This design comes from an exercise in tuning for small area on the open sky130 flow, not from production work.
At most, simulation tests tie the RTL to the original design; equivalence was not proved.
Some runs may be left out. An edit can pass the tests and still lose a function that they never use.
No functional check of the RTL was part of runs 6, 16, 17, 19 and 20.
The clock cells of runs 10 to 15 come from the design's own scripts or RTL, not from TritonCTS.
The clock input has no modelled driver; a real chip could not lean on it and would need a root buffer or a full tree.

File: flow/flow/run.sh
#!/bin/bash
# The standard layout (standard.sh, the ORFS flow), with ORFS's own variables set for two steps:
#  - clock tree synthesis without dummy balancing loads, built from clkbuf_8 cells;
#  - port buffering with the smallest buffer cell (every input and output still gets a buffer).
# The full ORFS output goes to standard.log in this folder (per-step logs under orfs/logs).
export CTS_ARGS="-sink_clustering_enable -repair_clock_nets -dont_use_dummy_load -buf_list sky130_fd_sc_hd__clkbuf_8"
export BUFFER_PORTS_ARGS="-buffer_cell sky130_fd_sc_hd__buf_1"
bash standard.sh > standard.log 2>&1
File: flow/standard.sh
#!/bin/bash
# synth_recipe.tcl (not shown) runs the flow's synth.tcl, then flattens the netlist and writes it again
# the make line also repeats each setting of config.mk as NAME=value (left out here)
make -C /OpenROAD-flow-scripts/flow DESIGN_CONFIG=/design/flow/config.mk WORK_HOME=/design/flow/orfs CLKGATE_MAP_FILE= SYNTH_SCRIPT=/design/flow/synth_recipe.tcl "${@:-finish}"
File: flow/config.mk
export PLATFORM = sky130hd
export DESIGN_NAME = total_fir
export DESIGN_NICKNAME = total_fir
export VERILOG_FILES = /design/flow/design.v
export SDC_FILE = /design/flow/constraint.sdc
export NUM_CORES = 4
export LEC_CHECK = 0
export CAP_MARGIN = 20
export CORE_MARGIN = 2
export CORE_UTILIZATION = 40
export SLEW_MARGIN = 20
export SYNTH_HIERARCHICAL = 1
export SYNTH_MINIMUM_KEEP_SIZE = 0
File: flow/constraint.sdc
create_clock -name core_clock -period 5.0 [get_ports {clk}]
set_input_delay 1.0000 -clock core_clock [delete_from_list [all_inputs] [get_ports {clk}]]
set_output_delay 1.0000 -clock core_clock [all_outputs]
set_load 0.01 [all_outputs]
File: flow/design.v
module total_fir(total_out, x_in, clk);
	input clk;
	input signed [7:0] x_in;
	output signed [15:0] total_out;
	reg [7:0] e0;
	reg [7:0] e1;
	reg [7:0] e2;
	reg [7:0] e3;
	reg [7:0] e4;
	reg [7:0] e5;
	reg [7:0] e6;
	reg [7:0] e7;
	reg [7:0] e8;
	reg [7:0] e9;
	reg [7:0] e10;
	reg [7:0] e11;
	reg [7:0] e12;
	reg [7:0] e13;
	reg [7:0] e14;
	reg [7:0] e15;
	reg [7:0] e16;
	reg [7:0] e17;
	reg r425;
	reg r426;
	reg r491;
	reg r492;
	reg r493;
	reg r554;
	reg r601;
	reg r602;
	reg r635;
	reg r636;
	reg r637;
	reg r664;
	reg r681;
	reg r682;
	reg r691;
	reg r692;
	reg r697;
	reg r698;
	reg r705;
	reg r706;
	reg r707;
	reg r708;
	wire o5;
	wire o6;
	wire o7;
	wire o8;
	wire o16;
	wire w1;
	wire w2;
	wire w3;
	wire w4;
	wire w5;
	wire w6;
	wire w7;
	wire w8;
	wire w9;
	wire w10;
	wire w11;
	wire w12;
	wire w13;
	wire w14;
	wire w15;
	wire w16;
	wire w17;
	wire w18;
	wire w19;
	wire w20;
	wire w21;
	wire w22;
	wire w23;
	wire w24;
	wire w25;
	wire w26;
	wire w27;
	wire w28;
	wire w29;
	wire w30;
	wire w31;
	wire w32;
	wire w33;
	wire w34;
	wire w35;
	wire w36;
	wire w37;
	wire w38;
	wire w39;
	wire w40;
	wire w41;
	wire w42;
	wire w43;
	wire w44;
	wire w45;
	wire w46;
	wire w47;
	wire w48;
	wire w49;
	wire w50;
	wire w51;
	wire w52;
	wire w53;
	wire w54;
	wire w55;
	wire w56;
	wire w57;
	wire w58;
	wire w59;
	wire w60;
	wire w61;
	wire w62;
	wire w63;
	wire w64;
	wire w65;
	wire w66;
	wire w67;
	wire w68;
	wire w69;
	wire w70;
	wire w71;
	wire w72;
	wire w73;
	wire w74;
	wire w75;
	wire w76;
	wire w77;
	wire w78;
	wire w79;
	wire w80;
	wire w81;
	wire w82;
	wire w83;
	wire w84;
	wire w85;
	wire w86;
	wire w87;
	wire w88;
	wire w89;
	wire w90;
	wire w91;
	wire w92;
	wire w93;
	wire w94;
	wire w95;
	wire w96;
	wire w97;
	wire w98;
	wire w99;
	wire w100;
	wire w101;
	wire w102;
	wire w103;
	wire w104;
	wire w105;
	wire w106;
	wire w107;
	wire w108;
	wire w109;
	wire w110;
	wire w111;
	wire w112;
	wire w113;
	wire w114;
	wire w115;
	wire w116;
	wire w117;
	wire w118;
	wire w119;
	wire w120;
	wire w121;
	wire w122;
	wire w123;
	wire w124;
	wire w125;
	wire w126;
	wire w127;
	wire w128;
	wire w129;
	wire w130;
	wire w131;
	wire w132;
	wire w133;
	wire w134;
	wire w135;
	wire w136;
	wire w137;
	wire w138;
	wire w139;
	wire w140;
	wire w141;
	wire w142;
	wire w143;
	wire w144;
	wire w145;
	wire w146;
	wire w147;
	wire w148;
	wire w149;
	wire w150;
	wire w151;
	wire w152;
	wire w153;
	wire w154;
	wire w155;
	wire w156;
	wire w157;
	wire w158;
	wire w159;
	wire w160;
	wire w161;
	wire w162;
	wire w163;
	wire w164;
	wire w165;
	wire w166;
	wire w167;
	wire w168;
	wire w169;
	wire w170;
	wire w171;
	wire w172;
	wire w173;
	wire w174;
	wire w175;
	wire w176;
	wire w177;
	wire w178;
	wire w179;
	wire w180;
	wire w181;
	wire w182;
	wire w183;
	wire w184;
	wire w185;
	wire w186;
	wire w187;
	wire w188;
	wire w189;
	wire w190;
	wire w191;
	wire w192;
	wire w193;
	wire w194;
	wire w195;
	wire w196;
	wire w197;
	wire w198;
	wire w199;
	wire w200;
	wire w201;
	wire w202;
	wire w203;
	wire w204;
	wire w205;
	wire w206;
	wire w207;
	wire w208;
	wire w209;
	wire w210;
	wire w211;
	wire w212;
	wire w213;
	wire w214;
	wire w215;
	wire w216;
	wire w217;
	wire w218;
	wire w219;
	wire w220;
	wire w221;
	wire w222;
	wire w223;
	wire w224;
	wire w225;
	wire w226;
	wire w227;
	wire w228;
	wire w229;
	wire w230;
	wire w231;
	wire w232;
	wire w233;
	wire w234;
	wire w235;
	wire w236;
	wire w237;
	wire w238;
	wire w239;
	wire w240;
	wire w241;
	wire w242;
	wire w243;
	wire w244;
	wire w245;
	wire w246;
	wire w247;
	wire w248;
	wire w249;
	wire w250;
	wire w251;
	wire w252;
	wire w253;
	wire w254;
	wire w255;
	wire w256;
	wire w257;
	wire w258;
	wire w259;
	wire w260;
	wire w261;
	wire w262;
	wire w263;
	wire w264;
	wire w265;
	wire w266;
	wire w267;
	wire w268;
	wire w269;
	wire w270;
	wire w271;
	wire w272;
	wire w273;
	wire w274;
	wire w275;
	wire w276;
	wire w277;
	wire w278;
	wire w279;
	wire w280;
	wire w281;
	wire w282;
	wire w283;
	wire w284;
	wire w285;
	wire w286;
	wire w287;
	wire w288;
	wire w289;
	wire w290;
	wire w291;
	wire w292;
	wire w293;
	wire w294;
	wire w295;
	wire w296;
	wire w297;
	wire w298;
	wire w299;
	wire w300;
	wire w301;
	wire w302;
	wire w303;
	wire w304;
	wire w305;
	wire w306;
	wire w307;
	wire w308;
	wire w309;
	wire w310;
	wire w311;
	wire w312;
	wire w313;
	wire w314;
	wire w315;
	wire w316;
	wire w317;
	wire w318;
	wire w319;
	wire w320;
	wire w321;
	wire w322;
	wire w323;
	wire w324;
	wire w325;
	wire w326;
	wire w327;
	wire w328;
	wire w329;
	wire w330;
	wire w331;
	wire w332;
	wire w333;
	wire w334;
	wire w335;
	wire w336;
	wire w337;
	wire w338;
	wire w339;
	wire w340;
	wire w341;
	wire w342;
	wire w343;
	wire w344;
	wire w345;
	wire w346;
	wire w347;
	wire w348;
	wire w349;
	wire w350;
	wire w351;
	wire w352;
	wire w353;
	wire w354;
	wire w355;
	wire w356;
	wire w357;
	wire w358;
	wire w359;
	wire w360;
	wire w361;
	wire w362;
	wire w363;
	wire w364;
	wire w365;
	wire w366;
	wire w367;
	wire w368;
	wire w369;
	wire w370;
	wire w371;
	wire w372;
	wire w373;
	wire w374;
	wire w375;
	wire w376;
	wire w377;
	wire w378;
	wire w379;
	wire w380;
	wire w381;
	wire w382;
	wire w383;
	wire w384;
	wire w385;
	wire w386;
	wire w387;
	wire w388;
	wire w389;
	wire w390;
	wire w391;
	wire w392;
	wire w393;
	wire w394;
	wire w395;
	wire w396;
	wire w397;
	wire w398;
	wire w399;
	wire w400;
	wire w401;
	wire w402;
	wire w403;
	wire w404;
	wire w405;
	wire w406;
	wire w407;
	wire w408;
	wire w409;
	wire w410;
	wire w411;
	wire w412;
	wire w413;
	wire w414;
	wire w415;
	wire w416;
	wire w417;
	wire w418;
	wire w419;
	wire w420;
	wire w421;
	wire w422;
	wire w423;
	wire w424;
	wire w425;
	wire w426;
	wire w427;
	wire w428;
	wire w429;
	wire w430;
	wire w431;
	wire w432;
	wire w433;
	wire w434;
	wire w435;
	wire w436;
	wire w437;
	wire w438;
	wire w439;
	wire w440;
	wire w441;
	wire w442;
	wire w443;
	wire w444;
	wire w445;
	wire w446;
	wire w447;
	wire w448;
	wire w449;
	wire w450;
	wire w451;
	wire w452;
	wire w453;
	wire w454;
	wire w455;
	wire w456;
	wire w457;
	wire w458;
	wire w459;
	wire w460;
	wire w461;
	wire w462;
	wire w463;
	wire w464;
	wire w465;
	wire w466;
	wire w467;
	wire w468;
	wire w469;
	wire w470;
	wire w471;
	wire w472;
	wire w473;
	wire w474;
	wire w475;
	wire w476;
	wire w477;
	wire w478;
	wire w479;
	wire w480;
	wire w481;
	wire w482;
	wire w483;
	wire w484;
	wire w485;
	wire w486;
	wire w487;
	wire w488;
	wire w489;
	wire w490;
	wire w491;
	wire w492;
	wire w493;
	wire w494;
	wire w495;
	wire w496;
	wire w497;
	wire w498;
	wire w499;
	wire w500;
	wire w501;
	wire w502;
	wire w503;
	wire w504;
	wire w505;
	wire w506;
	wire w507;
	wire w508;
	wire w509;
	wire w510;
	wire w511;
	wire w512;
	wire w513;
	wire w514;
	wire w515;
	wire w516;
	wire w517;
	wire w518;
	wire w519;
	wire w520;
	wire w521;
	wire w522;
	wire w523;
	wire w524;
	wire w525;
	wire w526;
	wire w527;
	wire w528;
	wire w529;
	wire w530;
	wire w531;
	wire w532;
	wire w533;
	wire w534;
	wire w535;
	wire w536;
	wire w537;
	wire w538;
	wire w539;
	wire w540;
	wire w541;
	wire w542;
	wire w543;
	wire w544;
	wire w545;
	wire w546;
	wire w547;
	wire w548;
	wire w549;
	wire w550;
	wire w551;
	wire w552;
	wire w553;
	wire w554;
	wire w555;
	wire w556;
	wire w557;
	wire w558;
	wire w559;
	wire w560;
	wire w561;
	wire w562;
	wire w563;
	wire w564;
	wire w565;
	wire w566;
	wire w567;
	wire w568;
	wire w569;
	wire w570;
	wire w571;
	wire w572;
	wire w573;
	wire w574;
	wire w575;
	wire w576;
	wire w577;
	wire w578;
	wire w579;
	wire w580;
	wire w581;
	wire w582;
	wire w583;
	wire w584;
	wire w585;
	wire w586;
	wire w587;
	wire w588;
	wire w589;
	wire w590;
	wire w591;
	wire w592;
	wire w593;
	wire w594;
	wire w595;
	wire w596;
	wire w597;
	wire w598;
	wire w599;
	wire w600;
	wire w601;
	wire w602;
	wire w603;
	wire w604;
	wire w605;
	wire w606;
	wire w607;
	wire w608;
	wire w609;
	wire w610;
	wire w611;
	wire w612;
	wire w613;
	wire w614;
	wire w615;
	wire w616;
	wire w617;
	wire w618;
	wire w619;
	wire w620;
	wire w621;
	wire w622;
	wire w623;
	wire w624;
	wire w625;
	wire w626;
	wire w627;
	wire w628;
	wire w629;
	wire w630;
	wire w631;
	wire w632;
	wire w633;
	wire w634;
	wire w635;
	wire w636;
	wire w637;
	wire w638;
	wire w639;
	wire w640;
	wire w641;
	wire w642;
	wire w643;
	wire w644;
	wire w645;
	wire w646;
	wire w647;
	wire w648;
	wire w649;
	wire w650;
	wire w651;
	wire w652;
	wire w653;
	wire w654;
	wire w655;
	wire w656;
	wire w657;
	wire w658;
	wire w659;
	wire w660;
	wire w661;
	wire w662;
	wire w663;
	wire w664;
	wire w665;
	wire w666;
	wire w667;
	wire w668;
	wire w669;
	wire w670;
	wire w671;
	wire w672;
	wire w673;
	wire w674;
	wire w675;
	wire w676;
	wire w677;
	wire w678;
	wire w679;
	wire w680;
	wire w681;
	wire w682;
	wire w683;
	wire w684;
	wire w685;
	wire w686;
	wire w687;
	wire w688;
	wire w689;
	wire w690;
	wire w691;
	wire w692;
	wire w693;
	wire w694;
	wire w695;
	wire w696;
	wire w697;
	wire w698;
	wire w699;
	wire w700;
	wire w701;
	wire w702;
	wire w703;
	wire w704;
	wire w705;
	wire w706;
	wire w707;
	wire w708;
	wire n1;
	wire n2;
	wire n3;
	wire n4;
	wire n5;
	wire n6;
	wire n7;
	wire n8;
	wire n9;
	wire n10;
	wire n11;
	wire n12;
	wire n13;
	wire n14;
	wire n15;
	wire n16;
	wire n17;
	wire n18;
	wire n19;
	wire n20;
	wire n21;
	wire n22;
	wire n23;
	wire n24;
	wire n25;
	wire n26;
	wire n27;
	wire n28;
	wire n29;
	wire n30;
	wire n31;
	wire n32;
	wire n33;
	wire n34;
	wire n35;
	wire n36;
	wire n37;
	wire n38;
	wire n39;
	wire n40;
	wire n41;
	wire n42;
	wire n43;
	wire n44;
	wire n45;
	wire n46;
	wire n47;
	wire n48;
	wire n49;
	wire n50;
	wire n51;
	wire n52;
	wire n53;
	wire n54;
	always @(posedge clk) begin
		e0 <= x_in;
		e1 <= e0;
		e2 <= e1 ^ 8'h7f;
		e3 <= e2;
		e4 <= e3;
		e5 <= e4;
		e6 <= e5;
		e7 <= e6 ^ 8'h03;
		e8 <= e7;
		e9 <= e8;
		e10 <= e9 ^ 8'h7c;
		e11 <= e10;
		e12 <= e11 ^ 8'h80;
		e13 <= e12;
		e14 <= e13;
		e15 <= e14;
		e16 <= e15;
		e17 <= e16;
		r425 <= w354;
		r426 <= w423;
		r491 <= w422;
		r492 <= w489;
		r493 <= w424;
		r554 <= w552;
		r601 <= w599;
		r602 <= w553;
		r635 <= w598;
		r636 <= w633;
		r637 <= w600;
		r664 <= w662;
		r681 <= w679;
		r682 <= w663;
		r691 <= w689;
		r692 <= w680;
		r697 <= w688;
		r698 <= w690;
		r705 <= w157;
		r706 <= w213;
		r707 <= w279;
		r708 <= w353;
	end
	assign o5 = ~(~e5[0] | ~e5[1]);
	assign o6 = ~(~e6[0] | ~e6[1]);
	assign o7 = ~(e7[0] | e7[1]);
	assign o8 = ~(e8[0] | e8[1]);
	assign o16 = ~(e16[0] | e16[1]);
	assign n1 = ~e7[2];
	assign n2 = ~e7[3];
	assign n3 = ~e7[4];
	assign n4 = ~e7[5];
	assign n5 = ~e7[6];
	assign n6 = ~e7[7];
	assign n7 = ~e8[2];
	assign n8 = ~e8[3];
	assign n9 = ~e8[4];
	assign n10 = ~e8[5];
	assign n11 = ~e8[6];
	assign n12 = ~e8[7];
	assign n13 = ~e9[0];
	assign n14 = ~e9[1];
	assign n15 = ~e10[0];
	assign n16 = ~e10[1];
	assign n17 = ~e10[2];
	assign n18 = ~e10[3];
	assign n19 = ~e10[4];
	assign n20 = ~e10[5];
	assign n21 = ~e10[6];
	assign n22 = ~e10[7];
	assign n23 = ~e11[7];
	assign n24 = ~e11[0];
	assign n25 = ~e11[1];
	assign n26 = ~e11[2];
	assign n27 = ~e11[3];
	assign n28 = ~e11[4];
	assign n29 = ~e11[5];
	assign n30 = ~e11[6];
	assign n31 = ~e13[0];
	assign n32 = ~e13[1];
	assign n33 = ~e13[2];
	assign n34 = ~e13[3];
	assign n35 = ~e13[4];
	assign n36 = ~e13[5];
	assign n37 = ~e13[6];
	assign n38 = ~e13[7];
	assign n39 = ~e14[0];
	assign n40 = ~e14[1];
	assign n41 = ~e14[2];
	assign n42 = ~e14[3];
	assign n43 = ~e14[4];
	assign n44 = ~e14[5];
	assign n45 = ~e14[6];
	assign n46 = ~e14[7];
	assign n47 = ~e16[0];
	assign n48 = ~e16[1];
	assign n49 = ~e16[2];
	assign n50 = ~e16[3];
	assign n51 = ~e16[4];
	assign n52 = ~e16[5];
	assign n53 = ~e16[6];
	assign n54 = ~e16[7];
	fa uw55 (.a(e3[0]), .b(e4[1]), .c(e4[0]), .s(w55), .co(w56));
	fa uw57 (.a(e5[0]), .b(e5[2]), .c(e6[2]), .s(w57), .co(w58));
	fa uw59 (.a(e7[2]), .b(e8[2]), .c(e10[1]), .s(w59), .co(w60));
	fa uw61 (.a(e11[1]), .b(e12[0]), .c(e12[1]), .s(w61), .co(w62));
	fa uw63 (.a(e13[0]), .b(e14[0]), .c(e14[1]), .s(w63), .co(w64));
	fa uw65 (.a(e17[2]), .b(n49), .c(o5), .s(w65), .co(w66));
	fa uw67 (.a(o6), .b(o7), .c(o8), .s(w67), .co(w68));
	fa uw69 (.a(o16), .b(w55), .c(w57), .s(w69), .co(w70));
	fa uw71 (.a(w59), .b(w61), .c(w63), .s(w71), .co(w72));
	fa uw73 (.a(w65), .b(w67), .c(w69), .s(w73), .co(w74));
	assign w76 = w71 & w73;
	assign w77 = ~(e3[1] ^ e4[0]);
	assign w78 = e3[1] | e4[0];
	fa uw79 (.a(e4[2]), .b(e5[1]), .c(e5[3]), .s(w79), .co(w80));
	fa uw81 (.a(e6[0]), .b(e6[3]), .c(e7[3]), .s(w81), .co(w82));
	fa uw83 (.a(e8[3]), .b(e10[2]), .c(e11[0]), .s(w83), .co(w84));
	fa uw85 (.a(e11[2]), .b(e12[1]), .c(e12[2]), .s(w85), .co(w86));
	fa uw87 (.a(e13[1]), .b(e13[0]), .c(e14[1]), .s(w87), .co(w88));
	fa uw89 (.a(e14[2]), .b(e15[0]), .c(e17[3]), .s(w89), .co(w90));
	fa uw91 (.a(n15), .b(n47), .c(n50), .s(w91), .co(w92));
	fa uw93 (.a(w77), .b(w56), .c(w58), .s(w93), .co(w94));
	fa uw95 (.a(w60), .b(w62), .c(w64), .s(w95), .co(w96));
	fa uw97 (.a(w79), .b(w81), .c(w83), .s(w97), .co(w98));
	fa uw99 (.a(w85), .b(w87), .c(w89), .s(w99), .co(w100));
	fa uw101 (.a(w91), .b(w66), .c(w68), .s(w101), .co(w102));
	fa uw103 (.a(w70), .b(w72), .c(w93), .s(w103), .co(w104));
	fa uw105 (.a(w95), .b(w97), .c(w99), .s(w105), .co(w106));
	fa uw107 (.a(w101), .b(w74), .c(w103), .s(w107), .co(w108));
	assign w110 = (w105 & w76) | (w105 & w107) | (w76 & w107);
	assign w111 = ~(e2[0] ^ e3[2]);
	assign w112 = e2[0] | e3[2];
	fa uw113 (.a(e4[1]), .b(e4[3]), .c(e5[2]), .s(w113), .co(w114));
	fa uw115 (.a(e5[0]), .b(e5[4]), .c(e6[1]), .s(w115), .co(w116));
	fa uw117 (.a(e6[4]), .b(e7[0]), .c(e7[4]), .s(w117), .co(w118));
	fa uw119 (.a(e8[4]), .b(e10[3]), .c(e11[1]), .s(w119), .co(w120));
	fa uw121 (.a(e11[0]), .b(e11[3]), .c(e12[2]), .s(w121), .co(w122));
	fa uw123 (.a(e12[0]), .b(e12[3]), .c(e13[2]), .s(w123), .co(w124));
	fa uw125 (.a(e13[1]), .b(e14[2]), .c(e14[3]), .s(w125), .co(w126));
	fa uw127 (.a(e15[1]), .b(e15[0]), .c(e17[0]), .s(w127), .co(w128));
	fa uw129 (.a(e17[4]), .b(n13), .c(n16), .s(w129), .co(w130));
	fa uw131 (.a(n48), .b(n51), .c(w78), .s(w131), .co(w132));
	fa uw133 (.a(w111), .b(w80), .c(w82), .s(w133), .co(w134));
	fa uw135 (.a(w84), .b(w86), .c(w88), .s(w135), .co(w136));
	fa uw137 (.a(w90), .b(w113), .c(w115), .s(w137), .co(w138));
	fa uw139 (.a(w117), .b(w119), .c(w121), .s(w139), .co(w140));
	fa uw141 (.a(w123), .b(w125), .c(w127), .s(w141), .co(w142));
	fa uw143 (.a(w92), .b(w129), .c(w131), .s(w143), .co(w144));
	fa uw145 (.a(w94), .b(w96), .c(w98), .s(w145), .co(w146));
	fa uw147 (.a(w100), .b(w133), .c(w135), .s(w147), .co(w148));
	fa uw149 (.a(w137), .b(w139), .c(w141), .s(w149), .co(w150));
	fa uw151 (.a(w102), .b(w143), .c(w104), .s(w151), .co(w152));
	fa uw153 (.a(w106), .b(w145), .c(w147), .s(w153), .co(w154));
	fa uw155 (.a(w149), .b(w108), .c(w151), .s(w155), .co(w156));
	fa uw157 (.a(w153), .b(w110), .c(w155), .s(w157), .co(w158));
	fa uw159 (.a(e2[1]), .b(e2[0]), .c(e3[3]), .s(w159), .co(w160));
	fa uw161 (.a(e4[2]), .b(e4[4]), .c(e5[3]), .s(w161), .co(w162));
	fa uw163 (.a(e5[1]), .b(e5[5]), .c(e6[2]), .s(w163), .co(w164));
	fa uw165 (.a(e6[5]), .b(e7[1]), .c(e7[5]), .s(w165), .co(w166));
	fa uw167 (.a(e8[5]), .b(e10[4]), .c(e11[2]), .s(w167), .co(w168));
	fa uw169 (.a(e11[1]), .b(e11[4]), .c(e12[3]), .s(w169), .co(w170));
	fa uw171 (.a(e12[1]), .b(e12[4]), .c(e13[3]), .s(w171), .co(w172));
	fa uw173 (.a(e13[2]), .b(e14[3]), .c(e14[4]), .s(w173), .co(w174));
	fa uw175 (.a(e15[2]), .b(e15[1]), .c(e17[1]), .s(w175), .co(w176));
	fa uw177 (.a(e17[5]), .b(n14), .c(n17), .s(w177), .co(w178));
	fa uw179 (.a(n49), .b(n47), .c(n52), .s(w179), .co(w180));
	fa uw181 (.a(w112), .b(w114), .c(w116), .s(w181), .co(w182));
	fa uw183 (.a(w118), .b(w120), .c(w122), .s(w183), .co(w184));
	fa uw185 (.a(w124), .b(w126), .c(w128), .s(w185), .co(w186));
	fa uw187 (.a(w159), .b(w161), .c(w163), .s(w187), .co(w188));
	fa uw189 (.a(w165), .b(w167), .c(w169), .s(w189), .co(w190));
	fa uw191 (.a(w171), .b(w173), .c(w175), .s(w191), .co(w192));
	fa uw193 (.a(w130), .b(w177), .c(w179), .s(w193), .co(w194));
	fa uw195 (.a(w132), .b(w134), .c(w136), .s(w195), .co(w196));
	fa uw197 (.a(w138), .b(w140), .c(w142), .s(w197), .co(w198));
	fa uw199 (.a(w181), .b(w183), .c(w185), .s(w199), .co(w200));
	fa uw201 (.a(w187), .b(w189), .c(w191), .s(w201), .co(w202));
	fa uw203 (.a(w193), .b(w144), .c(w146), .s(w203), .co(w204));
	fa uw205 (.a(w148), .b(w195), .c(w150), .s(w205), .co(w206));
	fa uw207 (.a(w197), .b(w199), .c(w201), .s(w207), .co(w208));
	fa uw209 (.a(w152), .b(w154), .c(w203), .s(w209), .co(w210));
	fa uw211 (.a(w205), .b(w207), .c(w156), .s(w211), .co(w212));
	fa uw213 (.a(w209), .b(w158), .c(w211), .s(w213), .co(w214));
	assign w215 = ~(e2[2] ^ e2[1]);
	assign w216 = e2[2] | e2[1];
	fa uw217 (.a(e3[4]), .b(e3[0]), .c(e4[3]), .s(w217), .co(w218));
	fa uw219 (.a(e4[0]), .b(e4[5]), .c(e5[4]), .s(w219), .co(w220));
	fa uw221 (.a(e5[2]), .b(e5[6]), .c(e6[3]), .s(w221), .co(w222));
	fa uw223 (.a(e6[6]), .b(e7[6]), .c(e8[6]), .s(w223), .co(w224));
	fa uw225 (.a(e9[2]), .b(e10[0]), .c(e10[5]), .s(w225), .co(w226));
	fa uw227 (.a(e11[3]), .b(e11[2]), .c(e11[5]), .s(w227), .co(w228));
	fa uw229 (.a(e12[4]), .b(e12[2]), .c(e12[0]), .s(w229), .co(w230));
	fa uw231 (.a(e12[5]), .b(e13[4]), .c(e13[3]), .s(w231), .co(w232));
	fa uw233 (.a(e14[4]), .b(e14[5]), .c(e15[3]), .s(w233), .co(w234));
	fa uw235 (.a(e15[2]), .b(e17[2]), .c(e17[6]), .s(w235), .co(w236));
	fa uw237 (.a(n1), .b(n18), .c(n39), .s(w237), .co(w238));
	fa uw239 (.a(n50), .b(n48), .c(n53), .s(w239), .co(w240));
	fa uw241 (.a(w215), .b(w160), .c(w162), .s(w241), .co(w242));
	fa uw243 (.a(w164), .b(w166), .c(w168), .s(w243), .co(w244));
	fa uw245 (.a(w170), .b(w172), .c(w174), .s(w245), .co(w246));
	fa uw247 (.a(w176), .b(w217), .c(w219), .s(w247), .co(w248));
	fa uw249 (.a(w221), .b(w223), .c(w225), .s(w249), .co(w250));
	fa uw251 (.a(w227), .b(w229), .c(w231), .s(w251), .co(w252));
	fa uw253 (.a(w233), .b(w235), .c(w178), .s(w253), .co(w254));
	fa uw255 (.a(w180), .b(w237), .c(w239), .s(w255), .co(w256));
	fa uw257 (.a(w182), .b(w184), .c(w186), .s(w257), .co(w258));
	fa uw259 (.a(w188), .b(w190), .c(w192), .s(w259), .co(w260));
	fa uw261 (.a(w241), .b(w243), .c(w245), .s(w261), .co(w262));
	fa uw263 (.a(w247), .b(w249), .c(w251), .s(w263), .co(w264));
	fa uw265 (.a(w194), .b(w253), .c(w255), .s(w265), .co(w266));
	fa uw267 (.a(w196), .b(w198), .c(w200), .s(w267), .co(w268));
	fa uw269 (.a(w257), .b(w202), .c(w259), .s(w269), .co(w270));
	fa uw271 (.a(w261), .b(w263), .c(w265), .s(w271), .co(w272));
	fa uw273 (.a(w204), .b(w206), .c(w267), .s(w273), .co(w274));
	fa uw275 (.a(w269), .b(w208), .c(w271), .s(w275), .co(w276));
	fa uw277 (.a(w210), .b(w273), .c(w275), .s(w277), .co(w278));
	fa uw279 (.a(w212), .b(w277), .c(w214), .s(w279), .co(w280));
	fa uw281 (.a(e2[3]), .b(e2[2]), .c(e3[5]), .s(w281), .co(w282));
	fa uw283 (.a(e3[1]), .b(e4[4]), .c(e4[1]), .s(w283), .co(w284));
	fa uw285 (.a(e4[6]), .b(e5[5]), .c(e5[3]), .s(w285), .co(w286));
	fa uw287 (.a(e5[7]), .b(e6[4]), .c(e6[7]), .s(w287), .co(w288));
	fa uw289 (.a(e7[7]), .b(e8[0]), .c(e8[7]), .s(w289), .co(w290));
	fa uw291 (.a(e9[3]), .b(e10[1]), .c(e10[6]), .s(w291), .co(w292));
	fa uw293 (.a(e11[4]), .b(e11[3]), .c(e11[6]), .s(w293), .co(w294));
	fa uw295 (.a(e12[5]), .b(e12[3]), .c(e12[1]), .s(w295), .co(w296));
	fa uw297 (.a(e12[6]), .b(e13[5]), .c(e13[4]), .s(w297), .co(w298));
	fa uw299 (.a(e14[5]), .b(e14[6]), .c(e15[4]), .s(w299), .co(w300));
	fa uw301 (.a(e15[3]), .b(e17[3]), .c(e17[7]), .s(w301), .co(w302));
	fa uw303 (.a(n2), .b(n19), .c(n24), .s(w303), .co(w304));
	fa uw305 (.a(n31), .b(n40), .c(n51), .s(w305), .co(w306));
	fa uw307 (.a(n49), .b(n54), .c(w216), .s(w307), .co(w308));
	fa uw309 (.a(w218), .b(w220), .c(w222), .s(w309), .co(w310));
	fa uw311 (.a(w224), .b(w226), .c(w228), .s(w311), .co(w312));
	fa uw313 (.a(w230), .b(w232), .c(w234), .s(w313), .co(w314));
	fa uw315 (.a(w236), .b(w281), .c(w283), .s(w315), .co(w316));
	fa uw317 (.a(w285), .b(w287), .c(w289), .s(w317), .co(w318));
	fa uw319 (.a(w291), .b(w293), .c(w295), .s(w319), .co(w320));
	fa uw321 (.a(w297), .b(w299), .c(w301), .s(w321), .co(w322));
	fa uw323 (.a(w238), .b(w240), .c(w303), .s(w323), .co(w324));
	fa uw325 (.a(w305), .b(w307), .c(w242), .s(w325), .co(w326));
	fa uw327 (.a(w244), .b(w246), .c(w248), .s(w327), .co(w328));
	fa uw329 (.a(w250), .b(w252), .c(w309), .s(w329), .co(w330));
	fa uw331 (.a(w311), .b(w313), .c(w254), .s(w331), .co(w332));
	fa uw333 (.a(w315), .b(w317), .c(w319), .s(w333), .co(w334));
	fa uw335 (.a(w321), .b(w256), .c(w323), .s(w335), .co(w336));
	fa uw337 (.a(w258), .b(w260), .c(w262), .s(w337), .co(w338));
	fa uw339 (.a(w325), .b(w264), .c(w327), .s(w339), .co(w340));
	fa uw341 (.a(w329), .b(w331), .c(w333), .s(w341), .co(w342));
	fa uw343 (.a(w266), .b(w335), .c(w268), .s(w343), .co(w344));
	fa uw345 (.a(w270), .b(w337), .c(w339), .s(w345), .co(w346));
	fa uw347 (.a(w341), .b(w272), .c(w274), .s(w347), .co(w348));
	fa uw349 (.a(w343), .b(w345), .c(w276), .s(w349), .co(w350));
	fa uw351 (.a(w347), .b(w278), .c(w349), .s(w351), .co(w352));
	ha uw353 (.a(w351), .b(w280), .s(w353), .co(w354));
	fa uw355 (.a(e2[4]), .b(e2[3]), .c(e3[6]), .s(w355), .co(w356));
	fa uw357 (.a(e3[2]), .b(e4[5]), .c(e4[2]), .s(w357), .co(w358));
	fa uw359 (.a(e4[7]), .b(e5[6]), .c(e5[4]), .s(w359), .co(w360));
	fa uw361 (.a(e6[5]), .b(e8[1]), .c(e9[4]), .s(w361), .co(w362));
	fa uw363 (.a(e10[2]), .b(e11[5]), .c(e11[4]), .s(w363), .co(w364));
	fa uw365 (.a(e12[6]), .b(e12[4]), .c(e12[2]), .s(w365), .co(w366));
	fa uw367 (.a(e12[7]), .b(e13[6]), .c(e13[5]), .s(w367), .co(w368));
	fa uw369 (.a(e14[6]), .b(e14[7]), .c(e15[5]), .s(w369), .co(w370));
	fa uw371 (.a(e15[4]), .b(e17[4]), .c(n3), .s(w371), .co(w372));
	fa uw373 (.a(n20), .b(n22), .c(n25), .s(w373), .co(w374));
	fa uw375 (.a(n23), .b(n32), .c(n41), .s(w375), .co(w376));
	fa uw377 (.a(n52), .b(n50), .c(w282), .s(w377), .co(w378));
	fa uw379 (.a(w284), .b(w286), .c(w288), .s(w379), .co(w380));
	fa uw381 (.a(w290), .b(w292), .c(w294), .s(w381), .co(w382));
	fa uw383 (.a(w296), .b(w298), .c(w300), .s(w383), .co(w384));
	fa uw385 (.a(w302), .b(w355), .c(w357), .s(w385), .co(w386));
	fa uw387 (.a(w359), .b(w361), .c(w363), .s(w387), .co(w388));
	fa uw389 (.a(w365), .b(w367), .c(w369), .s(w389), .co(w390));
	fa uw391 (.a(w304), .b(w306), .c(w371), .s(w391), .co(w392));
	fa uw393 (.a(w373), .b(w375), .c(w308), .s(w393), .co(w394));
	fa uw395 (.a(w310), .b(w312), .c(w314), .s(w395), .co(w396));
	fa uw397 (.a(w316), .b(w318), .c(w320), .s(w397), .co(w398));
	fa uw399 (.a(w322), .b(w377), .c(w379), .s(w399), .co(w400));
	fa uw401 (.a(w381), .b(w383), .c(w385), .s(w401), .co(w402));
	fa uw403 (.a(w387), .b(w389), .c(w324), .s(w403), .co(w404));
	fa uw405 (.a(w391), .b(w393), .c(w326), .s(w405), .co(w406));
	fa uw407 (.a(w328), .b(w330), .c(w395), .s(w407), .co(w408));
	fa uw409 (.a(w332), .b(w334), .c(w397), .s(w409), .co(w410));
	fa uw411 (.a(w399), .b(w401), .c(w336), .s(w411), .co(w412));
	fa uw413 (.a(w403), .b(w338), .c(w405), .s(w413), .co(w414));
	fa uw415 (.a(w340), .b(w407), .c(w409), .s(w415), .co(w416));
	fa uw417 (.a(w342), .b(w411), .c(w344), .s(w417), .co(w418));
	fa uw419 (.a(w413), .b(w346), .c(w415), .s(w419), .co(w420));
	fa uw421 (.a(w348), .b(w417), .c(w419), .s(w421), .co(w422));
	fa uw423 (.a(w350), .b(w421), .c(w352), .s(w423), .co(w424));
	ha uw427 (.a(r425), .b(r426), .s(w427), .co(w428));
	fa uw429 (.a(e2[5]), .b(e2[4]), .c(e3[7]), .s(w429), .co(w430));
	fa uw431 (.a(e3[3]), .b(e4[6]), .c(e4[3]), .s(w431), .co(w432));
	fa uw433 (.a(e5[7]), .b(e5[5]), .c(e6[6]), .s(w433), .co(w434));
	fa uw435 (.a(e9[5]), .b(e10[3]), .c(e11[6]), .s(w435), .co(w436));
	fa uw437 (.a(e11[5]), .b(e12[7]), .c(e12[5]), .s(w437), .co(w438));
	fa uw439 (.a(e12[3]), .b(e13[7]), .c(e13[6]), .s(w439), .co(w440));
	fa uw441 (.a(e14[7]), .b(e15[6]), .c(e15[5]), .s(w441), .co(w442));
	fa uw443 (.a(e17[5]), .b(n4), .c(n7), .s(w443), .co(w444));
	fa uw445 (.a(n21), .b(n26), .c(n33), .s(w445), .co(w446));
	fa uw447 (.a(n42), .b(n53), .c(n51), .s(w447), .co(w448));
	fa uw449 (.a(w356), .b(w358), .c(w360), .s(w449), .co(w450));
	fa uw451 (.a(w362), .b(w364), .c(w366), .s(w451), .co(w452));
	fa uw453 (.a(w368), .b(w370), .c(w429), .s(w453), .co(w454));
	fa uw455 (.a(w431), .b(w433), .c(w435), .s(w455), .co(w456));
	fa uw457 (.a(w437), .b(w439), .c(w441), .s(w457), .co(w458));
	fa uw459 (.a(w372), .b(w374), .c(w376), .s(w459), .co(w460));
	fa uw461 (.a(w443), .b(w445), .c(w447), .s(w461), .co(w462));
	fa uw463 (.a(w378), .b(w380), .c(w382), .s(w463), .co(w464));
	fa uw465 (.a(w384), .b(w386), .c(w388), .s(w465), .co(w466));
	fa uw467 (.a(w390), .b(w449), .c(w451), .s(w467), .co(w468));
	fa uw469 (.a(w453), .b(w455), .c(w457), .s(w469), .co(w470));
	fa uw471 (.a(w392), .b(w459), .c(w461), .s(w471), .co(w472));
	fa uw473 (.a(w394), .b(w396), .c(w398), .s(w473), .co(w474));
	fa uw475 (.a(w400), .b(w463), .c(w402), .s(w475), .co(w476));
	fa uw477 (.a(w465), .b(w467), .c(w404), .s(w477), .co(w478));
	fa uw479 (.a(w469), .b(w471), .c(w406), .s(w479), .co(w480));
	fa uw481 (.a(w408), .b(w410), .c(w473), .s(w481), .co(w482));
	fa uw483 (.a(w475), .b(w412), .c(w477), .s(w483), .co(w484));
	fa uw485 (.a(w414), .b(w479), .c(w416), .s(w485), .co(w486));
	fa uw487 (.a(w481), .b(w483), .c(w418), .s(w487), .co(w488));
	fa uw489 (.a(w420), .b(w485), .c(w487), .s(w489), .co(w490));
	fa uw494 (.a(r491), .b(r492), .c(r493), .s(w494), .co(w495));
	ha uw496 (.a(w428), .b(w494), .s(w496), .co(w497));
	assign w498 = ~(e2[6] ^ e2[5]);
	assign w499 = e2[6] | e2[5];
	fa uw500 (.a(e3[4]), .b(e4[7]), .c(e4[4]), .s(w500), .co(w501));
	fa uw502 (.a(e5[6]), .b(e6[7]), .c(e9[6]), .s(w502), .co(w503));
	fa uw504 (.a(e10[7]), .b(e10[4]), .c(e11[6]), .s(w504), .co(w505));
	fa uw506 (.a(e12[6]), .b(e12[4]), .c(e13[7]), .s(w506), .co(w507));
	fa uw508 (.a(e15[7]), .b(e15[6]), .c(e17[6]), .s(w508), .co(w509));
	fa uw510 (.a(n5), .b(n8), .c(n23), .s(w510), .co(w511));
	fa uw512 (.a(n27), .b(n34), .c(n43), .s(w512), .co(w513));
	fa uw514 (.a(n54), .b(n52), .c(w498), .s(w514), .co(w515));
	fa uw516 (.a(w430), .b(w432), .c(w434), .s(w516), .co(w517));
	fa uw518 (.a(w436), .b(w438), .c(w440), .s(w518), .co(w519));
	fa uw520 (.a(w442), .b(w500), .c(w502), .s(w520), .co(w521));
	fa uw522 (.a(w504), .b(w506), .c(w508), .s(w522), .co(w523));
	fa uw524 (.a(w444), .b(w446), .c(w448), .s(w524), .co(w525));
	fa uw526 (.a(w510), .b(w512), .c(w514), .s(w526), .co(w527));
	fa uw528 (.a(w450), .b(w452), .c(w454), .s(w528), .co(w529));
	fa uw530 (.a(w456), .b(w458), .c(w516), .s(w530), .co(w531));
	fa uw532 (.a(w518), .b(w460), .c(w520), .s(w532), .co(w533));
	fa uw534 (.a(w522), .b(w462), .c(w524), .s(w534), .co(w535));
	fa uw536 (.a(w526), .b(w464), .c(w466), .s(w536), .co(w537));
	fa uw538 (.a(w468), .b(w470), .c(w528), .s(w538), .co(w539));
	fa uw540 (.a(w530), .b(w532), .c(w472), .s(w540), .co(w541));
	fa uw542 (.a(w534), .b(w474), .c(w476), .s(w542), .co(w543));
	fa uw544 (.a(w536), .b(w478), .c(w538), .s(w544), .co(w545));
	fa uw546 (.a(w540), .b(w480), .c(w482), .s(w546), .co(w547));
	fa uw548 (.a(w542), .b(w484), .c(w544), .s(w548), .co(w549));
	fa uw550 (.a(w486), .b(w546), .c(w548), .s(w550), .co(w551));
	fa uw552 (.a(w488), .b(w550), .c(w490), .s(w552), .co(w553));
	fa uw555 (.a(r554), .b(w495), .c(w497), .s(w555), .co(w556));
	fa uw557 (.a(e2[7]), .b(e2[6]), .c(e3[5]), .s(w557), .co(w558));
	fa uw559 (.a(e4[5]), .b(e5[7]), .c(e9[7]), .s(w559), .co(w560));
	fa uw561 (.a(e10[5]), .b(e12[7]), .c(e12[5]), .s(w561), .co(w562));
	fa uw563 (.a(e15[7]), .b(e17[7]), .c(n6), .s(w563), .co(w564));
	fa uw565 (.a(n9), .b(n23), .c(n28), .s(w565), .co(w566));
	fa uw567 (.a(n35), .b(n44), .c(n53), .s(w567), .co(w568));
	fa uw569 (.a(w499), .b(w501), .c(w503), .s(w569), .co(w570));
	fa uw571 (.a(w505), .b(w507), .c(w509), .s(w571), .co(w572));
	fa uw573 (.a(w557), .b(w559), .c(w561), .s(w573), .co(w574));
	fa uw575 (.a(w511), .b(w513), .c(w563), .s(w575), .co(w576));
	fa uw577 (.a(w565), .b(w567), .c(w515), .s(w577), .co(w578));
	fa uw579 (.a(w517), .b(w519), .c(w521), .s(w579), .co(w580));
	fa uw581 (.a(w523), .b(w569), .c(w571), .s(w581), .co(w582));
	fa uw583 (.a(w525), .b(w573), .c(w575), .s(w583), .co(w584));
	fa uw585 (.a(w527), .b(w577), .c(w529), .s(w585), .co(w586));
	fa uw587 (.a(w531), .b(w533), .c(w579), .s(w587), .co(w588));
	fa uw589 (.a(w581), .b(w535), .c(w583), .s(w589), .co(w590));
	fa uw591 (.a(w537), .b(w539), .c(w585), .s(w591), .co(w592));
	fa uw593 (.a(w587), .b(w541), .c(w589), .s(w593), .co(w594));
	fa uw595 (.a(w543), .b(w545), .c(w591), .s(w595), .co(w596));
	fa uw597 (.a(w593), .b(w547), .c(w549), .s(w597), .co(w598));
	fa uw599 (.a(w595), .b(w551), .c(w597), .s(w599), .co(w600));
	fa uw603 (.a(r601), .b(r602), .c(w556), .s(w603), .co(w604));
	assign w605 = ~(e2[7] ^ e3[6]);
	assign w606 = e2[7] | e3[6];
	fa uw607 (.a(e4[6]), .b(e10[6]), .c(e12[6]), .s(w607), .co(w608));
	fa uw609 (.a(n10), .b(n29), .c(n36), .s(w609), .co(w610));
	fa uw611 (.a(n45), .b(n54), .c(w605), .s(w611), .co(w612));
	fa uw613 (.a(w558), .b(w560), .c(w562), .s(w613), .co(w614));
	fa uw615 (.a(w607), .b(w564), .c(w566), .s(w615), .co(w616));
	fa uw617 (.a(w568), .b(w609), .c(w611), .s(w617), .co(w618));
	fa uw619 (.a(w570), .b(w572), .c(w574), .s(w619), .co(w620));
	fa uw621 (.a(w613), .b(w576), .c(w615), .s(w621), .co(w622));
	fa uw623 (.a(w578), .b(w617), .c(w580), .s(w623), .co(w624));
	fa uw625 (.a(w582), .b(w619), .c(w584), .s(w625), .co(w626));
	fa uw627 (.a(w621), .b(w586), .c(w588), .s(w627), .co(w628));
	fa uw629 (.a(w623), .b(w590), .c(w625), .s(w629), .co(w630));
	fa uw631 (.a(w592), .b(w627), .c(w594), .s(w631), .co(w632));
	fa uw633 (.a(w629), .b(w596), .c(w631), .s(w633), .co(w634));
	fa uw638 (.a(r635), .b(r636), .c(r637), .s(w638), .co(w639));
	ha uw640 (.a(w638), .b(w604), .s(w640), .co(w641));
	fa uw642 (.a(e3[7]), .b(e4[7]), .c(e12[7]), .s(w642), .co(w643));
	fa uw644 (.a(n11), .b(n22), .c(n30), .s(w644), .co(w645));
	fa uw646 (.a(n37), .b(n46), .c(w606), .s(w646), .co(w647));
	fa uw648 (.a(w608), .b(w642), .c(w610), .s(w648), .co(w649));
	fa uw650 (.a(w644), .b(w612), .c(w646), .s(w650), .co(w651));
	fa uw652 (.a(w614), .b(w616), .c(w648), .s(w652), .co(w653));
	fa uw654 (.a(w618), .b(w650), .c(w620), .s(w654), .co(w655));
	fa uw656 (.a(w622), .b(w652), .c(w624), .s(w656), .co(w657));
	fa uw658 (.a(w654), .b(w626), .c(w628), .s(w658), .co(w659));
	fa uw660 (.a(w656), .b(w630), .c(w658), .s(w660), .co(w661));
	fa uw662 (.a(w632), .b(w660), .c(w634), .s(w662), .co(w663));
	ha uw667 (.a(r664), .b(w639), .s(w667), .co(w668));
	cs uw665 (.g(w668), .p(w667), .c(w641), .s(w665), .co(w666));
	fa uw669 (.a(e11[7]), .b(n12), .c(n38), .s(w669), .co(w670));
	fa uw671 (.a(w643), .b(w645), .c(w669), .s(w671), .co(w672));
	fa uw673 (.a(w647), .b(w649), .c(w671), .s(w673), .co(w674));
	fa uw675 (.a(w651), .b(w653), .c(w673), .s(w675), .co(w676));
	fa uw677 (.a(w655), .b(w675), .c(w657), .s(w677), .co(w678));
	fa uw679 (.a(w659), .b(w677), .c(w661), .s(w679), .co(w680));
	ha uw685 (.a(r681), .b(r682), .s(w685), .co(w686));
	cs uw683 (.g(w686), .p(w685), .c(w666), .s(w683), .co(w684));
	fa uw687 (.a(w670), .b(w672), .c(w674), .s(w687), .co(w688));
	fa uw689 (.a(w676), .b(w687), .c(w678), .s(w689), .co(w690));
	ha uw695 (.a(r691), .b(r692), .s(w695), .co(w696));
	cs uw693 (.g(w696), .p(w695), .c(w684), .s(w693), .co(w694));
	ha uw701 (.a(r697), .b(r698), .s(w701), .co(w702));
	cs uw699 (.g(w702), .p(w701), .c(w694), .s(w699), .co(w700));
	assign w703 = w700 ^ 1'b1;
	assign total_out[0] = r705;
	assign total_out[1] = r706;
	assign total_out[2] = r707;
	assign total_out[3] = r708;
	assign total_out[4] = w427;
	assign total_out[5] = w496;
	assign total_out[6] = w555;
	assign total_out[7] = w603;
	assign total_out[8] = w640;
	assign total_out[9] = w665;
	assign total_out[10] = w683;
	assign total_out[11] = w693;
	assign total_out[12] = w699;
	assign total_out[13] = w703;
	assign total_out[14] = w703;
	assign total_out[15] = w703;
endmodule
module fa(input a, input b, input c, output s, output co);
	assign s = a ^ b ^ c;
	assign co = (a & b) | (a & c) | (b & c);
endmodule
module cs(input g, input p, input c, output s, output co);
	assign s = p ^ c;
	assign co = g | (p & c);
endmodule
module ha(input a, input b, output s, output co);
	assign s = a ^ b;
	assign co = a & b;
endmodule
Figure 1. Cell area per tile (run 1).
Scale bar: 50 um. 16 x 16 tiles, from white (low) to dark blue (high), 0 to 100% covered.
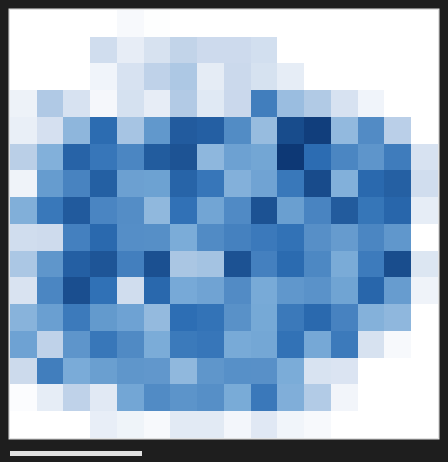
12% of the tiles are over 75% full. The mean over all tiles is 39%. The fullest tile reaches 97%.

Figure 2. Met1 routing (run 1).
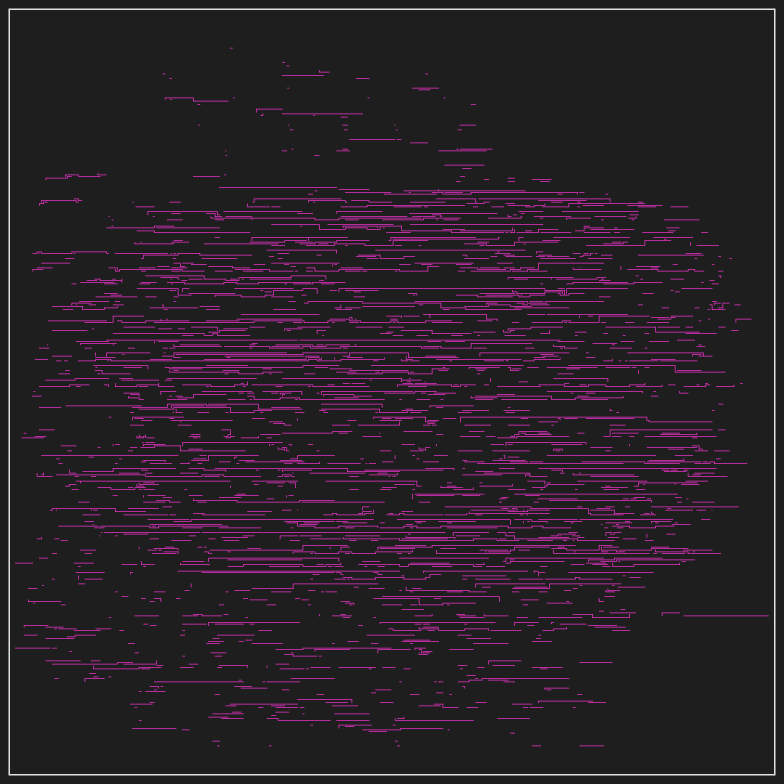
The wires run mostly horizontal. The layer holds 41% of the routed length. The layer carries 8590 um of wire. The longest straight run is 55.2 um.

==> reports/qor.csv, run 1 <==
stage;metric;value;unit
synthesis;synth_top_family_by_area;adder cells;
worst_setup_path;worst-path-max-fanout;3;
sta;rsz0062_at_grt;true;
status;violations;negative setup slack;
synthesis;synth_common_cells;296 x fa_1, 166 x dfxtp_1, 89 x inv_1;
worst_hold_path;hold_end;e1[7];
layout;seq_area_frac;0.3120;
worst_setup_path;crit_cells;15;
placement;dp_cells;928;
layout;layout_common_cells;294 x fa_1, 164 x dfxtp_1, 88 x inv_1, 20 x buf_1, 17 x clkbuf_8;
synthesis;yosysWarningCount;7;
layout;multi_input_gates;325;
grt;grt_antenna_before_repair;0;
cts;path_clk_slew;0.11;ns
cts;tritoncts;built;
synthesis;synth_compound_area_frac;0.0007524;
placement;port_buffers;24;
worst_setup_path;rr_endpoint;r708;
worst_setup_path;crit_family;adder cells;
cts;cts-buffers-inserted;17;
worst_setup_path;crit_start;r491;
layout;nFillCells;2221;
detailed_routing;wl_met2;10950;um
synthesis;synthAdderAreaFrac;0.6152;
die;core;24390;um2
worst_setup_path;cp-endpoint;total_out[13];
placement;dp_slack;0.09270;ns
sta;final-setup-viol-count;3;
detailed_routing;wirelength;20800;um
grt;top_usage_layer;met2;
worst_setup_path;required;4.00;ns
synthesis;synth_xor_area_frac;0;
layout;inverters;89;
sta;finalWorstSetupSlack;-0.01696;ns
sta;setup_tns;-0.04862;ns
die;row_count;57;
layout;largestClassByArea;multi-input gates;
worst_setup_path;rrSetupSlack;0.40;ns
grt;grt_pass1_vias;5446;
sta;final.period_utilization;1.003;
worst_hold_path;hold_class;register to register;
status;status;failed layout checks;
Figure 3. Ports around the boundary (run 1).
Scale bar: 50 um. Pins as bars across the die edge, other pins in gray.
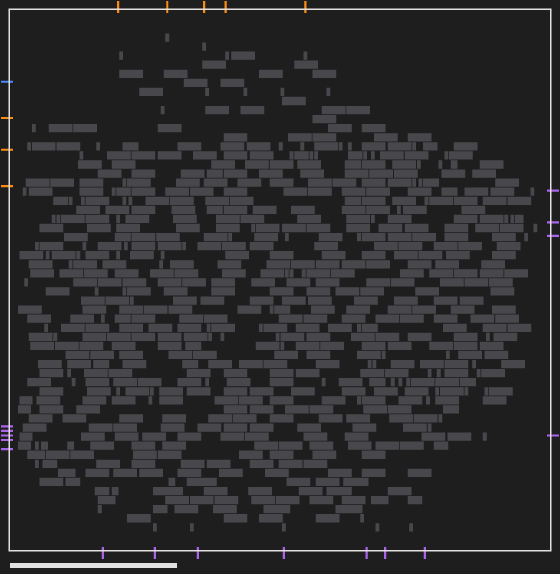
Orange marks x_in, pins 8, direction input, edge 5 top, 3 left. Blue marks clk, pins 1, direction input, edge left. Purple marks total_out, pins 16, direction output, edge 7 bottom, 5 left, 4 right.

Figure 4. Cells by drive strength (run 1).
Scale bar: 50 um.
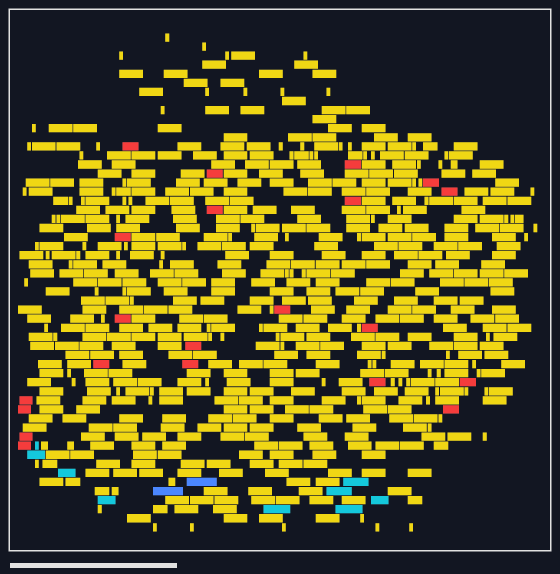

==> inputs of run 2 (changes only) <==
--- a/flow/design.v
+++ b/flow/design.v
@@ -1216,5 +1216,6 @@
 	fa uw662 (.a(w632), .b(w660), .c(w634), .s(w662), .co(w663));
 	ha uw667 (.a(r664), .b(w639), .s(w667), .co(w668));
-	cs uw665 (.g(w668), .p(w667), .c(w641), .s(w665), .co(w666));
+	xr uw665 (.a(w667), .b(w641), .s(w665));
+	ao uw666 (.g(w668), .p(w667), .c(w641), .co(w666));
 	fa uw669 (.a(e11[7]), .b(n12), .c(n38), .s(w669), .co(w670));
 	fa uw671 (.a(w643), .b(w645), .c(w669), .s(w671), .co(w672));
@@ -1224,11 +1225,14 @@
 	fa uw679 (.a(w659), .b(w677), .c(w661), .s(w679), .co(w680));
 	ha uw685 (.a(r681), .b(r682), .s(w685), .co(w686));
-	cs uw683 (.g(w686), .p(w685), .c(w666), .s(w683), .co(w684));
+	xr uw683 (.a(w685), .b(w666), .s(w683));
+	ao uw684 (.g(w686), .p(w685), .c(w666), .co(w684));
 	fa uw687 (.a(w670), .b(w672), .c(w674), .s(w687), .co(w688));
 	fa uw689 (.a(w676), .b(w687), .c(w678), .s(w689), .co(w690));
 	ha uw695 (.a(r691), .b(r692), .s(w695), .co(w696));
-	cs uw693 (.g(w696), .p(w695), .c(w684), .s(w693), .co(w694));
+	xr uw693 (.a(w695), .b(w684), .s(w693));
+	ao uw694 (.g(w696), .p(w695), .c(w684), .co(w694));
 	ha uw701 (.a(r697), .b(r698), .s(w701), .co(w702));
-	cs uw699 (.g(w702), .p(w701), .c(w694), .s(w699), .co(w700));
+	xr uw699 (.a(w701), .b(w694), .s(w699));
+	ao uw700 (.g(w702), .p(w701), .c(w694), .co(w700));
 	assign w703 = w700 ^ 1'b1;
 	assign total_out[0] = r705;
@@ -1253,6 +1257,8 @@
 	assign co = (a & b) | (a & c) | (b & c);
 endmodule
-module cs(input g, input p, input c, output s, output co);
-	assign s = p ^ c;
+module xr(input a, input b, output s);
+	assign s = a ^ b;
+endmodule
+module ao(input g, input p, input c, output co);
 	assign co = g | (p & c);
 endmodule
--- a/flow/config.mk
+++ b/flow/config.mk
@@ -8,5 +8,5 @@
 export CAP_MARGIN = 20
 export CORE_MARGIN = 2
-export CORE_UTILIZATION = 40
+export CORE_UTILIZATION = 55
 export SLEW_MARGIN = 20
 export SYNTH_HIERARCHICAL = 1
Figure 5. Cells by drive strength (run 2).
Scale bar: 50 um.
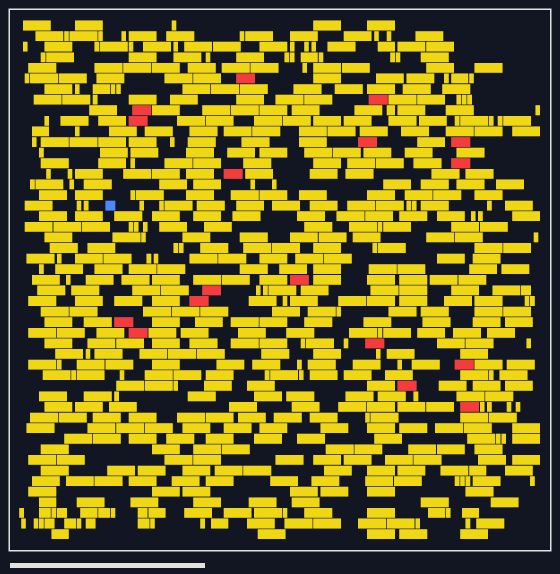
Red marks x6 and larger, cells 17. Yellow marks x1 and smaller, cells 604. Blue marks x3 and x4, cells 1.

Figure 6. Cell area per tile (run 2).
Scale bar: 50 um. 14 x 14 tiles, from white (low) to dark blue (high), 0 to 100% covered.
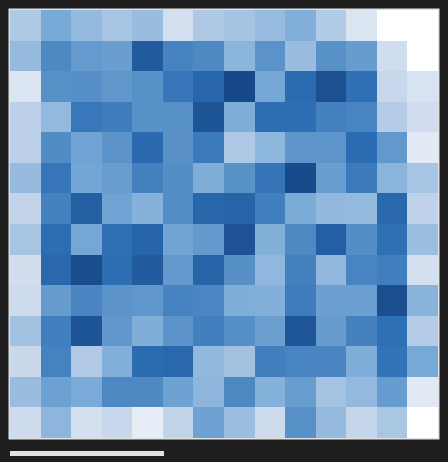
The emptiest ninth of the die: top right. The fullest tile reaches 90%. 2.0% of the tiles are nearly empty. 14% of the tiles are over 75% full.

==> reports/qor.csv, run 2 <==
stage;metric;value;unit
cts;cts-buffers-inserted;17;
layout;largestClassByArea;multi-input gates;
layout;nFillCells;1390;
placement;dp_slack;0.3581;ns
worst_setup_path;crit_family;adder cells;
grt;grt_antenna_before_repair;0;
sta;final-setup-viol-count;0;
layout;multi_input_gates;325;
grt;grt_pass1_vias;5560;
sta;rsz0062_at_grt;false;
sta;finalWorstSetupSlack;0.3685;ns
layout;fin_util;0.5866;
sta;min_period;4.632;ns
detailed_routing;wl_met2;12340;um
worst_setup_path;crit_start;e11[1];
die;row_count;49;
cts;path_clk_slew;0.08;ns
worst_setup_path;rrSetupSlack;0.37;ns
synthesis;synth_common_cells;296 x fa_1, 166 x dfxtp_1, 89 x inv_1;
worst_setup_path;rr_endpoint;r554;
worst_setup_path;required;5.31;ns
synthesis;yosysWarningCount;7;
synthesis;synth_top_family_by_area;adder cells;
detailed_routing;vias_per_cell;5.100;
worst_setup_path;slowest_stage;dfxtp_1;
sta;setup_tns;0;ns
worst_setup_path;crit_cells;9;
layout;inverters;89;
placement;port_buffers;24;
grt;use_met3;0.04662;
worst_setup_path;cp-endpoint;r554;
worst_hold_path;min_from;e0[1];
sta;final.period_utilization;0.9263;
status;status;no timing/DRC/antenna violations;
synthesis;synth_compound_area_frac;0.003766;
worst_setup_path;cp-end-kind;register;
detailed_routing;wirelength;22240;um
layout;layout_common_cells;296 x fa_1, 166 x dfxtp_1, 89 x inv_1, 24 x buf_1, 17 x clkbuf_8;
die;core;17840;um2
cts;htreeDepth;4;
worst_hold_path;hold_end;e1[1];
die;num_tap_cells;229;
grt;grt_max_degree;22;
placement;dp_cells;834;
cts;tritoncts;built;
sta;slew_viol_final;0;
layout;seq_area_frac;0.3176;
Figure 7. Met1 routing (run 2).
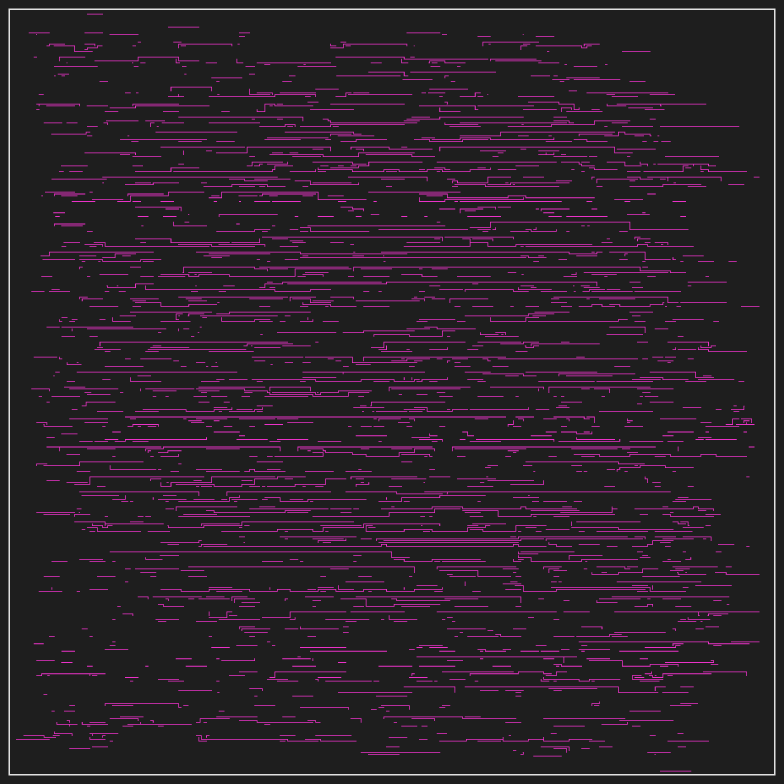

==> inputs of run 3 (changes only) <==
--- a/flow/config.mk
+++ b/flow/config.mk
@@ -8,5 +8,5 @@
 export CAP_MARGIN = 20
 export CORE_MARGIN = 2
-export CORE_UTILIZATION = 55
+export CORE_UTILIZATION = 40
 export SLEW_MARGIN = 20
 export SYNTH_HIERARCHICAL = 1
Figure 8. Met1 routing (run 3).
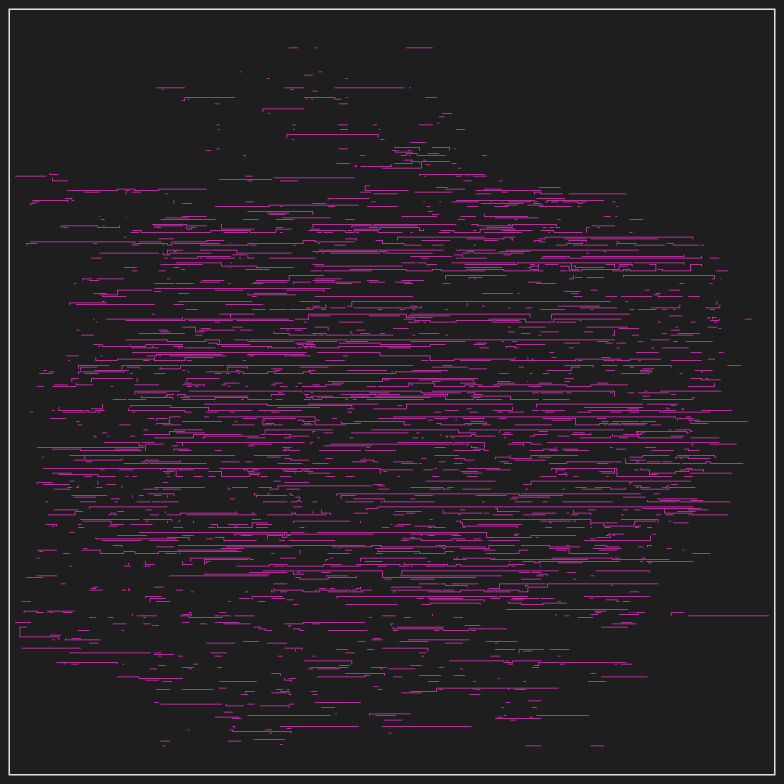
The wires run mostly horizontal. 860 nets have wire on it. The layer carries 8480 um of wire. The layer holds 40% of the routed length. The longest straight run is 66.7 um.

Figure 9. Cell area per tile (run 3).
Scale bar: 50 um. 16 x 16 tiles, from white (low) to dark blue (high), 0 to 100% covered.
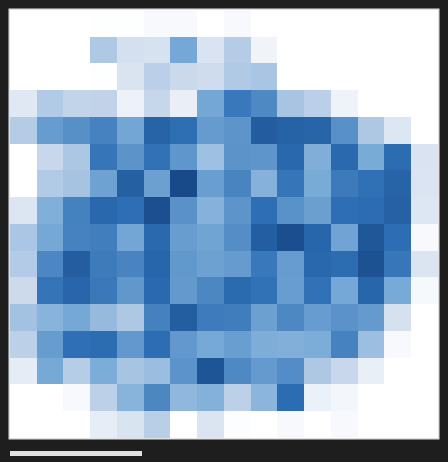
The emptiest ninth of the die: top right. 14% of the tiles are over 75% full. The mean over all tiles is 39%.

==> reports/qor.csv, run 3 <==
stage;metric;value;unit
detailed_routing;wl_met2;10900;um
grt;top_usage_layer;met2;
layout;multi_input_gates;325;
synthesis;synthAdderAreaFrac;0.6108;
worst_setup_path;cp-end-kind;register;
cts;tritoncts;built;
layout;nFillCells;2183;
die;num_tap_cells;324;
worst_setup_path;crit_start;e12[4];
sta;finalWorstSetupSlack;0.3760;ns
cts;path_clk_slew;0.11;ns
cts;cts-buffers-inserted;17;
worst_setup_path;rr_endpoint;r554;
sta;min_period;4.624;ns
placement;port_buffers;24;
sta;final.period_utilization;0.9248;
die;core;24390;um2
worst_setup_path;slowest_stage;fa_1;
layout;layout_common_cells;296 x fa_1, 166 x dfxtp_1, 89 x inv_1, 24 x buf_1, 17 x clkbuf_8;
grt;use_met3;0.04392;
synthesis;synth_top_family_by_area;adder cells;
cts;htreeDepth;4;
detailed_routing;wirelength;21340;um
sta;rsz0062_at_grt;false;
worst_setup_path;rrSetupSlack;0.38;ns
sta;final-setup-viol-count;0;
worst_hold_path;hold_class;register to register;
grt;grt_pass1_vias;5414;
sta;slew_viol_final;0;
placement;dp_slack;0.3927;ns
layout;fin_util;0.4336;
worst_setup_path;required;5.33;ns
grt;grt_max_degree;19;
sta;setup_tns;0;ns
synthesis;synth_compound_area_frac;0.003766;
die;row_count;57;
layout;inverters;89;
worst_setup_path;cp-endpoint;r554;
layout;largestClassByArea;multi-input gates;
worst_hold_path;hold_end;e1[4];
worst_hold_path;min_from;e0[4];
status;status;no timing/DRC/antenna violations;
synthesis;synth_common_cells;296 x fa_1, 166 x dfxtp_1, 89 x inv_1;
worst_setup_path;crit_cells;8;
Figure 10. The clock tree on the layout (run 3).
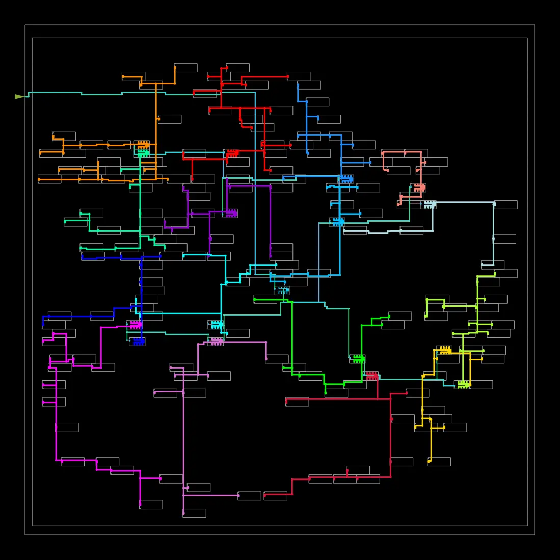

==> run 4: a larger rewrite; changed files in full <==
==> flow/design.v <==
module total_fir(total_out, x_in, clk);
	input clk;
	input signed [7:0] x_in;
	output signed [15:0] total_out;
	reg [7:0] e0;
	reg [7:0] e1;
	reg [7:0] e2;
	reg [7:0] e3;
	reg [7:0] e4;
	reg [7:0] e5;
	reg [7:0] e6;
	reg [7:0] e7;
	reg [7:0] e8;
	reg [7:0] e9;
	reg [7:0] e10;
	reg [7:0] e11;
	reg [7:0] e12;
	reg [7:0] e13;
	reg [7:0] e14;
	reg [7:0] e15;
	reg [7:0] e16;
	reg [7:0] e17;
	reg r491;
	reg r492;
	reg r551;
	reg r552;
	reg r599;
	reg r600;
	reg r635;
	reg r660;
	reg r661;
	reg r676;
	reg r677;
	reg r684;
	reg r685;
	reg r690;
	reg r691;
	reg r698;
	reg r699;
	reg r700;
	reg r701;
	reg r702;
	wire o5;
	wire o6;
	wire o7;
	wire o8;
	wire o16;
	wire w1;
	wire w2;
	wire w3;
	wire w4;
	wire w5;
	wire w6;
	wire w7;
	wire w8;
	wire w9;
	wire w10;
	wire w11;
	wire w12;
	wire w13;
	wire w14;
	wire w15;
	wire w16;
	wire w17;
	wire w18;
	wire w19;
	wire w20;
	wire w21;
	wire w22;
	wire w23;
	wire w24;
	wire w25;
	wire w26;
	wire w27;
	wire w28;
	wire w29;
	wire w30;
	wire w31;
	wire w32;
	wire w33;
	wire w34;
	wire w35;
	wire w36;
	wire w37;
	wire w38;
	wire w39;
	wire w40;
	wire w41;
	wire w42;
	wire w43;
	wire w44;
	wire w45;
	wire w46;
	wire w47;
	wire w48;
	wire w49;
	wire w50;
	wire w51;
	wire w52;
	wire w53;
	wire w54;
	wire w55;
	wire w56;
	wire w57;
	wire w58;
	wire w59;
	wire w60;
	wire w61;
	wire w62;
	wire w63;
	wire w64;
	wire w65;
	wire w66;
	wire w67;
	wire w68;
	wire w69;
	wire w70;
	wire w71;
	wire w72;
	wire w73;
	wire w74;
	wire w75;
	wire w76;
	wire w77;
	wire w78;
	wire w79;
	wire w80;
	wire w81;
	wire w82;
	wire w83;
	wire w84;
	wire w85;
	wire w86;
	wire w87;
	wire w88;
	wire w89;
	wire w90;
	wire w91;
	wire w92;
	wire w93;
	wire w94;
	wire w95;
	wire w96;
	wire w97;
	wire w98;
	wire w99;
	wire w100;
	wire w101;
	wire w102;
	wire w103;
	wire w104;
	wire w105;
	wire w106;
	wire w107;
	wire w108;
	wire w109;
	wire w110;
	wire w111;
	wire w112;
	wire w113;
	wire w114;
	wire w115;
	wire w116;
	wire w117;
	wire w118;
	wire w119;
	wire w120;
	wire w121;
	wire w122;
	wire w123;
	wire w124;
	wire w125;
	wire w126;
	wire w127;
	wire w128;
	wire w129;
	wire w130;
	wire w131;
	wire w132;
	wire w133;
	wire w134;
	wire w135;
	wire w136;
	wire w137;
	wire w138;
	wire w139;
	wire w140;
	wire w141;
	wire w142;
	wire w143;
	wire w144;
	wire w145;
	wire w146;
	wire w147;
	wire w148;
	wire w149;
	wire w150;
	wire w151;
	wire w152;
	wire w153;
	wire w154;
	wire w155;
	wire w156;
	wire w157;
	wire w158;
	wire w159;
	wire w160;
	wire w161;
	wire w162;
	wire w163;
	wire w164;
	wire w165;
	wire w166;
	wire w167;
	wire w168;
	wire w169;
	wire w170;
	wire w171;
	wire w172;
	wire w173;
	wire w174;
	wire w175;
	wire w176;
	wire w177;
	wire w178;
	wire w179;
	wire w180;
	wire w181;
	wire w182;
	wire w183;
	wire w184;
	wire w185;
	wire w186;
	wire w187;
	wire w188;
	wire w189;
	wire w190;
	wire w191;
	wire w192;
	wire w193;
	wire w194;
	wire w195;
	wire w196;
	wire w197;
	wire w198;
	wire w199;
	wire w200;
	wire w201;
	wire w202;
	wire w203;
	wire w204;
	wire w205;
	wire w206;
	wire w207;
	wire w208;
	wire w209;
	wire w210;
	wire w211;
	wire w212;
	wire w213;
	wire w214;
	wire w215;
	wire w216;
	wire w217;
	wire w218;
	wire w219;
	wire w220;
	wire w221;
	wire w222;
	wire w223;
	wire w224;
	wire w225;
	wire w226;
	wire w227;
	wire w228;
	wire w229;
	wire w230;
	wire w231;
	wire w232;
	wire w233;
	wire w234;
	wire w235;
	wire w236;
	wire w237;
	wire w238;
	wire w239;
	wire w240;
	wire w241;
	wire w242;
	wire w243;
	wire w244;
	wire w245;
	wire w246;
	wire w247;
	wire w248;
	wire w249;
	wire w250;
	wire w251;
	wire w252;
	wire w253;
	wire w254;
	wire w255;
	wire w256;
	wire w257;
	wire w258;
	wire w259;
	wire w260;
	wire w261;
	wire w262;
	wire w263;
	wire w264;
	wire w265;
	wire w266;
	wire w267;
	wire w268;
	wire w269;
	wire w270;
	wire w271;
	wire w272;
	wire w273;
	wire w274;
	wire w275;
	wire w276;
	wire w277;
	wire w278;
	wire w279;
	wire w280;
	wire w281;
	wire w282;
	wire w283;
	wire w284;
	wire w285;
	wire w286;
	wire w287;
	wire w288;
	wire w289;
	wire w290;
	wire w291;
	wire w292;
	wire w293;
	wire w294;
	wire w295;
	wire w296;
	wire w297;
	wire w298;
	wire w299;
	wire w300;
	wire w301;
	wire w302;
	wire w303;
	wire w304;
	wire w305;
	wire w306;
	wire w307;
	wire w308;
	wire w309;
	wire w310;
	wire w311;
	wire w312;
	wire w313;
	wire w314;
	wire w315;
	wire w316;
	wire w317;
	wire w318;
	wire w319;
	wire w320;
	wire w321;
	wire w322;
	wire w323;
	wire w324;
	wire w325;
	wire w326;
	wire w327;
	wire w328;
	wire w329;
	wire w330;
	wire w331;
	wire w332;
	wire w333;
	wire w334;
	wire w335;
	wire w336;
	wire w337;
	wire w338;
	wire w339;
	wire w340;
	wire w341;
	wire w342;
	wire w343;
	wire w344;
	wire w345;
	wire w346;
	wire w347;
	wire w348;
	wire w349;
	wire w350;
	wire w351;
	wire w352;
	wire w353;
	wire w354;
	wire w355;
	wire w356;
	wire w357;
	wire w358;
	wire w359;
	wire w360;
	wire w361;
	wire w362;
	wire w363;
	wire w364;
	wire w365;
	wire w366;
	wire w367;
	wire w368;
	wire w369;
	wire w370;
	wire w371;
	wire w372;
	wire w373;
	wire w374;
	wire w375;
	wire w376;
	wire w377;
	wire w378;
	wire w379;
	wire w380;
	wire w381;
	wire w382;
	wire w383;
	wire w384;
	wire w385;
	wire w386;
	wire w387;
	wire w388;
	wire w389;
	wire w390;
	wire w391;
	wire w392;
	wire w393;
	wire w394;
	wire w395;
	wire w396;
	wire w397;
	wire w398;
	wire w399;
	wire w400;
	wire w401;
	wire w402;
	wire w403;
	wire w404;
	wire w405;
	wire w406;
	wire w407;
	wire w408;
	wire w409;
	wire w410;
	wire w411;
	wire w412;
	wire w413;
	wire w414;
	wire w415;
	wire w416;
	wire w417;
	wire w418;
	wire w419;
	wire w420;
	wire w421;
	wire w422;
	wire w423;
	wire w424;
	wire w425;
	wire w426;
	wire w427;
	wire w428;
	wire w429;
	wire w430;
	wire w431;
	wire w432;
	wire w433;
	wire w434;
	wire w435;
	wire w436;
	wire w437;
	wire w438;
	wire w439;
	wire w440;
	wire w441;
	wire w442;
	wire w443;
	wire w444;
	wire w445;
	wire w446;
	wire w447;
	wire w448;
	wire w449;
	wire w450;
	wire w451;
	wire w452;
	wire w453;
	wire w454;
	wire w455;
	wire w456;
	wire w457;
	wire w458;
	wire w459;
	wire w460;
	wire w461;
	wire w462;
	wire w463;
	wire w464;
	wire w465;
	wire w466;
	wire w467;
	wire w468;
	wire w469;
	wire w470;
	wire w471;
	wire w472;
	wire w473;
	wire w474;
	wire w475;
	wire w476;
	wire w477;
	wire w478;
	wire w479;
	wire w480;
	wire w481;
	wire w482;
	wire w483;
	wire w484;
	wire w485;
	wire w486;
	wire w487;
	wire w488;
	wire w489;
	wire w490;
	wire w491;
	wire w492;
	wire w493;
	wire w494;
	wire w495;
	wire w496;
	wire w497;
	wire w498;
	wire w499;
	wire w500;
	wire w501;
	wire w502;
	wire w503;
	wire w504;
	wire w505;
	wire w506;
	wire w507;
	wire w508;
	wire w509;
	wire w510;
	wire w511;
	wire w512;
	wire w513;
	wire w514;
	wire w515;
	wire w516;
	wire w517;
	wire w518;
	wire w519;
	wire w520;
	wire w521;
	wire w522;
	wire w523;
	wire w524;
	wire w525;
	wire w526;
	wire w527;
	wire w528;
	wire w529;
	wire w530;
	wire w531;
	wire w532;
	wire w533;
	wire w534;
	wire w535;
	wire w536;
	wire w537;
	wire w538;
	wire w539;
	wire w540;
	wire w541;
	wire w542;
	wire w543;
	wire w544;
	wire w545;
	wire w546;
	wire w547;
	wire w548;
	wire w549;
	wire w550;
	wire w551;
	wire w552;
	wire w553;
	wire w554;
	wire w555;
	wire w556;
	wire w557;
	wire w558;
	wire w559;
	wire w560;
	wire w561;
	wire w562;
	wire w563;
	wire w564;
	wire w565;
	wire w566;
	wire w567;
	wire w568;
	wire w569;
	wire w570;
	wire w571;
	wire w572;
	wire w573;
	wire w574;
	wire w575;
	wire w576;
	wire w577;
	wire w578;
	wire w579;
	wire w580;
	wire w581;
	wire w582;
	wire w583;
	wire w584;
	wire w585;
	wire w586;
	wire w587;
	wire w588;
	wire w589;
	wire w590;
	wire w591;
	wire w592;
	wire w593;
	wire w594;
	wire w595;
	wire w596;
	wire w597;
	wire w598;
	wire w599;
	wire w600;
	wire w601;
	wire w602;
	wire w603;
	wire w604;
	wire w605;
	wire w606;
	wire w607;
	wire w608;
	wire w609;
	wire w610;
	wire w611;
	wire w612;
	wire w613;
	wire w614;
	wire w615;
	wire w616;
	wire w617;
	wire w618;
	wire w619;
	wire w620;
	wire w621;
	wire w622;
	wire w623;
	wire w624;
	wire w625;
	wire w626;
	wire w627;
	wire w628;
	wire w629;
	wire w630;
	wire w631;
	wire w632;
	wire w633;
	wire w634;
	wire w635;
	wire w636;
	wire w637;
	wire w638;
	wire w639;
	wire w640;
	wire w641;
	wire w642;
	wire w643;
	wire w644;
	wire w645;
	wire w646;
	wire w647;
	wire w648;
	wire w649;
	wire w650;
	wire w651;
	wire w652;
	wire w653;
	wire w654;
	wire w655;
	wire w656;
	wire w657;
	wire w658;
	wire w659;
	wire w660;
	wire w661;
	wire w662;
	wire w663;
	wire w664;
	wire w665;
	wire w666;
	wire w667;
	wire w668;
	wire w669;
	wire w670;
	wire w671;
	wire w672;
	wire w673;
	wire w674;
	wire w675;
	wire w676;
	wire w677;
	wire w678;
	wire w679;
	wire w680;
	wire w681;
	wire w682;
	wire w683;
	wire w684;
	wire w685;
	wire w686;
	wire w687;
	wire w688;
	wire w689;
	wire w690;
	wire w691;
	wire w692;
	wire w693;
	wire w694;
	wire w695;
	wire w696;
	wire w697;
	wire w698;
	wire w699;
	wire w700;
	wire w701;
	wire w702;
	wire n1;
	wire n2;
	wire n3;
	wire n4;
	wire n5;
	wire n6;
	wire n7;
	wire n8;
	wire n9;
	wire n10;
	wire n11;
	wire n12;
	wire n13;
	wire n14;
	wire n15;
	wire n16;
	wire n17;
	wire n18;
	wire n19;
	wire n20;
	wire n21;
	wire n22;
	wire n23;
	wire n24;
	wire n25;
	wire n26;
	wire n27;
	wire n28;
	wire n29;
	wire n30;
	wire n31;
	wire n32;
	wire n33;
	wire n34;
	wire n35;
	wire n36;
	wire n37;
	wire n38;
	wire n39;
	wire n40;
	wire n41;
	wire n42;
	wire n43;
	wire n44;
	wire n45;
	wire n46;
	wire n47;
	wire n48;
	wire n49;
	wire n50;
	wire n51;
	wire n52;
	wire n53;
	wire n54;
	always @(posedge clk) begin
		e0 <= x_in;
		e1 <= e0;
		e2 <= e1 ^ 8'h7f;
		e3 <= e2;
		e4 <= e3;
		e5 <= e4;
		e6 <= e5;
		e7 <= e6 ^ 8'h03;
		e8 <= e7;
		e9 <= e8;
		e10 <= e9 ^ 8'h7c;
		e11 <= e10;
		e12 <= e11 ^ 8'h80;
		e13 <= e12;
		e14 <= e13;
		e15 <= e14;
		e16 <= e15;
		e17 <= e16;
		r491 <= w426;
		r492 <= w489;
		r551 <= w549;
		r552 <= w490;
		r599 <= w597;
		r600 <= w550;
		r635 <= w633;
		r660 <= w658;
		r661 <= w634;
		r676 <= w674;
		r677 <= w659;
		r684 <= w682;
		r685 <= w675;
		r690 <= w681;
		r691 <= w683;
		r698 <= w157;
		r699 <= w213;
		r700 <= w279;
		r701 <= w353;
		r702 <= w425;
	end
	assign o5 = ~(~e5[0] | ~e5[1]);
	assign o6 = ~(~e6[0] | ~e6[1]);
	assign o7 = ~(e7[0] | e7[1]);
	assign o8 = ~(e8[0] | e8[1]);
	assign o16 = ~(e16[0] | e16[1]);
	assign n1 = ~e7[2];
	assign n2 = ~e7[3];
	assign n3 = ~e7[4];
	assign n4 = ~e7[5];
	assign n5 = ~e7[6];
	assign n6 = ~e7[7];
	assign n7 = ~e8[2];
	assign n8 = ~e8[3];
	assign n9 = ~e8[4];
	assign n10 = ~e8[5];
	assign n11 = ~e8[6];
	assign n12 = ~e8[7];
	assign n13 = ~e9[0];
	assign n14 = ~e9[1];
	assign n15 = ~e10[0];
	assign n16 = ~e10[1];
	assign n17 = ~e10[2];
	assign n18 = ~e10[3];
	assign n19 = ~e10[4];
	assign n20 = ~e10[5];
	assign n21 = ~e10[6];
	assign n22 = ~e10[7];
	assign n23 = ~e11[7];
	assign n24 = ~e11[0];
	assign n25 = ~e11[1];
	assign n26 = ~e11[2];
	assign n27 = ~e11[3];
	assign n28 = ~e11[4];
	assign n29 = ~e11[5];
	assign n30 = ~e11[6];
	assign n31 = ~e13[0];
	assign n32 = ~e13[1];
	assign n33 = ~e13[2];
	assign n34 = ~e13[3];
	assign n35 = ~e13[4];
	assign n36 = ~e13[5];
	assign n37 = ~e13[6];
	assign n38 = ~e13[7];
	assign n39 = ~e14[0];
	assign n40 = ~e14[1];
	assign n41 = ~e14[2];
	assign n42 = ~e14[3];
	assign n43 = ~e14[4];
	assign n44 = ~e14[5];
	assign n45 = ~e14[6];
	assign n46 = ~e14[7];
	assign n47 = ~e16[0];
	assign n48 = ~e16[1];
	assign n49 = ~e16[2];
	assign n50 = ~e16[3];
	assign n51 = ~e16[4];
	assign n52 = ~e16[5];
	assign n53 = ~e16[6];
	assign n54 = ~e16[7];
	fa uw55 (.a(e3[0]), .b(e4[1]), .c(e4[0]), .s(w55), .co(w56));
	fa uw57 (.a(e5[0]), .b(e5[2]), .c(e6[2]), .s(w57), .co(w58));
	fa uw59 (.a(e7[2]), .b(e8[2]), .c(e10[1]), .s(w59), .co(w60));
	fa uw61 (.a(e11[1]), .b(e12[0]), .c(e12[1]), .s(w61), .co(w62));
	fa uw63 (.a(e13[0]), .b(e14[0]), .c(e14[1]), .s(w63), .co(w64));
	fa uw65 (.a(e17[2]), .b(n49), .c(o5), .s(w65), .co(w66));
	fa uw67 (.a(o6), .b(o7), .c(o8), .s(w67), .co(w68));
	fa uw69 (.a(o16), .b(w55), .c(w57), .s(w69), .co(w70));
	fa uw71 (.a(w59), .b(w61), .c(w63), .s(w71), .co(w72));
	fa uw73 (.a(w65), .b(w67), .c(w69), .s(w73), .co(w74));
	assign w76 = w71 & w73;
	xn uw77 (.a(e3[1]), .b(e4[0]), .s(w77));
	o2 uw78 (.a(e3[1]), .b(e4[0]), .co(w78));
	fa uw79 (.a(e4[2]), .b(e5[1]), .c(e5[3]), .s(w79), .co(w80));
	fa uw81 (.a(e6[0]), .b(e6[3]), .c(e7[3]), .s(w81), .co(w82));
	fa uw83 (.a(e8[3]), .b(e10[2]), .c(e11[0]), .s(w83), .co(w84));
	fa uw85 (.a(e11[2]), .b(e12[1]), .c(e12[2]), .s(w85), .co(w86));
	fa uw87 (.a(e13[1]), .b(e13[0]), .c(e14[1]), .s(w87), .co(w88));
	fa uw89 (.a(e14[2]), .b(e15[0]), .c(e17[3]), .s(w89), .co(w90));
	fa uw91 (.a(n15), .b(n47), .c(n50), .s(w91), .co(w92));
	fa uw93 (.a(w77), .b(w56), .c(w58), .s(w93), .co(w94));
	fa uw95 (.a(w60), .b(w62), .c(w64), .s(w95), .co(w96));
	fa uw97 (.a(w79), .b(w81), .c(w83), .s(w97), .co(w98));
	fa uw99 (.a(w85), .b(w87), .c(w89), .s(w99), .co(w100));
	fa uw101 (.a(w91), .b(w66), .c(w68), .s(w101), .co(w102));
	fa uw103 (.a(w70), .b(w72), .c(w93), .s(w103), .co(w104));
	fa uw105 (.a(w95), .b(w97), .c(w99), .s(w105), .co(w106));
	fa uw107 (.a(w101), .b(w74), .c(w103), .s(w107), .co(w108));
	assign w110 = (w105 & w76) | (w105 & w107) | (w76 & w107);
	xn uw111 (.a(e2[0]), .b(e3[2]), .s(w111));
	o2 uw112 (.a(e2[0]), .b(e3[2]), .co(w112));
	fa uw113 (.a(e4[1]), .b(e4[3]), .c(e5[2]), .s(w113), .co(w114));
	fa uw115 (.a(e5[0]), .b(e5[4]), .c(e6[1]), .s(w115), .co(w116));
	fa uw117 (.a(e6[4]), .b(e7[0]), .c(e7[4]), .s(w117), .co(w118));
	fa uw119 (.a(e8[4]), .b(e10[3]), .c(e11[1]), .s(w119), .co(w120));
	fa uw121 (.a(e11[0]), .b(e11[3]), .c(e12[2]), .s(w121), .co(w122));
	fa uw123 (.a(e12[0]), .b(e12[3]), .c(e13[2]), .s(w123), .co(w124));
	fa uw125 (.a(e13[1]), .b(e14[2]), .c(e14[3]), .s(w125), .co(w126));
	fa uw127 (.a(e15[1]), .b(e15[0]), .c(e17[0]), .s(w127), .co(w128));
	fa uw129 (.a(e17[4]), .b(n13), .c(n16), .s(w129), .co(w130));
	fa uw131 (.a(n48), .b(n51), .c(w78), .s(w131), .co(w132));
	fa uw133 (.a(w111), .b(w80), .c(w82), .s(w133), .co(w134));
	fa uw135 (.a(w84), .b(w86), .c(w88), .s(w135), .co(w136));
	fa uw137 (.a(w90), .b(w113), .c(w115), .s(w137), .co(w138));
	fa uw139 (.a(w117), .b(w119), .c(w121), .s(w139), .co(w140));
	fa uw141 (.a(w123), .b(w125), .c(w127), .s(w141), .co(w142));
	fa uw143 (.a(w92), .b(w129), .c(w131), .s(w143), .co(w144));
	fa uw145 (.a(w94), .b(w96), .c(w98), .s(w145), .co(w146));
	fa uw147 (.a(w100), .b(w133), .c(w135), .s(w147), .co(w148));
	fa uw149 (.a(w137), .b(w139), .c(w141), .s(w149), .co(w150));
	fa uw151 (.a(w102), .b(w143), .c(w104), .s(w151), .co(w152));
	fa uw153 (.a(w106), .b(w145), .c(w147), .s(w153), .co(w154));
	fa uw155 (.a(w149), .b(w108), .c(w151), .s(w155), .co(w156));
	fa uw157 (.a(w153), .b(w110), .c(w155), .s(w157), .co(w158));
	fa uw159 (.a(e2[1]), .b(e2[0]), .c(e3[3]), .s(w159), .co(w160));
	fa uw161 (.a(e4[2]), .b(e4[4]), .c(e5[3]), .s(w161), .co(w162));
	fa uw163 (.a(e5[1]), .b(e5[5]), .c(e6[2]), .s(w163), .co(w164));
	fa uw165 (.a(e6[5]), .b(e7[1]), .c(e7[5]), .s(w165), .co(w166));
	fa uw167 (.a(e8[5]), .b(e10[4]), .c(e11[2]), .s(w167), .co(w168));
	fa uw169 (.a(e11[1]), .b(e11[4]), .c(e12[3]), .s(w169), .co(w170));
	fa uw171 (.a(e12[1]), .b(e12[4]), .c(e13[3]), .s(w171), .co(w172));
	fa uw173 (.a(e13[2]), .b(e14[3]), .c(e14[4]), .s(w173), .co(w174));
	fa uw175 (.a(e15[2]), .b(e15[1]), .c(e17[1]), .s(w175), .co(w176));
	fa uw177 (.a(e17[5]), .b(n14), .c(n17), .s(w177), .co(w178));
	fa uw179 (.a(n49), .b(n47), .c(n52), .s(w179), .co(w180));
	fa uw181 (.a(w112), .b(w114), .c(w116), .s(w181), .co(w182));
	fa uw183 (.a(w118), .b(w120), .c(w122), .s(w183), .co(w184));
	fa uw185 (.a(w124), .b(w126), .c(w128), .s(w185), .co(w186));
	fa uw187 (.a(w159), .b(w161), .c(w163), .s(w187), .co(w188));
	fa uw189 (.a(w165), .b(w167), .c(w169), .s(w189), .co(w190));
	fa uw191 (.a(w171), .b(w173), .c(w175), .s(w191), .co(w192));
	fa uw193 (.a(w130), .b(w177), .c(w179), .s(w193), .co(w194));
	fa uw195 (.a(w132), .b(w134), .c(w136), .s(w195), .co(w196));
	fa uw197 (.a(w138), .b(w140), .c(w142), .s(w197), .co(w198));
	fa uw199 (.a(w181), .b(w183), .c(w185), .s(w199), .co(w200));
	fa uw201 (.a(w187), .b(w189), .c(w191), .s(w201), .co(w202));
	fa uw203 (.a(w193), .b(w144), .c(w146), .s(w203), .co(w204));
	fa uw205 (.a(w148), .b(w195), .c(w150), .s(w205), .co(w206));
	fa uw207 (.a(w197), .b(w199), .c(w201), .s(w207), .co(w208));
	fa uw209 (.a(w152), .b(w154), .c(w203), .s(w209), .co(w210));
	fa uw211 (.a(w205), .b(w207), .c(w156), .s(w211), .co(w212));
	fa uw213 (.a(w209), .b(w158), .c(w211), .s(w213), .co(w214));
	xn uw215 (.a(e2[2]), .b(e2[1]), .s(w215));
	o2 uw216 (.a(e2[2]), .b(e2[1]), .co(w216));
	fa uw217 (.a(e3[4]), .b(e3[0]), .c(e4[3]), .s(w217), .co(w218));
	fa uw219 (.a(e4[0]), .b(e4[5]), .c(e5[4]), .s(w219), .co(w220));
	fa uw221 (.a(e5[2]), .b(e5[6]), .c(e6[3]), .s(w221), .co(w222));
	fa uw223 (.a(e6[6]), .b(e7[6]), .c(e8[6]), .s(w223), .co(w224));
	fa uw225 (.a(e9[2]), .b(e10[0]), .c(e10[5]), .s(w225), .co(w226));
	fa uw227 (.a(e11[3]), .b(e11[2]), .c(e11[5]), .s(w227), .co(w228));
	fa uw229 (.a(e12[4]), .b(e12[2]), .c(e12[0]), .s(w229), .co(w230));
	fa uw231 (.a(e12[5]), .b(e13[4]), .c(e13[3]), .s(w231), .co(w232));
	fa uw233 (.a(e14[4]), .b(e14[5]), .c(e15[3]), .s(w233), .co(w234));
	fa uw235 (.a(e15[2]), .b(e17[2]), .c(e17[6]), .s(w235), .co(w236));
	fa uw237 (.a(n1), .b(n18), .c(n39), .s(w237), .co(w238));
	fa uw239 (.a(n50), .b(n48), .c(n53), .s(w239), .co(w240));
	fa uw241 (.a(w215), .b(w160), .c(w162), .s(w241), .co(w242));
	fa uw243 (.a(w164), .b(w166), .c(w168), .s(w243), .co(w244));
	fa uw245 (.a(w170), .b(w172), .c(w174), .s(w245), .co(w246));
	fa uw247 (.a(w176), .b(w217), .c(w219), .s(w247), .co(w248));
	fa uw249 (.a(w221), .b(w223), .c(w225), .s(w249), .co(w250));
	fa uw251 (.a(w227), .b(w229), .c(w231), .s(w251), .co(w252));
	fa uw253 (.a(w233), .b(w235), .c(w178), .s(w253), .co(w254));
	fa uw255 (.a(w180), .b(w237), .c(w239), .s(w255), .co(w256));
	fa uw257 (.a(w182), .b(w184), .c(w186), .s(w257), .co(w258));
	fa uw259 (.a(w188), .b(w190), .c(w192), .s(w259), .co(w260));
	fa uw261 (.a(w241), .b(w243), .c(w245), .s(w261), .co(w262));
	fa uw263 (.a(w247), .b(w249), .c(w251), .s(w263), .co(w264));
	fa uw265 (.a(w194), .b(w253), .c(w255), .s(w265), .co(w266));
	fa uw267 (.a(w196), .b(w198), .c(w200), .s(w267), .co(w268));
	fa uw269 (.a(w257), .b(w202), .c(w259), .s(w269), .co(w270));
	fa uw271 (.a(w261), .b(w263), .c(w265), .s(w271), .co(w272));
	fa uw273 (.a(w204), .b(w206), .c(w267), .s(w273), .co(w274));
	fa uw275 (.a(w269), .b(w208), .c(w271), .s(w275), .co(w276));
	fa uw277 (.a(w210), .b(w273), .c(w275), .s(w277), .co(w278));
	fa uw279 (.a(w212), .b(w277), .c(w214), .s(w279), .co(w280));
	fa uw281 (.a(e2[3]), .b(e2[2]), .c(e3[5]), .s(w281), .co(w282));
	fa uw283 (.a(e3[1]), .b(e4[4]), .c(e4[1]), .s(w283), .co(w284));
	fa uw285 (.a(e4[6]), .b(e5[5]), .c(e5[3]), .s(w285), .co(w286));
	fa uw287 (.a(e5[7]), .b(e6[4]), .c(e6[7]), .s(w287), .co(w288));
	fa uw289 (.a(e7[7]), .b(e8[0]), .c(e8[7]), .s(w289), .co(w290));
	fa uw291 (.a(e9[3]), .b(e10[1]), .c(e10[6]), .s(w291), .co(w292));
	fa uw293 (.a(e11[4]), .b(e11[3]), .c(e11[6]), .s(w293), .co(w294));
	fa uw295 (.a(e12[5]), .b(e12[3]), .c(e12[1]), .s(w295), .co(w296));
	fa uw297 (.a(e12[6]), .b(e13[5]), .c(e13[4]), .s(w297), .co(w298));
	fa uw299 (.a(e14[5]), .b(e14[6]), .c(e15[4]), .s(w299), .co(w300));
	fa uw301 (.a(e15[3]), .b(e17[3]), .c(e17[7]), .s(w301), .co(w302));
	fa uw303 (.a(n2), .b(n19), .c(n24), .s(w303), .co(w304));
	fa uw305 (.a(n31), .b(n40), .c(n51), .s(w305), .co(w306));
	fa uw307 (.a(n49), .b(n54), .c(w216), .s(w307), .co(w308));
	fa uw309 (.a(w218), .b(w220), .c(w222), .s(w309), .co(w310));
	fa uw311 (.a(w224), .b(w226), .c(w228), .s(w311), .co(w312));
	fa uw313 (.a(w230), .b(w232), .c(w234), .s(w313), .co(w314));
	fa uw315 (.a(w236), .b(w281), .c(w283), .s(w315), .co(w316));
	fa uw317 (.a(w285), .b(w287), .c(w289), .s(w317), .co(w318));
	fa uw319 (.a(w291), .b(w293), .c(w295), .s(w319), .co(w320));
	fa uw321 (.a(w297), .b(w299), .c(w301), .s(w321), .co(w322));
	fa uw323 (.a(w238), .b(w240), .c(w303), .s(w323), .co(w324));
	fa uw325 (.a(w305), .b(w307), .c(w242), .s(w325), .co(w326));
	fa uw327 (.a(w244), .b(w246), .c(w248), .s(w327), .co(w328));
	fa uw329 (.a(w250), .b(w252), .c(w309), .s(w329), .co(w330));
	fa uw331 (.a(w311), .b(w313), .c(w254), .s(w331), .co(w332));
	fa uw333 (.a(w315), .b(w317), .c(w319), .s(w333), .co(w334));
	fa uw335 (.a(w321), .b(w256), .c(w323), .s(w335), .co(w336));
	fa uw337 (.a(w258), .b(w260), .c(w262), .s(w337), .co(w338));
	fa uw339 (.a(w325), .b(w264), .c(w327), .s(w339), .co(w340));
	fa uw341 (.a(w329), .b(w331), .c(w333), .s(w341), .co(w342));
	fa uw343 (.a(w266), .b(w335), .c(w268), .s(w343), .co(w344));
	fa uw345 (.a(w270), .b(w337), .c(w339), .s(w345), .co(w346));
	fa uw347 (.a(w341), .b(w272), .c(w274), .s(w347), .co(w348));
	fa uw349 (.a(w343), .b(w345), .c(w276), .s(w349), .co(w350));
	fa uw351 (.a(w347), .b(w278), .c(w349), .s(w351), .co(w352));
	ha uw353 (.a(w351), .b(w280), .s(w353), .co(w354));
	fa uw355 (.a(e2[4]), .b(e2[3]), .c(e3[6]), .s(w355), .co(w356));
	fa uw357 (.a(e3[2]), .b(e4[5]), .c(e4[2]), .s(w357), .co(w358));
	fa uw359 (.a(e4[7]), .b(e5[6]), .c(e5[4]), .s(w359), .co(w360));
	fa uw361 (.a(e6[5]), .b(e8[1]), .c(e9[4]), .s(w361), .co(w362));
	fa uw363 (.a(e10[2]), .b(e11[5]), .c(e11[4]), .s(w363), .co(w364));
	fa uw365 (.a(e12[6]), .b(e12[4]), .c(e12[2]), .s(w365), .co(w366));
	fa uw367 (.a(e12[7]), .b(e13[6]), .c(e13[5]), .s(w367), .co(w368));
	fa uw369 (.a(e14[6]), .b(e14[7]), .c(e15[5]), .s(w369), .co(w370));
	fa uw371 (.a(e15[4]), .b(e17[4]), .c(n3), .s(w371), .co(w372));
	fa uw373 (.a(n20), .b(n22), .c(n25), .s(w373), .co(w374));
	fa uw375 (.a(n23), .b(n32), .c(n41), .s(w375), .co(w376));
	fa uw377 (.a(n52), .b(n50), .c(w282), .s(w377), .co(w378));
	fa uw379 (.a(w284), .b(w286), .c(w288), .s(w379), .co(w380));
	fa uw381 (.a(w290), .b(w292), .c(w294), .s(w381), .co(w382));
	fa uw383 (.a(w296), .b(w298), .c(w300), .s(w383), .co(w384));
	fa uw385 (.a(w302), .b(w355), .c(w357), .s(w385), .co(w386));
	fa uw387 (.a(w359), .b(w361), .c(w363), .s(w387), .co(w388));
	fa uw389 (.a(w365), .b(w367), .c(w369), .s(w389), .co(w390));
	fa uw391 (.a(w304), .b(w306), .c(w371), .s(w391), .co(w392));
	fa uw393 (.a(w373), .b(w375), .c(w308), .s(w393), .co(w394));
	fa uw395 (.a(w310), .b(w312), .c(w314), .s(w395), .co(w396));
	fa uw397 (.a(w316), .b(w318), .c(w320), .s(w397), .co(w398));
	fa uw399 (.a(w322), .b(w377), .c(w379), .s(w399), .co(w400));
	fa uw401 (.a(w381), .b(w383), .c(w385), .s(w401), .co(w402));
	fa uw403 (.a(w387), .b(w389), .c(w324), .s(w403), .co(w404));
	fa uw405 (.a(w391), .b(w393), .c(w326), .s(w405), .co(w406));
	fa uw407 (.a(w328), .b(w330), .c(w395), .s(w407), .co(w408));
	fa uw409 (.a(w332), .b(w334), .c(w397), .s(w409), .co(w410));
	fa uw411 (.a(w399), .b(w401), .c(w336), .s(w411), .co(w412));
	fa uw413 (.a(w403), .b(w338), .c(w405), .s(w413), .co(w414));
	fa uw415 (.a(w340), .b(w407), .c(w409), .s(w415), .co(w416));
	fa uw417 (.a(w342), .b(w411), .c(w344), .s(w417), .co(w418));
	fa uw419 (.a(w413), .b(w346), .c(w415), .s(w419), .co(w420));
	fa uw421 (.a(w348), .b(w417), .c(w419), .s(w421), .co(w422));
	fa uw423 (.a(w350), .b(w421), .c(w352), .s(w423), .co(w424));
	ha uw425 (.a(w354), .b(w423), .s(w425), .co(w426));
	fa uw427 (.a(e2[5]), .b(e2[4]), .c(e3[7]), .s(w427), .co(w428));
	fa uw429 (.a(e3[3]), .b(e4[6]), .c(e4[3]), .s(w429), .co(w430));
	fa uw431 (.a(e5[7]), .b(e5[5]), .c(e6[6]), .s(w431), .co(w432));
	fa uw433 (.a(e9[5]), .b(e10[3]), .c(e11[6]), .s(w433), .co(w434));
	fa uw435 (.a(e11[5]), .b(e12[7]), .c(e12[5]), .s(w435), .co(w436));
	fa uw437 (.a(e12[3]), .b(e13[7]), .c(e13[6]), .s(w437), .co(w438));
	fa uw439 (.a(e14[7]), .b(e15[6]), .c(e15[5]), .s(w439), .co(w440));
	fa uw441 (.a(e17[5]), .b(n4), .c(n7), .s(w441), .co(w442));
	fa uw443 (.a(n21), .b(n26), .c(n33), .s(w443), .co(w444));
	fa uw445 (.a(n42), .b(n53), .c(n51), .s(w445), .co(w446));
	fa uw447 (.a(w356), .b(w358), .c(w360), .s(w447), .co(w448));
	fa uw449 (.a(w362), .b(w364), .c(w366), .s(w449), .co(w450));
	fa uw451 (.a(w368), .b(w370), .c(w427), .s(w451), .co(w452));
	fa uw453 (.a(w429), .b(w431), .c(w433), .s(w453), .co(w454));
	fa uw455 (.a(w435), .b(w437), .c(w439), .s(w455), .co(w456));
	fa uw457 (.a(w372), .b(w374), .c(w376), .s(w457), .co(w458));
	fa uw459 (.a(w441), .b(w443), .c(w445), .s(w459), .co(w460));
	fa uw461 (.a(w378), .b(w380), .c(w382), .s(w461), .co(w462));
	fa uw463 (.a(w384), .b(w386), .c(w388), .s(w463), .co(w464));
	fa uw465 (.a(w390), .b(w447), .c(w449), .s(w465), .co(w466));
	fa uw467 (.a(w451), .b(w453), .c(w455), .s(w467), .co(w468));
	fa uw469 (.a(w392), .b(w457), .c(w459), .s(w469), .co(w470));
	fa uw471 (.a(w394), .b(w396), .c(w398), .s(w471), .co(w472));
	fa uw473 (.a(w400), .b(w461), .c(w402), .s(w473), .co(w474));
	fa uw475 (.a(w463), .b(w465), .c(w404), .s(w475), .co(w476));
	fa uw477 (.a(w467), .b(w469), .c(w406), .s(w477), .co(w478));
	fa uw479 (.a(w408), .b(w410), .c(w471), .s(w479), .co(w480));
	fa uw481 (.a(w473), .b(w412), .c(w475), .s(w481), .co(w482));
	fa uw483 (.a(w414), .b(w477), .c(w416), .s(w483), .co(w484));
	fa uw485 (.a(w479), .b(w481), .c(w418), .s(w485), .co(w486));
	fa uw487 (.a(w420), .b(w483), .c(w485), .s(w487), .co(w488));
	fa uw489 (.a(w422), .b(w487), .c(w424), .s(w489), .co(w490));
	ha uw493 (.a(r491), .b(r492), .s(w493), .co(w494));
	xn uw495 (.a(e2[6]), .b(e2[5]), .s(w495));
	o2 uw496 (.a(e2[6]), .b(e2[5]), .co(w496));
	fa uw497 (.a(e3[4]), .b(e4[7]), .c(e4[4]), .s(w497), .co(w498));
	fa uw499 (.a(e5[6]), .b(e6[7]), .c(e9[6]), .s(w499), .co(w500));
	fa uw501 (.a(e10[7]), .b(e10[4]), .c(e11[6]), .s(w501), .co(w502));
	fa uw503 (.a(e12[6]), .b(e12[4]), .c(e13[7]), .s(w503), .co(w504));
	fa uw505 (.a(e15[7]), .b(e15[6]), .c(e17[6]), .s(w505), .co(w506));
	fa uw507 (.a(n5), .b(n8), .c(n23), .s(w507), .co(w508));
	fa uw509 (.a(n27), .b(n34), .c(n43), .s(w509), .co(w510));
	fa uw511 (.a(n54), .b(n52), .c(w495), .s(w511), .co(w512));
	fa uw513 (.a(w428), .b(w430), .c(w432), .s(w513), .co(w514));
	fa uw515 (.a(w434), .b(w436), .c(w438), .s(w515), .co(w516));
	fa uw517 (.a(w440), .b(w497), .c(w499), .s(w517), .co(w518));
	fa uw519 (.a(w501), .b(w503), .c(w505), .s(w519), .co(w520));
	fa uw521 (.a(w442), .b(w444), .c(w446), .s(w521), .co(w522));
	fa uw523 (.a(w507), .b(w509), .c(w511), .s(w523), .co(w524));
	fa uw525 (.a(w448), .b(w450), .c(w452), .s(w525), .co(w526));
	fa uw527 (.a(w454), .b(w456), .c(w513), .s(w527), .co(w528));
	fa uw529 (.a(w515), .b(w458), .c(w517), .s(w529), .co(w530));
	fa uw531 (.a(w519), .b(w460), .c(w521), .s(w531), .co(w532));
	fa uw533 (.a(w523), .b(w462), .c(w464), .s(w533), .co(w534));
	fa uw535 (.a(w466), .b(w468), .c(w525), .s(w535), .co(w536));
	fa uw537 (.a(w527), .b(w529), .c(w470), .s(w537), .co(w538));
	fa uw539 (.a(w531), .b(w472), .c(w474), .s(w539), .co(w540));
	fa uw541 (.a(w533), .b(w476), .c(w535), .s(w541), .co(w542));
	fa uw543 (.a(w537), .b(w478), .c(w480), .s(w543), .co(w544));
	fa uw545 (.a(w539), .b(w482), .c(w541), .s(w545), .co(w546));
	fa uw547 (.a(w484), .b(w543), .c(w545), .s(w547), .co(w548));
	fa uw549 (.a(w486), .b(w547), .c(w488), .s(w549), .co(w550));
	fa uw553 (.a(r551), .b(r552), .c(w494), .s(w553), .co(w554));
	fa uw555 (.a(e2[7]), .b(e2[6]), .c(e3[5]), .s(w555), .co(w556));
	fa uw557 (.a(e4[5]), .b(e5[7]), .c(e9[7]), .s(w557), .co(w558));
	fa uw559 (.a(e10[5]), .b(e12[7]), .c(e12[5]), .s(w559), .co(w560));
	fa uw561 (.a(e15[7]), .b(e17[7]), .c(n6), .s(w561), .co(w562));
	fa uw563 (.a(n9), .b(n23), .c(n28), .s(w563), .co(w564));
	fa uw565 (.a(n35), .b(n44), .c(n53), .s(w565), .co(w566));
	fa uw567 (.a(w496), .b(w498), .c(w500), .s(w567), .co(w568));
	fa uw569 (.a(w502), .b(w504), .c(w506), .s(w569), .co(w570));
	fa uw571 (.a(w555), .b(w557), .c(w559), .s(w571), .co(w572));
	fa uw573 (.a(w508), .b(w510), .c(w561), .s(w573), .co(w574));
	fa uw575 (.a(w563), .b(w565), .c(w512), .s(w575), .co(w576));
	fa uw577 (.a(w514), .b(w516), .c(w518), .s(w577), .co(w578));
	fa uw579 (.a(w520), .b(w567), .c(w569), .s(w579), .co(w580));
	fa uw581 (.a(w522), .b(w571), .c(w573), .s(w581), .co(w582));
	fa uw583 (.a(w524), .b(w575), .c(w526), .s(w583), .co(w584));
	fa uw585 (.a(w528), .b(w530), .c(w577), .s(w585), .co(w586));
	fa uw587 (.a(w579), .b(w532), .c(w581), .s(w587), .co(w588));
	fa uw589 (.a(w534), .b(w536), .c(w583), .s(w589), .co(w590));
	fa uw591 (.a(w585), .b(w538), .c(w587), .s(w591), .co(w592));
	fa uw593 (.a(w540), .b(w542), .c(w589), .s(w593), .co(w594));
	fa uw595 (.a(w591), .b(w544), .c(w546), .s(w595), .co(w596));
	fa uw597 (.a(w593), .b(w548), .c(w595), .s(w597), .co(w598));
	fa uw601 (.a(r599), .b(r600), .c(w554), .s(w601), .co(w602));
	xn uw603 (.a(e2[7]), .b(e3[6]), .s(w603));
	o2 uw604 (.a(e2[7]), .b(e3[6]), .co(w604));
	fa uw605 (.a(e4[6]), .b(e10[6]), .c(e12[6]), .s(w605), .co(w606));
	fa uw607 (.a(n10), .b(n29), .c(n36), .s(w607), .co(w608));
	fa uw609 (.a(n45), .b(n54), .c(w603), .s(w609), .co(w610));
	fa uw611 (.a(w556), .b(w558), .c(w560), .s(w611), .co(w612));
	fa uw613 (.a(w605), .b(w562), .c(w564), .s(w613), .co(w614));
	fa uw615 (.a(w566), .b(w607), .c(w609), .s(w615), .co(w616));
	fa uw617 (.a(w568), .b(w570), .c(w572), .s(w617), .co(w618));
	fa uw619 (.a(w611), .b(w574), .c(w613), .s(w619), .co(w620));
	fa uw621 (.a(w576), .b(w615), .c(w578), .s(w621), .co(w622));
	fa uw623 (.a(w580), .b(w617), .c(w582), .s(w623), .co(w624));
	fa uw625 (.a(w619), .b(w584), .c(w586), .s(w625), .co(w626));
	fa uw627 (.a(w621), .b(w588), .c(w623), .s(w627), .co(w628));
	fa uw629 (.a(w590), .b(w625), .c(w592), .s(w629), .co(w630));
	fa uw631 (.a(w627), .b(w594), .c(w629), .s(w631), .co(w632));
	fa uw633 (.a(w596), .b(w631), .c(w598), .s(w633), .co(w634));
	ha uw636 (.a(r635), .b(w602), .s(w636), .co(w637));
	fa uw638 (.a(e3[7]), .b(e4[7]), .c(e12[7]), .s(w638), .co(w639));
	fa uw640 (.a(n11), .b(n22), .c(n30), .s(w640), .co(w641));
	fa uw642 (.a(n37), .b(n46), .c(w604), .s(w642), .co(w643));
	fa uw644 (.a(w606), .b(w638), .c(w608), .s(w644), .co(w645));
	fa uw646 (.a(w640), .b(w610), .c(w642), .s(w646), .co(w647));
	fa uw648 (.a(w612), .b(w614), .c(w644), .s(w648), .co(w649));
	fa uw650 (.a(w616), .b(w646), .c(w618), .s(w650), .co(w651));
	fa uw652 (.a(w620), .b(w648), .c(w622), .s(w652), .co(w653));
	fa uw654 (.a(w650), .b(w624), .c(w626), .s(w654), .co(w655));
	fa uw656 (.a(w652), .b(w628), .c(w654), .s(w656), .co(w657));
	fa uw658 (.a(w630), .b(w656), .c(w632), .s(w658), .co(w659));
	fa uw662 (.a(r660), .b(r661), .c(w637), .s(w662), .co(w663));
	fa uw664 (.a(e11[7]), .b(n12), .c(n38), .s(w664), .co(w665));
	fa uw666 (.a(w639), .b(w641), .c(w664), .s(w666), .co(w667));
	fa uw668 (.a(w643), .b(w645), .c(w666), .s(w668), .co(w669));
	fa uw670 (.a(w647), .b(w649), .c(w668), .s(w670), .co(w671));
	fa uw672 (.a(w651), .b(w670), .c(w653), .s(w672), .co(w673));
	fa uw674 (.a(w655), .b(w672), .c(w657), .s(w674), .co(w675));
	fa uw678 (.a(r676), .b(r677), .c(w663), .s(w678), .co(w679));
	fa uw680 (.a(w665), .b(w667), .c(w669), .s(w680), .co(w681));
	fa uw682 (.a(w671), .b(w680), .c(w673), .s(w682), .co(w683));
	ha uw688 (.a(r684), .b(r685), .s(w688), .co(w689));
	xr uw686 (.a(w688), .b(w679), .s(w686));
	ao uw687 (.g(w689), .p(w688), .c(w679), .co(w687));
	ha uw694 (.a(r690), .b(r691), .s(w694), .co(w695));
	xr uw692 (.a(w694), .b(w687), .s(w692));
	ao uw693 (.g(w695), .p(w694), .c(w687), .co(w693));
	assign w696 = w693 ^ 1'b1;
	assign total_out[0] = r698;
	assign total_out[1] = r699;
	assign total_out[2] = r700;
	assign total_out[3] = r701;
	assign total_out[4] = r702;
	assign total_out[5] = w493;
	assign total_out[6] = w553;
	assign total_out[7] = w601;
	assign total_out[8] = w636;
	assign total_out[9] = w662;
	assign total_out[10] = w678;
	assign total_out[11] = w686;
	assign total_out[12] = w692;
	assign total_out[13] = w696;
	assign total_out[14] = w696;
	assign total_out[15] = w696;
endmodule
module fa(input a, input b, input c, output s, output co);
	assign s = a ^ b ^ c;
	assign co = (a & b) | (a & c) | (b & c);
endmodule
module xn(input a, input b, output s);
	assign s = ~(a ^ b);
endmodule
module o2(input a, input b, output co);
	assign co = a | b;
endmodule
module xr(input a, input b, output s);
	assign s = a ^ b;
endmodule
module ao(input g, input p, input c, output co);
	assign co = g | (p & c);
endmodule
module ha(input a, input b, output s, output co);
	assign s = a ^ b;
	assign co = a & b;
endmodule
Figure 11. The clock tree on the layout (run 4).
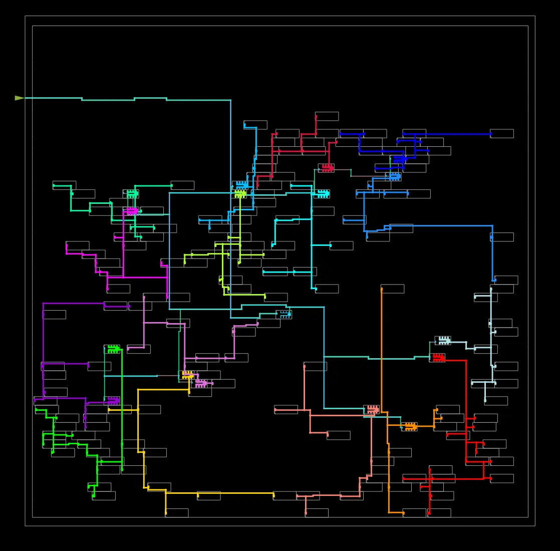
clock tree sinks: 164
Max H-tree Level: 4
Num CTS Buffers: 17
seq_cells: 164

==> reports/qor.csv, run 4 <==
stage;metric;value;unit
layout;seq_area_frac;0.3103;
worst_setup_path;required;5.35;ns
worst_hold_path;hold_end;e1[1];
synthesis;synth_xor_area_frac;0.006226;
sta;final.period_utilization;0.9720;
worst_hold_path;min_from;e0[1];
status;status;no timing/DRC/antenna violations;
sta;setup_tns;0;ns
worst_setup_path;cp-endpoint;r492;
die;num_tap_cells;324;
worst_hold_path;hold_class;register to register;
synthesis;yosysWarningCount;7;
die;row_count;57;
worst_setup_path;rr_endpoint;r492;
cts;path_clk_slew;0.09;ns
synthesis;synth_common_cells;298 x fa_1, 164 x dfxtp_1, 69 x inv_1;
placement;dp_slack;0.05506;ns
sta;rsz0062_at_grt;false;
worst_setup_path;crit_start;e5[5];
detailed_routing;wirelength;22080;um
grt;use_met3;0.04313;
layout;largestClassByArea;multi-input gates;
grt;grt_antenna_before_repair;0;
synthesis;synthAdderAreaFrac;0.6135;
die;core;24250;um2
Figure 12. Cell area per tile (run 4).
Scale bar: 50 um. 16 x 16 tiles, from white (low) to dark blue (high), 0 to 100% covered.
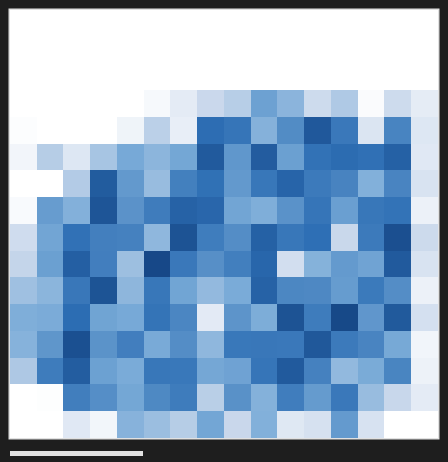
11% of the tiles are over 75% full. 25% of the tiles are nearly empty. The fullest tile reaches 90%. The densest ninth of the die: middle. The emptiest ninth of the die: top left. The mean over all tiles is 39%.

Figure 13. Routing view (run 4).
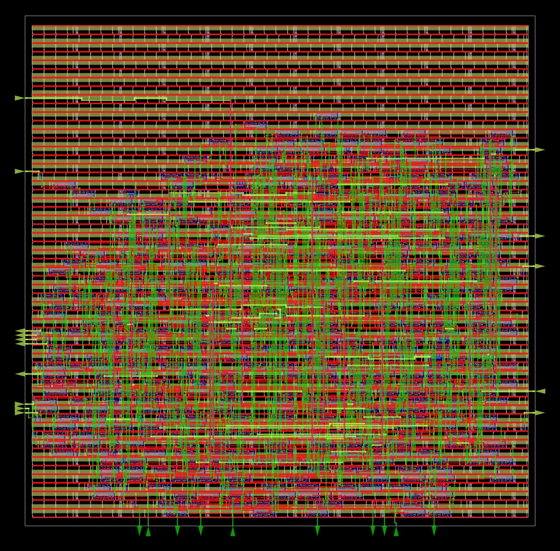

## Run 5: files that changed since run 4, shown whole
==> flow/design.v <==
module total_fir(total_out, x_in, clk);
	input clk;
	input signed [7:0] x_in;
	output signed [15:0] total_out;
	reg [7:0] e0;
	reg [7:0] e1;
	reg [7:0] e2;
	reg [7:0] e3;
	reg [7:0] e4;
	reg [7:0] e5;
	reg [7:0] e6;
	reg [7:0] e7;
	reg [7:0] e8;
	reg [7:0] e9;
	reg [7:0] e10;
	reg [7:0] e11;
	reg [7:0] e12;
	reg [7:0] e13;
	reg [7:0] e14;
	reg [7:0] e15;
	reg [7:0] e16;
	reg [7:0] e17;
	reg r432;
	reg r433;
	reg r498;
	reg r499;
	reg r500;
	reg r559;
	reg r560;
	reg r561;
	reg r610;
	reg r643;
	reg r644;
	reg r645;
	reg r672;
	reg r689;
	reg r690;
	reg r699;
	reg r700;
	reg r705;
	reg r706;
	reg r713;
	reg r714;
	reg r715;
	reg r716;
	wire o5_0;
	wire o6_0;
	wire o7_0;
	wire o8_0;
	wire o16_0;
	wire w1;
	wire w2;
	wire w3;
	wire w4;
	wire w5;
	wire w6;
	wire w7;
	wire w8;
	wire w9;
	wire w10;
	wire w11;
	wire w12;
	wire w13;
	wire w14;
	wire w15;
	wire w16;
	wire w17;
	wire w18;
	wire w19;
	wire w20;
	wire w21;
	wire w22;
	wire w23;
	wire w24;
	wire w25;
	wire w26;
	wire w27;
	wire w28;
	wire w29;
	wire w30;
	wire w31;
	wire w32;
	wire w33;
	wire w34;
	wire w35;
	wire w36;
	wire w37;
	wire w38;
	wire w39;
	wire w40;
	wire w41;
	wire w42;
	wire w43;
	wire w44;
	wire w45;
	wire w46;
	wire w47;
	wire w48;
	wire w49;
	wire w50;
	wire w51;
	wire w52;
	wire w53;
	wire w54;
	wire w55;
	wire w56;
	wire w57;
	wire w58;
	wire w59;
	wire w60;
	wire w61;
	wire w62;
	wire w63;
	wire w64;
	wire w65;
	wire w66;
	wire w67;
	wire w68;
	wire w69;
	wire w70;
	wire w71;
	wire w72;
	wire w73;
	wire w74;
	wire w75;
	wire w76;
	wire w77;
	wire w78;
	wire w79;
	wire w80;
	wire w81;
	wire w82;
	wire w83;
	wire w84;
	wire w85;
	wire w86;
	wire w87;
	wire w88;
	wire w89;
	wire w90;
	wire w91;
	wire w92;
	wire w93;
	wire w94;
	wire w95;
	wire w96;
	wire w97;
	wire w98;
	wire w99;
	wire w100;
	wire w101;
	wire w102;
	wire w103;
	wire w104;
	wire w105;
	wire w106;
	wire w107;
	wire w108;
	wire w109;
	wire w110;
	wire w111;
	wire w112;
	wire w113;
	wire w114;
	wire w115;
	wire w116;
	wire w117;
	wire w118;
	wire w119;
	wire w120;
	wire w121;
	wire w122;
	wire w123;
	wire w124;
	wire w125;
	wire w126;
	wire w127;
	wire w128;
	wire w129;
	wire w130;
	wire w131;
	wire w132;
	wire w133;
	wire w134;
	wire w135;
	wire w136;
	wire w137;
	wire w138;
	wire w139;
	wire w140;
	wire w141;
	wire w142;
	wire w143;
	wire w144;
	wire w145;
	wire w146;
	wire w147;
	wire w148;
	wire w149;
	wire w150;
	wire w151;
	wire w152;
	wire w153;
	wire w154;
	wire w155;
	wire w156;
	wire w157;
	wire w158;
	wire w159;
	wire w160;
	wire w161;
	wire w162;
	wire w163;
	wire w164;
	wire w165;
	wire w166;
	wire w167;
	wire w168;
	wire w169;
	wire w170;
	wire w171;
	wire w172;
	wire w173;
	wire w174;
	wire w175;
	wire w176;
	wire w177;
	wire w178;
	wire w179;
	wire w180;
	wire w181;
	wire w182;
	wire w183;
	wire w184;
	wire w185;
	wire w186;
	wire w187;
	wire w188;
	wire w189;
	wire w190;
	wire w191;
	wire w192;
	wire w193;
	wire w194;
	wire w195;
	wire w196;
	wire w197;
	wire w198;
	wire w199;
	wire w200;
	wire w201;
	wire w202;
	wire w203;
	wire w204;
	wire w205;
	wire w206;
	wire w207;
	wire w208;
	wire w209;
	wire w210;
	wire w211;
	wire w212;
	wire w213;
	wire w214;
	wire w215;
	wire w216;
	wire w217;
	wire w218;
	wire w219;
	wire w220;
	wire w221;
	wire w222;
	wire w223;
	wire w224;
	wire w225;
	wire w226;
	wire w227;
	wire w228;
	wire w229;
	wire w230;
	wire w231;
	wire w232;
	wire w233;
	wire w234;
	wire w235;
	wire w236;
	wire w237;
	wire w238;
	wire w239;
	wire w240;
	wire w241;
	wire w242;
	wire w243;
	wire w244;
	wire w245;
	wire w246;
	wire w247;
	wire w248;
	wire w249;
	wire w250;
	wire w251;
	wire w252;
	wire w253;
	wire w254;
	wire w255;
	wire w256;
	wire w257;
	wire w258;
	wire w259;
	wire w260;
	wire w261;
	wire w262;
	wire w263;
	wire w264;
	wire w265;
	wire w266;
	wire w267;
	wire w268;
	wire w269;
	wire w270;
	wire w271;
	wire w272;
	wire w273;
	wire w274;
	wire w275;
	wire w276;
	wire w277;
	wire w278;
	wire w279;
	wire w280;
	wire w281;
	wire w282;
	wire w283;
	wire w284;
	wire w285;
	wire w286;
	wire w287;
	wire w288;
	wire w289;
	wire w290;
	wire w291;
	wire w292;
	wire w293;
	wire w294;
	wire w295;
	wire w296;
	wire w297;
	wire w298;
	wire w299;
	wire w300;
	wire w301;
	wire w302;
	wire w303;
	wire w304;
	wire w305;
	wire w306;
	wire w307;
	wire w308;
	wire w309;
	wire w310;
	wire w311;
	wire w312;
	wire w313;
	wire w314;
	wire w315;
	wire w316;
	wire w317;
	wire w318;
	wire w319;
	wire w320;
	wire w321;
	wire w322;
	wire w323;
	wire w324;
	wire w325;
	wire w326;
	wire w327;
	wire w328;
	wire w329;
	wire w330;
	wire w331;
	wire w332;
	wire w333;
	wire w334;
	wire w335;
	wire w336;
	wire w337;
	wire w338;
	wire w339;
	wire w340;
	wire w341;
	wire w342;
	wire w343;
	wire w344;
	wire w345;
	wire w346;
	wire w347;
	wire w348;
	wire w349;
	wire w350;
	wire w351;
	wire w352;
	wire w353;
	wire w354;
	wire w355;
	wire w356;
	wire w357;
	wire w358;
	wire w359;
	wire w360;
	wire w361;
	wire w362;
	wire w363;
	wire w364;
	wire w365;
	wire w366;
	wire w367;
	wire w368;
	wire w369;
	wire w370;
	wire w371;
	wire w372;
	wire w373;
	wire w374;
	wire w375;
	wire w376;
	wire w377;
	wire w378;
	wire w379;
	wire w380;
	wire w381;
	wire w382;
	wire w383;
	wire w384;
	wire w385;
	wire w386;
	wire w387;
	wire w388;
	wire w389;
	wire w390;
	wire w391;
	wire w392;
	wire w393;
	wire w394;
	wire w395;
	wire w396;
	wire w397;
	wire w398;
	wire w399;
	wire w400;
	wire w401;
	wire w402;
	wire w403;
	wire w404;
	wire w405;
	wire w406;
	wire w407;
	wire w408;
	wire w409;
	wire w410;
	wire w411;
	wire w412;
	wire w413;
	wire w414;
	wire w415;
	wire w416;
	wire w417;
	wire w418;
	wire w419;
	wire w420;
	wire w421;
	wire w422;
	wire w423;
	wire w424;
	wire w425;
	wire w426;
	wire w427;
	wire w428;
	wire w429;
	wire w430;
	wire w431;
	wire w432;
	wire w433;
	wire w434;
	wire w435;
	wire w436;
	wire w437;
	wire w438;
	wire w439;
	wire w440;
	wire w441;
	wire w442;
	wire w443;
	wire w444;
	wire w445;
	wire w446;
	wire w447;
	wire w448;
	wire w449;
	wire w450;
	wire w451;
	wire w452;
	wire w453;
	wire w454;
	wire w455;
	wire w456;
	wire w457;
	wire w458;
	wire w459;
	wire w460;
	wire w461;
	wire w462;
	wire w463;
	wire w464;
	wire w465;
	wire w466;
	wire w467;
	wire w468;
	wire w469;
	wire w470;
	wire w471;
	wire w472;
	wire w473;
	wire w474;
	wire w475;
	wire w476;
	wire w477;
	wire w478;
	wire w479;
	wire w480;
	wire w481;
	wire w482;
	wire w483;
	wire w484;
	wire w485;
	wire w486;
	wire w487;
	wire w488;
	wire w489;
	wire w490;
	wire w491;
	wire w492;
	wire w493;
	wire w494;
	wire w495;
	wire w496;
	wire w497;
	wire w498;
	wire w499;
	wire w500;
	wire w501;
	wire w502;
	wire w503;
	wire w504;
	wire w505;
	wire w506;
	wire w507;
	wire w508;
	wire w509;
	wire w510;
	wire w511;
	wire w512;
	wire w513;
	wire w514;
	wire w515;
	wire w516;
	wire w517;
	wire w518;
	wire w519;
	wire w520;
	wire w521;
	wire w522;
	wire w523;
	wire w524;
	wire w525;
	wire w526;
	wire w527;
	wire w528;
	wire w529;
	wire w530;
	wire w531;
	wire w532;
	wire w533;
	wire w534;
	wire w535;
	wire w536;
	wire w537;
	wire w538;
	wire w539;
	wire w540;
	wire w541;
	wire w542;
	wire w543;
	wire w544;
	wire w545;
	wire w546;
	wire w547;
	wire w548;
	wire w549;
	wire w550;
	wire w551;
	wire w552;
	wire w553;
	wire w554;
	wire w555;
	wire w556;
	wire w557;
	wire w558;
	wire w559;
	wire w560;
	wire w561;
	wire w562;
	wire w563;
	wire w564;
	wire w565;
	wire w566;
	wire w567;
	wire w568;
	wire w569;
	wire w570;
	wire w571;
	wire w572;
	wire w573;
	wire w574;
	wire w575;
	wire w576;
	wire w577;
	wire w578;
	wire w579;
	wire w580;
	wire w581;
	wire w582;
	wire w583;
	wire w584;
	wire w585;
	wire w586;
	wire w587;
	wire w588;
	wire w589;
	wire w590;
	wire w591;
	wire w592;
	wire w593;
	wire w594;
	wire w595;
	wire w596;
	wire w597;
	wire w598;
	wire w599;
	wire w600;
	wire w601;
	wire w602;
	wire w603;
	wire w604;
	wire w605;
	wire w606;
	wire w607;
	wire w608;
	wire w609;
	wire w610;
	wire w611;
	wire w612;
	wire w613;
	wire w614;
	wire w615;
	wire w616;
	wire w617;
	wire w618;
	wire w619;
	wire w620;
	wire w621;
	wire w622;
	wire w623;
	wire w624;
	wire w625;
	wire w626;
	wire w627;
	wire w628;
	wire w629;
	wire w630;
	wire w631;
	wire w632;
	wire w633;
	wire w634;
	wire w635;
	wire w636;
	wire w637;
	wire w638;
	wire w639;
	wire w640;
	wire w641;
	wire w642;
	wire w643;
	wire w644;
	wire w645;
	wire w646;
	wire w647;
	wire w648;
	wire w649;
	wire w650;
	wire w651;
	wire w652;
	wire w653;
	wire w654;
	wire w655;
	wire w656;
	wire w657;
	wire w658;
	wire w659;
	wire w660;
	wire w661;
	wire w662;
	wire w663;
	wire w664;
	wire w665;
	wire w666;
	wire w667;
	wire w668;
	wire w669;
	wire w670;
	wire w671;
	wire w672;
	wire w673;
	wire w674;
	wire w675;
	wire w676;
	wire w677;
	wire w678;
	wire w679;
	wire w680;
	wire w681;
	wire w682;
	wire w683;
	wire w684;
	wire w685;
	wire w686;
	wire w687;
	wire w688;
	wire w689;
	wire w690;
	wire w691;
	wire w692;
	wire w693;
	wire w694;
	wire w695;
	wire w696;
	wire w697;
	wire w698;
	wire w699;
	wire w700;
	wire w701;
	wire w702;
	wire w703;
	wire w704;
	wire w705;
	wire w706;
	wire w707;
	wire w708;
	wire w709;
	wire w710;
	wire w711;
	wire w712;
	wire w713;
	wire w714;
	wire w715;
	wire w716;
	wire n1;
	wire n2;
	wire n3;
	wire n4;
	wire n5;
	wire n6;
	wire n7;
	wire n8;
	wire n9;
	wire n10;
	wire n11;
	wire n12;
	wire n13;
	wire n14;
	wire n15;
	wire n16;
	wire n17;
	wire n18;
	wire n19;
	wire n20;
	wire n21;
	wire n22;
	wire n23;
	wire n24;
	wire n25;
	wire n26;
	wire n27;
	wire n28;
	wire n29;
	wire n30;
	wire n31;
	wire n32;
	wire n33;
	wire n34;
	wire n35;
	wire n36;
	wire n37;
	wire n38;
	wire n39;
	wire n40;
	wire n41;
	wire n42;
	wire n43;
	wire n44;
	wire n45;
	wire n46;
	wire n47;
	wire n48;
	wire n49;
	wire n50;
	wire n51;
	wire n52;
	wire n53;
	wire n54;
	wire n55;
	wire n56;
	wire n57;
	wire n58;
	wire n59;
	wire n60;
	wire n61;
	always @(posedge clk) begin
		e0 <= x_in;
		e1 <= e0;
		e2 <= e1;
		e3 <= e2 ^ 8'h7f;
		e4 <= e3;
		e5 <= e4;
		e6 <= e5;
		e7 <= e6 ^ 8'h03;
		e8 <= e7 ^ 8'h7c;
		e9 <= e8 ^ 8'h7c;
		e10 <= e9;
		e11 <= e10 ^ 8'h7c;
		e12 <= e11 ^ 8'h80;
		e13 <= e12;
		e14 <= e13 ^ 8'h80;
		e15 <= e14 ^ 8'h80;
		e16 <= e15;
		e17 <= e16;
		r432 <= w361;
		r433 <= w430;
		r498 <= w429;
		r499 <= w496;
		r500 <= w431;
		r559 <= w495;
		r560 <= w557;
		r561 <= w497;
		r610 <= w608;
		r643 <= w607;
		r644 <= w641;
		r645 <= w609;
		r672 <= w670;
		r689 <= w687;
		r690 <= w671;
		r699 <= w697;
		r700 <= w688;
		r705 <= w696;
		r706 <= w698;
		r713 <= w164;
		r714 <= w220;
		r715 <= w286;
		r716 <= w360;
	end
	assign o5_0 = ~(~e5[0] | ~e5[1]);
	assign o6_0 = ~(~e6[0] | ~e6[1]);
	assign o7_0 = ~(e7[0] | e7[1]);
	assign o8_0 = ~(e8[0] | e8[1]);
	assign o16_0 = ~(e16[0] | e16[1]);
	assign n1 = ~e2[0];
	assign n2 = ~e2[1];
	assign n3 = ~e2[2];
	assign n4 = ~e2[3];
	assign n5 = ~e2[4];
	assign n6 = ~e2[5];
	assign n7 = ~e2[6];
	assign n8 = ~e7[2];
	assign n9 = ~e7[3];
	assign n10 = ~e7[4];
	assign n11 = ~e7[5];
	assign n12 = ~e7[6];
	assign n13 = ~e7[7];
	assign n14 = ~e8[7];
	assign n15 = ~e8[2];
	assign n16 = ~e8[3];
	assign n17 = ~e8[4];
	assign n18 = ~e8[5];
	assign n19 = ~e8[6];
	assign n20 = ~e9[0];
	assign n21 = ~e9[1];
	assign n22 = ~e10[0];
	assign n23 = ~e10[1];
	assign n24 = ~e10[2];
	assign n25 = ~e10[3];
	assign n26 = ~e10[4];
	assign n27 = ~e10[5];
	assign n28 = ~e10[6];
	assign n29 = ~e10[7];
	assign n30 = ~e11[7];
	assign n31 = ~e11[0];
	assign n32 = ~e11[1];
	assign n33 = ~e11[2];
	assign n34 = ~e11[3];
	assign n35 = ~e11[4];
	assign n36 = ~e11[5];
	assign n37 = ~e11[6];
	assign n38 = ~e13[0];
	assign n39 = ~e13[1];
	assign n40 = ~e13[2];
	assign n41 = ~e13[3];
	assign n42 = ~e13[4];
	assign n43 = ~e13[5];
	assign n44 = ~e13[6];
	assign n45 = ~e13[7];
	assign n46 = ~e14[7];
	assign n47 = ~e14[0];
	assign n48 = ~e14[1];
	assign n49 = ~e14[2];
	assign n50 = ~e14[3];
	assign n51 = ~e14[4];
	assign n52 = ~e14[5];
	assign n53 = ~e14[6];
	assign n54 = ~e16[0];
	assign n55 = ~e16[1];
	assign n56 = ~e16[2];
	assign n57 = ~e16[3];
	assign n58 = ~e16[4];
	assign n59 = ~e16[5];
	assign n60 = ~e16[6];
	assign n61 = ~e16[7];
	fa uw62 (.a(e3[0]), .b(e4[1]), .c(e4[0]), .s(w62), .co(w63));
	fa uw64 (.a(e5[0]), .b(e5[2]), .c(e6[2]), .s(w64), .co(w65));
	fa uw66 (.a(e7[2]), .b(e10[1]), .c(e11[1]), .s(w66), .co(w67));
	fa uw68 (.a(e12[0]), .b(e12[1]), .c(e13[0]), .s(w68), .co(w69));
	fa uw70 (.a(e14[0]), .b(e14[1]), .c(e17[2]), .s(w70), .co(w71));
	fa uw72 (.a(n15), .b(n56), .c(o5_0), .s(w72), .co(w73));
	fa uw74 (.a(o6_0), .b(o7_0), .c(o8_0), .s(w74), .co(w75));
	fa uw76 (.a(o16_0), .b(w62), .c(w64), .s(w76), .co(w77));
	fa uw78 (.a(w66), .b(w68), .c(w70), .s(w78), .co(w79));
	fa uw80 (.a(w72), .b(w74), .c(w76), .s(w80), .co(w81));
	assign w83 = w78 & w80;
	xn uw84 (.a(e3[1]), .b(e4[0]), .s(w84));
	o2 uw85 (.a(e3[1]), .b(e4[0]), .co(w85));
	fa uw86 (.a(e4[2]), .b(e5[1]), .c(e5[3]), .s(w86), .co(w87));
	fa uw88 (.a(e6[0]), .b(e6[3]), .c(e7[3]), .s(w88), .co(w89));
	fa uw90 (.a(e11[0]), .b(e11[2]), .c(e12[1]), .s(w90), .co(w91));
	fa uw92 (.a(e12[2]), .b(e13[1]), .c(e13[0]), .s(w92), .co(w93));
	fa uw94 (.a(e14[1]), .b(e14[2]), .c(e15[0]), .s(w94), .co(w95));
	fa uw96 (.a(e17[3]), .b(n16), .c(n22), .s(w96), .co(w97));
	fa uw98 (.a(n24), .b(n54), .c(n57), .s(w98), .co(w99));
	fa uw100 (.a(w84), .b(w63), .c(w65), .s(w100), .co(w101));
	fa uw102 (.a(w67), .b(w69), .c(w71), .s(w102), .co(w103));
	fa uw104 (.a(w86), .b(w88), .c(w90), .s(w104), .co(w105));
	fa uw106 (.a(w92), .b(w94), .c(w96), .s(w106), .co(w107));
	fa uw108 (.a(w98), .b(w73), .c(w75), .s(w108), .co(w109));
	fa uw110 (.a(w77), .b(w79), .c(w100), .s(w110), .co(w111));
	fa uw112 (.a(w102), .b(w104), .c(w106), .s(w112), .co(w113));
	fa uw114 (.a(w108), .b(w81), .c(w110), .s(w114), .co(w115));
	assign w117 = (w112 & w83) | (w112 & w114) | (w83 & w114);
	xn uw118 (.a(e3[2]), .b(e4[1]), .s(w118));
	o2 uw119 (.a(e3[2]), .b(e4[1]), .co(w119));
	fa uw120 (.a(e4[3]), .b(e5[2]), .c(e5[0]), .s(w120), .co(w121));
	fa uw122 (.a(e5[4]), .b(e6[1]), .c(e6[4]), .s(w122), .co(w123));
	fa uw124 (.a(e7[0]), .b(e7[4]), .c(e11[1]), .s(w124), .co(w125));
	fa uw126 (.a(e11[0]), .b(e11[3]), .c(e12[2]), .s(w126), .co(w127));
	fa uw128 (.a(e12[0]), .b(e12[3]), .c(e13[2]), .s(w128), .co(w129));
	fa uw130 (.a(e13[1]), .b(e14[2]), .c(e14[3]), .s(w130), .co(w131));
	fa uw132 (.a(e15[1]), .b(e15[0]), .c(e17[0]), .s(w132), .co(w133));
	fa uw134 (.a(e17[4]), .b(n1), .c(n17), .s(w134), .co(w135));
	fa uw136 (.a(n20), .b(n23), .c(n25), .s(w136), .co(w137));
	fa uw138 (.a(n55), .b(n58), .c(w85), .s(w138), .co(w139));
	fa uw140 (.a(w118), .b(w87), .c(w89), .s(w140), .co(w141));
	fa uw142 (.a(w91), .b(w93), .c(w95), .s(w142), .co(w143));
	fa uw144 (.a(w120), .b(w122), .c(w124), .s(w144), .co(w145));
	fa uw146 (.a(w126), .b(w128), .c(w130), .s(w146), .co(w147));
	fa uw148 (.a(w132), .b(w97), .c(w99), .s(w148), .co(w149));
	fa uw150 (.a(w134), .b(w136), .c(w138), .s(w150), .co(w151));
	fa uw152 (.a(w101), .b(w103), .c(w105), .s(w152), .co(w153));
	fa uw154 (.a(w140), .b(w142), .c(w144), .s(w154), .co(w155));
	fa uw156 (.a(w146), .b(w107), .c(w148), .s(w156), .co(w157));
	fa uw158 (.a(w109), .b(w150), .c(w111), .s(w158), .co(w159));
	fa uw160 (.a(w152), .b(w154), .c(w113), .s(w160), .co(w161));
	fa uw162 (.a(w156), .b(w115), .c(w158), .s(w162), .co(w163));
	fa uw164 (.a(w160), .b(w117), .c(w162), .s(w164), .co(w165));
	fa uw166 (.a(e3[3]), .b(e4[2]), .c(e4[4]), .s(w166), .co(w167));
	fa uw168 (.a(e5[3]), .b(e5[1]), .c(e5[5]), .s(w168), .co(w169));
	fa uw170 (.a(e6[2]), .b(e6[5]), .c(e7[1]), .s(w170), .co(w171));
	fa uw172 (.a(e7[5]), .b(e10[2]), .c(e11[2]), .s(w172), .co(w173));
	fa uw174 (.a(e11[1]), .b(e11[4]), .c(e12[3]), .s(w174), .co(w175));
	fa uw176 (.a(e12[1]), .b(e12[4]), .c(e13[3]), .s(w176), .co(w177));
	fa uw178 (.a(e13[2]), .b(e14[3]), .c(e14[4]), .s(w178), .co(w179));
	fa uw180 (.a(e15[2]), .b(e15[1]), .c(e17[1]), .s(w180), .co(w181));
	fa uw182 (.a(e17[5]), .b(n2), .c(n1), .s(w182), .co(w183));
	fa uw184 (.a(n18), .b(n21), .c(n26), .s(w184), .co(w185));
	fa uw186 (.a(n56), .b(n54), .c(n59), .s(w186), .co(w187));
	fa uw188 (.a(w119), .b(w121), .c(w123), .s(w188), .co(w189));
	fa uw190 (.a(w125), .b(w127), .c(w129), .s(w190), .co(w191));
	fa uw192 (.a(w131), .b(w133), .c(w166), .s(w192), .co(w193));
	fa uw194 (.a(w168), .b(w170), .c(w172), .s(w194), .co(w195));
	fa uw196 (.a(w174), .b(w176), .c(w178), .s(w196), .co(w197));
	fa uw198 (.a(w180), .b(w135), .c(w137), .s(w198), .co(w199));
	fa uw200 (.a(w182), .b(w184), .c(w186), .s(w200), .co(w201));
	fa uw202 (.a(w139), .b(w141), .c(w143), .s(w202), .co(w203));
	fa uw204 (.a(w145), .b(w147), .c(w188), .s(w204), .co(w205));
	fa uw206 (.a(w190), .b(w149), .c(w192), .s(w206), .co(w207));
	fa uw208 (.a(w194), .b(w196), .c(w198), .s(w208), .co(w209));
	fa uw210 (.a(w200), .b(w151), .c(w153), .s(w210), .co(w211));
	fa uw212 (.a(w202), .b(w155), .c(w204), .s(w212), .co(w213));
	fa uw214 (.a(w157), .b(w206), .c(w208), .s(w214), .co(w215));
	fa uw216 (.a(w159), .b(w210), .c(w212), .s(w216), .co(w217));
	fa uw218 (.a(w161), .b(w214), .c(w163), .s(w218), .co(w219));
	fa uw220 (.a(w216), .b(w165), .c(w218), .s(w220), .co(w221));
	xn uw222 (.a(e3[4]), .b(e3[0]), .s(w222));
	o2 uw223 (.a(e3[4]), .b(e3[0]), .co(w223));
	fa uw224 (.a(e4[3]), .b(e4[0]), .c(e4[5]), .s(w224), .co(w225));
	fa uw226 (.a(e5[4]), .b(e5[2]), .c(e5[6]), .s(w226), .co(w227));
	fa uw228 (.a(e6[3]), .b(e6[6]), .c(e7[6]), .s(w228), .co(w229));
	fa uw230 (.a(e9[2]), .b(e10[3]), .c(e10[0]), .s(w230), .co(w231));
	fa uw232 (.a(e11[3]), .b(e11[2]), .c(e11[5]), .s(w232), .co(w233));
	fa uw234 (.a(e12[4]), .b(e12[2]), .c(e12[0]), .s(w234), .co(w235));
	fa uw236 (.a(e12[5]), .b(e13[4]), .c(e13[3]), .s(w236), .co(w237));
	fa uw238 (.a(e14[4]), .b(e14[5]), .c(e15[3]), .s(w238), .co(w239));
	fa uw240 (.a(e15[2]), .b(e17[2]), .c(e17[6]), .s(w240), .co(w241));
	fa uw242 (.a(n3), .b(n2), .c(n8), .s(w242), .co(w243));
	fa uw244 (.a(n19), .b(n27), .c(n47), .s(w244), .co(w245));
	fa uw246 (.a(n57), .b(n55), .c(n60), .s(w246), .co(w247));
	fa uw248 (.a(w222), .b(w167), .c(w169), .s(w248), .co(w249));
	fa uw250 (.a(w171), .b(w173), .c(w175), .s(w250), .co(w251));
	fa uw252 (.a(w177), .b(w179), .c(w181), .s(w252), .co(w253));
	fa uw254 (.a(w224), .b(w226), .c(w228), .s(w254), .co(w255));
	fa uw256 (.a(w230), .b(w232), .c(w234), .s(w256), .co(w257));
	fa uw258 (.a(w236), .b(w238), .c(w240), .s(w258), .co(w259));
	fa uw260 (.a(w183), .b(w185), .c(w187), .s(w260), .co(w261));
	fa uw262 (.a(w242), .b(w244), .c(w246), .s(w262), .co(w263));
	fa uw264 (.a(w189), .b(w191), .c(w193), .s(w264), .co(w265));
	fa uw266 (.a(w195), .b(w197), .c(w248), .s(w266), .co(w267));
	fa uw268 (.a(w250), .b(w252), .c(w199), .s(w268), .co(w269));
	fa uw270 (.a(w254), .b(w256), .c(w258), .s(w270), .co(w271));
	fa uw272 (.a(w201), .b(w260), .c(w262), .s(w272), .co(w273));
	fa uw274 (.a(w203), .b(w205), .c(w207), .s(w274), .co(w275));
	fa uw276 (.a(w264), .b(w266), .c(w209), .s(w276), .co(w277));
	fa uw278 (.a(w268), .b(w270), .c(w272), .s(w278), .co(w279));
	fa uw280 (.a(w211), .b(w213), .c(w274), .s(w280), .co(w281));
	fa uw282 (.a(w215), .b(w276), .c(w278), .s(w282), .co(w283));
	fa uw284 (.a(w217), .b(w280), .c(w282), .s(w284), .co(w285));
	fa uw286 (.a(w219), .b(w284), .c(w221), .s(w286), .co(w287));
	fa uw288 (.a(e3[5]), .b(e3[1]), .c(e4[4]), .s(w288), .co(w289));
	fa uw290 (.a(e4[1]), .b(e4[6]), .c(e5[5]), .s(w290), .co(w291));
	fa uw292 (.a(e5[3]), .b(e5[7]), .c(e6[4]), .s(w292), .co(w293));
	fa uw294 (.a(e6[7]), .b(e7[7]), .c(e8[0]), .s(w294), .co(w295));
	fa uw296 (.a(e8[7]), .b(e9[3]), .c(e10[4]), .s(w296), .co(w297));
	fa uw298 (.a(e10[1]), .b(e11[4]), .c(e11[3]), .s(w298), .co(w299));
	fa uw300 (.a(e11[6]), .b(e12[5]), .c(e12[3]), .s(w300), .co(w301));
	fa uw302 (.a(e12[1]), .b(e12[6]), .c(e13[5]), .s(w302), .co(w303));
	fa uw304 (.a(e13[4]), .b(e14[5]), .c(e14[6]), .s(w304), .co(w305));
	fa uw306 (.a(e15[4]), .b(e15[3]), .c(e17[3]), .s(w306), .co(w307));
	fa uw308 (.a(e17[7]), .b(n4), .c(n3), .s(w308), .co(w309));
	fa uw310 (.a(n9), .b(n28), .c(n31), .s(w310), .co(w311));
	fa uw312 (.a(n38), .b(n48), .c(n58), .s(w312), .co(w313));
	fa uw314 (.a(n56), .b(n61), .c(w223), .s(w314), .co(w315));
	fa uw316 (.a(w225), .b(w227), .c(w229), .s(w316), .co(w317));
	fa uw318 (.a(w231), .b(w233), .c(w235), .s(w318), .co(w319));
	fa uw320 (.a(w237), .b(w239), .c(w241), .s(w320), .co(w321));
	fa uw322 (.a(w288), .b(w290), .c(w292), .s(w322), .co(w323));
	fa uw324 (.a(w294), .b(w296), .c(w298), .s(w324), .co(w325));
	fa uw326 (.a(w300), .b(w302), .c(w304), .s(w326), .co(w327));
	fa uw328 (.a(w306), .b(w243), .c(w245), .s(w328), .co(w329));
	fa uw330 (.a(w247), .b(w308), .c(w310), .s(w330), .co(w331));
	fa uw332 (.a(w312), .b(w314), .c(w249), .s(w332), .co(w333));
	fa uw334 (.a(w251), .b(w253), .c(w255), .s(w334), .co(w335));
	fa uw336 (.a(w257), .b(w259), .c(w316), .s(w336), .co(w337));
	fa uw338 (.a(w318), .b(w320), .c(w261), .s(w338), .co(w339));
	fa uw340 (.a(w322), .b(w324), .c(w326), .s(w340), .co(w341));
	fa uw342 (.a(w263), .b(w328), .c(w330), .s(w342), .co(w343));
	fa uw344 (.a(w265), .b(w267), .c(w332), .s(w344), .co(w345));
	fa uw346 (.a(w269), .b(w271), .c(w334), .s(w346), .co(w347));
	fa uw348 (.a(w336), .b(w338), .c(w340), .s(w348), .co(w349));
	fa uw350 (.a(w273), .b(w342), .c(w275), .s(w350), .co(w351));
	fa uw352 (.a(w344), .b(w277), .c(w346), .s(w352), .co(w353));
	fa uw354 (.a(w348), .b(w279), .c(w281), .s(w354), .co(w355));
	fa uw356 (.a(w350), .b(w352), .c(w283), .s(w356), .co(w357));
	fa uw358 (.a(w354), .b(w285), .c(w356), .s(w358), .co(w359));
	ha uw360 (.a(w358), .b(w287), .s(w360), .co(w361));
	fa uw362 (.a(e3[6]), .b(e3[2]), .c(e4[5]), .s(w362), .co(w363));
	fa uw364 (.a(e4[2]), .b(e4[7]), .c(e5[6]), .s(w364), .co(w365));
	fa uw366 (.a(e5[4]), .b(e6[5]), .c(e8[1]), .s(w366), .co(w367));
	fa uw368 (.a(e9[4]), .b(e10[5]), .c(e11[5]), .s(w368), .co(w369));
	fa uw370 (.a(e11[4]), .b(e12[6]), .c(e12[4]), .s(w370), .co(w371));
	fa uw372 (.a(e12[2]), .b(e12[7]), .c(e13[6]), .s(w372), .co(w373));
	fa uw374 (.a(e13[5]), .b(e14[6]), .c(e15[5]), .s(w374), .co(w375));
	fa uw376 (.a(e15[4]), .b(e17[4]), .c(n5), .s(w376), .co(w377));
	fa uw378 (.a(n4), .b(n10), .c(n24), .s(w378), .co(w379));
	fa uw380 (.a(n29), .b(n32), .c(n30), .s(w380), .co(w381));
	fa uw382 (.a(n39), .b(n49), .c(n46), .s(w382), .co(w383));
	fa uw384 (.a(n59), .b(n57), .c(w289), .s(w384), .co(w385));
	fa uw386 (.a(w291), .b(w293), .c(w295), .s(w386), .co(w387));
	fa uw388 (.a(w297), .b(w299), .c(w301), .s(w388), .co(w389));
	fa uw390 (.a(w303), .b(w305), .c(w307), .s(w390), .co(w391));
	fa uw392 (.a(w362), .b(w364), .c(w366), .s(w392), .co(w393));
	fa uw394 (.a(w368), .b(w370), .c(w372), .s(w394), .co(w395));
	fa uw396 (.a(w374), .b(w309), .c(w311), .s(w396), .co(w397));
	fa uw398 (.a(w313), .b(w376), .c(w378), .s(w398), .co(w399));
	fa uw400 (.a(w380), .b(w382), .c(w315), .s(w400), .co(w401));
	fa uw402 (.a(w317), .b(w319), .c(w321), .s(w402), .co(w403));
	fa uw404 (.a(w323), .b(w325), .c(w327), .s(w404), .co(w405));
	fa uw406 (.a(w384), .b(w386), .c(w388), .s(w406), .co(w407));
	fa uw408 (.a(w390), .b(w329), .c(w392), .s(w408), .co(w409));
	fa uw410 (.a(w394), .b(w331), .c(w396), .s(w410), .co(w411));
	fa uw412 (.a(w398), .b(w400), .c(w333), .s(w412), .co(w413));
	fa uw414 (.a(w335), .b(w337), .c(w402), .s(w414), .co(w415));
	fa uw416 (.a(w339), .b(w341), .c(w404), .s(w416), .co(w417));
	fa uw418 (.a(w406), .b(w408), .c(w343), .s(w418), .co(w419));
	fa uw420 (.a(w410), .b(w345), .c(w412), .s(w420), .co(w421));
	fa uw422 (.a(w347), .b(w414), .c(w416), .s(w422), .co(w423));
	fa uw424 (.a(w349), .b(w418), .c(w351), .s(w424), .co(w425));
	fa uw426 (.a(w420), .b(w353), .c(w422), .s(w426), .co(w427));
	fa uw428 (.a(w355), .b(w424), .c(w426), .s(w428), .co(w429));
	fa uw430 (.a(w357), .b(w428), .c(w359), .s(w430), .co(w431));
	ha uw434 (.a(r432), .b(r433), .s(w434), .co(w435));
	fa uw436 (.a(e3[7]), .b(e3[3]), .c(e4[6]), .s(w436), .co(w437));
	fa uw438 (.a(e4[3]), .b(e5[7]), .c(e5[5]), .s(w438), .co(w439));
	fa uw440 (.a(e6[6]), .b(e8[2]), .c(e9[5]), .s(w440), .co(w441));
	fa uw442 (.a(e10[6]), .b(e11[6]), .c(e11[5]), .s(w442), .co(w443));
	fa uw444 (.a(e12[7]), .b(e12[5]), .c(e12[3]), .s(w444), .co(w445));
	fa uw446 (.a(e13[7]), .b(e13[6]), .c(e15[6]), .s(w446), .co(w447));
	fa uw448 (.a(e15[5]), .b(e17[5]), .c(n6), .s(w448), .co(w449));
	fa uw450 (.a(n5), .b(n11), .c(n25), .s(w450), .co(w451));
	fa uw452 (.a(n33), .b(n40), .c(n46), .s(w452), .co(w453));
	fa uw454 (.a(n50), .b(n60), .c(n58), .s(w454), .co(w455));
	fa uw456 (.a(w363), .b(w365), .c(w367), .s(w456), .co(w457));
	fa uw458 (.a(w369), .b(w371), .c(w373), .s(w458), .co(w459));
	fa uw460 (.a(w375), .b(w436), .c(w438), .s(w460), .co(w461));
	fa uw462 (.a(w440), .b(w442), .c(w444), .s(w462), .co(w463));
	fa uw464 (.a(w446), .b(w377), .c(w379), .s(w464), .co(w465));
	fa uw466 (.a(w381), .b(w383), .c(w448), .s(w466), .co(w467));
	fa uw468 (.a(w450), .b(w452), .c(w454), .s(w468), .co(w469));
	fa uw470 (.a(w385), .b(w387), .c(w389), .s(w470), .co(w471));
	fa uw472 (.a(w391), .b(w393), .c(w395), .s(w472), .co(w473));
	fa uw474 (.a(w456), .b(w458), .c(w397), .s(w474), .co(w475));
	fa uw476 (.a(w460), .b(w462), .c(w399), .s(w476), .co(w477));
	fa uw478 (.a(w464), .b(w466), .c(w468), .s(w478), .co(w479));
	fa uw480 (.a(w401), .b(w403), .c(w405), .s(w480), .co(w481));
	fa uw482 (.a(w407), .b(w470), .c(w409), .s(w482), .co(w483));
	fa uw484 (.a(w472), .b(w411), .c(w474), .s(w484), .co(w485));
	fa uw486 (.a(w476), .b(w478), .c(w413), .s(w486), .co(w487));
	fa uw488 (.a(w415), .b(w417), .c(w480), .s(w488), .co(w489));
	fa uw490 (.a(w482), .b(w419), .c(w484), .s(w490), .co(w491));
	fa uw492 (.a(w421), .b(w486), .c(w423), .s(w492), .co(w493));
	fa uw494 (.a(w488), .b(w490), .c(w425), .s(w494), .co(w495));
	fa uw496 (.a(w427), .b(w492), .c(w494), .s(w496), .co(w497));
	fa uw501 (.a(r498), .b(r499), .c(r500), .s(w501), .co(w502));
	ha uw503 (.a(w435), .b(w501), .s(w503), .co(w504));
	xn uw505 (.a(e3[4]), .b(e4[7]), .s(w505));
	o2 uw506 (.a(e3[4]), .b(e4[7]), .co(w506));
	fa uw507 (.a(e4[4]), .b(e5[6]), .c(e6[7]), .s(w507), .co(w508));
	fa uw509 (.a(e8[3]), .b(e9[6]), .c(e10[7]), .s(w509), .co(w510));
	fa uw511 (.a(e11[6]), .b(e12[6]), .c(e12[4]), .s(w511), .co(w512));
	fa uw513 (.a(e13[7]), .b(e15[7]), .c(e15[6]), .s(w513), .co(w514));
	fa uw515 (.a(e17[6]), .b(n7), .c(n6), .s(w515), .co(w516));
	fa uw517 (.a(n12), .b(n26), .c(n30), .s(w517), .co(w518));
	fa uw519 (.a(n34), .b(n41), .c(n51), .s(w519), .co(w520));
	fa uw521 (.a(n61), .b(n59), .c(w505), .s(w521), .co(w522));
	fa uw523 (.a(w437), .b(w439), .c(w441), .s(w523), .co(w524));
	fa uw525 (.a(w443), .b(w445), .c(w447), .s(w525), .co(w526));
	fa uw527 (.a(w507), .b(w509), .c(w511), .s(w527), .co(w528));
	fa uw529 (.a(w513), .b(w449), .c(w451), .s(w529), .co(w530));
	fa uw531 (.a(w453), .b(w455), .c(w515), .s(w531), .co(w532));
	fa uw533 (.a(w517), .b(w519), .c(w521), .s(w533), .co(w534));
	fa uw535 (.a(w457), .b(w459), .c(w461), .s(w535), .co(w536));
	fa uw537 (.a(w463), .b(w523), .c(w525), .s(w537), .co(w538));
	fa uw539 (.a(w465), .b(w527), .c(w467), .s(w539), .co(w540));
	fa uw541 (.a(w469), .b(w529), .c(w531), .s(w541), .co(w542));
	fa uw543 (.a(w533), .b(w471), .c(w473), .s(w543), .co(w544));
	fa uw545 (.a(w475), .b(w535), .c(w537), .s(w545), .co(w546));
	fa uw547 (.a(w477), .b(w479), .c(w539), .s(w547), .co(w548));
	fa uw549 (.a(w541), .b(w481), .c(w483), .s(w549), .co(w550));
	fa uw551 (.a(w543), .b(w485), .c(w545), .s(w551), .co(w552));
	fa uw553 (.a(w547), .b(w487), .c(w489), .s(w553), .co(w554));
	fa uw555 (.a(w549), .b(w491), .c(w551), .s(w555), .co(w556));
	fa uw557 (.a(w493), .b(w553), .c(w555), .s(w557), .co(w558));
	fa uw562 (.a(r559), .b(r560), .c(r561), .s(w562), .co(w563));
	fa uw564 (.a(w502), .b(w562), .c(w504), .s(w564), .co(w565));
	fa uw566 (.a(e2[7]), .b(e3[5]), .c(e4[5]), .s(w566), .co(w567));
	fa uw568 (.a(e5[7]), .b(e8[4]), .c(e9[7]), .s(w568), .co(w569));
	fa uw570 (.a(e12[7]), .b(e12[5]), .c(e15[7]), .s(w570), .co(w571));
	fa uw572 (.a(e17[7]), .b(n7), .c(n13), .s(w572), .co(w573));
	fa uw574 (.a(n27), .b(n30), .c(n35), .s(w574), .co(w575));
	fa uw576 (.a(n42), .b(n52), .c(n60), .s(w576), .co(w577));
	fa uw578 (.a(w506), .b(w508), .c(w510), .s(w578), .co(w579));
	fa uw580 (.a(w512), .b(w514), .c(w566), .s(w580), .co(w581));
	fa uw582 (.a(w568), .b(w570), .c(w516), .s(w582), .co(w583));
	fa uw584 (.a(w518), .b(w520), .c(w572), .s(w584), .co(w585));
	fa uw586 (.a(w574), .b(w576), .c(w522), .s(w586), .co(w587));
	fa uw588 (.a(w524), .b(w526), .c(w528), .s(w588), .co(w589));
	fa uw590 (.a(w578), .b(w530), .c(w580), .s(w590), .co(w591));
	fa uw592 (.a(w532), .b(w582), .c(w584), .s(w592), .co(w593));
	fa uw594 (.a(w534), .b(w586), .c(w536), .s(w594), .co(w595));
	fa uw596 (.a(w538), .b(w588), .c(w540), .s(w596), .co(w597));
	fa uw598 (.a(w590), .b(w542), .c(w592), .s(w598), .co(w599));
	fa uw600 (.a(w544), .b(w546), .c(w594), .s(w600), .co(w601));
	fa uw602 (.a(w548), .b(w596), .c(w598), .s(w602), .co(w603));
	fa uw604 (.a(w550), .b(w552), .c(w600), .s(w604), .co(w605));
	fa uw606 (.a(w602), .b(w554), .c(w556), .s(w606), .co(w607));
	fa uw608 (.a(w604), .b(w558), .c(w606), .s(w608), .co(w609));
	fa uw611 (.a(r610), .b(w563), .c(w565), .s(w611), .co(w612));
	xn uw613 (.a(e2[7]), .b(e3[6]), .s(w613));
	o2 uw614 (.a(e2[7]), .b(e3[6]), .co(w614));
	fa uw615 (.a(e4[6]), .b(e8[5]), .c(e12[6]), .s(w615), .co(w616));
	fa uw617 (.a(n28), .b(n36), .c(n43), .s(w617), .co(w618));
	fa uw619 (.a(n53), .b(n61), .c(w613), .s(w619), .co(w620));
	fa uw621 (.a(w567), .b(w569), .c(w571), .s(w621), .co(w622));
	fa uw623 (.a(w615), .b(w573), .c(w575), .s(w623), .co(w624));
	fa uw625 (.a(w577), .b(w617), .c(w619), .s(w625), .co(w626));
	fa uw627 (.a(w579), .b(w581), .c(w621), .s(w627), .co(w628));
	fa uw629 (.a(w583), .b(w585), .c(w623), .s(w629), .co(w630));
	fa uw631 (.a(w587), .b(w625), .c(w589), .s(w631), .co(w632));
	fa uw633 (.a(w591), .b(w627), .c(w593), .s(w633), .co(w634));
	fa uw635 (.a(w629), .b(w595), .c(w631), .s(w635), .co(w636));
	fa uw637 (.a(w597), .b(w599), .c(w633), .s(w637), .co(w638));
	fa uw639 (.a(w601), .b(w635), .c(w603), .s(w639), .co(w640));
	fa uw641 (.a(w637), .b(w605), .c(w639), .s(w641), .co(w642));
	fa uw646 (.a(r643), .b(r644), .c(r645), .s(w646), .co(w647));
	ha uw648 (.a(w646), .b(w612), .s(w648), .co(w649));
	fa uw650 (.a(e3[7]), .b(e4[7]), .c(e8[6]), .s(w650), .co(w651));
	fa uw652 (.a(e12[7]), .b(e14[7]), .c(n29), .s(w652), .co(w653));
	fa uw654 (.a(n37), .b(n44), .c(w614), .s(w654), .co(w655));
	fa uw656 (.a(w616), .b(w650), .c(w618), .s(w656), .co(w657));
	fa uw658 (.a(w652), .b(w620), .c(w654), .s(w658), .co(w659));
	fa uw660 (.a(w622), .b(w624), .c(w656), .s(w660), .co(w661));
	fa uw662 (.a(w626), .b(w658), .c(w628), .s(w662), .co(w663));
	fa uw664 (.a(w630), .b(w660), .c(w632), .s(w664), .co(w665));
	fa uw666 (.a(w662), .b(w634), .c(w636), .s(w666), .co(w667));
	fa uw668 (.a(w664), .b(w638), .c(w666), .s(w668), .co(w669));
	fa uw670 (.a(w640), .b(w668), .c(w642), .s(w670), .co(w671));
	ha uw675 (.a(r672), .b(w647), .s(w675), .co(w676));
	xr uw673 (.a(w675), .b(w649), .s(w673));
	ao uw674 (.g(w676), .p(w675), .c(w649), .co(w674));
	fa uw677 (.a(e11[7]), .b(n14), .c(n45), .s(w677), .co(w678));
	fa uw679 (.a(w651), .b(w653), .c(w677), .s(w679), .co(w680));
	fa uw681 (.a(w655), .b(w657), .c(w679), .s(w681), .co(w682));
	fa uw683 (.a(w659), .b(w661), .c(w681), .s(w683), .co(w684));
	fa uw685 (.a(w663), .b(w683), .c(w665), .s(w685), .co(w686));
	fa uw687 (.a(w667), .b(w685), .c(w669), .s(w687), .co(w688));
	ha uw693 (.a(r689), .b(r690), .s(w693), .co(w694));
	xr uw691 (.a(w693), .b(w674), .s(w691));
	ao uw692 (.g(w694), .p(w693), .c(w674), .co(w692));
	fa uw695 (.a(w678), .b(w680), .c(w682), .s(w695), .co(w696));
	fa uw697 (.a(w684), .b(w695), .c(w686), .s(w697), .co(w698));
	ha uw703 (.a(r699), .b(r700), .s(w703), .co(w704));
	xr uw701 (.a(w703), .b(w692), .s(w701));
	ao uw702 (.g(w704), .p(w703), .c(w692), .co(w702));
	ha uw709 (.a(r705), .b(r706), .s(w709), .co(w710));
	xr uw707 (.a(w709), .b(w702), .s(w707));
	ao uw708 (.g(w710), .p(w709), .c(w702), .co(w708));
	assign w711 = w708 ^ 1'b1;
	assign total_out[0] = r713;
	assign total_out[1] = r714;
	assign total_out[2] = r715;
	assign total_out[3] = r716;
	assign total_out[4] = w434;
	assign total_out[5] = w503;
	assign total_out[6] = w564;
	assign total_out[7] = w611;
	assign total_out[8] = w648;
	assign total_out[9] = w673;
	assign total_out[10] = w691;
	assign total_out[11] = w701;
	assign total_out[12] = w707;
	assign total_out[13] = w711;
	assign total_out[14] = w711;
	assign total_out[15] = w711;
endmodule
module fa(input a, input b, input c, output s, output co);
	assign s = a ^ b ^ c;
	assign co = (a & b) | (a & c) | (b & c);
endmodule
module xn(input a, input b, output s);
	assign s = ~(a ^ b);
endmodule
module o2(input a, input b, output co);
	assign co = a | b;
endmodule
module xr(input a, input b, output s);
	assign s = a ^ b;
endmodule
module ao(input g, input p, input c, output co);
	assign co = g | (p & c);
endmodule
module ha(input a, input b, output s, output co);
	assign s = a ^ b;
	assign co = a & b;
endmodule
Figure 14. Routing view (run 5).
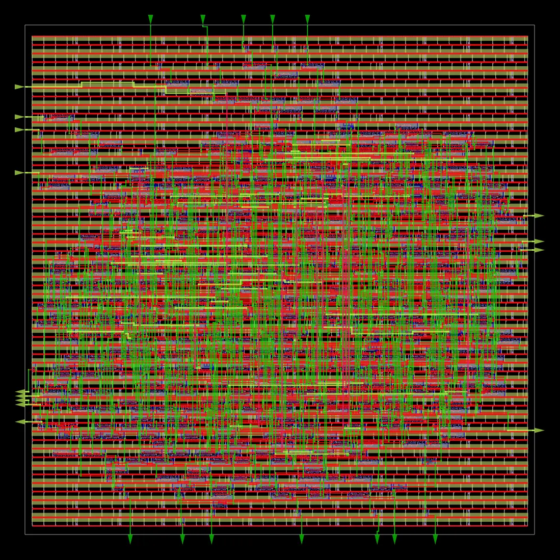
top sig layer: met4
Met2 Wirelength: 11120 um
total number of vias: 4258

Figure 15. Cells by drive strength (run 5).
Scale bar: 50 um.
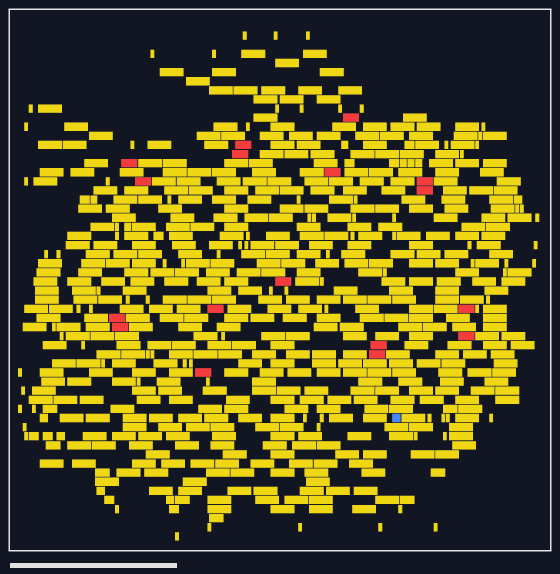
Blue marks x3 and x4, cells 1. Yellow marks x1 and smaller, cells 585. Red marks x6 and larger, cells 17.

==> reports/qor.csv, run 5 <==
stage;metric;value;unit
die;num_tap_cells;324;
worst_hold_path;hold_end;e1[4];
layout;nFlopsAndLatches;167;
status;status;no timing/DRC/antenna violations;
placement;port_buffers;24;
detailed_routing;vias_per_cell;4.593;
synthesis;yosysWarningCount;7;
worst_setup_path;crit_start;e11[1];
worst_setup_path;rrSetupSlack;0.42;ns
worst_setup_path;cp-endpoint;r716;
synthesis;synthAdderAreaFrac;0.6083;
worst_hold_path;min_from;e0[4];
layout;multi_input_gates;330;
worst_setup_path;crit_family;adder cells;
layout;layout_common_cells;296 x fa_1, 167 x dfxtp_1, 64 x inv_1, 24 x buf_1, 17 x clkbuf_8;
grt;use_met3;0.04494;
cts;path_clk_slew;0.10;ns
die;row_count;57;
sta;min_period;4.583;ns
cts;tritoncts;built;
worst_setup_path;rr_endpoint;r716;
worst_setup_path;worst-path-max-fanout;5;
sta;setup_tns;0;ns
grt;grt_pass1_vias;5398;
grt;grt_max_degree;18;
synthesis;synth_xor_area_frac;0.007958;
grt;grt_antenna_before_repair;0;
synthesis;synth_compound_area_frac;0.003789;
worst_setup_path;required;5.34;ns
layout;seq_area_frac;0.3177;
sta;rsz0062_at_grt;false;
cts;htreeDepth;4;
placement;dp_slack;0.4169;ns
worst_hold_path;hold_class;register to register;
cts;cts_num_sinks;167;
layout;nFillCells;2181;
worst_setup_path;cp-end-kind;register;
grt;top_usage_layer;met2;
worst_setup_path;slowest_stage;dfxtp_1;
synthesis;synth_common_cells;296 x fa_1, 167 x dfxtp_1, 64 x inv_1;
layout;fin_util;0.4327;
Figure 16. The clock tree on the layout (run 5).
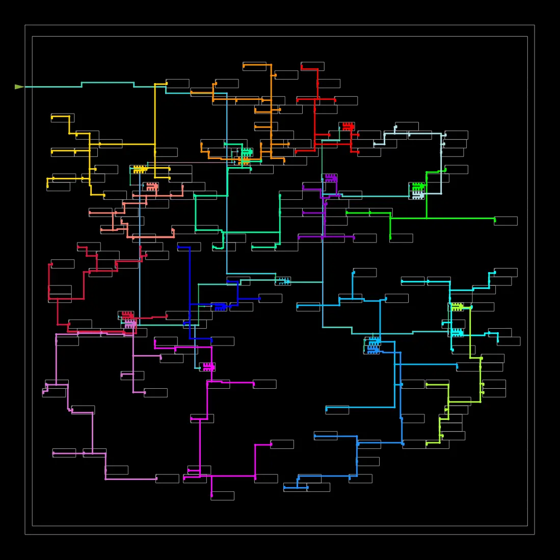

==> inputs of run 6 (changes only) <==
--- a/flow/design.v
+++ b/flow/design.v
@@ -21,27 +21,24 @@
 	reg [7:0] e16;
 	reg [7:0] e17;
-	reg r432;
-	reg r433;
 	reg r498;
 	reg r499;
-	reg r500;
+	reg r558;
 	reg r559;
-	reg r560;
-	reg r561;
-	reg r610;
-	reg r643;
-	reg r644;
-	reg r645;
-	reg r672;
-	reg r689;
-	reg r690;
-	reg r699;
-	reg r700;
+	reg r606;
+	reg r607;
+	reg r642;
+	reg r667;
+	reg r668;
+	reg r683;
+	reg r684;
+	reg r691;
+	reg r692;
+	reg r697;
+	reg r698;
 	reg r705;
 	reg r706;
-	reg r713;
-	reg r714;
-	reg r715;
-	reg r716;
+	reg r707;
+	reg r708;
+	reg r709;
 	wire o5_0;
 	wire o6_0;
@@ -758,11 +755,4 @@
 	wire w708;
 	wire w709;
-	wire w710;
-	wire w711;
-	wire w712;
-	wire w713;
-	wire w714;
-	wire w715;
-	wire w716;
 	wire n1;
 	wire n2;
@@ -845,27 +835,24 @@
 		e16 <= e15;
 		e17 <= e16;
-		r432 <= w361;
-		r433 <= w430;
-		r498 <= w429;
+		r498 <= w433;
 		r499 <= w496;
-		r500 <= w431;
-		r559 <= w495;
-		r560 <= w557;
-		r561 <= w497;
-		r610 <= w608;
-		r643 <= w607;
-		r644 <= w641;
-		r645 <= w609;
-		r672 <= w670;
-		r689 <= w687;
-		r690 <= w671;
-		r699 <= w697;
-		r700 <= w688;
-		r705 <= w696;
-		r706 <= w698;
-		r713 <= w164;
-		r714 <= w220;
-		r715 <= w286;
-		r716 <= w360;
+		r558 <= w556;
+		r559 <= w497;
+		r606 <= w604;
+		r607 <= w557;
+		r642 <= w640;
+		r667 <= w665;
+		r668 <= w641;
+		r683 <= w681;
+		r684 <= w666;
+		r691 <= w689;
+		r692 <= w682;
+		r697 <= w688;
+		r698 <= w690;
+		r705 <= w164;
+		r706 <= w220;
+		r707 <= w286;
+		r708 <= w360;
+		r709 <= w432;
 	end
 	assign o5_0 = ~(~e5[0] | ~e5[1]);
@@ -1123,157 +1110,153 @@
 	fa uw428 (.a(w355), .b(w424), .c(w426), .s(w428), .co(w429));
 	fa uw430 (.a(w357), .b(w428), .c(w359), .s(w430), .co(w431));
-	ha uw434 (.a(r432), .b(r433), .s(w434), .co(w435));
-	fa uw436 (.a(e3[7]), .b(e3[3]), .c(e4[6]), .s(w436), .co(w437));
-	fa uw438 (.a(e4[3]), .b(e5[7]), .c(e5[5]), .s(w438), .co(w439));
-	fa uw440 (.a(e6[6]), .b(e8[2]), .c(e9[5]), .s(w440), .co(w441));
-	fa uw442 (.a(e10[6]), .b(e11[6]), .c(e11[5]), .s(w442), .co(w443));
-	fa uw444 (.a(e12[7]), .b(e12[5]), .c(e12[3]), .s(w444), .co(w445));
-	fa uw446 (.a(e13[7]), .b(e13[6]), .c(e15[6]), .s(w446), .co(w447));
-	fa uw448 (.a(e15[5]), .b(e17[5]), .c(n6), .s(w448), .co(w449));
-	fa uw450 (.a(n5), .b(n11), .c(n25), .s(w450), .co(w451));
-	fa uw452 (.a(n33), .b(n40), .c(n46), .s(w452), .co(w453));
-	fa uw454 (.a(n50), .b(n60), .c(n58), .s(w454), .co(w455));
-	fa uw456 (.a(w363), .b(w365), .c(w367), .s(w456), .co(w457));
-	fa uw458 (.a(w369), .b(w371), .c(w373), .s(w458), .co(w459));
-	fa uw460 (.a(w375), .b(w436), .c(w438), .s(w460), .co(w461));
-	fa uw462 (.a(w440), .b(w442), .c(w444), .s(w462), .co(w463));
-	fa uw464 (.a(w446), .b(w377), .c(w379), .s(w464), .co(w465));
-	fa uw466 (.a(w381), .b(w383), .c(w448), .s(w466), .co(w467));
-	fa uw468 (.a(w450), .b(w452), .c(w454), .s(w468), .co(w469));
-	fa uw470 (.a(w385), .b(w387), .c(w389), .s(w470), .co(w471));
-	fa uw472 (.a(w391), .b(w393), .c(w395), .s(w472), .co(w473));
-	fa uw474 (.a(w456), .b(w458), .c(w397), .s(w474), .co(w475));
-	fa uw476 (.a(w460), .b(w462), .c(w399), .s(w476), .co(w477));
-	fa uw478 (.a(w464), .b(w466), .c(w468), .s(w478), .co(w479));
-	fa uw480 (.a(w401), .b(w403), .c(w405), .s(w480), .co(w481));
-	fa uw482 (.a(w407), .b(w470), .c(w409), .s(w482), .co(w483));
-	fa uw484 (.a(w472), .b(w411), .c(w474), .s(w484), .co(w485));
-	fa uw486 (.a(w476), .b(w478), .c(w413), .s(w486), .co(w487));
-	fa uw488 (.a(w415), .b(w417), .c(w480), .s(w488), .co(w489));
-	fa uw490 (.a(w482), .b(w419), .c(w484), .s(w490), .co(w491));
-	fa uw492 (.a(w421), .b(w486), .c(w423), .s(w492), .co(w493));
-	fa uw494 (.a(w488), .b(w490), .c(w425), .s(w494), .co(w495));
-	fa uw496 (.a(w427), .b(w492), .c(w494), .s(w496), .co(w497));
-	fa uw501 (.a(r498), .b(r499), .c(r500), .s(w501), .co(w502));
-	ha uw503 (.a(w435), .b(w501), .s(w503), .co(w504));
-	xn uw505 (.a(e3[4]), .b(e4[7]), .s(w505));
-	o2 uw506 (.a(e3[4]), .b(e4[7]), .co(w506));
-	fa uw507 (.a(e4[4]), .b(e5[6]), .c(e6[7]), .s(w507), .co(w508));
-	fa uw509 (.a(e8[3]), .b(e9[6]), .c(e10[7]), .s(w509), .co(w510));
-	fa uw511 (.a(e11[6]), .b(e12[6]), .c(e12[4]), .s(w511), .co(w512));
-	fa uw513 (.a(e13[7]), .b(e15[7]), .c(e15[6]), .s(w513), .co(w514));
-	fa uw515 (.a(e17[6]), .b(n7), .c(n6), .s(w515), .co(w516));
-	fa uw517 (.a(n12), .b(n26), .c(n30), .s(w517), .co(w518));
-	fa uw519 (.a(n34), .b(n41), .c(n51), .s(w519), .co(w520));
-	fa uw521 (.a(n61), .b(n59), .c(w505), .s(w521), .co(w522));
-	fa uw523 (.a(w437), .b(w439), .c(w441), .s(w523), .co(w524));
-	fa uw525 (.a(w443), .b(w445), .c(w447), .s(w525), .co(w526));
-	fa uw527 (.a(w507), .b(w509), .c(w511), .s(w527), .co(w528));
-	fa uw529 (.a(w513), .b(w449), .c(w451), .s(w529), .co(w530));
-	fa uw531 (.a(w453), .b(w455), .c(w515), .s(w531), .co(w532));
-	fa uw533 (.a(w517), .b(w519), .c(w521), .s(w533), .co(w534));
-	fa uw535 (.a(w457), .b(w459), .c(w461), .s(w535), .co(w536));
-	fa uw537 (.a(w463), .b(w523), .c(w525), .s(w537), .co(w538));
-	fa uw539 (.a(w465), .b(w527), .c(w467), .s(w539), .co(w540));
-	fa uw541 (.a(w469), .b(w529), .c(w531), .s(w541), .co(w542));
-	fa uw543 (.a(w533), .b(w471), .c(w473), .s(w543), .co(w544));
-	fa uw545 (.a(w475), .b(w535), .c(w537), .s(w545), .co(w546));
-	fa uw547 (.a(w477), .b(w479), .c(w539), .s(w547), .co(w548));
-	fa uw549 (.a(w541), .b(w481), .c(w483), .s(w549), .co(w550));
-	fa uw551 (.a(w543), .b(w485), .c(w545), .s(w551), .co(w552));
-	fa uw553 (.a(w547), .b(w487), .c(w489), .s(w553), .co(w554));
-	fa uw555 (.a(w549), .b(w491), .c(w551), .s(w555), .co(w556));
-	fa uw557 (.a(w493), .b(w553), .c(w555), .s(w557), .co(w558));
-	fa uw562 (.a(r559), .b(r560), .c(r561), .s(w562), .co(w563));
-	fa uw564 (.a(w502), .b(w562), .c(w504), .s(w564), .co(w565));
-	fa uw566 (.a(e2[7]), .b(e3[5]), .c(e4[5]), .s(w566), .co(w567));
-	fa uw568 (.a(e5[7]), .b(e8[4]), .c(e9[7]), .s(w568), .co(w569));
-	fa uw570 (.a(e12[7]), .b(e12[5]), .c(e15[7]), .s(w570), .co(w571));
-	fa uw572 (.a(e17[7]), .b(n7), .c(n13), .s(w572), .co(w573));
-	fa uw574 (.a(n27), .b(n30), .c(n35), .s(w574), .co(w575));
-	fa uw576 (.a(n42), .b(n52), .c(n60), .s(w576), .co(w577));
-	fa uw578 (.a(w506), .b(w508), .c(w510), .s(w578), .co(w579));
-	fa uw580 (.a(w512), .b(w514), .c(w566), .s(w580), .co(w581));
-	fa uw582 (.a(w568), .b(w570), .c(w516), .s(w582), .co(w583));
-	fa uw584 (.a(w518), .b(w520), .c(w572), .s(w584), .co(w585));
-	fa uw586 (.a(w574), .b(w576), .c(w522), .s(w586), .co(w587));
-	fa uw588 (.a(w524), .b(w526), .c(w528), .s(w588), .co(w589));
-	fa uw590 (.a(w578), .b(w530), .c(w580), .s(w590), .co(w591));
-	fa uw592 (.a(w532), .b(w582), .c(w584), .s(w592), .co(w593));
-	fa uw594 (.a(w534), .b(w586), .c(w536), .s(w594), .co(w595));
-	fa uw596 (.a(w538), .b(w588), .c(w540), .s(w596), .co(w597));
-	fa uw598 (.a(w590), .b(w542), .c(w592), .s(w598), .co(w599));
-	fa uw600 (.a(w544), .b(w546), .c(w594), .s(w600), .co(w601));
-	fa uw602 (.a(w548), .b(w596), .c(w598), .s(w602), .co(w603));
-	fa uw604 (.a(w550), .b(w552), .c(w600), .s(w604), .co(w605));
-	fa uw606 (.a(w602), .b(w554), .c(w556), .s(w606), .co(w607));
-	fa uw608 (.a(w604), .b(w558), .c(w606), .s(w608), .co(w609));
-	fa uw611 (.a(r610), .b(w563), .c(w565), .s(w611), .co(w612));
-	xn uw613 (.a(e2[7]), .b(e3[6]), .s(w613));
-	o2 uw614 (.a(e2[7]), .b(e3[6]), .co(w614));
-	fa uw615 (.a(e4[6]), .b(e8[5]), .c(e12[6]), .s(w615), .co(w616));
-	fa uw617 (.a(n28), .b(n36), .c(n43), .s(w617), .co(w618));
-	fa uw619 (.a(n53), .b(n61), .c(w613), .s(w619), .co(w620));
-	fa uw621 (.a(w567), .b(w569), .c(w571), .s(w621), .co(w622));
-	fa uw623 (.a(w615), .b(w573), .c(w575), .s(w623), .co(w624));
-	fa uw625 (.a(w577), .b(w617), .c(w619), .s(w625), .co(w626));
-	fa uw627 (.a(w579), .b(w581), .c(w621), .s(w627), .co(w628));
-	fa uw629 (.a(w583), .b(w585), .c(w623), .s(w629), .co(w630));
-	fa uw631 (.a(w587), .b(w625), .c(w589), .s(w631), .co(w632));
-	fa uw633 (.a(w591), .b(w627), .c(w593), .s(w633), .co(w634));
-	fa uw635 (.a(w629), .b(w595), .c(w631), .s(w635), .co(w636));
-	fa uw637 (.a(w597), .b(w599), .c(w633), .s(w637), .co(w638));
-	fa uw639 (.a(w601), .b(w635), .c(w603), .s(w639), .co(w640));
-	fa uw641 (.a(w637), .b(w605), .c(w639), .s(w641), .co(w642));
-	fa uw646 (.a(r643), .b(r644), .c(r645), .s(w646), .co(w647));
-	ha uw648 (.a(w646), .b(w612), .s(w648), .co(w649));
-	fa uw650 (.a(e3[7]), .b(e4[7]), .c(e8[6]), .s(w650), .co(w651));
-	fa uw652 (.a(e12[7]), .b(e14[7]), .c(n29), .s(w652), .co(w653));
-	fa uw654 (.a(n37), .b(n44), .c(w614), .s(w654), .co(w655));
-	fa uw656 (.a(w616), .b(w650), .c(w618), .s(w656), .co(w657));
-	fa uw658 (.a(w652), .b(w620), .c(w654), .s(w658), .co(w659));
-	fa uw660 (.a(w622), .b(w624), .c(w656), .s(w660), .co(w661));
-	fa uw662 (.a(w626), .b(w658), .c(w628), .s(w662), .co(w663));
-	fa uw664 (.a(w630), .b(w660), .c(w632), .s(w664), .co(w665));
-	fa uw666 (.a(w662), .b(w634), .c(w636), .s(w666), .co(w667));
-	fa uw668 (.a(w664), .b(w638), .c(w666), .s(w668), .co(w669));
-	fa uw670 (.a(w640), .b(w668), .c(w642), .s(w670), .co(w671));
-	ha uw675 (.a(r672), .b(w647), .s(w675), .co(w676));
-	xr uw673 (.a(w675), .b(w649), .s(w673));
-	ao uw674 (.g(w676), .p(w675), .c(w649), .co(w674));
-	fa uw677 (.a(e11[7]), .b(n14), .c(n45), .s(w677), .co(w678));
-	fa uw679 (.a(w651), .b(w653), .c(w677), .s(w679), .co(w680));
-	fa uw681 (.a(w655), .b(w657), .c(w679), .s(w681), .co(w682));
-	fa uw683 (.a(w659), .b(w661), .c(w681), .s(w683), .co(w684));
-	fa uw685 (.a(w663), .b(w683), .c(w665), .s(w685), .co(w686));
-	fa uw687 (.a(w667), .b(w685), .c(w669), .s(w687), .co(w688));
-	ha uw693 (.a(r689), .b(r690), .s(w693), .co(w694));
-	xr uw691 (.a(w693), .b(w674), .s(w691));
-	ao uw692 (.g(w694), .p(w693), .c(w674), .co(w692));
-	fa uw695 (.a(w678), .b(w680), .c(w682), .s(w695), .co(w696));
-	fa uw697 (.a(w684), .b(w695), .c(w686), .s(w697), .co(w698));
-	ha uw703 (.a(r699), .b(r700), .s(w703), .co(w704));
-	xr uw701 (.a(w703), .b(w692), .s(w701));
-	ao uw702 (.g(w704), .p(w703), .c(w692), .co(w702));
-	ha uw709 (.a(r705), .b(r706), .s(w709), .co(w710));
-	xr uw707 (.a(w709), .b(w702), .s(w707));
-	ao uw708 (.g(w710), .p(w709), .c(w702), .co(w708));
-	assign w711 = w708 ^ 1'b1;
-	assign total_out[0] = r713;
-	assign total_out[1] = r714;
-	assign total_out[2] = r715;
-	assign total_out[3] = r716;
-	assign total_out[4] = w434;
-	assign total_out[5] = w503;
-	assign total_out[6] = w564;
-	assign total_out[7] = w611;
-	assign total_out[8] = w648;
-	assign total_out[9] = w673;
-	assign total_out[10] = w691;
-	assign total_out[11] = w701;
-	assign total_out[12] = w707;
-	assign total_out[13] = w711;
-	assign total_out[14] = w711;
-	assign total_out[15] = w711;
+	ha uw432 (.a(w361), .b(w430), .s(w432), .co(w433));
+	fa uw434 (.a(e3[7]), .b(e3[3]), .c(e4[6]), .s(w434), .co(w435));
+	fa uw436 (.a(e4[3]), .b(e5[7]), .c(e5[5]), .s(w436), .co(w437));
+	fa uw438 (.a(e6[6]), .b(e8[2]), .c(e9[5]), .s(w438), .co(w439));
+	fa uw440 (.a(e10[6]), .b(e11[6]), .c(e11[5]), .s(w440), .co(w441));
+	fa uw442 (.a(e12[7]), .b(e12[5]), .c(e12[3]), .s(w442), .co(w443));
+	fa uw444 (.a(e13[7]), .b(e13[6]), .c(e15[6]), .s(w444), .co(w445));
+	fa uw446 (.a(e15[5]), .b(e17[5]), .c(n6), .s(w446), .co(w447));
+	fa uw448 (.a(n5), .b(n11), .c(n25), .s(w448), .co(w449));
+	fa uw450 (.a(n33), .b(n40), .c(n46), .s(w450), .co(w451));
+	fa uw452 (.a(n50), .b(n60), .c(n58), .s(w452), .co(w453));
+	fa uw454 (.a(w363), .b(w365), .c(w367), .s(w454), .co(w455));
+	fa uw456 (.a(w369), .b(w371), .c(w373), .s(w456), .co(w457));
+	fa uw458 (.a(w375), .b(w434), .c(w436), .s(w458), .co(w459));
+	fa uw460 (.a(w438), .b(w440), .c(w442), .s(w460), .co(w461));
+	fa uw462 (.a(w444), .b(w377), .c(w379), .s(w462), .co(w463));
+	fa uw464 (.a(w381), .b(w383), .c(w446), .s(w464), .co(w465));
+	fa uw466 (.a(w448), .b(w450), .c(w452), .s(w466), .co(w467));
+	fa uw468 (.a(w385), .b(w387), .c(w389), .s(w468), .co(w469));
+	fa uw470 (.a(w391), .b(w393), .c(w395), .s(w470), .co(w471));
+	fa uw472 (.a(w454), .b(w456), .c(w397), .s(w472), .co(w473));
+	fa uw474 (.a(w458), .b(w460), .c(w399), .s(w474), .co(w475));
+	fa uw476 (.a(w462), .b(w464), .c(w466), .s(w476), .co(w477));
+	fa uw478 (.a(w401), .b(w403), .c(w405), .s(w478), .co(w479));
+	fa uw480 (.a(w407), .b(w468), .c(w409), .s(w480), .co(w481));
+	fa uw482 (.a(w470), .b(w411), .c(w472), .s(w482), .co(w483));
+	fa uw484 (.a(w474), .b(w476), .c(w413), .s(w484), .co(w485));
+	fa uw486 (.a(w415), .b(w417), .c(w478), .s(w486), .co(w487));
+	fa uw488 (.a(w480), .b(w419), .c(w482), .s(w488), .co(w489));
+	fa uw490 (.a(w421), .b(w484), .c(w423), .s(w490), .co(w491));
+	fa uw492 (.a(w486), .b(w488), .c(w425), .s(w492), .co(w493));
+	fa uw494 (.a(w427), .b(w490), .c(w492), .s(w494), .co(w495));
+	fa uw496 (.a(w429), .b(w494), .c(w431), .s(w496), .co(w497));
+	ha uw500 (.a(r498), .b(r499), .s(w500), .co(w501));
+	xn uw502 (.a(e3[4]), .b(e4[7]), .s(w502));
+	o2 uw503 (.a(e3[4]), .b(e4[7]), .co(w503));
+	fa uw504 (.a(e4[4]), .b(e5[6]), .c(e6[7]), .s(w504), .co(w505));
+	fa uw506 (.a(e8[3]), .b(e9[6]), .c(e10[7]), .s(w506), .co(w507));
+	fa uw508 (.a(e11[6]), .b(e12[6]), .c(e12[4]), .s(w508), .co(w509));
+	fa uw510 (.a(e13[7]), .b(e15[7]), .c(e15[6]), .s(w510), .co(w511));
+	fa uw512 (.a(e17[6]), .b(n7), .c(n6), .s(w512), .co(w513));
+	fa uw514 (.a(n12), .b(n26), .c(n30), .s(w514), .co(w515));
+	fa uw516 (.a(n34), .b(n41), .c(n51), .s(w516), .co(w517));
+	fa uw518 (.a(n61), .b(n59), .c(w502), .s(w518), .co(w519));
+	fa uw520 (.a(w435), .b(w437), .c(w439), .s(w520), .co(w521));
+	fa uw522 (.a(w441), .b(w443), .c(w445), .s(w522), .co(w523));
+	fa uw524 (.a(w504), .b(w506), .c(w508), .s(w524), .co(w525));
+	fa uw526 (.a(w510), .b(w447), .c(w449), .s(w526), .co(w527));
+	fa uw528 (.a(w451), .b(w453), .c(w512), .s(w528), .co(w529));
+	fa uw530 (.a(w514), .b(w516), .c(w518), .s(w530), .co(w531));
+	fa uw532 (.a(w455), .b(w457), .c(w459), .s(w532), .co(w533));
+	fa uw534 (.a(w461), .b(w520), .c(w522), .s(w534), .co(w535));
+	fa uw536 (.a(w463), .b(w524), .c(w465), .s(w536), .co(w537));
+	fa uw538 (.a(w467), .b(w526), .c(w528), .s(w538), .co(w539));
+	fa uw540 (.a(w530), .b(w469), .c(w471), .s(w540), .co(w541));
+	fa uw542 (.a(w473), .b(w532), .c(w534), .s(w542), .co(w543));
+	fa uw544 (.a(w475), .b(w477), .c(w536), .s(w544), .co(w545));
+	fa uw546 (.a(w538), .b(w479), .c(w481), .s(w546), .co(w547));
+	fa uw548 (.a(w540), .b(w483), .c(w542), .s(w548), .co(w549));
+	fa uw550 (.a(w544), .b(w485), .c(w487), .s(w550), .co(w551));
+	fa uw552 (.a(w546), .b(w489), .c(w548), .s(w552), .co(w553));
+	fa uw554 (.a(w491), .b(w550), .c(w552), .s(w554), .co(w555));
+	fa uw556 (.a(w493), .b(w554), .c(w495), .s(w556), .co(w557));
+	fa uw560 (.a(r558), .b(r559), .c(w501), .s(w560), .co(w561));
+	fa uw562 (.a(e2[7]), .b(e3[5]), .c(e4[5]), .s(w562), .co(w563));
+	fa uw564 (.a(e5[7]), .b(e8[4]), .c(e9[7]), .s(w564), .co(w565));
+	fa uw566 (.a(e12[7]), .b(e12[5]), .c(e15[7]), .s(w566), .co(w567));
+	fa uw568 (.a(e17[7]), .b(n7), .c(n13), .s(w568), .co(w569));
+	fa uw570 (.a(n27), .b(n30), .c(n35), .s(w570), .co(w571));
+	fa uw572 (.a(n42), .b(n52), .c(n60), .s(w572), .co(w573));
+	fa uw574 (.a(w503), .b(w505), .c(w507), .s(w574), .co(w575));
+	fa uw576 (.a(w509), .b(w511), .c(w562), .s(w576), .co(w577));
+	fa uw578 (.a(w564), .b(w566), .c(w513), .s(w578), .co(w579));
+	fa uw580 (.a(w515), .b(w517), .c(w568), .s(w580), .co(w581));
+	fa uw582 (.a(w570), .b(w572), .c(w519), .s(w582), .co(w583));
+	fa uw584 (.a(w521), .b(w523), .c(w525), .s(w584), .co(w585));
+	fa uw586 (.a(w574), .b(w527), .c(w576), .s(w586), .co(w587));
+	fa uw588 (.a(w529), .b(w578), .c(w580), .s(w588), .co(w589));
+	fa uw590 (.a(w531), .b(w582), .c(w533), .s(w590), .co(w591));
+	fa uw592 (.a(w535), .b(w584), .c(w537), .s(w592), .co(w593));
+	fa uw594 (.a(w586), .b(w539), .c(w588), .s(w594), .co(w595));
+	fa uw596 (.a(w541), .b(w543), .c(w590), .s(w596), .co(w597));
+	fa uw598 (.a(w545), .b(w592), .c(w594), .s(w598), .co(w599));
+	fa uw600 (.a(w547), .b(w549), .c(w596), .s(w600), .co(w601));
+	fa uw602 (.a(w598), .b(w551), .c(w553), .s(w602), .co(w603));
+	fa uw604 (.a(w600), .b(w555), .c(w602), .s(w604), .co(w605));
+	fa uw608 (.a(r606), .b(r607), .c(w561), .s(w608), .co(w609));
+	xn uw610 (.a(e2[7]), .b(e3[6]), .s(w610));
+	o2 uw611 (.a(e2[7]), .b(e3[6]), .co(w611));
+	fa uw612 (.a(e4[6]), .b(e8[5]), .c(e12[6]), .s(w612), .co(w613));
+	fa uw614 (.a(n28), .b(n36), .c(n43), .s(w614), .co(w615));
+	fa uw616 (.a(n53), .b(n61), .c(w610), .s(w616), .co(w617));
+	fa uw618 (.a(w563), .b(w565), .c(w567), .s(w618), .co(w619));
+	fa uw620 (.a(w612), .b(w569), .c(w571), .s(w620), .co(w621));
+	fa uw622 (.a(w573), .b(w614), .c(w616), .s(w622), .co(w623));
+	fa uw624 (.a(w575), .b(w577), .c(w618), .s(w624), .co(w625));
+	fa uw626 (.a(w579), .b(w581), .c(w620), .s(w626), .co(w627));
+	fa uw628 (.a(w583), .b(w622), .c(w585), .s(w628), .co(w629));
+	fa uw630 (.a(w587), .b(w624), .c(w589), .s(w630), .co(w631));
+	fa uw632 (.a(w626), .b(w591), .c(w628), .s(w632), .co(w633));
+	fa uw634 (.a(w593), .b(w595), .c(w630), .s(w634), .co(w635));
+	fa uw636 (.a(w597), .b(w632), .c(w599), .s(w636), .co(w637));
+	fa uw638 (.a(w634), .b(w601), .c(w636), .s(w638), .co(w639));
+	fa uw640 (.a(w603), .b(w638), .c(w605), .s(w640), .co(w641));
+	ha uw643 (.a(r642), .b(w609), .s(w643), .co(w644));
+	fa uw645 (.a(e3[7]), .b(e4[7]), .c(e8[6]), .s(w645), .co(w646));
+	fa uw647 (.a(e12[7]), .b(e14[7]), .c(n29), .s(w647), .co(w648));
+	fa uw649 (.a(n37), .b(n44), .c(w611), .s(w649), .co(w650));
+	fa uw651 (.a(w613), .b(w645), .c(w615), .s(w651), .co(w652));
+	fa uw653 (.a(w647), .b(w617), .c(w649), .s(w653), .co(w654));
+	fa uw655 (.a(w619), .b(w621), .c(w651), .s(w655), .co(w656));
+	fa uw657 (.a(w623), .b(w653), .c(w625), .s(w657), .co(w658));
+	fa uw659 (.a(w627), .b(w655), .c(w629), .s(w659), .co(w660));
+	fa uw661 (.a(w657), .b(w631), .c(w633), .s(w661), .co(w662));
+	fa uw663 (.a(w659), .b(w635), .c(w661), .s(w663), .co(w664));
+	fa uw665 (.a(w637), .b(w663), .c(w639), .s(w665), .co(w666));
+	fa uw669 (.a(r667), .b(r668), .c(w644), .s(w669), .co(w670));
+	fa uw671 (.a(e11[7]), .b(n14), .c(n45), .s(w671), .co(w672));
+	fa uw673 (.a(w646), .b(w648), .c(w671), .s(w673), .co(w674));
+	fa uw675 (.a(w650), .b(w652), .c(w673), .s(w675), .co(w676));
+	fa uw677 (.a(w654), .b(w656), .c(w675), .s(w677), .co(w678));
+	fa uw679 (.a(w658), .b(w677), .c(w660), .s(w679), .co(w680));
+	fa uw681 (.a(w662), .b(w679), .c(w664), .s(w681), .co(w682));
+	fa uw685 (.a(r683), .b(r684), .c(w670), .s(w685), .co(w686));
+	fa uw687 (.a(w672), .b(w674), .c(w676), .s(w687), .co(w688));
+	fa uw689 (.a(w678), .b(w687), .c(w680), .s(w689), .co(w690));
+	ha uw695 (.a(r691), .b(r692), .s(w695), .co(w696));
+	xr uw693 (.a(w695), .b(w686), .s(w693));
+	ao uw694 (.g(w696), .p(w695), .c(w686), .co(w694));
+	ha uw701 (.a(r697), .b(r698), .s(w701), .co(w702));
+	xr uw699 (.a(w701), .b(w694), .s(w699));
+	ao uw700 (.g(w702), .p(w701), .c(w694), .co(w700));
+	assign w703 = w700 ^ 1'b1;
+	assign total_out[0] = r705;
+	assign total_out[1] = r706;
+	assign total_out[2] = r707;
+	assign total_out[3] = r708;
+	assign total_out[4] = r709;
+	assign total_out[5] = w500;
+	assign total_out[6] = w560;
+	assign total_out[7] = w608;
+	assign total_out[8] = w643;
+	assign total_out[9] = w669;
+	assign total_out[10] = w685;
+	assign total_out[11] = w693;
+	assign total_out[12] = w699;
+	assign total_out[13] = w703;
+	assign total_out[14] = w703;
+	assign total_out[15] = w703;
 endmodule
 module fa(input a, input b, input c, output s, output co);
Figure 17. The clock tree on the layout (run 6).
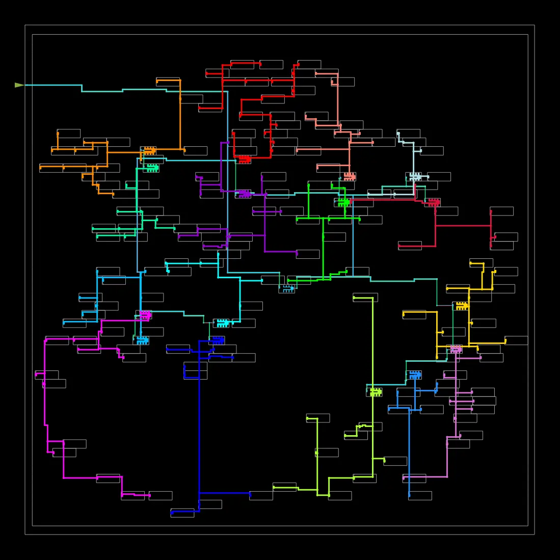
buffer type at the clock tree root: clkbuf_8

Figure 18. Cell area per tile (run 6).
Scale bar: 50 um. 16 x 16 tiles, from white (low) to dark blue (high), 0 to 100% covered.
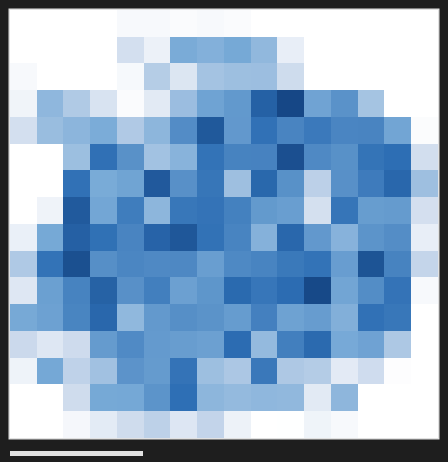
20% of the tiles are nearly empty. The mean over all tiles is 39%. The fullest tile reaches 91%. 8.6% of the tiles are over 75% full.

==> reports/qor.csv, run 6 <==
stage;metric;value;unit
placement;dp_cells;915;
sta;finalWorstSetupSlack;0.1111;ns
grt;grt_pass1_vias;5377;
worst_setup_path;crit_cells;9;
worst_setup_path;cp-end-kind;register;
sta;min_period;4.889;ns
worst_setup_path;cp-endpoint;r499;
layout;largestClassByArea;multi-input gates;
sta;slew_viol_final;0;
cts;cts-buffers-inserted;17;
layout;nFillCells;2187;
layout;fin_util;0.4348;
worst_setup_path;slowest_stage;fa_1;
synthesis;synth_top_family_by_area;adder cells;
worst_setup_path;crit_start;e12[3];
detailed_routing;top_layer;met4;
sta;rsz0062_at_grt;false;
worst_setup_path;required;5.34;ns
worst_setup_path;rr_endpoint;r499;
cts;htreeDepth;4;
detailed_routing;vias;4222;
worst_setup_path;crit_family;adder cells;
grt;grt_antenna_before_repair;0;
die;num_tap_cells;324;
worst_setup_path;worst-path-max-fanout;5;
layout;inverters;64;
worst_hold_path;hold_class;register to register;
status;status;no timing/DRC/antenna violations;
die;row_count;57;
synthesis;synthAdderAreaFrac;0.6146;
layout;seq_area_frac;0.3122;
worst_setup_path;rrSetupSlack;0.11;ns
grt;use_met3;0.03719;
cts;cts_num_sinks;164;
sta;setup_tns;0;ns
die;core;24250;um2
detailed_routing;wl_met2;11360;um
sta;final.period_utilization;0.9778;
detailed_routing;vias_per_cell;4.530;
synthesis;synth_xor_area_frac;0.006238;
synthesis;synth_compound_area_frac;0.002292;
worst_hold_path;hold_end;e2[4];
detailed_routing;wl_per_cell;23.44;um
placement;dp_slack;0.04873;ns
layout;layout_common_cells;298 x fa_1, 157 x dfxtp_1, 64 x inv_1, 24 x buf_1, 17 x clkbuf_8;
sta;final-setup-viol-count;0;
cts;tritoncts;built;
Figure 19. Cells by drive strength (run 6).
Scale bar: 50 um.
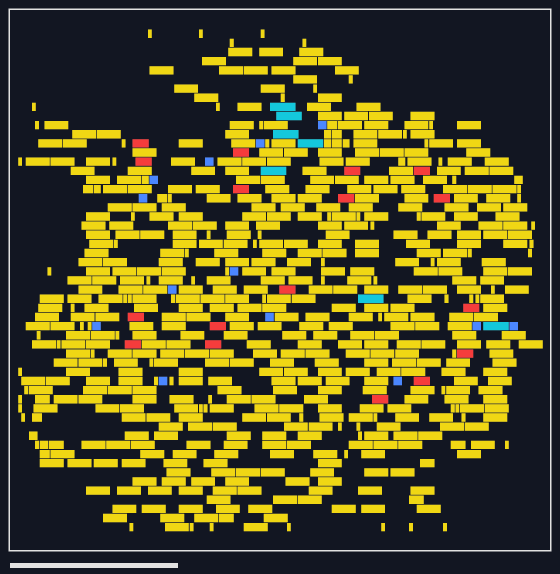

==> inputs of run 7 (changes only) <==
--- a/flow/design.v
+++ b/flow/design.v
@@ -34,11 +34,11 @@
 	reg r691;
 	reg r692;
-	reg r697;
-	reg r698;
+	reg r695;
+	reg r696;
+	reg r703;
+	reg r704;
 	reg r705;
 	reg r706;
 	reg r707;
-	reg r708;
-	reg r709;
 	wire o5_0;
 	wire o6_0;
@@ -753,6 +753,4 @@
 	wire w706;
 	wire w707;
-	wire w708;
-	wire w709;
 	wire n1;
 	wire n2;
@@ -848,11 +846,11 @@
 		r691 <= w689;
 		r692 <= w682;
-		r697 <= w688;
-		r698 <= w690;
-		r705 <= w164;
-		r706 <= w220;
-		r707 <= w286;
-		r708 <= w360;
-		r709 <= w432;
+		r695 <= w688;
+		r696 <= w690;
+		r703 <= w164;
+		r704 <= w220;
+		r705 <= w286;
+		r706 <= w360;
+		r707 <= w432;
 	end
 	assign o5_0 = ~(~e5[0] | ~e5[1]);
@@ -1236,16 +1234,14 @@
 	fa uw687 (.a(w672), .b(w674), .c(w676), .s(w687), .co(w688));
 	fa uw689 (.a(w678), .b(w687), .c(w680), .s(w689), .co(w690));
-	ha uw695 (.a(r691), .b(r692), .s(w695), .co(w696));
-	xr uw693 (.a(w695), .b(w686), .s(w693));
-	ao uw694 (.g(w696), .p(w695), .c(w686), .co(w694));
-	ha uw701 (.a(r697), .b(r698), .s(w701), .co(w702));
-	xr uw699 (.a(w701), .b(w694), .s(w699));
-	ao uw700 (.g(w702), .p(w701), .c(w694), .co(w700));
-	assign w703 = w700 ^ 1'b1;
-	assign total_out[0] = r705;
-	assign total_out[1] = r706;
-	assign total_out[2] = r707;
-	assign total_out[3] = r708;
-	assign total_out[4] = r709;
+	fa uw693 (.a(r691), .b(r692), .c(w686), .s(w693), .co(w694));
+	ha uw699 (.a(r695), .b(r696), .s(w699), .co(w700));
+	xr uw697 (.a(w699), .b(w694), .s(w697));
+	ao uw698 (.g(w700), .p(w699), .c(w694), .co(w698));
+	assign w701 = w698 ^ 1'b1;
+	assign total_out[0] = r703;
+	assign total_out[1] = r704;
+	assign total_out[2] = r705;
+	assign total_out[3] = r706;
+	assign total_out[4] = r707;
 	assign total_out[5] = w500;
 	assign total_out[6] = w560;
@@ -1255,8 +1251,8 @@
 	assign total_out[10] = w685;
 	assign total_out[11] = w693;
-	assign total_out[12] = w699;
-	assign total_out[13] = w703;
-	assign total_out[14] = w703;
-	assign total_out[15] = w703;
+	assign total_out[12] = w697;
+	assign total_out[13] = w701;
+	assign total_out[14] = w701;
+	assign total_out[15] = w701;
 endmodule
 module fa(input a, input b, input c, output s, output co);
--- a/flow/flow/run.sh
+++ b/flow/flow/run.sh
@@ -6,3 +6,5 @@
 export CTS_ARGS="-sink_clustering_enable -repair_clock_nets -dont_use_dummy_load -buf_list sky130_fd_sc_hd__clkbuf_8"
 export BUFFER_PORTS_ARGS="-buffer_cell sky130_fd_sc_hd__buf_1"
+# timing-driven global placement: use its trial buffering for net weights only, do not keep it
+export GPL_KEEP_OVERFLOW=0
 bash standard.sh > standard.log 2>&1
--- a/flow/config.mk
+++ b/flow/config.mk
@@ -8,5 +8,5 @@
 export CAP_MARGIN = 20
 export CORE_MARGIN = 2
-export CORE_UTILIZATION = 40
+export CORE_UTILIZATION = 60
 export SLEW_MARGIN = 20
 export SYNTH_HIERARCHICAL = 1
Figure 20. Cells by drive strength (run 7).
Scale bar: 50 um.
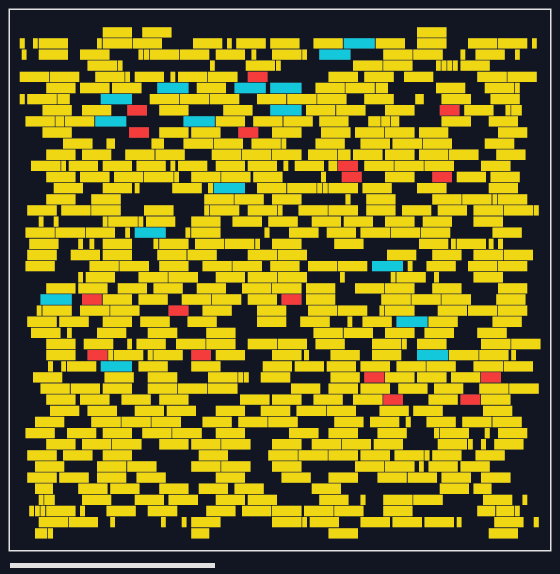
Red marks x6 and larger, cells 17. Cyan marks x2, cells 16. Yellow marks x1 and smaller, cells 560.

Figure 21. Routing view (run 7).
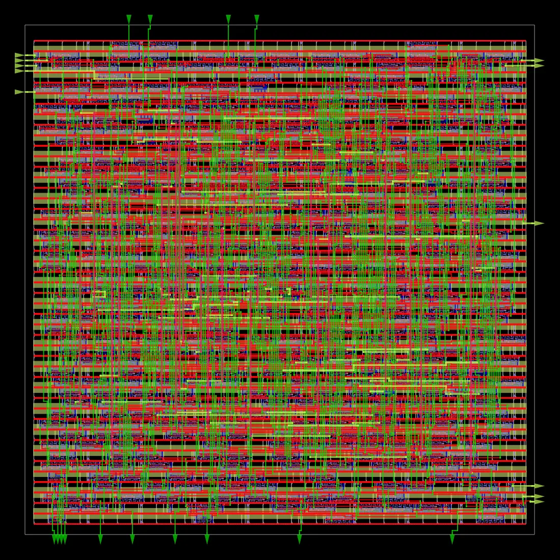
total number of vias: 4185
Met2 Wirelength: 11160 um

==> reports/qor.csv, run 7 <==
stage;metric;value;unit
placement;dp_cells;792;
detailed_routing;wirelength;21310;um
layout;layout_common_cells;299 x fa_1, 148 x dfxtp_1, 64 x inv_1, 24 x buf_1, 17 x clkbuf_8;
worst_setup_path;slowest_stage;dfxtp_1;
cts;tritoncts;built;
sta;final.period_utilization;0.9829;
layout;inverters;64;
worst_hold_path;min_from;e0[3];
synthesis;yosysWarningCount;7;
detailed_routing;wl_per_cell;26.35;um
synthesis;synthAdderAreaFrac;0.6160;
cts;cts_num_sinks;164;
sta;final-setup-viol-count;0;
grt;grt_max_degree;19;
synthesis;synth_compound_area_frac;0.001529;
synthesis;synth_common_cells;299 x fa_1, 164 x dfxtp_1, 64 x inv_1;
worst_setup_path;required;5.32;ns
grt;grt_pass1_vias;5393;
layout;nFlopsAndLatches;164;
cts;path_clk_slew;0.09;ns
die;core;15940;um2
worst_setup_path;crit_start;e11[5];
grt;top_usage_layer;met2;
die;row_count;46;
worst_setup_path;worst-path-max-fanout;5;
worst_setup_path;rr_endpoint;r642;
sta;min_period;4.915;ns
worst_setup_path;crit_cells;9;
grt;grt_antenna_before_repair;0;
cts;cts-buffers-inserted;17;
layout;largestClassByArea;multi-input gates;
sta;setup_tns;0;ns
cts;htreeDepth;4;
layout;seq_area_frac;0.3203;
cts;root_buffer;clkbuf_8;
worst_setup_path;crit_family;adder cells;
synthesis;synth_top_family_by_area;adder cells;
layout;multi_input_gates;324;
sta;slew_viol_final;0;
synthesis;synth_xor_area_frac;0.005352;
status;status;no timing/DRC/antenna violations;
die;num_tap_cells;216;
grt;use_met3;0.05882;
Figure 22. Cell area per tile (run 7).
Scale bar: 50 um. 13 x 13 tiles, from white (low) to dark blue (high), 0 to 100% covered.
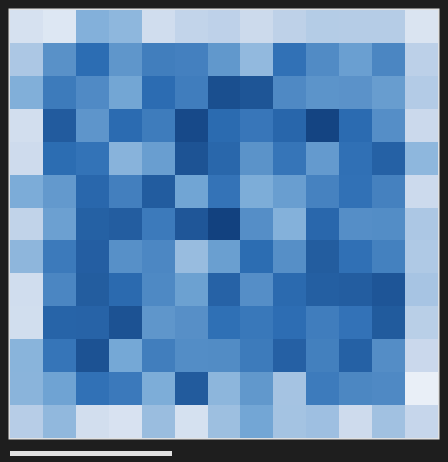

==> inputs of run 8 (changes only) <==
--- a/flow/config.mk
+++ b/flow/config.mk
@@ -8,5 +8,6 @@
 export CAP_MARGIN = 20
 export CORE_MARGIN = 2
-export CORE_UTILIZATION = 60
+export CORE_UTILIZATION = 40
+export PLACE_DENSITY = 0.75
 export SLEW_MARGIN = 20
 export SYNTH_HIERARCHICAL = 1
Figure 23. Cell area per tile (run 8).
Scale bar: 50 um. 16 x 16 tiles, from white (low) to dark blue (high), 0 to 100% covered.
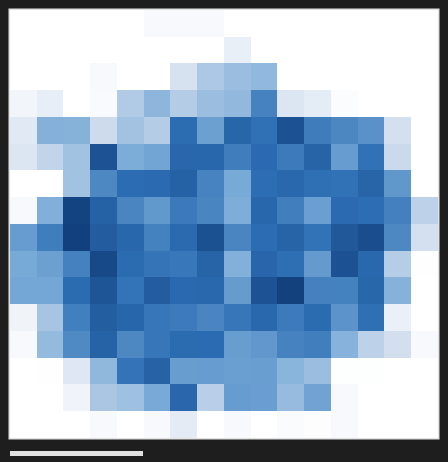
28% of the tiles are nearly empty. The fullest tile reaches 93%. The mean over all tiles is 39%. The densest ninth of the die: middle. 20% of the tiles are over 75% full.

Figure 24. Routing view (run 8).
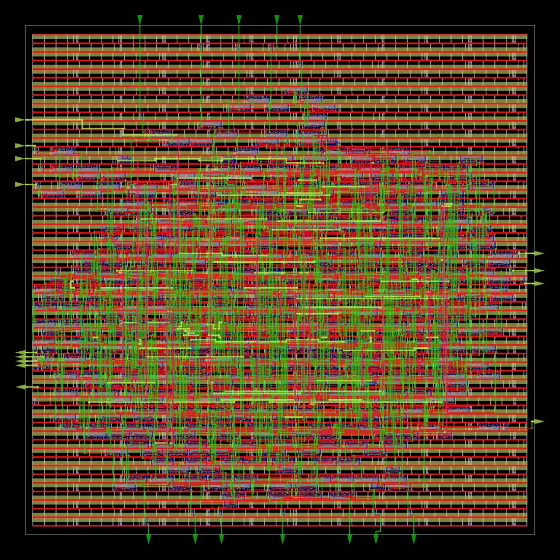
GRT Total Usage: 0.1800
routed len/inst: 22.29 um
total number of vias: 4217
Total Routed Length: 20440 um

==> reports/qor.csv, run 8 <==
stage;metric;value;unit
sta;slew_viol_final;0;
layout;layout_common_cells;299 x fa_1, 160 x dfxtp_1, 64 x inv_1, 24 x buf_1, 17 x clkbuf_8;
synthesis;synth_top_family_by_area;adder cells;
worst_setup_path;crit_family;adder cells;
die;num_tap_cells;324;
worst_setup_path;required;5.34;ns
sta;setup_tns;0;ns
sta;final.period_utilization;0.9684;
sta;finalWorstSetupSlack;0.1578;ns
placement;dp_slack;0.09330;ns
cts;cts-buffers-inserted;17;
worst_setup_path;cp-endpoint;r499;
cts;htreeDepth;4;
layout;nFlopsAndLatches;164;
grt;grt_max_degree;17;
worst_setup_path;crit_cells;9;
placement;port_buffers;24;
sta;rsz0062_at_grt;false;
cts;path_clk_slew;0.09;ns
layout;multi_input_gates;324;
placement;dp_cells;900;
grt;use_met3;0.03926;
status;status;no timing/DRC/antenna violations;
layout;inverters;64;
synthesis;synth_xor_area_frac;0.005352;
worst_setup_path;rr_endpoint;r499;
cts;tritoncts;built;
Figure 25. The clock tree on the layout (run 8).
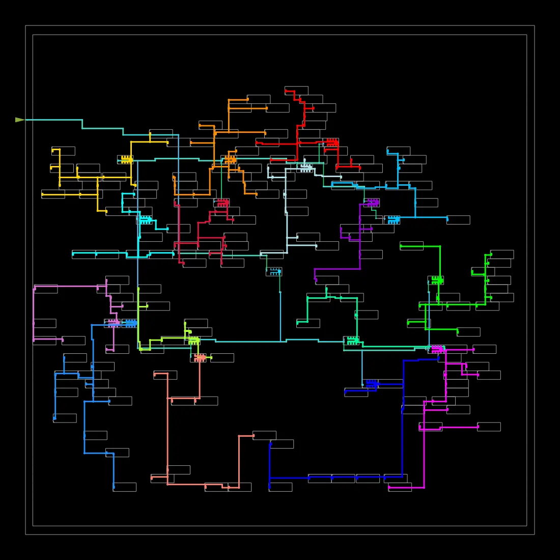

==> inputs of run 9 (changes only) <==
--- a/flow/config.mk
+++ b/flow/config.mk
@@ -9,5 +9,4 @@
 export CORE_MARGIN = 2
 export CORE_UTILIZATION = 40
-export PLACE_DENSITY = 0.75
 export SLEW_MARGIN = 20
 export SYNTH_HIERARCHICAL = 1
Figure 26. The clock tree on the layout (run 9).
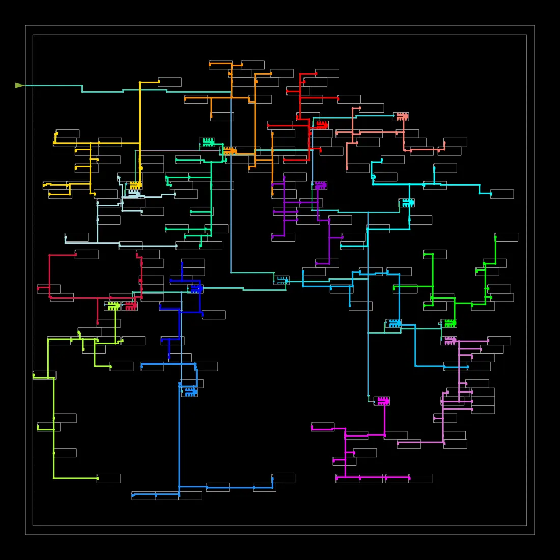

Figure 27. Cell area per tile (run 9).
Scale bar: 50 um. 16 x 16 tiles, from white (low) to dark blue (high), 0 to 100% covered.
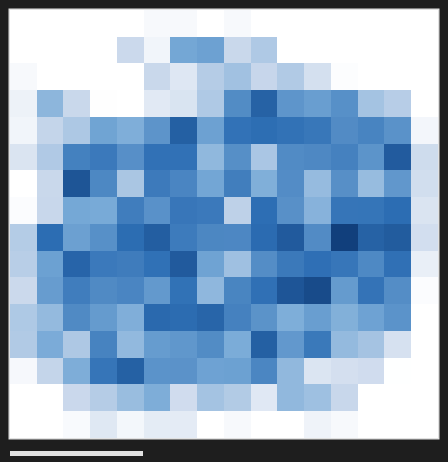
21% of the tiles are nearly empty. The emptiest ninth of the die: top left. 9.0% of the tiles are over 75% full. The fullest tile reaches 94%.

==> reports/qor.csv, run 9 <==
stage;metric;value;unit
status;status;no timing/DRC/antenna violations;
cts;cts-buffers-inserted;17;
layout;nFillCells;2131;
grt;track_usage;0.1872;
worst_hold_path;hold_end;e1[0];
worst_setup_path;rrSetupSlack;0.09;ns
detailed_routing;wl_per_cell;23.51;um
layout;largestClassByArea;multi-input gates;
worst_setup_path;cp-end-kind;register;
sta;rsz0062_at_grt;false;
grt;grt_max_degree;17;
sta;slew_viol_final;0;
worst_hold_path;min_from;e0[0];
layout;nFlopsAndLatches;164;
synthesis;synth_xor_area_frac;0.005352;
sta;setup_tns;0;ns
placement;port_buffers;24;
placement;dp_slack;0.06575;ns
sta;finalWorstSetupSlack;0.09218;ns
detailed_routing;top_layer;met4;
cts;cts_num_sinks;164;
detailed_routing;vias_per_cell;4.602;
die;core;24180;um2
grt;use_met3;0.04390;
die;row_count;57;
cts;htreeDepth;4;
cts;tritoncts;built;
layout;multi_input_gates;324;
detailed_routing;wl_met2;11290;um
worst_setup_path;cp-endpoint;r499;
synthesis;synth_common_cells;299 x fa_1, 164 x dfxtp_1, 64 x inv_1;
worst_setup_path;crit_family;adder cells;
worst_hold_path;hold_class;register to register;
detailed_routing;wirelength;21560;um
synthesis;synth_top_family_by_area;adder cells;
die;num_tap_cells;324;
==> inputs of run 10 (changes only) <==
==> flow/flow/run.sh (replaced) <==
#!/bin/bash
# The standard layout (standard.sh, the ORFS flow), with ORFS's own variables set for three steps:
#  - clock tree: flow/mycts.tcl (sourced by ORFS before its CTS step) replaces TritonCTS with a
#    two-level tree: one clkbuf_16 at the clock port driving MYCTS_NLEAF clkbuf_4 cells, each
#    driving one placement cluster of flip-flops (balanced k-means on flip-flop locations);
#  - port buffering with the smallest buffer cell (every input and output still gets a buffer);
#  - timing-driven global placement keeps none of its trial buffering.
# The full ORFS output goes to standard.log in this folder (per-step logs under orfs/logs).
export PRE_CTS_TCL="$(pwd)/flow/mycts.tcl"
export MYCTS_NLEAF=20
export MYCTS_CELL=sky130_fd_sc_hd__clkbuf_4
export MYCTS_ROOT=sky130_fd_sc_hd__clkbuf_16
export BUFFER_PORTS_ARGS="-buffer_cell sky130_fd_sc_hd__buf_1"
export GPL_KEEP_OVERFLOW=0
bash standard.sh > standard.log 2>&1
==> flow/flow/mycts.tcl (new file) <==
# Simple one-level clock tree: the clock port drives NLEAF clock buffers, each
# buffer drives the flip-flops of one placement cluster (k-means on the flip-flop
# locations).  Replaces TritonCTS, whose H-tree always builds 16 leaf buffers here.
proc simple_clock_tree {args} {
  set nleaf [expr {[info exists ::env(MYCTS_NLEAF)] ? $::env(MYCTS_NLEAF) : 4}]
  set cell [expr {[info exists ::env(MYCTS_CELL)] ? $::env(MYCTS_CELL) : "sky130_fd_sc_hd__clkbuf_8"}]
  set block [ord::get_db_block]
  set db [ord::get_db]
  set master [$db findMaster $cell]
  set clkport [$block findBTerm clk]
  set clknet [$clkport getNet]
  set sinks {}
  foreach it [$clknet getITerms] {
    set inst [$it getInst]
    set bb [$inst getBBox]
    lappend sinks [list $it [expr {([$bb xMin] + [$bb xMax]) / 2}] [expr {([$bb yMin] + [$bb yMax]) / 2}]]
  }
  # k-means with farthest-point seeding (deterministic)
  set pts $sinks
  set cx [lindex $pts 0 1]; set cy [lindex $pts 0 2]
  set tx 0; set ty 0
  foreach p $pts { set tx [expr {$tx + [lindex $p 1]}]; set ty [expr {$ty + [lindex $p 2]}] }
  set n [llength $pts]
  set cents [list [list [expr {$tx / $n}] [expr {$ty / $n}]]]
  while {[llength $cents] < $nleaf} {
    set best -1; set bp {}
    foreach p $pts {
      set dmin 1e18
      foreach c $cents {
        set d [expr {abs([lindex $p 1] - [lindex $c 0]) + abs([lindex $p 2] - [lindex $c 1])}]
        if {$d < $dmin} { set dmin $d }
      }
      if {$dmin > $best} { set best $dmin; set bp [list [lindex $p 1] [lindex $p 2]] }
    }
    lappend cents $bp
  }
  # balanced k-means: each cluster gets at most ceil(n/k) sinks
  set cap [expr {int(ceil(double($n) / $nleaf))}]
  for {set iter 0} {$iter < 30} {incr iter} {
    set pairs {}
    set i 0
    foreach p $pts {
      set k 0
      foreach c $cents {
        lappend pairs [list [expr {abs([lindex $p 1] - [lindex $c 0]) + abs([lindex $p 2] - [lindex $c 1])}] $i $k]
        incr k
      }
      incr i
    }
    set pairs [lsort -real -index 0 $pairs]
    array unset asg; array unset cnt
    for {set k 0} {$k < $nleaf} {incr k} { set cnt($k) 0 }
    foreach pr $pairs {
      lassign $pr d i k
      if {[info exists asg($i)]} continue
      if {$cnt($k) >= $cap} continue
      set asg($i) $k; incr cnt($k)
    }
    set newc {}
    for {set k 0} {$k < $nleaf} {incr k} { set sx($k) 0; set sy($k) 0 }
    for {set i 0} {$i < $n} {incr i} {
      set k $asg($i)
      set sx($k) [expr {$sx($k) + [lindex $pts $i 1]}]; set sy($k) [expr {$sy($k) + [lindex $pts $i 2]}]
    }
    for {set k 0} {$k < $nleaf} {incr k} {
      if {$cnt($k) > 0} { lappend newc [list [expr {$sx($k) / $cnt($k)}] [expr {$sy($k) / $cnt($k)}]] } else { lappend newc [lindex $cents $k] }
    }
    set cents $newc
  }
  set drvnet $clknet
  if {$nleaf > 4} {
    set rcell [expr {[info exists ::env(MYCTS_ROOT)] ? $::env(MYCTS_ROOT) : $cell}]
    set rinst [odb::dbInst_create $block [$db findMaster $rcell] "clkbuf_root"]
    set drvnet [odb::dbNet_create $block "clknet_root"]
    $drvnet setSigType CLOCK
    [$rinst findITerm X] connect $drvnet
    [$rinst findITerm A] connect $clknet
    set mx 0; set my 0
    foreach c $cents { set mx [expr {$mx + [lindex $c 0]}]; set my [expr {$my + [lindex $c 1]}] }
    $rinst setLocation [expr {int($mx / $nleaf)}] [expr {int($my / $nleaf)}]
    $rinst setPlacementStatus PLACED
  }
  for {set k 0} {$k < $nleaf} {incr k} {
    set inst [odb::dbInst_create $block $master "clkbuf_leaf_$k"]
    set net [odb::dbNet_create $block "clknet_leaf_$k"]
    $net setSigType CLOCK
    [$inst findITerm X] connect $net
    [$inst findITerm A] connect $drvnet
    $inst setLocation [expr {int([lindex $cents $k 0])}] [expr {int([lindex $cents $k 1])}]
    $inst setPlacementStatus PLACED
    set leafnet($k) $net
  }
  for {set i 0} {$i < $n} {incr i} {
    set it [lindex $pts $i 0]
    $it disconnect
    $it connect $leafnet($asg($i))
  }
  global_connect
  set_propagated_clock [all_clocks]
  puts "simple_clock_tree: $nleaf x $cell, sinks per buffer: [array get cnt]"
}
rename clock_tree_synthesis tritoncts_clock_tree_synthesis
proc clock_tree_synthesis {args} { simple_clock_tree }
--- a/flow/config.mk
+++ b/flow/config.mk
@@ -9,4 +9,5 @@
 export CORE_MARGIN = 2
 export CORE_UTILIZATION = 40
+export PLACE_DENSITY = 0.75
 export SLEW_MARGIN = 20
 export SYNTH_HIERARCHICAL = 1
==> reports/qor.csv, run 10 <==
stage;metric;value;unit
status;status;no timing/DRC/antenna violations;
worst_setup_path;rr_endpoint;r499;
worst_setup_path;rrSetupSlack;0.13;ns
worst_setup_path;cp-endpoint;r499;
detailed_routing;wl_met2;10490;um
grt;grt_antenna_before_repair;0;
grt;grt_pass1_vias;5259;
worst_setup_path;slowest_stage;dfxtp_1;
detailed_routing;wl_per_cell;22.10;um
sta;finalWorstSetupSlack;0.1266;ns
detailed_routing;vias;4209;
sta;rsz0062_at_grt;false;
die;core;24180;um2
synthesis;synth_top_family_by_area;adder cells;
worst_setup_path;crit_family;adder cells;
layout;nFillCells;2116;
placement;dp_slack;0.09330;ns
synthesis;synth_xor_area_frac;0.005352;
worst_setup_path;required;5.29;ns
grt;grt_max_degree;21;
die;num_tap_cells;324;
placement;port_buffers;24;
detailed_routing;top_layer;met4;
worst_setup_path;crit_cells;9;
synthesis;synth_common_cells;299 x fa_1, 164 x dfxtp_1, 64 x inv_1;
layout;largestClassByArea;multi-input gates;
layout;fin_util;0.4296;
sta;final.period_utilization;0.9747;
worst_hold_path;hold_class;register to register;
layout;multi_input_gates;324;
sta;slew_viol_final;0;
worst_setup_path;worst-path-max-fanout;5;
worst_setup_path;crit_start;e12[2];
cts;path_clk_slew;0.11;ns
synthesis;yosysWarningCount;7;
grt;use_met3;0.01989;
placement;dp_cells;900;
layout;nFlopsAndLatches;164;
==> inputs of run 11 (changes only) <==
--- a/flow/config.mk
+++ b/flow/config.mk
@@ -9,5 +9,4 @@
 export CORE_MARGIN = 2
 export CORE_UTILIZATION = 40
-export PLACE_DENSITY = 0.75
 export SLEW_MARGIN = 20
 export SYNTH_HIERARCHICAL = 1
==> reports/qor.csv, run 11 <==
stage;metric;value;unit
status;status;no timing/DRC/antenna violations;
grt;grt_pass1_vias;5342;
layout;fin_util;0.4294;
detailed_routing;wl_per_cell;23.35;um
sta;min_period;4.890;ns
cts;path_clk_slew;0.09;ns
layout;inverters;64;
synthesis;synth_compound_area_frac;0.001529;
placement;dp_slack;0.06575;ns
worst_setup_path;rr_endpoint;r499;
synthesis;synth_xor_area_frac;0.005352;
sta;rsz0062_at_grt;false;
worst_setup_path;required;5.30;ns
layout;largestClassByArea;multi-input gates;
die;num_tap_cells;324;
detailed_routing;top_layer;met4;
sta;finalWorstSetupSlack;0.1098;ns
worst_setup_path;cp-end-kind;register;
die;row_count;57;
synthesis;synthAdderAreaFrac;0.6160;
die;core;24180;um2
placement;port_buffers;24;
layout;nFillCells;2124;
synthesis;synth_top_family_by_area;adder cells;
synthesis;synth_common_cells;299 x fa_1, 164 x dfxtp_1, 64 x inv_1;
worst_hold_path;hold_class;register to register;
worst_setup_path;cp-endpoint;r499;
sta;final.period_utilization;0.9780;
worst_setup_path;rrSetupSlack;0.11;ns
layout;seq_area_frac;0.3173;
layout;nFlopsAndLatches;164;
detailed_routing;vias;4267;
grt;track_usage;0.1786;
placement;dp_cells;900;
grt;grt_max_degree;21;
worst_setup_path;crit_start;e3[1];
grt;top_usage_layer;met2;
==> inputs of run 12 (changes only) <==
--- a/flow/flow/run.sh
+++ b/flow/flow/run.sh
@@ -8,5 +8,5 @@
 # The full ORFS output goes to standard.log in this folder (per-step logs under orfs/logs).
 export PRE_CTS_TCL="$(pwd)/flow/mycts.tcl"
-export MYCTS_NLEAF=20
+export MYCTS_NLEAF=18
 export MYCTS_CELL=sky130_fd_sc_hd__clkbuf_4
 export MYCTS_ROOT=sky130_fd_sc_hd__clkbuf_16
==> reports/qor.csv, run 12 <==
stage;metric;value;unit
status;status;no timing/DRC/antenna violations;
grt;grt_max_degree;19;
synthesis;yosysWarningCount;7;
detailed_routing;wl_met2;11080;um
sta;slew_viol_final;0;
sta;finalWorstSetupSlack;0.09464;ns
detailed_routing;wirelength;21480;um
die;num_tap_cells;324;
grt;grt_pass1_vias;5316;
layout;nFlopsAndLatches;164;
layout;inverters;64;
worst_setup_path;slowest_stage;dfxtp_1;
synthesis;synth_common_cells;299 x fa_1, 164 x dfxtp_1, 64 x inv_1;
sta;min_period;4.905;ns
layout;fin_util;0.4288;
worst_hold_path;hold_end;e2[7];
detailed_routing;vias_per_cell;4.625;
detailed_routing;wl_per_cell;23.38;um
layout;largestClassByArea;multi-input gates;
placement;dp_slack;0.06575;ns
die;row_count;57;
die;core;24180;um2
sta;final.period_utilization;0.9811;
synthesis;synthAdderAreaFrac;0.6160;
detailed_routing;vias;4250;
grt;grt_antenna_before_repair;0;
cts;path_clk_slew;0.10;ns
worst_setup_path;crit_family;adder cells;
worst_setup_path;worst-path-max-fanout;5;
layout;seq_area_frac;0.3178;
placement;dp_cells;900;
synthesis;synth_compound_area_frac;0.001529;
synthesis;synth_xor_area_frac;0.005352;
worst_hold_path;hold_class;register to register;
synthesis;synth_top_family_by_area;adder cells;
worst_setup_path;required;5.30;ns
==> inputs of run 13 (changes only) <==
==> flow/flow/run.sh (replaced) <==
#!/bin/bash
# The standard layout (standard.sh, the ORFS flow), with ORFS's own variables set for three steps:
#  - clock tree: flow/mycts.tcl (sourced by ORFS before its CTS step) replaces TritonCTS with a
#    two-level tree: one clkbuf_8 at the clock port driving MYCTS_NLEAF clkbuf_4 cells, each
#    driving one placement cluster of flip-flops (balanced k-means on flip-flop locations);
#  - port buffering with the smallest buffer cell (every input and output still gets a buffer);
#  - timing-driven global placement keeps none of its trial buffering.
# The full ORFS output goes to standard.log in this folder (per-step logs under orfs/logs).
export PRE_CTS_TCL="$(pwd)/flow/mycts.tcl"
export MYCTS_NLEAF=20
export MYCTS_CELL=sky130_fd_sc_hd__clkbuf_4
export MYCTS_ROOT=sky130_fd_sc_hd__clkbuf_8
export BUFFER_PORTS_ARGS="-buffer_cell sky130_fd_sc_hd__buf_1"
export GPL_KEEP_OVERFLOW=0
bash standard.sh > standard.log 2>&1
==> reports/qor.csv, run 13 <==
stage;metric;value;unit
worst_hold_path;hold_class;register to register;
sta;slew_viol_final;0;
worst_setup_path;crit_family;adder cells;
placement;dp_cells;900;
synthesis;yosysWarningCount;7;
layout;fin_util;0.4289;
grt;grt_max_degree;21;
sta;min_period;4.883;ns
worst_setup_path;required;5.39;ns
layout;multi_input_gates;324;
synthesis;synth_top_family_by_area;adder cells;
detailed_routing;vias_per_cell;4.621;
layout;nFillCells;2126;
synthesis;synthAdderAreaFrac;0.6160;
layout;largestClassByArea;multi-input gates;
detailed_routing;top_layer;met4;
worst_setup_path;crit_start;e3[1];
grt;grt_pass1_vias;5337;
worst_setup_path;cp-endpoint;r499;
worst_setup_path;slowest_stage;fa_1;
synthesis;synth_xor_area_frac;0.005352;
layout;nFlopsAndLatches;164;
synthesis;synth_common_cells;299 x fa_1, 164 x dfxtp_1, 64 x inv_1;
placement;port_buffers;24;
worst_setup_path;crit_cells;9;
detailed_routing;vias;4256;
layout;layout_common_cells;299 x fa_1, 155 x dfxtp_1, 64 x inv_1, 24 x buf_1, 20 x clkbuf_4;
cts;path_clk_slew;0.09;ns
grt;grt_antenna_before_repair;0;
grt;top_usage_layer;met2;
sta;final.period_utilization;0.9767;
detailed_routing;wirelength;21440;um
worst_hold_path;min_from;e1[7];
sta;rsz0062_at_grt;false;
status;status;no timing/DRC/antenna violations;
sta;setup_tns;0;ns
grt;use_met3;0.02014;
==> inputs of run 14 (changes only) <==
--- a/flow/design.v
+++ b/flow/design.v
@@ -36,9 +36,9 @@
 	reg r695;
 	reg r696;
+	reg r701;
+	reg r702;
 	reg r703;
 	reg r704;
 	reg r705;
-	reg r706;
-	reg r707;
 	wire o5_0;
 	wire o6_0;
@@ -751,6 +751,4 @@
 	wire w704;
 	wire w705;
-	wire w706;
-	wire w707;
 	wire n1;
 	wire n2;
@@ -848,9 +846,9 @@
 		r695 <= w688;
 		r696 <= w690;
-		r703 <= w164;
-		r704 <= w220;
-		r705 <= w286;
-		r706 <= w360;
-		r707 <= w432;
+		r701 <= w164;
+		r702 <= w220;
+		r703 <= w286;
+		r704 <= w360;
+		r705 <= w432;
 	end
 	assign o5_0 = ~(~e5[0] | ~e5[1]);
@@ -1235,13 +1233,11 @@
 	fa uw689 (.a(w678), .b(w687), .c(w680), .s(w689), .co(w690));
 	fa uw693 (.a(r691), .b(r692), .c(w686), .s(w693), .co(w694));
-	ha uw699 (.a(r695), .b(r696), .s(w699), .co(w700));
-	xr uw697 (.a(w699), .b(w694), .s(w697));
-	ao uw698 (.g(w700), .p(w699), .c(w694), .co(w698));
-	assign w701 = w698 ^ 1'b1;
-	assign total_out[0] = r703;
-	assign total_out[1] = r704;
-	assign total_out[2] = r705;
-	assign total_out[3] = r706;
-	assign total_out[4] = r707;
+	fa uw697 (.a(r695), .b(r696), .c(w694), .s(w697), .co(w698));
+	assign w699 = w698 ^ 1'b1;
+	assign total_out[0] = r701;
+	assign total_out[1] = r702;
+	assign total_out[2] = r703;
+	assign total_out[3] = r704;
+	assign total_out[4] = r705;
 	assign total_out[5] = w500;
 	assign total_out[6] = w560;
@@ -1252,7 +1248,7 @@
 	assign total_out[11] = w693;
 	assign total_out[12] = w697;
-	assign total_out[13] = w701;
-	assign total_out[14] = w701;
-	assign total_out[15] = w701;
+	assign total_out[13] = w699;
+	assign total_out[14] = w699;
+	assign total_out[15] = w699;
 endmodule
 module fa(input a, input b, input c, output s, output co);
--- a/flow/flow/run.sh
+++ b/flow/flow/run.sh
@@ -8,5 +8,5 @@
 # The full ORFS output goes to standard.log in this folder (per-step logs under orfs/logs).
 export PRE_CTS_TCL="$(pwd)/flow/mycts.tcl"
-export MYCTS_NLEAF=20
+export MYCTS_NLEAF=18
 export MYCTS_CELL=sky130_fd_sc_hd__clkbuf_4
 export MYCTS_ROOT=sky130_fd_sc_hd__clkbuf_8
==> reports/qor.csv, run 14 <==
stage;metric;value;unit
sta;final-setup-viol-count;0;
synthesis;synth-seq-cells;164;
worst_setup_path;cp-endpoint;r499;
worst_setup_path;crit_family;adder cells;
worst_setup_path;cp-end-kind;register;
detailed_routing;top_layer;met4;
layout;multi_input_gates;322;
sta;min_period;4.891;ns
worst_setup_path;worst-path-max-fanout;4;
layout;inverters;64;
synthesis;synth_xor_area_frac;0.004464;
synthesis;synth_compound_area_frac;0.0007652;
synthesis;synth_top_family_by_area;adder cells;
worst_setup_path;rr_endpoint;r499;
worst_setup_path;crit_start;e13[5];
grt;grt_pass1_vias;5335;
worst_setup_path;rrSetupSlack;0.11;ns
layout;fin_util;0.4285;
layout;largestClassByArea;multi-input gates;
die;core;24180;um2
placement;port_buffers;24;
layout;nFillCells;2181;
detailed_routing;vias_per_cell;4.563;
sta;slew_viol_final;0;
grt;use_met3;0.01446;
layout;nFlopsAndLatches;164;
synthesis;synth_ff_type;dfxtp_1;
grt;overflow;0;
grt;grt_max_degree;19;
layout;seq_area_frac;0.3189;
synthesis;yosysWarningCount;7;
status;status;no timing/DRC/antenna violations;
worst_setup_path;slowest_stage;fa_1;
detailed_routing;wl_per_cell;23.76;um
detailed_routing;wl_met2;11110;um
layout;layout_common_cells;299 x fa_1, 148 x dfxtp_1, 64 x inv_1, 23 x buf_1, 18 x clkbuf_4;
sta;setup_tns;0;ns
placement;dp_cells;898;
worst_hold_path;hold_class;register to register;
die;num_tap_cells;324;
sta;max_freq;204.5;MHz
detailed_routing;wirelength;21790;um
worst_hold_path;hold_end;e1[0];
placement;dp_slack;0.04168;ns
cts;path_clk_slew;0.11;ns
sta;rsz0062_at_grt;false;
detailed_routing;vias;4184;
synthesis;synthAdderAreaFrac;0.6173;
sta;final.period_utilization;0.9782;
synthesis;synth_common_cells;300 x fa_1, 164 x dfxtp_1, 64 x inv_1;
==> inputs of run 15 (changes only) <==
--- a/flow/flow/mycts.tcl
+++ b/flow/flow/mycts.tcl
@@ -1,5 +1,2 @@
-# Simple one-level clock tree: the clock port drives NLEAF clock buffers, each
-# buffer drives the flip-flops of one placement cluster (k-means on the flip-flop
-# locations).  Replaces TritonCTS, whose H-tree always builds 16 leaf buffers here.
 proc simple_clock_tree {args} {
   set nleaf [expr {[info exists ::env(MYCTS_NLEAF)] ? $::env(MYCTS_NLEAF) : 4}]
--- a/flow/config.mk
+++ b/flow/config.mk
@@ -9,4 +9,5 @@
 export CORE_MARGIN = 2
 export CORE_UTILIZATION = 40
+export PLACE_DENSITY = 0.75
 export SLEW_MARGIN = 20
 export SYNTH_HIERARCHICAL = 1
==> reports/qor.csv, run 15 <==
stage;metric;value;unit
worst_setup_path;rr_endpoint;r499;
synthesis;synth_top_family_by_area;adder cells;
grt;grt_pass1_vias;5351;
worst_hold_path;hold_class;register to register;
worst_hold_path;hold_end;e1[3];
die;num_tap_cells;324;
grt;overflow;0;
synthesis;synth_ff_type;dfxtp_1;
worst_setup_path;cp-end-kind;register;
worst_setup_path;crit_cells;9;
synthesis;synth_common_cells;300 x fa_1, 164 x dfxtp_1, 64 x inv_1;
layout;seq_area_frac;0.3189;
layout;inverters;64;
grt;top_usage_layer;met2;
layout;multi_input_gates;322;
synthesis;synth_compound_area_frac;0.0007652;
worst_setup_path;rrSetupSlack;0.15;ns
cts;path_clk_slew;0.10;ns
sta;min_period;4.854;ns
detailed_routing;vias_per_cell;4.616;
grt;track_usage;0.1756;
worst_setup_path;required;5.36;ns
worst_hold_path;min_from;e0[3];
layout;fin_util;0.4284;
worst_setup_path;cp-endpoint;r499;
detailed_routing;wl_met2;10820;um
layout;nFlopsAndLatches;164;
grt;grt_max_degree;19;
die;core;24180;um2
worst_setup_path;crit_family;adder cells;
grt;use_met3;0.02454;
worst_setup_path;crit_start;e12[6];
placement;port_buffers;24;
grt;grt_antenna_before_repair;0;
placement;dp_slack;0.06596;ns
sta;finalWorstSetupSlack;0.1459;ns
worst_setup_path;worst-path-max-fanout;5;
detailed_routing;top_layer;met4;
synthesis;synth_xor_area_frac;0.004464;
status;status;no timing/DRC/antenna violations;
layout;layout_common_cells;299 x fa_1, 148 x dfxtp_1, 64 x inv_1, 24 x buf_1, 18 x clkbuf_4;
sta;final.period_utilization;0.9708;
detailed_routing;wl_per_cell;22.82;um
sta;setup_tns;0;ns
die;row_count;57;
layout;nFillCells;2130;
--- run 16: outline of the changes from run 15 ---
flow/design.v: 1273 -> 1292 lines; modules unchanged: 6
  total_fir: edited, 1253 -> 1272 lines
==> flow/flow/run.sh (replaced) <==
#!/bin/bash
# The standard layout (standard.sh, the ORFS flow), with ORFS's own variables set for two steps:
#  - clock tree synthesis without dummy balancing loads, built from clkbuf_8 cells;
#  - port buffering with the smallest buffer cell (every input and output still gets a buffer).
# The full ORFS output goes to standard.log in this folder (per-step logs under orfs/logs).
export CTS_ARGS="-sink_clustering_enable -repair_clock_nets -dont_use_dummy_load -buf_list sky130_fd_sc_hd__clkbuf_8"
export BUFFER_PORTS_ARGS="-buffer_cell sky130_fd_sc_hd__buf_1"
bash standard.sh > standard.log 2>&1
--- a/flow/config.mk
+++ b/flow/config.mk
@@ -9,5 +9,4 @@
 export CORE_MARGIN = 2
 export CORE_UTILIZATION = 40
-export PLACE_DENSITY = 0.75
 export SLEW_MARGIN = 20
 export SYNTH_HIERARCHICAL = 1
removed: flow/flow/mycts.tcl
Figure 28. Met1 routing (run 16).
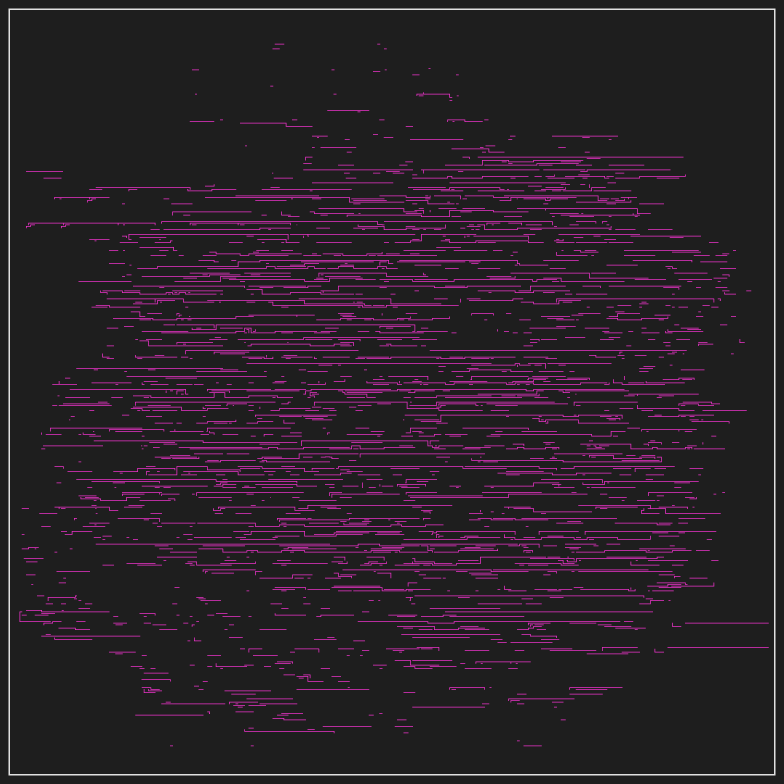
841 nets have wire on it. The layer holds 40% of the routed length.

Figure 29. Cells by drive strength (run 16).
Scale bar: 50 um.
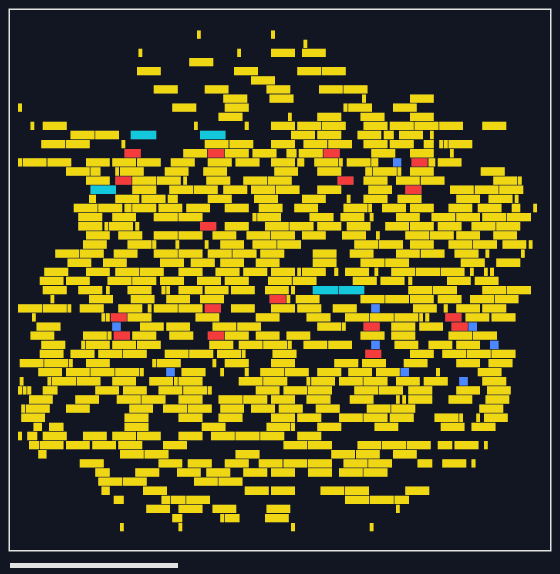
Red marks x6 and larger, cells 17. Cyan marks x2, cells 5. Blue marks x3 and x4, cells 9. Yellow marks x1 and smaller, cells 578.

==> reports/qor.csv, run 16 <==
stage;metric;value;unit
cts;cts_num_sinks;165;
worst_setup_path;required;5.32;ns
detailed_routing;wl_met2;11310;um
synthesis;synth_ff_type;dfxtp_1;
cts;tritoncts;built;
worst_setup_path;slowest_stage;fa_1;
worst_setup_path;crit_cells;9;
synthesis;yosysWarningCount;7;
sta;rsz0062_at_grt;false;
sta;min_period;4.859;ns
worst_setup_path;cp-endpoint;r643;
layout;multi_input_gates;330;
synthesis;synth_top_family_by_area;adder cells;
cts;htreeDepth;4;
layout;seq_area_frac;0.3137;
placement;dp_cells;916;
layout;largestClassByArea;multi-input gates;
cts;root_buffer;clkbuf_8;
cts;cts-buffers-inserted;17;
worst_setup_path;cp-end-kind;register;
sta;final-setup-viol-count;0;
sta;slew_viol_final;0;
detailed_routing;wirelength;21710;um
grt;overflow;0;
cts;path_clk_slew;0.09;ns
sta;max_freq;205.8;MHz
sta;finalWorstSetupSlack;0.1409;ns
layout;fin_util;0.4350;
worst_hold_path;hold_class;register to register;
worst_setup_path;worst-path-max-fanout;4;
grt;grt_antenna_before_repair;0;
detailed_routing;vias_per_cell;4.562;
synthesis;synth-seq-cells;165;
die;row_count;57;
synthesis;synth_compound_area_frac;0.003805;
grt;grt_pass1_vias;5435;
grt;top_usage_layer;met2;
layout;inverters;64;
sta;final.period_utilization;0.9718;
worst_setup_path;rrSetupSlack;0.14;ns
die;core;24250;um2
worst_hold_path;min_from;e1[0];
die;num_tap_cells;324;
status;status;no timing/DRC/antenna violations;
Figure 30. Cell area per tile (run 16).
Scale bar: 50 um. 16 x 16 tiles, from white (low) to dark blue (high), 0 to 100% covered.
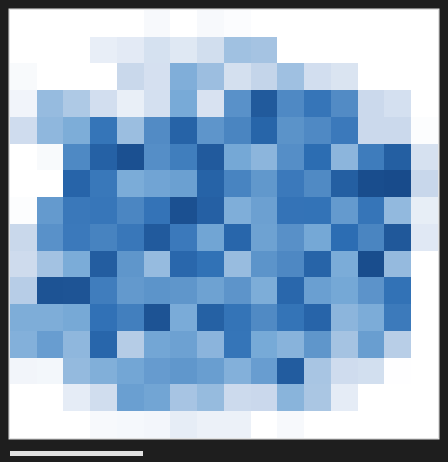

==> inputs of run 17 (changes only) <==
--- a/flow/config.mk
+++ b/flow/config.mk
@@ -9,4 +9,5 @@
 export CORE_MARGIN = 2
 export CORE_UTILIZATION = 40
+export GPL_TIMING_DRIVEN = 0
 export SLEW_MARGIN = 20
 export SYNTH_HIERARCHICAL = 1
Figure 31. Cell area per tile (run 17).
Scale bar: 50 um. 16 x 16 tiles, from white (low) to dark blue (high), 0 to 100% covered.
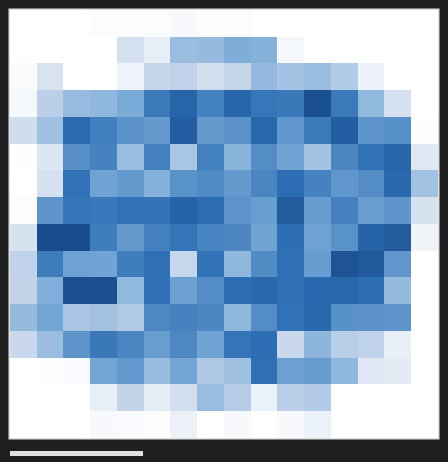
The densest ninth of the die: middle. 22% of the tiles are nearly empty. 11% of the tiles are over 75% full. The emptiest ninth of the die: top left. The mean over all tiles is 39%.

==> reports/qor.csv, run 17 <==
stage;metric;value;unit
sta;max_freq;206.8;MHz
layout;inverters;64;
grt;overflow;0;
worst_setup_path;cp-endpoint;r714;
placement;port_buffers;24;
grt;grt_antenna_before_repair;0;
cts;cts-buffers-inserted;17;
placement;dp_cells;923;
layout;largestClassByArea;multi-input gates;
grt;use_met3;0.04212;
synthesis;synthAdderAreaFrac;0.6108;
sta;final.period_utilization;0.9669;
worst_setup_path;rr_endpoint;r714;
status;status;no timing/DRC/antenna violations;
detailed_routing;vias_per_cell;4.619;
sta;min_period;4.835;ns
sta;setup_tns;0;ns
worst_setup_path;crit_start;e4[5];
sta;rsz0062_at_grt;false;
cts;path_clk_slew;0.09;ns
synthesis;synth-seq-cells;165;
die;row_count;57;
die;num_tap_cells;324;
detailed_routing;wl_met2;11020;um
cts;htreeDepth;4;
layout;fin_util;0.4375;
sta;final-setup-viol-count;0;
cts;cts_num_sinks;165;
worst_setup_path;crit_family;adder cells;
worst_hold_path;hold_end;e1[7];
die;core;24250;um2
placement;dp_slack;0.08066;ns
Figure 32. Routing view (run 17).
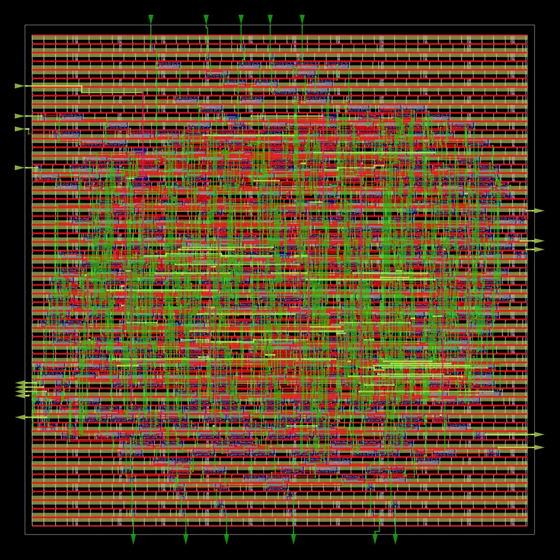
Total Routed Length: 21150 um
routed len/inst: 22.50 um
GRT Total Usage: 0.1845

Figure 33. The clock tree on the layout (run 17).
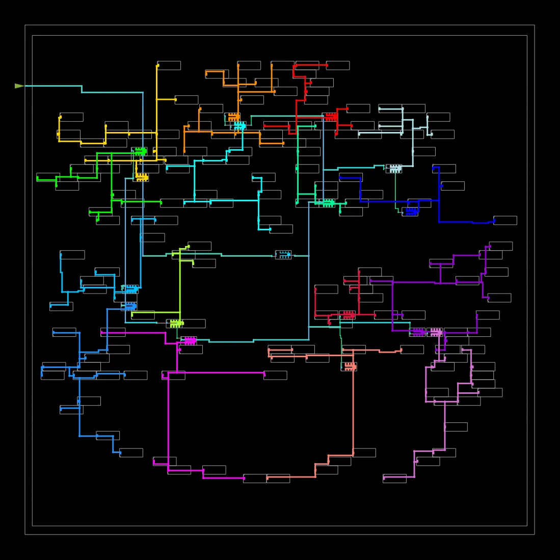

==> inputs of run 18 (changes only) <==
--- a/flow/design.v
+++ b/flow/design.v
@@ -31,15 +31,15 @@
 	reg r668;
 	reg r669;
-	reg r686;
-	reg r687;
-	reg r696;
-	reg r697;
-	reg r702;
-	reg r703;
+	reg r684;
+	reg r685;
+	reg r692;
+	reg r693;
+	reg r698;
+	reg r699;
+	reg r706;
+	reg r707;
+	reg r708;
+	reg r709;
 	reg r710;
-	reg r711;
-	reg r712;
-	reg r713;
-	reg r714;
 	wire o5_0;
 	wire o6_0;
@@ -757,8 +757,4 @@
 	wire w709;
 	wire w710;
-	wire w711;
-	wire w712;
-	wire w713;
-	wire w714;
 	wire n1;
 	wire n2;
@@ -851,15 +847,15 @@
 		r668 <= w666;
 		r669 <= w642;
-		r686 <= w684;
-		r687 <= w667;
-		r696 <= w694;
-		r697 <= w685;
-		r702 <= w693;
-		r703 <= w695;
-		r710 <= w164;
-		r711 <= w220;
-		r712 <= w286;
-		r713 <= w360;
-		r714 <= w432;
+		r684 <= w682;
+		r685 <= w667;
+		r692 <= w690;
+		r693 <= w683;
+		r698 <= w689;
+		r699 <= w691;
+		r706 <= w164;
+		r707 <= w220;
+		r708 <= w286;
+		r709 <= w360;
+		r710 <= w432;
 	end
 	assign o5_0 = ~(~e5[0] | ~e5[1]);
@@ -1233,30 +1229,26 @@
 	fa uw664 (.a(w660), .b(w636), .c(w662), .s(w664), .co(w665));
 	fa uw666 (.a(w638), .b(w664), .c(w640), .s(w666), .co(w667));
-	ha uw672 (.a(r668), .b(r669), .s(w672), .co(w673));
-	xr uw670 (.a(w672), .b(w645), .s(w670));
-	ao uw671 (.g(w673), .p(w672), .c(w645), .co(w671));
-	fa uw674 (.a(e11[7]), .b(n14), .c(n45), .s(w674), .co(w675));
-	fa uw676 (.a(w647), .b(w649), .c(w674), .s(w676), .co(w677));
-	fa uw678 (.a(w651), .b(w653), .c(w676), .s(w678), .co(w679));
-	fa uw680 (.a(w655), .b(w657), .c(w678), .s(w680), .co(w681));
-	fa uw682 (.a(w659), .b(w680), .c(w661), .s(w682), .co(w683));
-	fa uw684 (.a(w663), .b(w682), .c(w665), .s(w684), .co(w685));
-	ha uw690 (.a(r686), .b(r687), .s(w690), .co(w691));
-	xr uw688 (.a(w690), .b(w671), .s(w688));
-	ao uw689 (.g(w691), .p(w690), .c(w671), .co(w689));
-	fa uw692 (.a(w675), .b(w677), .c(w679), .s(w692), .co(w693));
-	fa uw694 (.a(w681), .b(w692), .c(w683), .s(w694), .co(w695));
-	ha uw700 (.a(r696), .b(r697), .s(w700), .co(w701));
-	xr uw698 (.a(w700), .b(w689), .s(w698));
-	ao uw699 (.g(w701), .p(w700), .c(w689), .co(w699));
-	ha uw706 (.a(r702), .b(r703), .s(w706), .co(w707));
-	xr uw704 (.a(w706), .b(w699), .s(w704));
-	ao uw705 (.g(w707), .p(w706), .c(w699), .co(w705));
-	assign w708 = w705 ^ 1'b1;
-	assign total_out[0] = r710;
-	assign total_out[1] = r711;
-	assign total_out[2] = r712;
-	assign total_out[3] = r713;
-	assign total_out[4] = r714;
+	fa uw670 (.a(r668), .b(r669), .c(w645), .s(w670), .co(w671));
+	fa uw672 (.a(e11[7]), .b(n14), .c(n45), .s(w672), .co(w673));
+	fa uw674 (.a(w647), .b(w649), .c(w672), .s(w674), .co(w675));
+	fa uw676 (.a(w651), .b(w653), .c(w674), .s(w676), .co(w677));
+	fa uw678 (.a(w655), .b(w657), .c(w676), .s(w678), .co(w679));
+	fa uw680 (.a(w659), .b(w678), .c(w661), .s(w680), .co(w681));
+	fa uw682 (.a(w663), .b(w680), .c(w665), .s(w682), .co(w683));
+	fa uw686 (.a(r684), .b(r685), .c(w671), .s(w686), .co(w687));
+	fa uw688 (.a(w673), .b(w675), .c(w677), .s(w688), .co(w689));
+	fa uw690 (.a(w679), .b(w688), .c(w681), .s(w690), .co(w691));
+	ha uw696 (.a(r692), .b(r693), .s(w696), .co(w697));
+	xr uw694 (.a(w696), .b(w687), .s(w694));
+	ao uw695 (.g(w697), .p(w696), .c(w687), .co(w695));
+	ha uw702 (.a(r698), .b(r699), .s(w702), .co(w703));
+	xr uw700 (.a(w702), .b(w695), .s(w700));
+	ao uw701 (.g(w703), .p(w702), .c(w695), .co(w701));
+	assign w704 = w701 ^ 1'b1;
+	assign total_out[0] = r706;
+	assign total_out[1] = r707;
+	assign total_out[2] = r708;
+	assign total_out[3] = r709;
+	assign total_out[4] = r710;
 	assign total_out[5] = w502;
 	assign total_out[6] = w561;
@@ -1264,10 +1256,10 @@
 	assign total_out[8] = w644;
 	assign total_out[9] = w670;
-	assign total_out[10] = w688;
-	assign total_out[11] = w698;
-	assign total_out[12] = w704;
-	assign total_out[13] = w708;
-	assign total_out[14] = w708;
-	assign total_out[15] = w708;
+	assign total_out[10] = w686;
+	assign total_out[11] = w694;
+	assign total_out[12] = w700;
+	assign total_out[13] = w704;
+	assign total_out[14] = w704;
+	assign total_out[15] = w704;
 endmodule
 module fa(input a, input b, input c, output s, output co);
--- a/flow/flow/run.sh
+++ b/flow/flow/run.sh
@@ -6,3 +6,5 @@
 export CTS_ARGS="-sink_clustering_enable -repair_clock_nets -dont_use_dummy_load -buf_list sky130_fd_sc_hd__clkbuf_8"
 export BUFFER_PORTS_ARGS="-buffer_cell sky130_fd_sc_hd__buf_1"
+# timing-driven global placement: use its trial buffering for net weights only, do not keep it
+export GPL_KEEP_OVERFLOW=0
 bash standard.sh > standard.log 2>&1
--- a/flow/config.mk
+++ b/flow/config.mk
@@ -9,5 +9,4 @@
 export CORE_MARGIN = 2
 export CORE_UTILIZATION = 40
-export GPL_TIMING_DRIVEN = 0
 export SLEW_MARGIN = 20
 export SYNTH_HIERARCHICAL = 1
Figure 34. The clock tree on the layout (run 18).
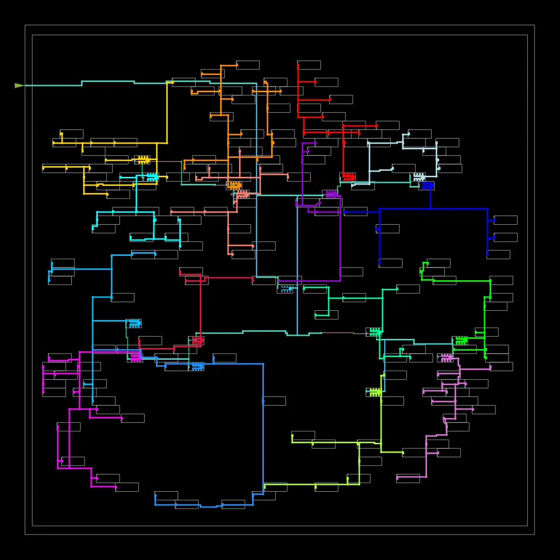
clock tree sinks: 165
seq_cells: 165

==> reports/qor.csv, run 18 <==
stage;metric;value;unit
layout;nFillCells;2198;
grt;overflow;0;
grt;use_met3;0.04106;
worst_setup_path;crit_cells;9;
die;core;24250;um2
worst_setup_path;rr_endpoint;r643;
worst_setup_path;required;5.34;ns
cts;root_buffer;clkbuf_8;
worst_hold_path;min_from;e0[4];
cts;path_clk_slew;0.10;ns
sta;rsz0062_at_grt;false;
worst_setup_path;worst-path-max-fanout;5;
worst_hold_path;hold_class;register to register;
cts;cts-buffers-inserted;17;
detailed_routing;vias;4250;
sta;slew_viol_final;0;
sta;max_freq;206.4;MHz
synthesis;yosysWarningCount;7;
layout;largestClassByArea;multi-input gates;
layout;inverters;64;
placement;dp_slack;0.1246;ns
synthesis;synth_compound_area_frac;0.002287;
synthesis;synthAdderAreaFrac;0.6134;
worst_hold_path;hold_end;e1[4];
worst_setup_path;cp-end-kind;register;
layout;multi_input_gates;326;
placement;port_buffers;24;
placement;dp_cells;903;
detailed_routing;vias_per_cell;4.620;
cts;tritoncts;built;
layout;fin_util;0.4314;
synthesis;synth_top_family_by_area;adder cells;
worst_setup_path;slowest_stage;dfxtp_1;
detailed_routing;wl_met2;11260;um
die;num_tap_cells;324;
sta;min_period;4.846;ns
sta;final.period_utilization;0.9692;
grt;grt_pass1_vias;5414;
detailed_routing;top_layer;met4;
synthesis;synth_ff_type;dfxtp_1;
worst_setup_path;cp-endpoint;r643;
grt;top_usage_layer;met2;
synthesis;synth-seq-cells;165;
synthesis;synth_xor_area_frac;0.006225;
worst_setup_path;crit_start;e12[6];
worst_setup_path;crit_family;adder cells;
synthesis;synth_common_cells;298 x fa_1, 165 x dfxtp_1, 64 x inv_1;
status;status;no timing/DRC/antenna violations;
Figure 35. Routing view (run 18).
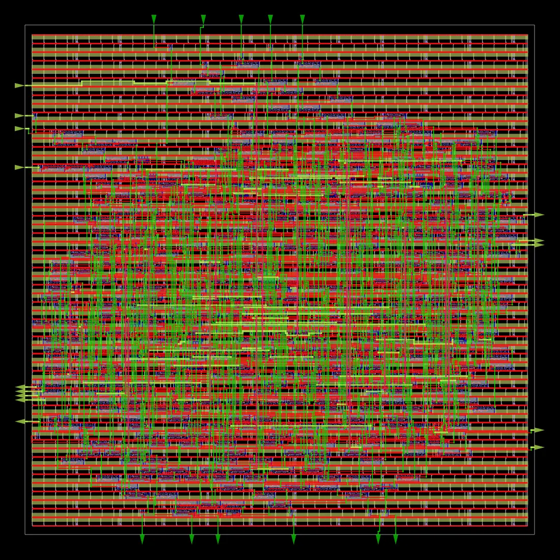
wire length on met1: 8949 um
GRT Total Usage: 0.1918
routed len/inst: 24.01 um
Routed met3 length: 1008 um
Total Routed Length: 22090 um

Figure 36. Cell area per tile (run 18).
Scale bar: 50 um. 16 x 16 tiles, from white (low) to dark blue (high), 0 to 100% covered.
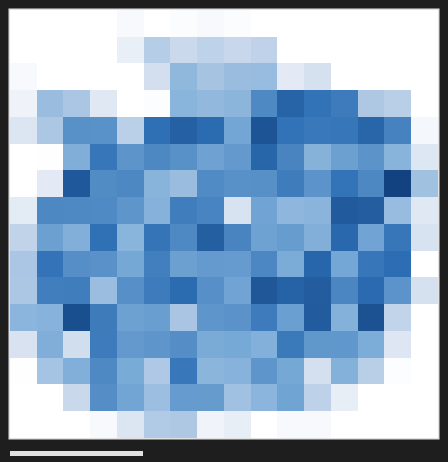

==> inputs of run 19 (changes only) <==
--- a/flow/design.v
+++ b/flow/design.v
@@ -28,18 +28,19 @@
 	reg r607;
 	reg r608;
+	reg r641;
+	reg r642;
 	reg r643;
-	reg r668;
-	reg r669;
-	reg r684;
-	reg r685;
-	reg r692;
-	reg r693;
+	reg r670;
+	reg r687;
+	reg r688;
+	reg r697;
 	reg r698;
-	reg r699;
-	reg r706;
-	reg r707;
-	reg r708;
-	reg r709;
-	reg r710;
+	reg r703;
+	reg r704;
+	reg r711;
+	reg r712;
+	reg r713;
+	reg r714;
+	reg r715;
 	wire o5_0;
 	wire o6_0;
@@ -757,4 +758,9 @@
 	wire w709;
 	wire w710;
+	wire w711;
+	wire w712;
+	wire w713;
+	wire w714;
+	wire w715;
 	wire n1;
 	wire n2;
@@ -844,18 +850,19 @@
 		r607 <= w605;
 		r608 <= w559;
-		r643 <= w641;
-		r668 <= w666;
-		r669 <= w642;
-		r684 <= w682;
-		r685 <= w667;
-		r692 <= w690;
-		r693 <= w683;
-		r698 <= w689;
-		r699 <= w691;
-		r706 <= w164;
-		r707 <= w220;
-		r708 <= w286;
-		r709 <= w360;
-		r710 <= w432;
+		r641 <= w604;
+		r642 <= w639;
+		r643 <= w606;
+		r670 <= w668;
+		r687 <= w685;
+		r688 <= w669;
+		r697 <= w695;
+		r698 <= w686;
+		r703 <= w694;
+		r704 <= w696;
+		r711 <= w164;
+		r712 <= w220;
+		r713 <= w286;
+		r714 <= w360;
+		r715 <= w432;
 	end
 	assign o5_0 = ~(~e5[0] | ~e5[1]);
@@ -1216,50 +1223,54 @@
 	fa uw637 (.a(w598), .b(w633), .c(w600), .s(w637), .co(w638));
 	fa uw639 (.a(w635), .b(w602), .c(w637), .s(w639), .co(w640));
-	fa uw641 (.a(w604), .b(w639), .c(w606), .s(w641), .co(w642));
-	ha uw644 (.a(r643), .b(w610), .s(w644), .co(w645));
-	fa uw646 (.a(e3[7]), .b(e4[7]), .c(e8[6]), .s(w646), .co(w647));
-	fa uw648 (.a(e12[7]), .b(e14[7]), .c(n29), .s(w648), .co(w649));
-	fa uw650 (.a(n37), .b(n44), .c(w612), .s(w650), .co(w651));
-	fa uw652 (.a(w614), .b(w646), .c(w616), .s(w652), .co(w653));
-	fa uw654 (.a(w648), .b(w618), .c(w650), .s(w654), .co(w655));
-	fa uw656 (.a(w620), .b(w622), .c(w652), .s(w656), .co(w657));
-	fa uw658 (.a(w624), .b(w654), .c(w626), .s(w658), .co(w659));
-	fa uw660 (.a(w628), .b(w656), .c(w630), .s(w660), .co(w661));
-	fa uw662 (.a(w658), .b(w632), .c(w634), .s(w662), .co(w663));
-	fa uw664 (.a(w660), .b(w636), .c(w662), .s(w664), .co(w665));
-	fa uw666 (.a(w638), .b(w664), .c(w640), .s(w666), .co(w667));
-	fa uw670 (.a(r668), .b(r669), .c(w645), .s(w670), .co(w671));
-	fa uw672 (.a(e11[7]), .b(n14), .c(n45), .s(w672), .co(w673));
-	fa uw674 (.a(w647), .b(w649), .c(w672), .s(w674), .co(w675));
-	fa uw676 (.a(w651), .b(w653), .c(w674), .s(w676), .co(w677));
-	fa uw678 (.a(w655), .b(w657), .c(w676), .s(w678), .co(w679));
-	fa uw680 (.a(w659), .b(w678), .c(w661), .s(w680), .co(w681));
-	fa uw682 (.a(w663), .b(w680), .c(w665), .s(w682), .co(w683));
-	fa uw686 (.a(r684), .b(r685), .c(w671), .s(w686), .co(w687));
-	fa uw688 (.a(w673), .b(w675), .c(w677), .s(w688), .co(w689));
-	fa uw690 (.a(w679), .b(w688), .c(w681), .s(w690), .co(w691));
-	ha uw696 (.a(r692), .b(r693), .s(w696), .co(w697));
-	xr uw694 (.a(w696), .b(w687), .s(w694));
-	ao uw695 (.g(w697), .p(w696), .c(w687), .co(w695));
-	ha uw702 (.a(r698), .b(r699), .s(w702), .co(w703));
-	xr uw700 (.a(w702), .b(w695), .s(w700));
-	ao uw701 (.g(w703), .p(w702), .c(w695), .co(w701));
-	assign w704 = w701 ^ 1'b1;
-	assign total_out[0] = r706;
-	assign total_out[1] = r707;
-	assign total_out[2] = r708;
-	assign total_out[3] = r709;
-	assign total_out[4] = r710;
+	fa uw644 (.a(r641), .b(r642), .c(r643), .s(w644), .co(w645));
+	ha uw646 (.a(w644), .b(w610), .s(w646), .co(w647));
+	fa uw648 (.a(e3[7]), .b(e4[7]), .c(e8[6]), .s(w648), .co(w649));
+	fa uw650 (.a(e12[7]), .b(e14[7]), .c(n29), .s(w650), .co(w651));
+	fa uw652 (.a(n37), .b(n44), .c(w612), .s(w652), .co(w653));
+	fa uw654 (.a(w614), .b(w648), .c(w616), .s(w654), .co(w655));
+	fa uw656 (.a(w650), .b(w618), .c(w652), .s(w656), .co(w657));
+	fa uw658 (.a(w620), .b(w622), .c(w654), .s(w658), .co(w659));
+	fa uw660 (.a(w624), .b(w656), .c(w626), .s(w660), .co(w661));
+	fa uw662 (.a(w628), .b(w658), .c(w630), .s(w662), .co(w663));
+	fa uw664 (.a(w660), .b(w632), .c(w634), .s(w664), .co(w665));
+	fa uw666 (.a(w662), .b(w636), .c(w664), .s(w666), .co(w667));
+	fa uw668 (.a(w638), .b(w666), .c(w640), .s(w668), .co(w669));
+	ha uw673 (.a(r670), .b(w645), .s(w673), .co(w674));
+	xr uw671 (.a(w673), .b(w647), .s(w671));
+	ao uw672 (.g(w674), .p(w673), .c(w647), .co(w672));
+	fa uw675 (.a(e11[7]), .b(n14), .c(n45), .s(w675), .co(w676));
+	fa uw677 (.a(w649), .b(w651), .c(w675), .s(w677), .co(w678));
+	fa uw679 (.a(w653), .b(w655), .c(w677), .s(w679), .co(w680));
+	fa uw681 (.a(w657), .b(w659), .c(w679), .s(w681), .co(w682));
+	fa uw683 (.a(w661), .b(w681), .c(w663), .s(w683), .co(w684));
+	fa uw685 (.a(w665), .b(w683), .c(w667), .s(w685), .co(w686));
+	ha uw691 (.a(r687), .b(r688), .s(w691), .co(w692));
+	xr uw689 (.a(w691), .b(w672), .s(w689));
+	ao uw690 (.g(w692), .p(w691), .c(w672), .co(w690));
+	fa uw693 (.a(w676), .b(w678), .c(w680), .s(w693), .co(w694));
+	fa uw695 (.a(w682), .b(w693), .c(w684), .s(w695), .co(w696));
+	ha uw701 (.a(r697), .b(r698), .s(w701), .co(w702));
+	xr uw699 (.a(w701), .b(w690), .s(w699));
+	ao uw700 (.g(w702), .p(w701), .c(w690), .co(w700));
+	ha uw707 (.a(r703), .b(r704), .s(w707), .co(w708));
+	xr uw705 (.a(w707), .b(w700), .s(w705));
+	ao uw706 (.g(w708), .p(w707), .c(w700), .co(w706));
+	assign w709 = w706 ^ 1'b1;
+	assign total_out[0] = r711;
+	assign total_out[1] = r712;
+	assign total_out[2] = r713;
+	assign total_out[3] = r714;
+	assign total_out[4] = r715;
 	assign total_out[5] = w502;
 	assign total_out[6] = w561;
 	assign total_out[7] = w609;
-	assign total_out[8] = w644;
-	assign total_out[9] = w670;
-	assign total_out[10] = w686;
-	assign total_out[11] = w694;
-	assign total_out[12] = w700;
-	assign total_out[13] = w704;
-	assign total_out[14] = w704;
-	assign total_out[15] = w704;
+	assign total_out[8] = w646;
+	assign total_out[9] = w671;
+	assign total_out[10] = w689;
+	assign total_out[11] = w699;
+	assign total_out[12] = w705;
+	assign total_out[13] = w709;
+	assign total_out[14] = w709;
+	assign total_out[15] = w709;
 endmodule
 module fa(input a, input b, input c, output s, output co);
--- a/flow/flow/run.sh
+++ b/flow/flow/run.sh
@@ -6,5 +6,3 @@
 export CTS_ARGS="-sink_clustering_enable -repair_clock_nets -dont_use_dummy_load -buf_list sky130_fd_sc_hd__clkbuf_8"
 export BUFFER_PORTS_ARGS="-buffer_cell sky130_fd_sc_hd__buf_1"
-# timing-driven global placement: use its trial buffering for net weights only, do not keep it
-export GPL_KEEP_OVERFLOW=0
 bash standard.sh > standard.log 2>&1
Figure 37. Cell area per tile (run 19).
Scale bar: 50 um. 16 x 16 tiles, from white (low) to dark blue (high), 0 to 100% covered.
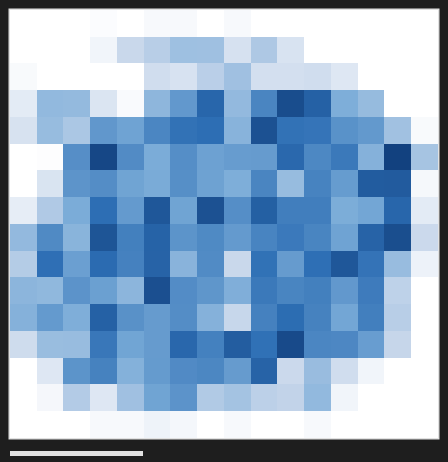
11% of the tiles are over 75% full. The emptiest ninth of the die: top left. The densest ninth of the die: middle. The mean over all tiles is 39%. The fullest tile reaches 93%. 21% of the tiles are nearly empty.

Figure 38. Met1 routing (run 19).
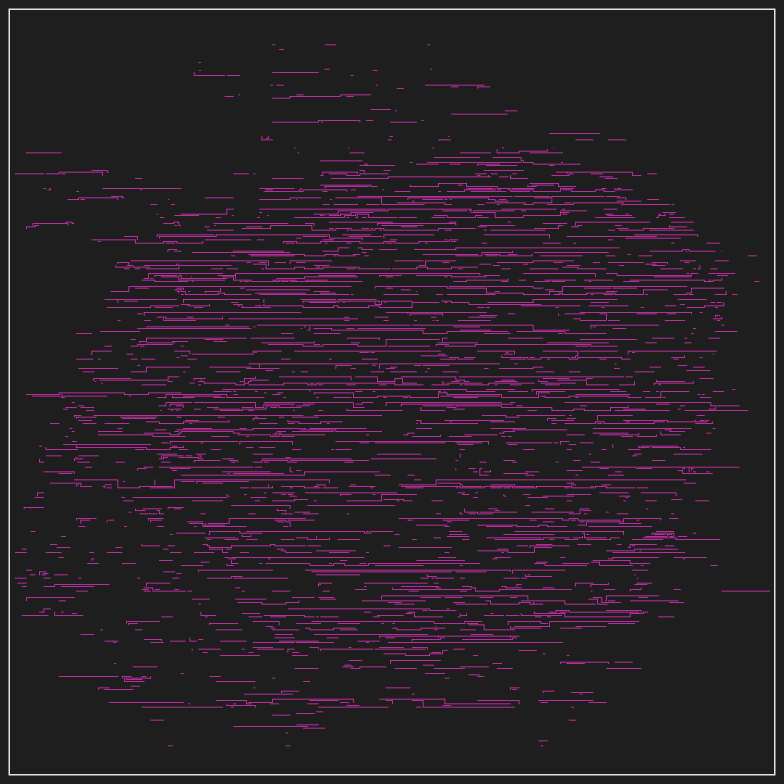
849 nets have wire on it. The wires run mostly horizontal. The layer holds 40% of the routed length. The layer carries 8760 um of wire.

==> reports/qor.csv, run 19 <==
stage;metric;value;unit
grt;top_usage_layer;met2;
sta;max_freq;207.0;MHz
worst_setup_path;cp-endpoint;r715;
worst_setup_path;cp-end-kind;register;
layout;layout_common_cells;296 x fa_1, 166 x dfxtp_1, 64 x inv_1, 24 x buf_1, 17 x clkbuf_8;
grt;grt_antenna_before_repair;0;
layout;inverters;64;
synthesis;synth_ff_type;dfxtp_1;
worst_setup_path;crit_cells;9;
sta;min_period;4.830;ns
detailed_routing;vias;4299;
detailed_routing;met1_length;8756;um
layout;nFlopsAndLatches;166;
layout;seq_area_frac;0.3142;
sta;final-setup-viol-count;0;
worst_setup_path;worst-path-max-fanout;4;
status;status;no timing/DRC/antenna violations;
die;num_tap_cells;324;
placement;dp_slack;0.1911;ns
grt;track_usage;0.1902;
sta;final.period_utilization;0.9660;
layout;multi_input_gates;330;
sta;finalWorstSetupSlack;0.1702;ns
detailed_routing;vias_per_cell;4.593;
grt;use_met3;0.04854;
synthesis;synth_xor_area_frac;0.007974;
Figure 39. Routing view (run 19).
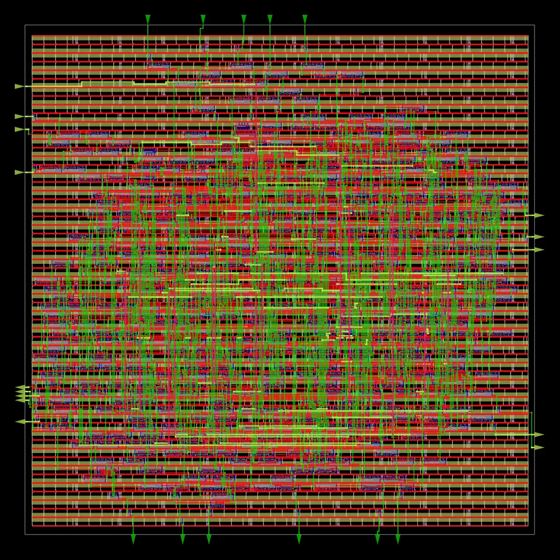

==> inputs of run 20 (changes only) <==
--- a/flow/flow/run.sh
+++ b/flow/flow/run.sh
@@ -6,3 +6,5 @@
 export CTS_ARGS="-sink_clustering_enable -repair_clock_nets -dont_use_dummy_load -buf_list sky130_fd_sc_hd__clkbuf_8"
 export BUFFER_PORTS_ARGS="-buffer_cell sky130_fd_sc_hd__buf_1"
+# timing-driven global placement: use its trial buffering for net weights only, do not keep it
+export GPL_KEEP_OVERFLOW=0
 bash standard.sh > standard.log 2>&1
Figure 40. Routing view (run 20).
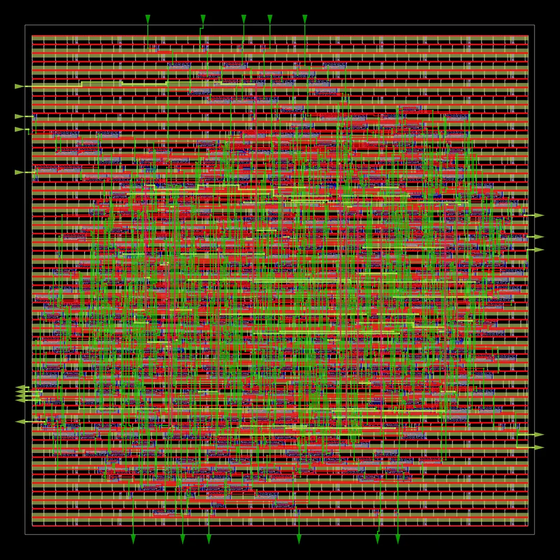
Met2 Wirelength: 11090 um
Routed met3 length: 1072 um
total number of vias: 4273
routed len/inst: 23.33 um
Total Routed Length: 21580 um

Figure 41. Met1 routing (run 20).
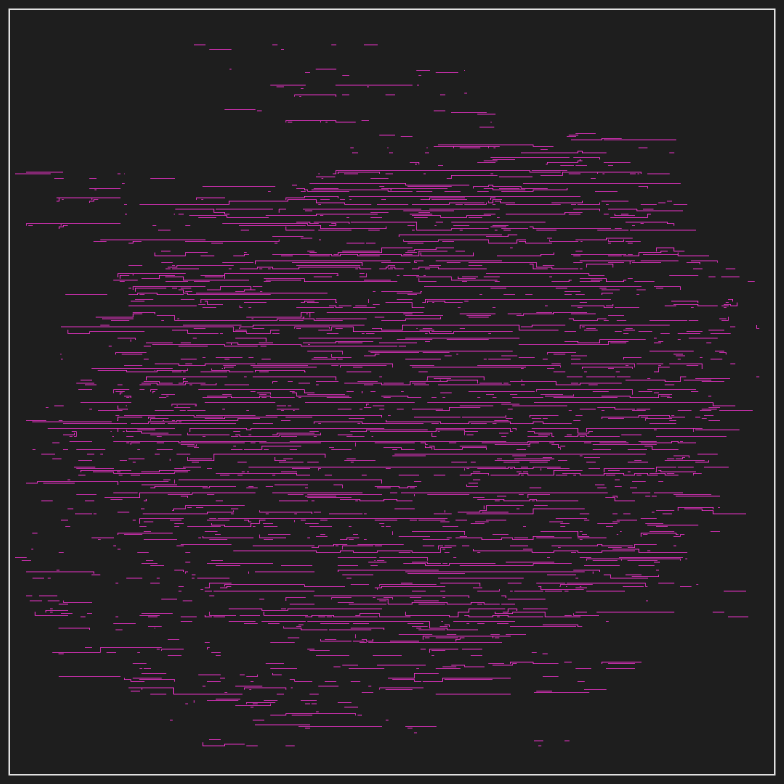
The layer carries 8780 um of wire. The wires run mostly horizontal. 854 nets have wire on it. The layer holds 41% of the routed length. The longest straight run is 54.3 um.

==> reports/qor.csv, run 20 <==
stage;metric;value;unit
status;status;no timing/DRC/antenna violations;
sta;final.period_utilization;0.9686;
synthesis;synth-seq-cells;166;
die;row_count;57;
cts;cts-buffers-inserted;17;
synthesis;synthAdderAreaFrac;0.6095;
placement;port_buffers;24;
synthesis;synth_ff_type;dfxtp_1;
sta;finalWorstSetupSlack;0.1568;ns
cts;cts_num_sinks;166;
layout;seq_area_frac;0.3166;
layout;nFlopsAndLatches;166;
worst_setup_path;crit_family;adder cells;
worst_setup_path;rr_endpoint;r715;
worst_setup_path;worst-path-max-fanout;5;
worst_setup_path;rrSetupSlack;0.16;ns
layout;inverters;64;
synthesis;synth_compound_area_frac;0.003797;
sta;rsz0062_at_grt;false;
sta;max_freq;206.5;MHz
layout;largestClassByArea;multi-input gates;
grt;grt_max_degree;20;
worst_setup_path;cp-end-kind;register;
placement;dp_slack;0.1233;ns
synthesis;yosysWarningCount;7;
sta;setup_tns;0;ns
detailed_routing;met1_length;8783;um
placement;dp_cells;908;
cts;tritoncts;built;
grt;grt_antenna_before_repair;0;
sta;slew_viol_final;0;
detailed_routing;top_layer;met4;
cts;root_buffer;clkbuf_8;
synthesis;synth_common_cells;296 x fa_1, 166 x dfxtp_1, 64 x inv_1;
grt;overflow;0;
grt;top_usage_layer;met2;

## port drivers added, routing unchanged
No port has a modelled driver above. Below, the same layouts with a new extraction and two added sets of constraints. Step 1, drivers: a clkbuf_16 drives clk and a buf_2 each remaining input, both assumed. Step 2 times the ports against the registers' clock, not the clock port: input delays grow and output delays shrink by t, the midpoint of the rising clock arrivals with the driver on. Three values: ideal ports, drivers, drivers and shift; two values: the first two.
| run | shift t [ns] | setup WS [ns] | clock arrival spread, ns | pins driven straight from the clock port |
|---|---|---|---|---|
| run 1 | 0.494 | -0.017 / -0.059 / 0.396 | 0.044 / 0.044 | 1 |
| run 2 | 0.487 | 0.368 / 0.368 / 0.368 | 0.046 / 0.047 | 1 |
| run 3 | 0.487 | 0.376 / 0.376 / 0.376 | 0.045 / 0.044 | 1 |
| run 4 | 0.491 | 0.140 / 0.140 / 0.140 | 0.022 / 0.022 | 1 |
| run 5 | 0.488 | 0.417 / 0.417 / 0.417 | 0.039 / 0.039 | 1 |
| run 6 | 0.494 | 0.111 / 0.111 / 0.111 | 0.051 / 0.050 | 1 |
| run 7 | 0.489 | 0.085 / 0.085 / 0.085 | 0.038 / 0.038 | 1 |
| run 8 | 0.485 | 0.158 / 0.158 / 0.158 | 0.030 / 0.030 | 1 |
| run 9 | 0.496 | 0.092 / 0.092 / 0.092 | 0.028 / 0.027 | 1 |
| run 10 | 0.445 | 0.127 / 0.127 / 0.127 | 0.028 / 0.029 | 1 |
| run 11 | 0.446 | 0.110 / 0.110 / 0.110 | 0.044 / 0.044 | 1 |
| run 12 | 0.445 | 0.095 / 0.095 / 0.095 | 0.027 / 0.028 | 1 |
| run 13 | 0.528 | 0.117 / 0.117 / 0.117 | 0.043 / 0.043 | 1 |
| run 14 | 0.538 | 0.109 / 0.109 / 0.109 | 0.033 / 0.034 | 1 |
| run 15 | 0.530 | 0.146 / 0.146 / 0.146 | 0.034 / 0.035 | 1 |
| run 16 | 0.473 | 0.141 / 0.141 / 0.141 | 0.034 / 0.033 | 1 |
| run 17 | 0.479 | 0.165 / 0.165 / 0.165 | 0.035 / 0.035 | 1 |
| run 18 | 0.486 | 0.154 / 0.154 / 0.154 | 0.037 / 0.037 | 1 |
| run 19 | 0.495 | 0.170 / 0.170 / 0.170 | 0.040 / 0.040 | 1 |
| run 20 | 0.478 | 0.157 / 0.157 / 0.157 | 0.039 / 0.040 | 1 |
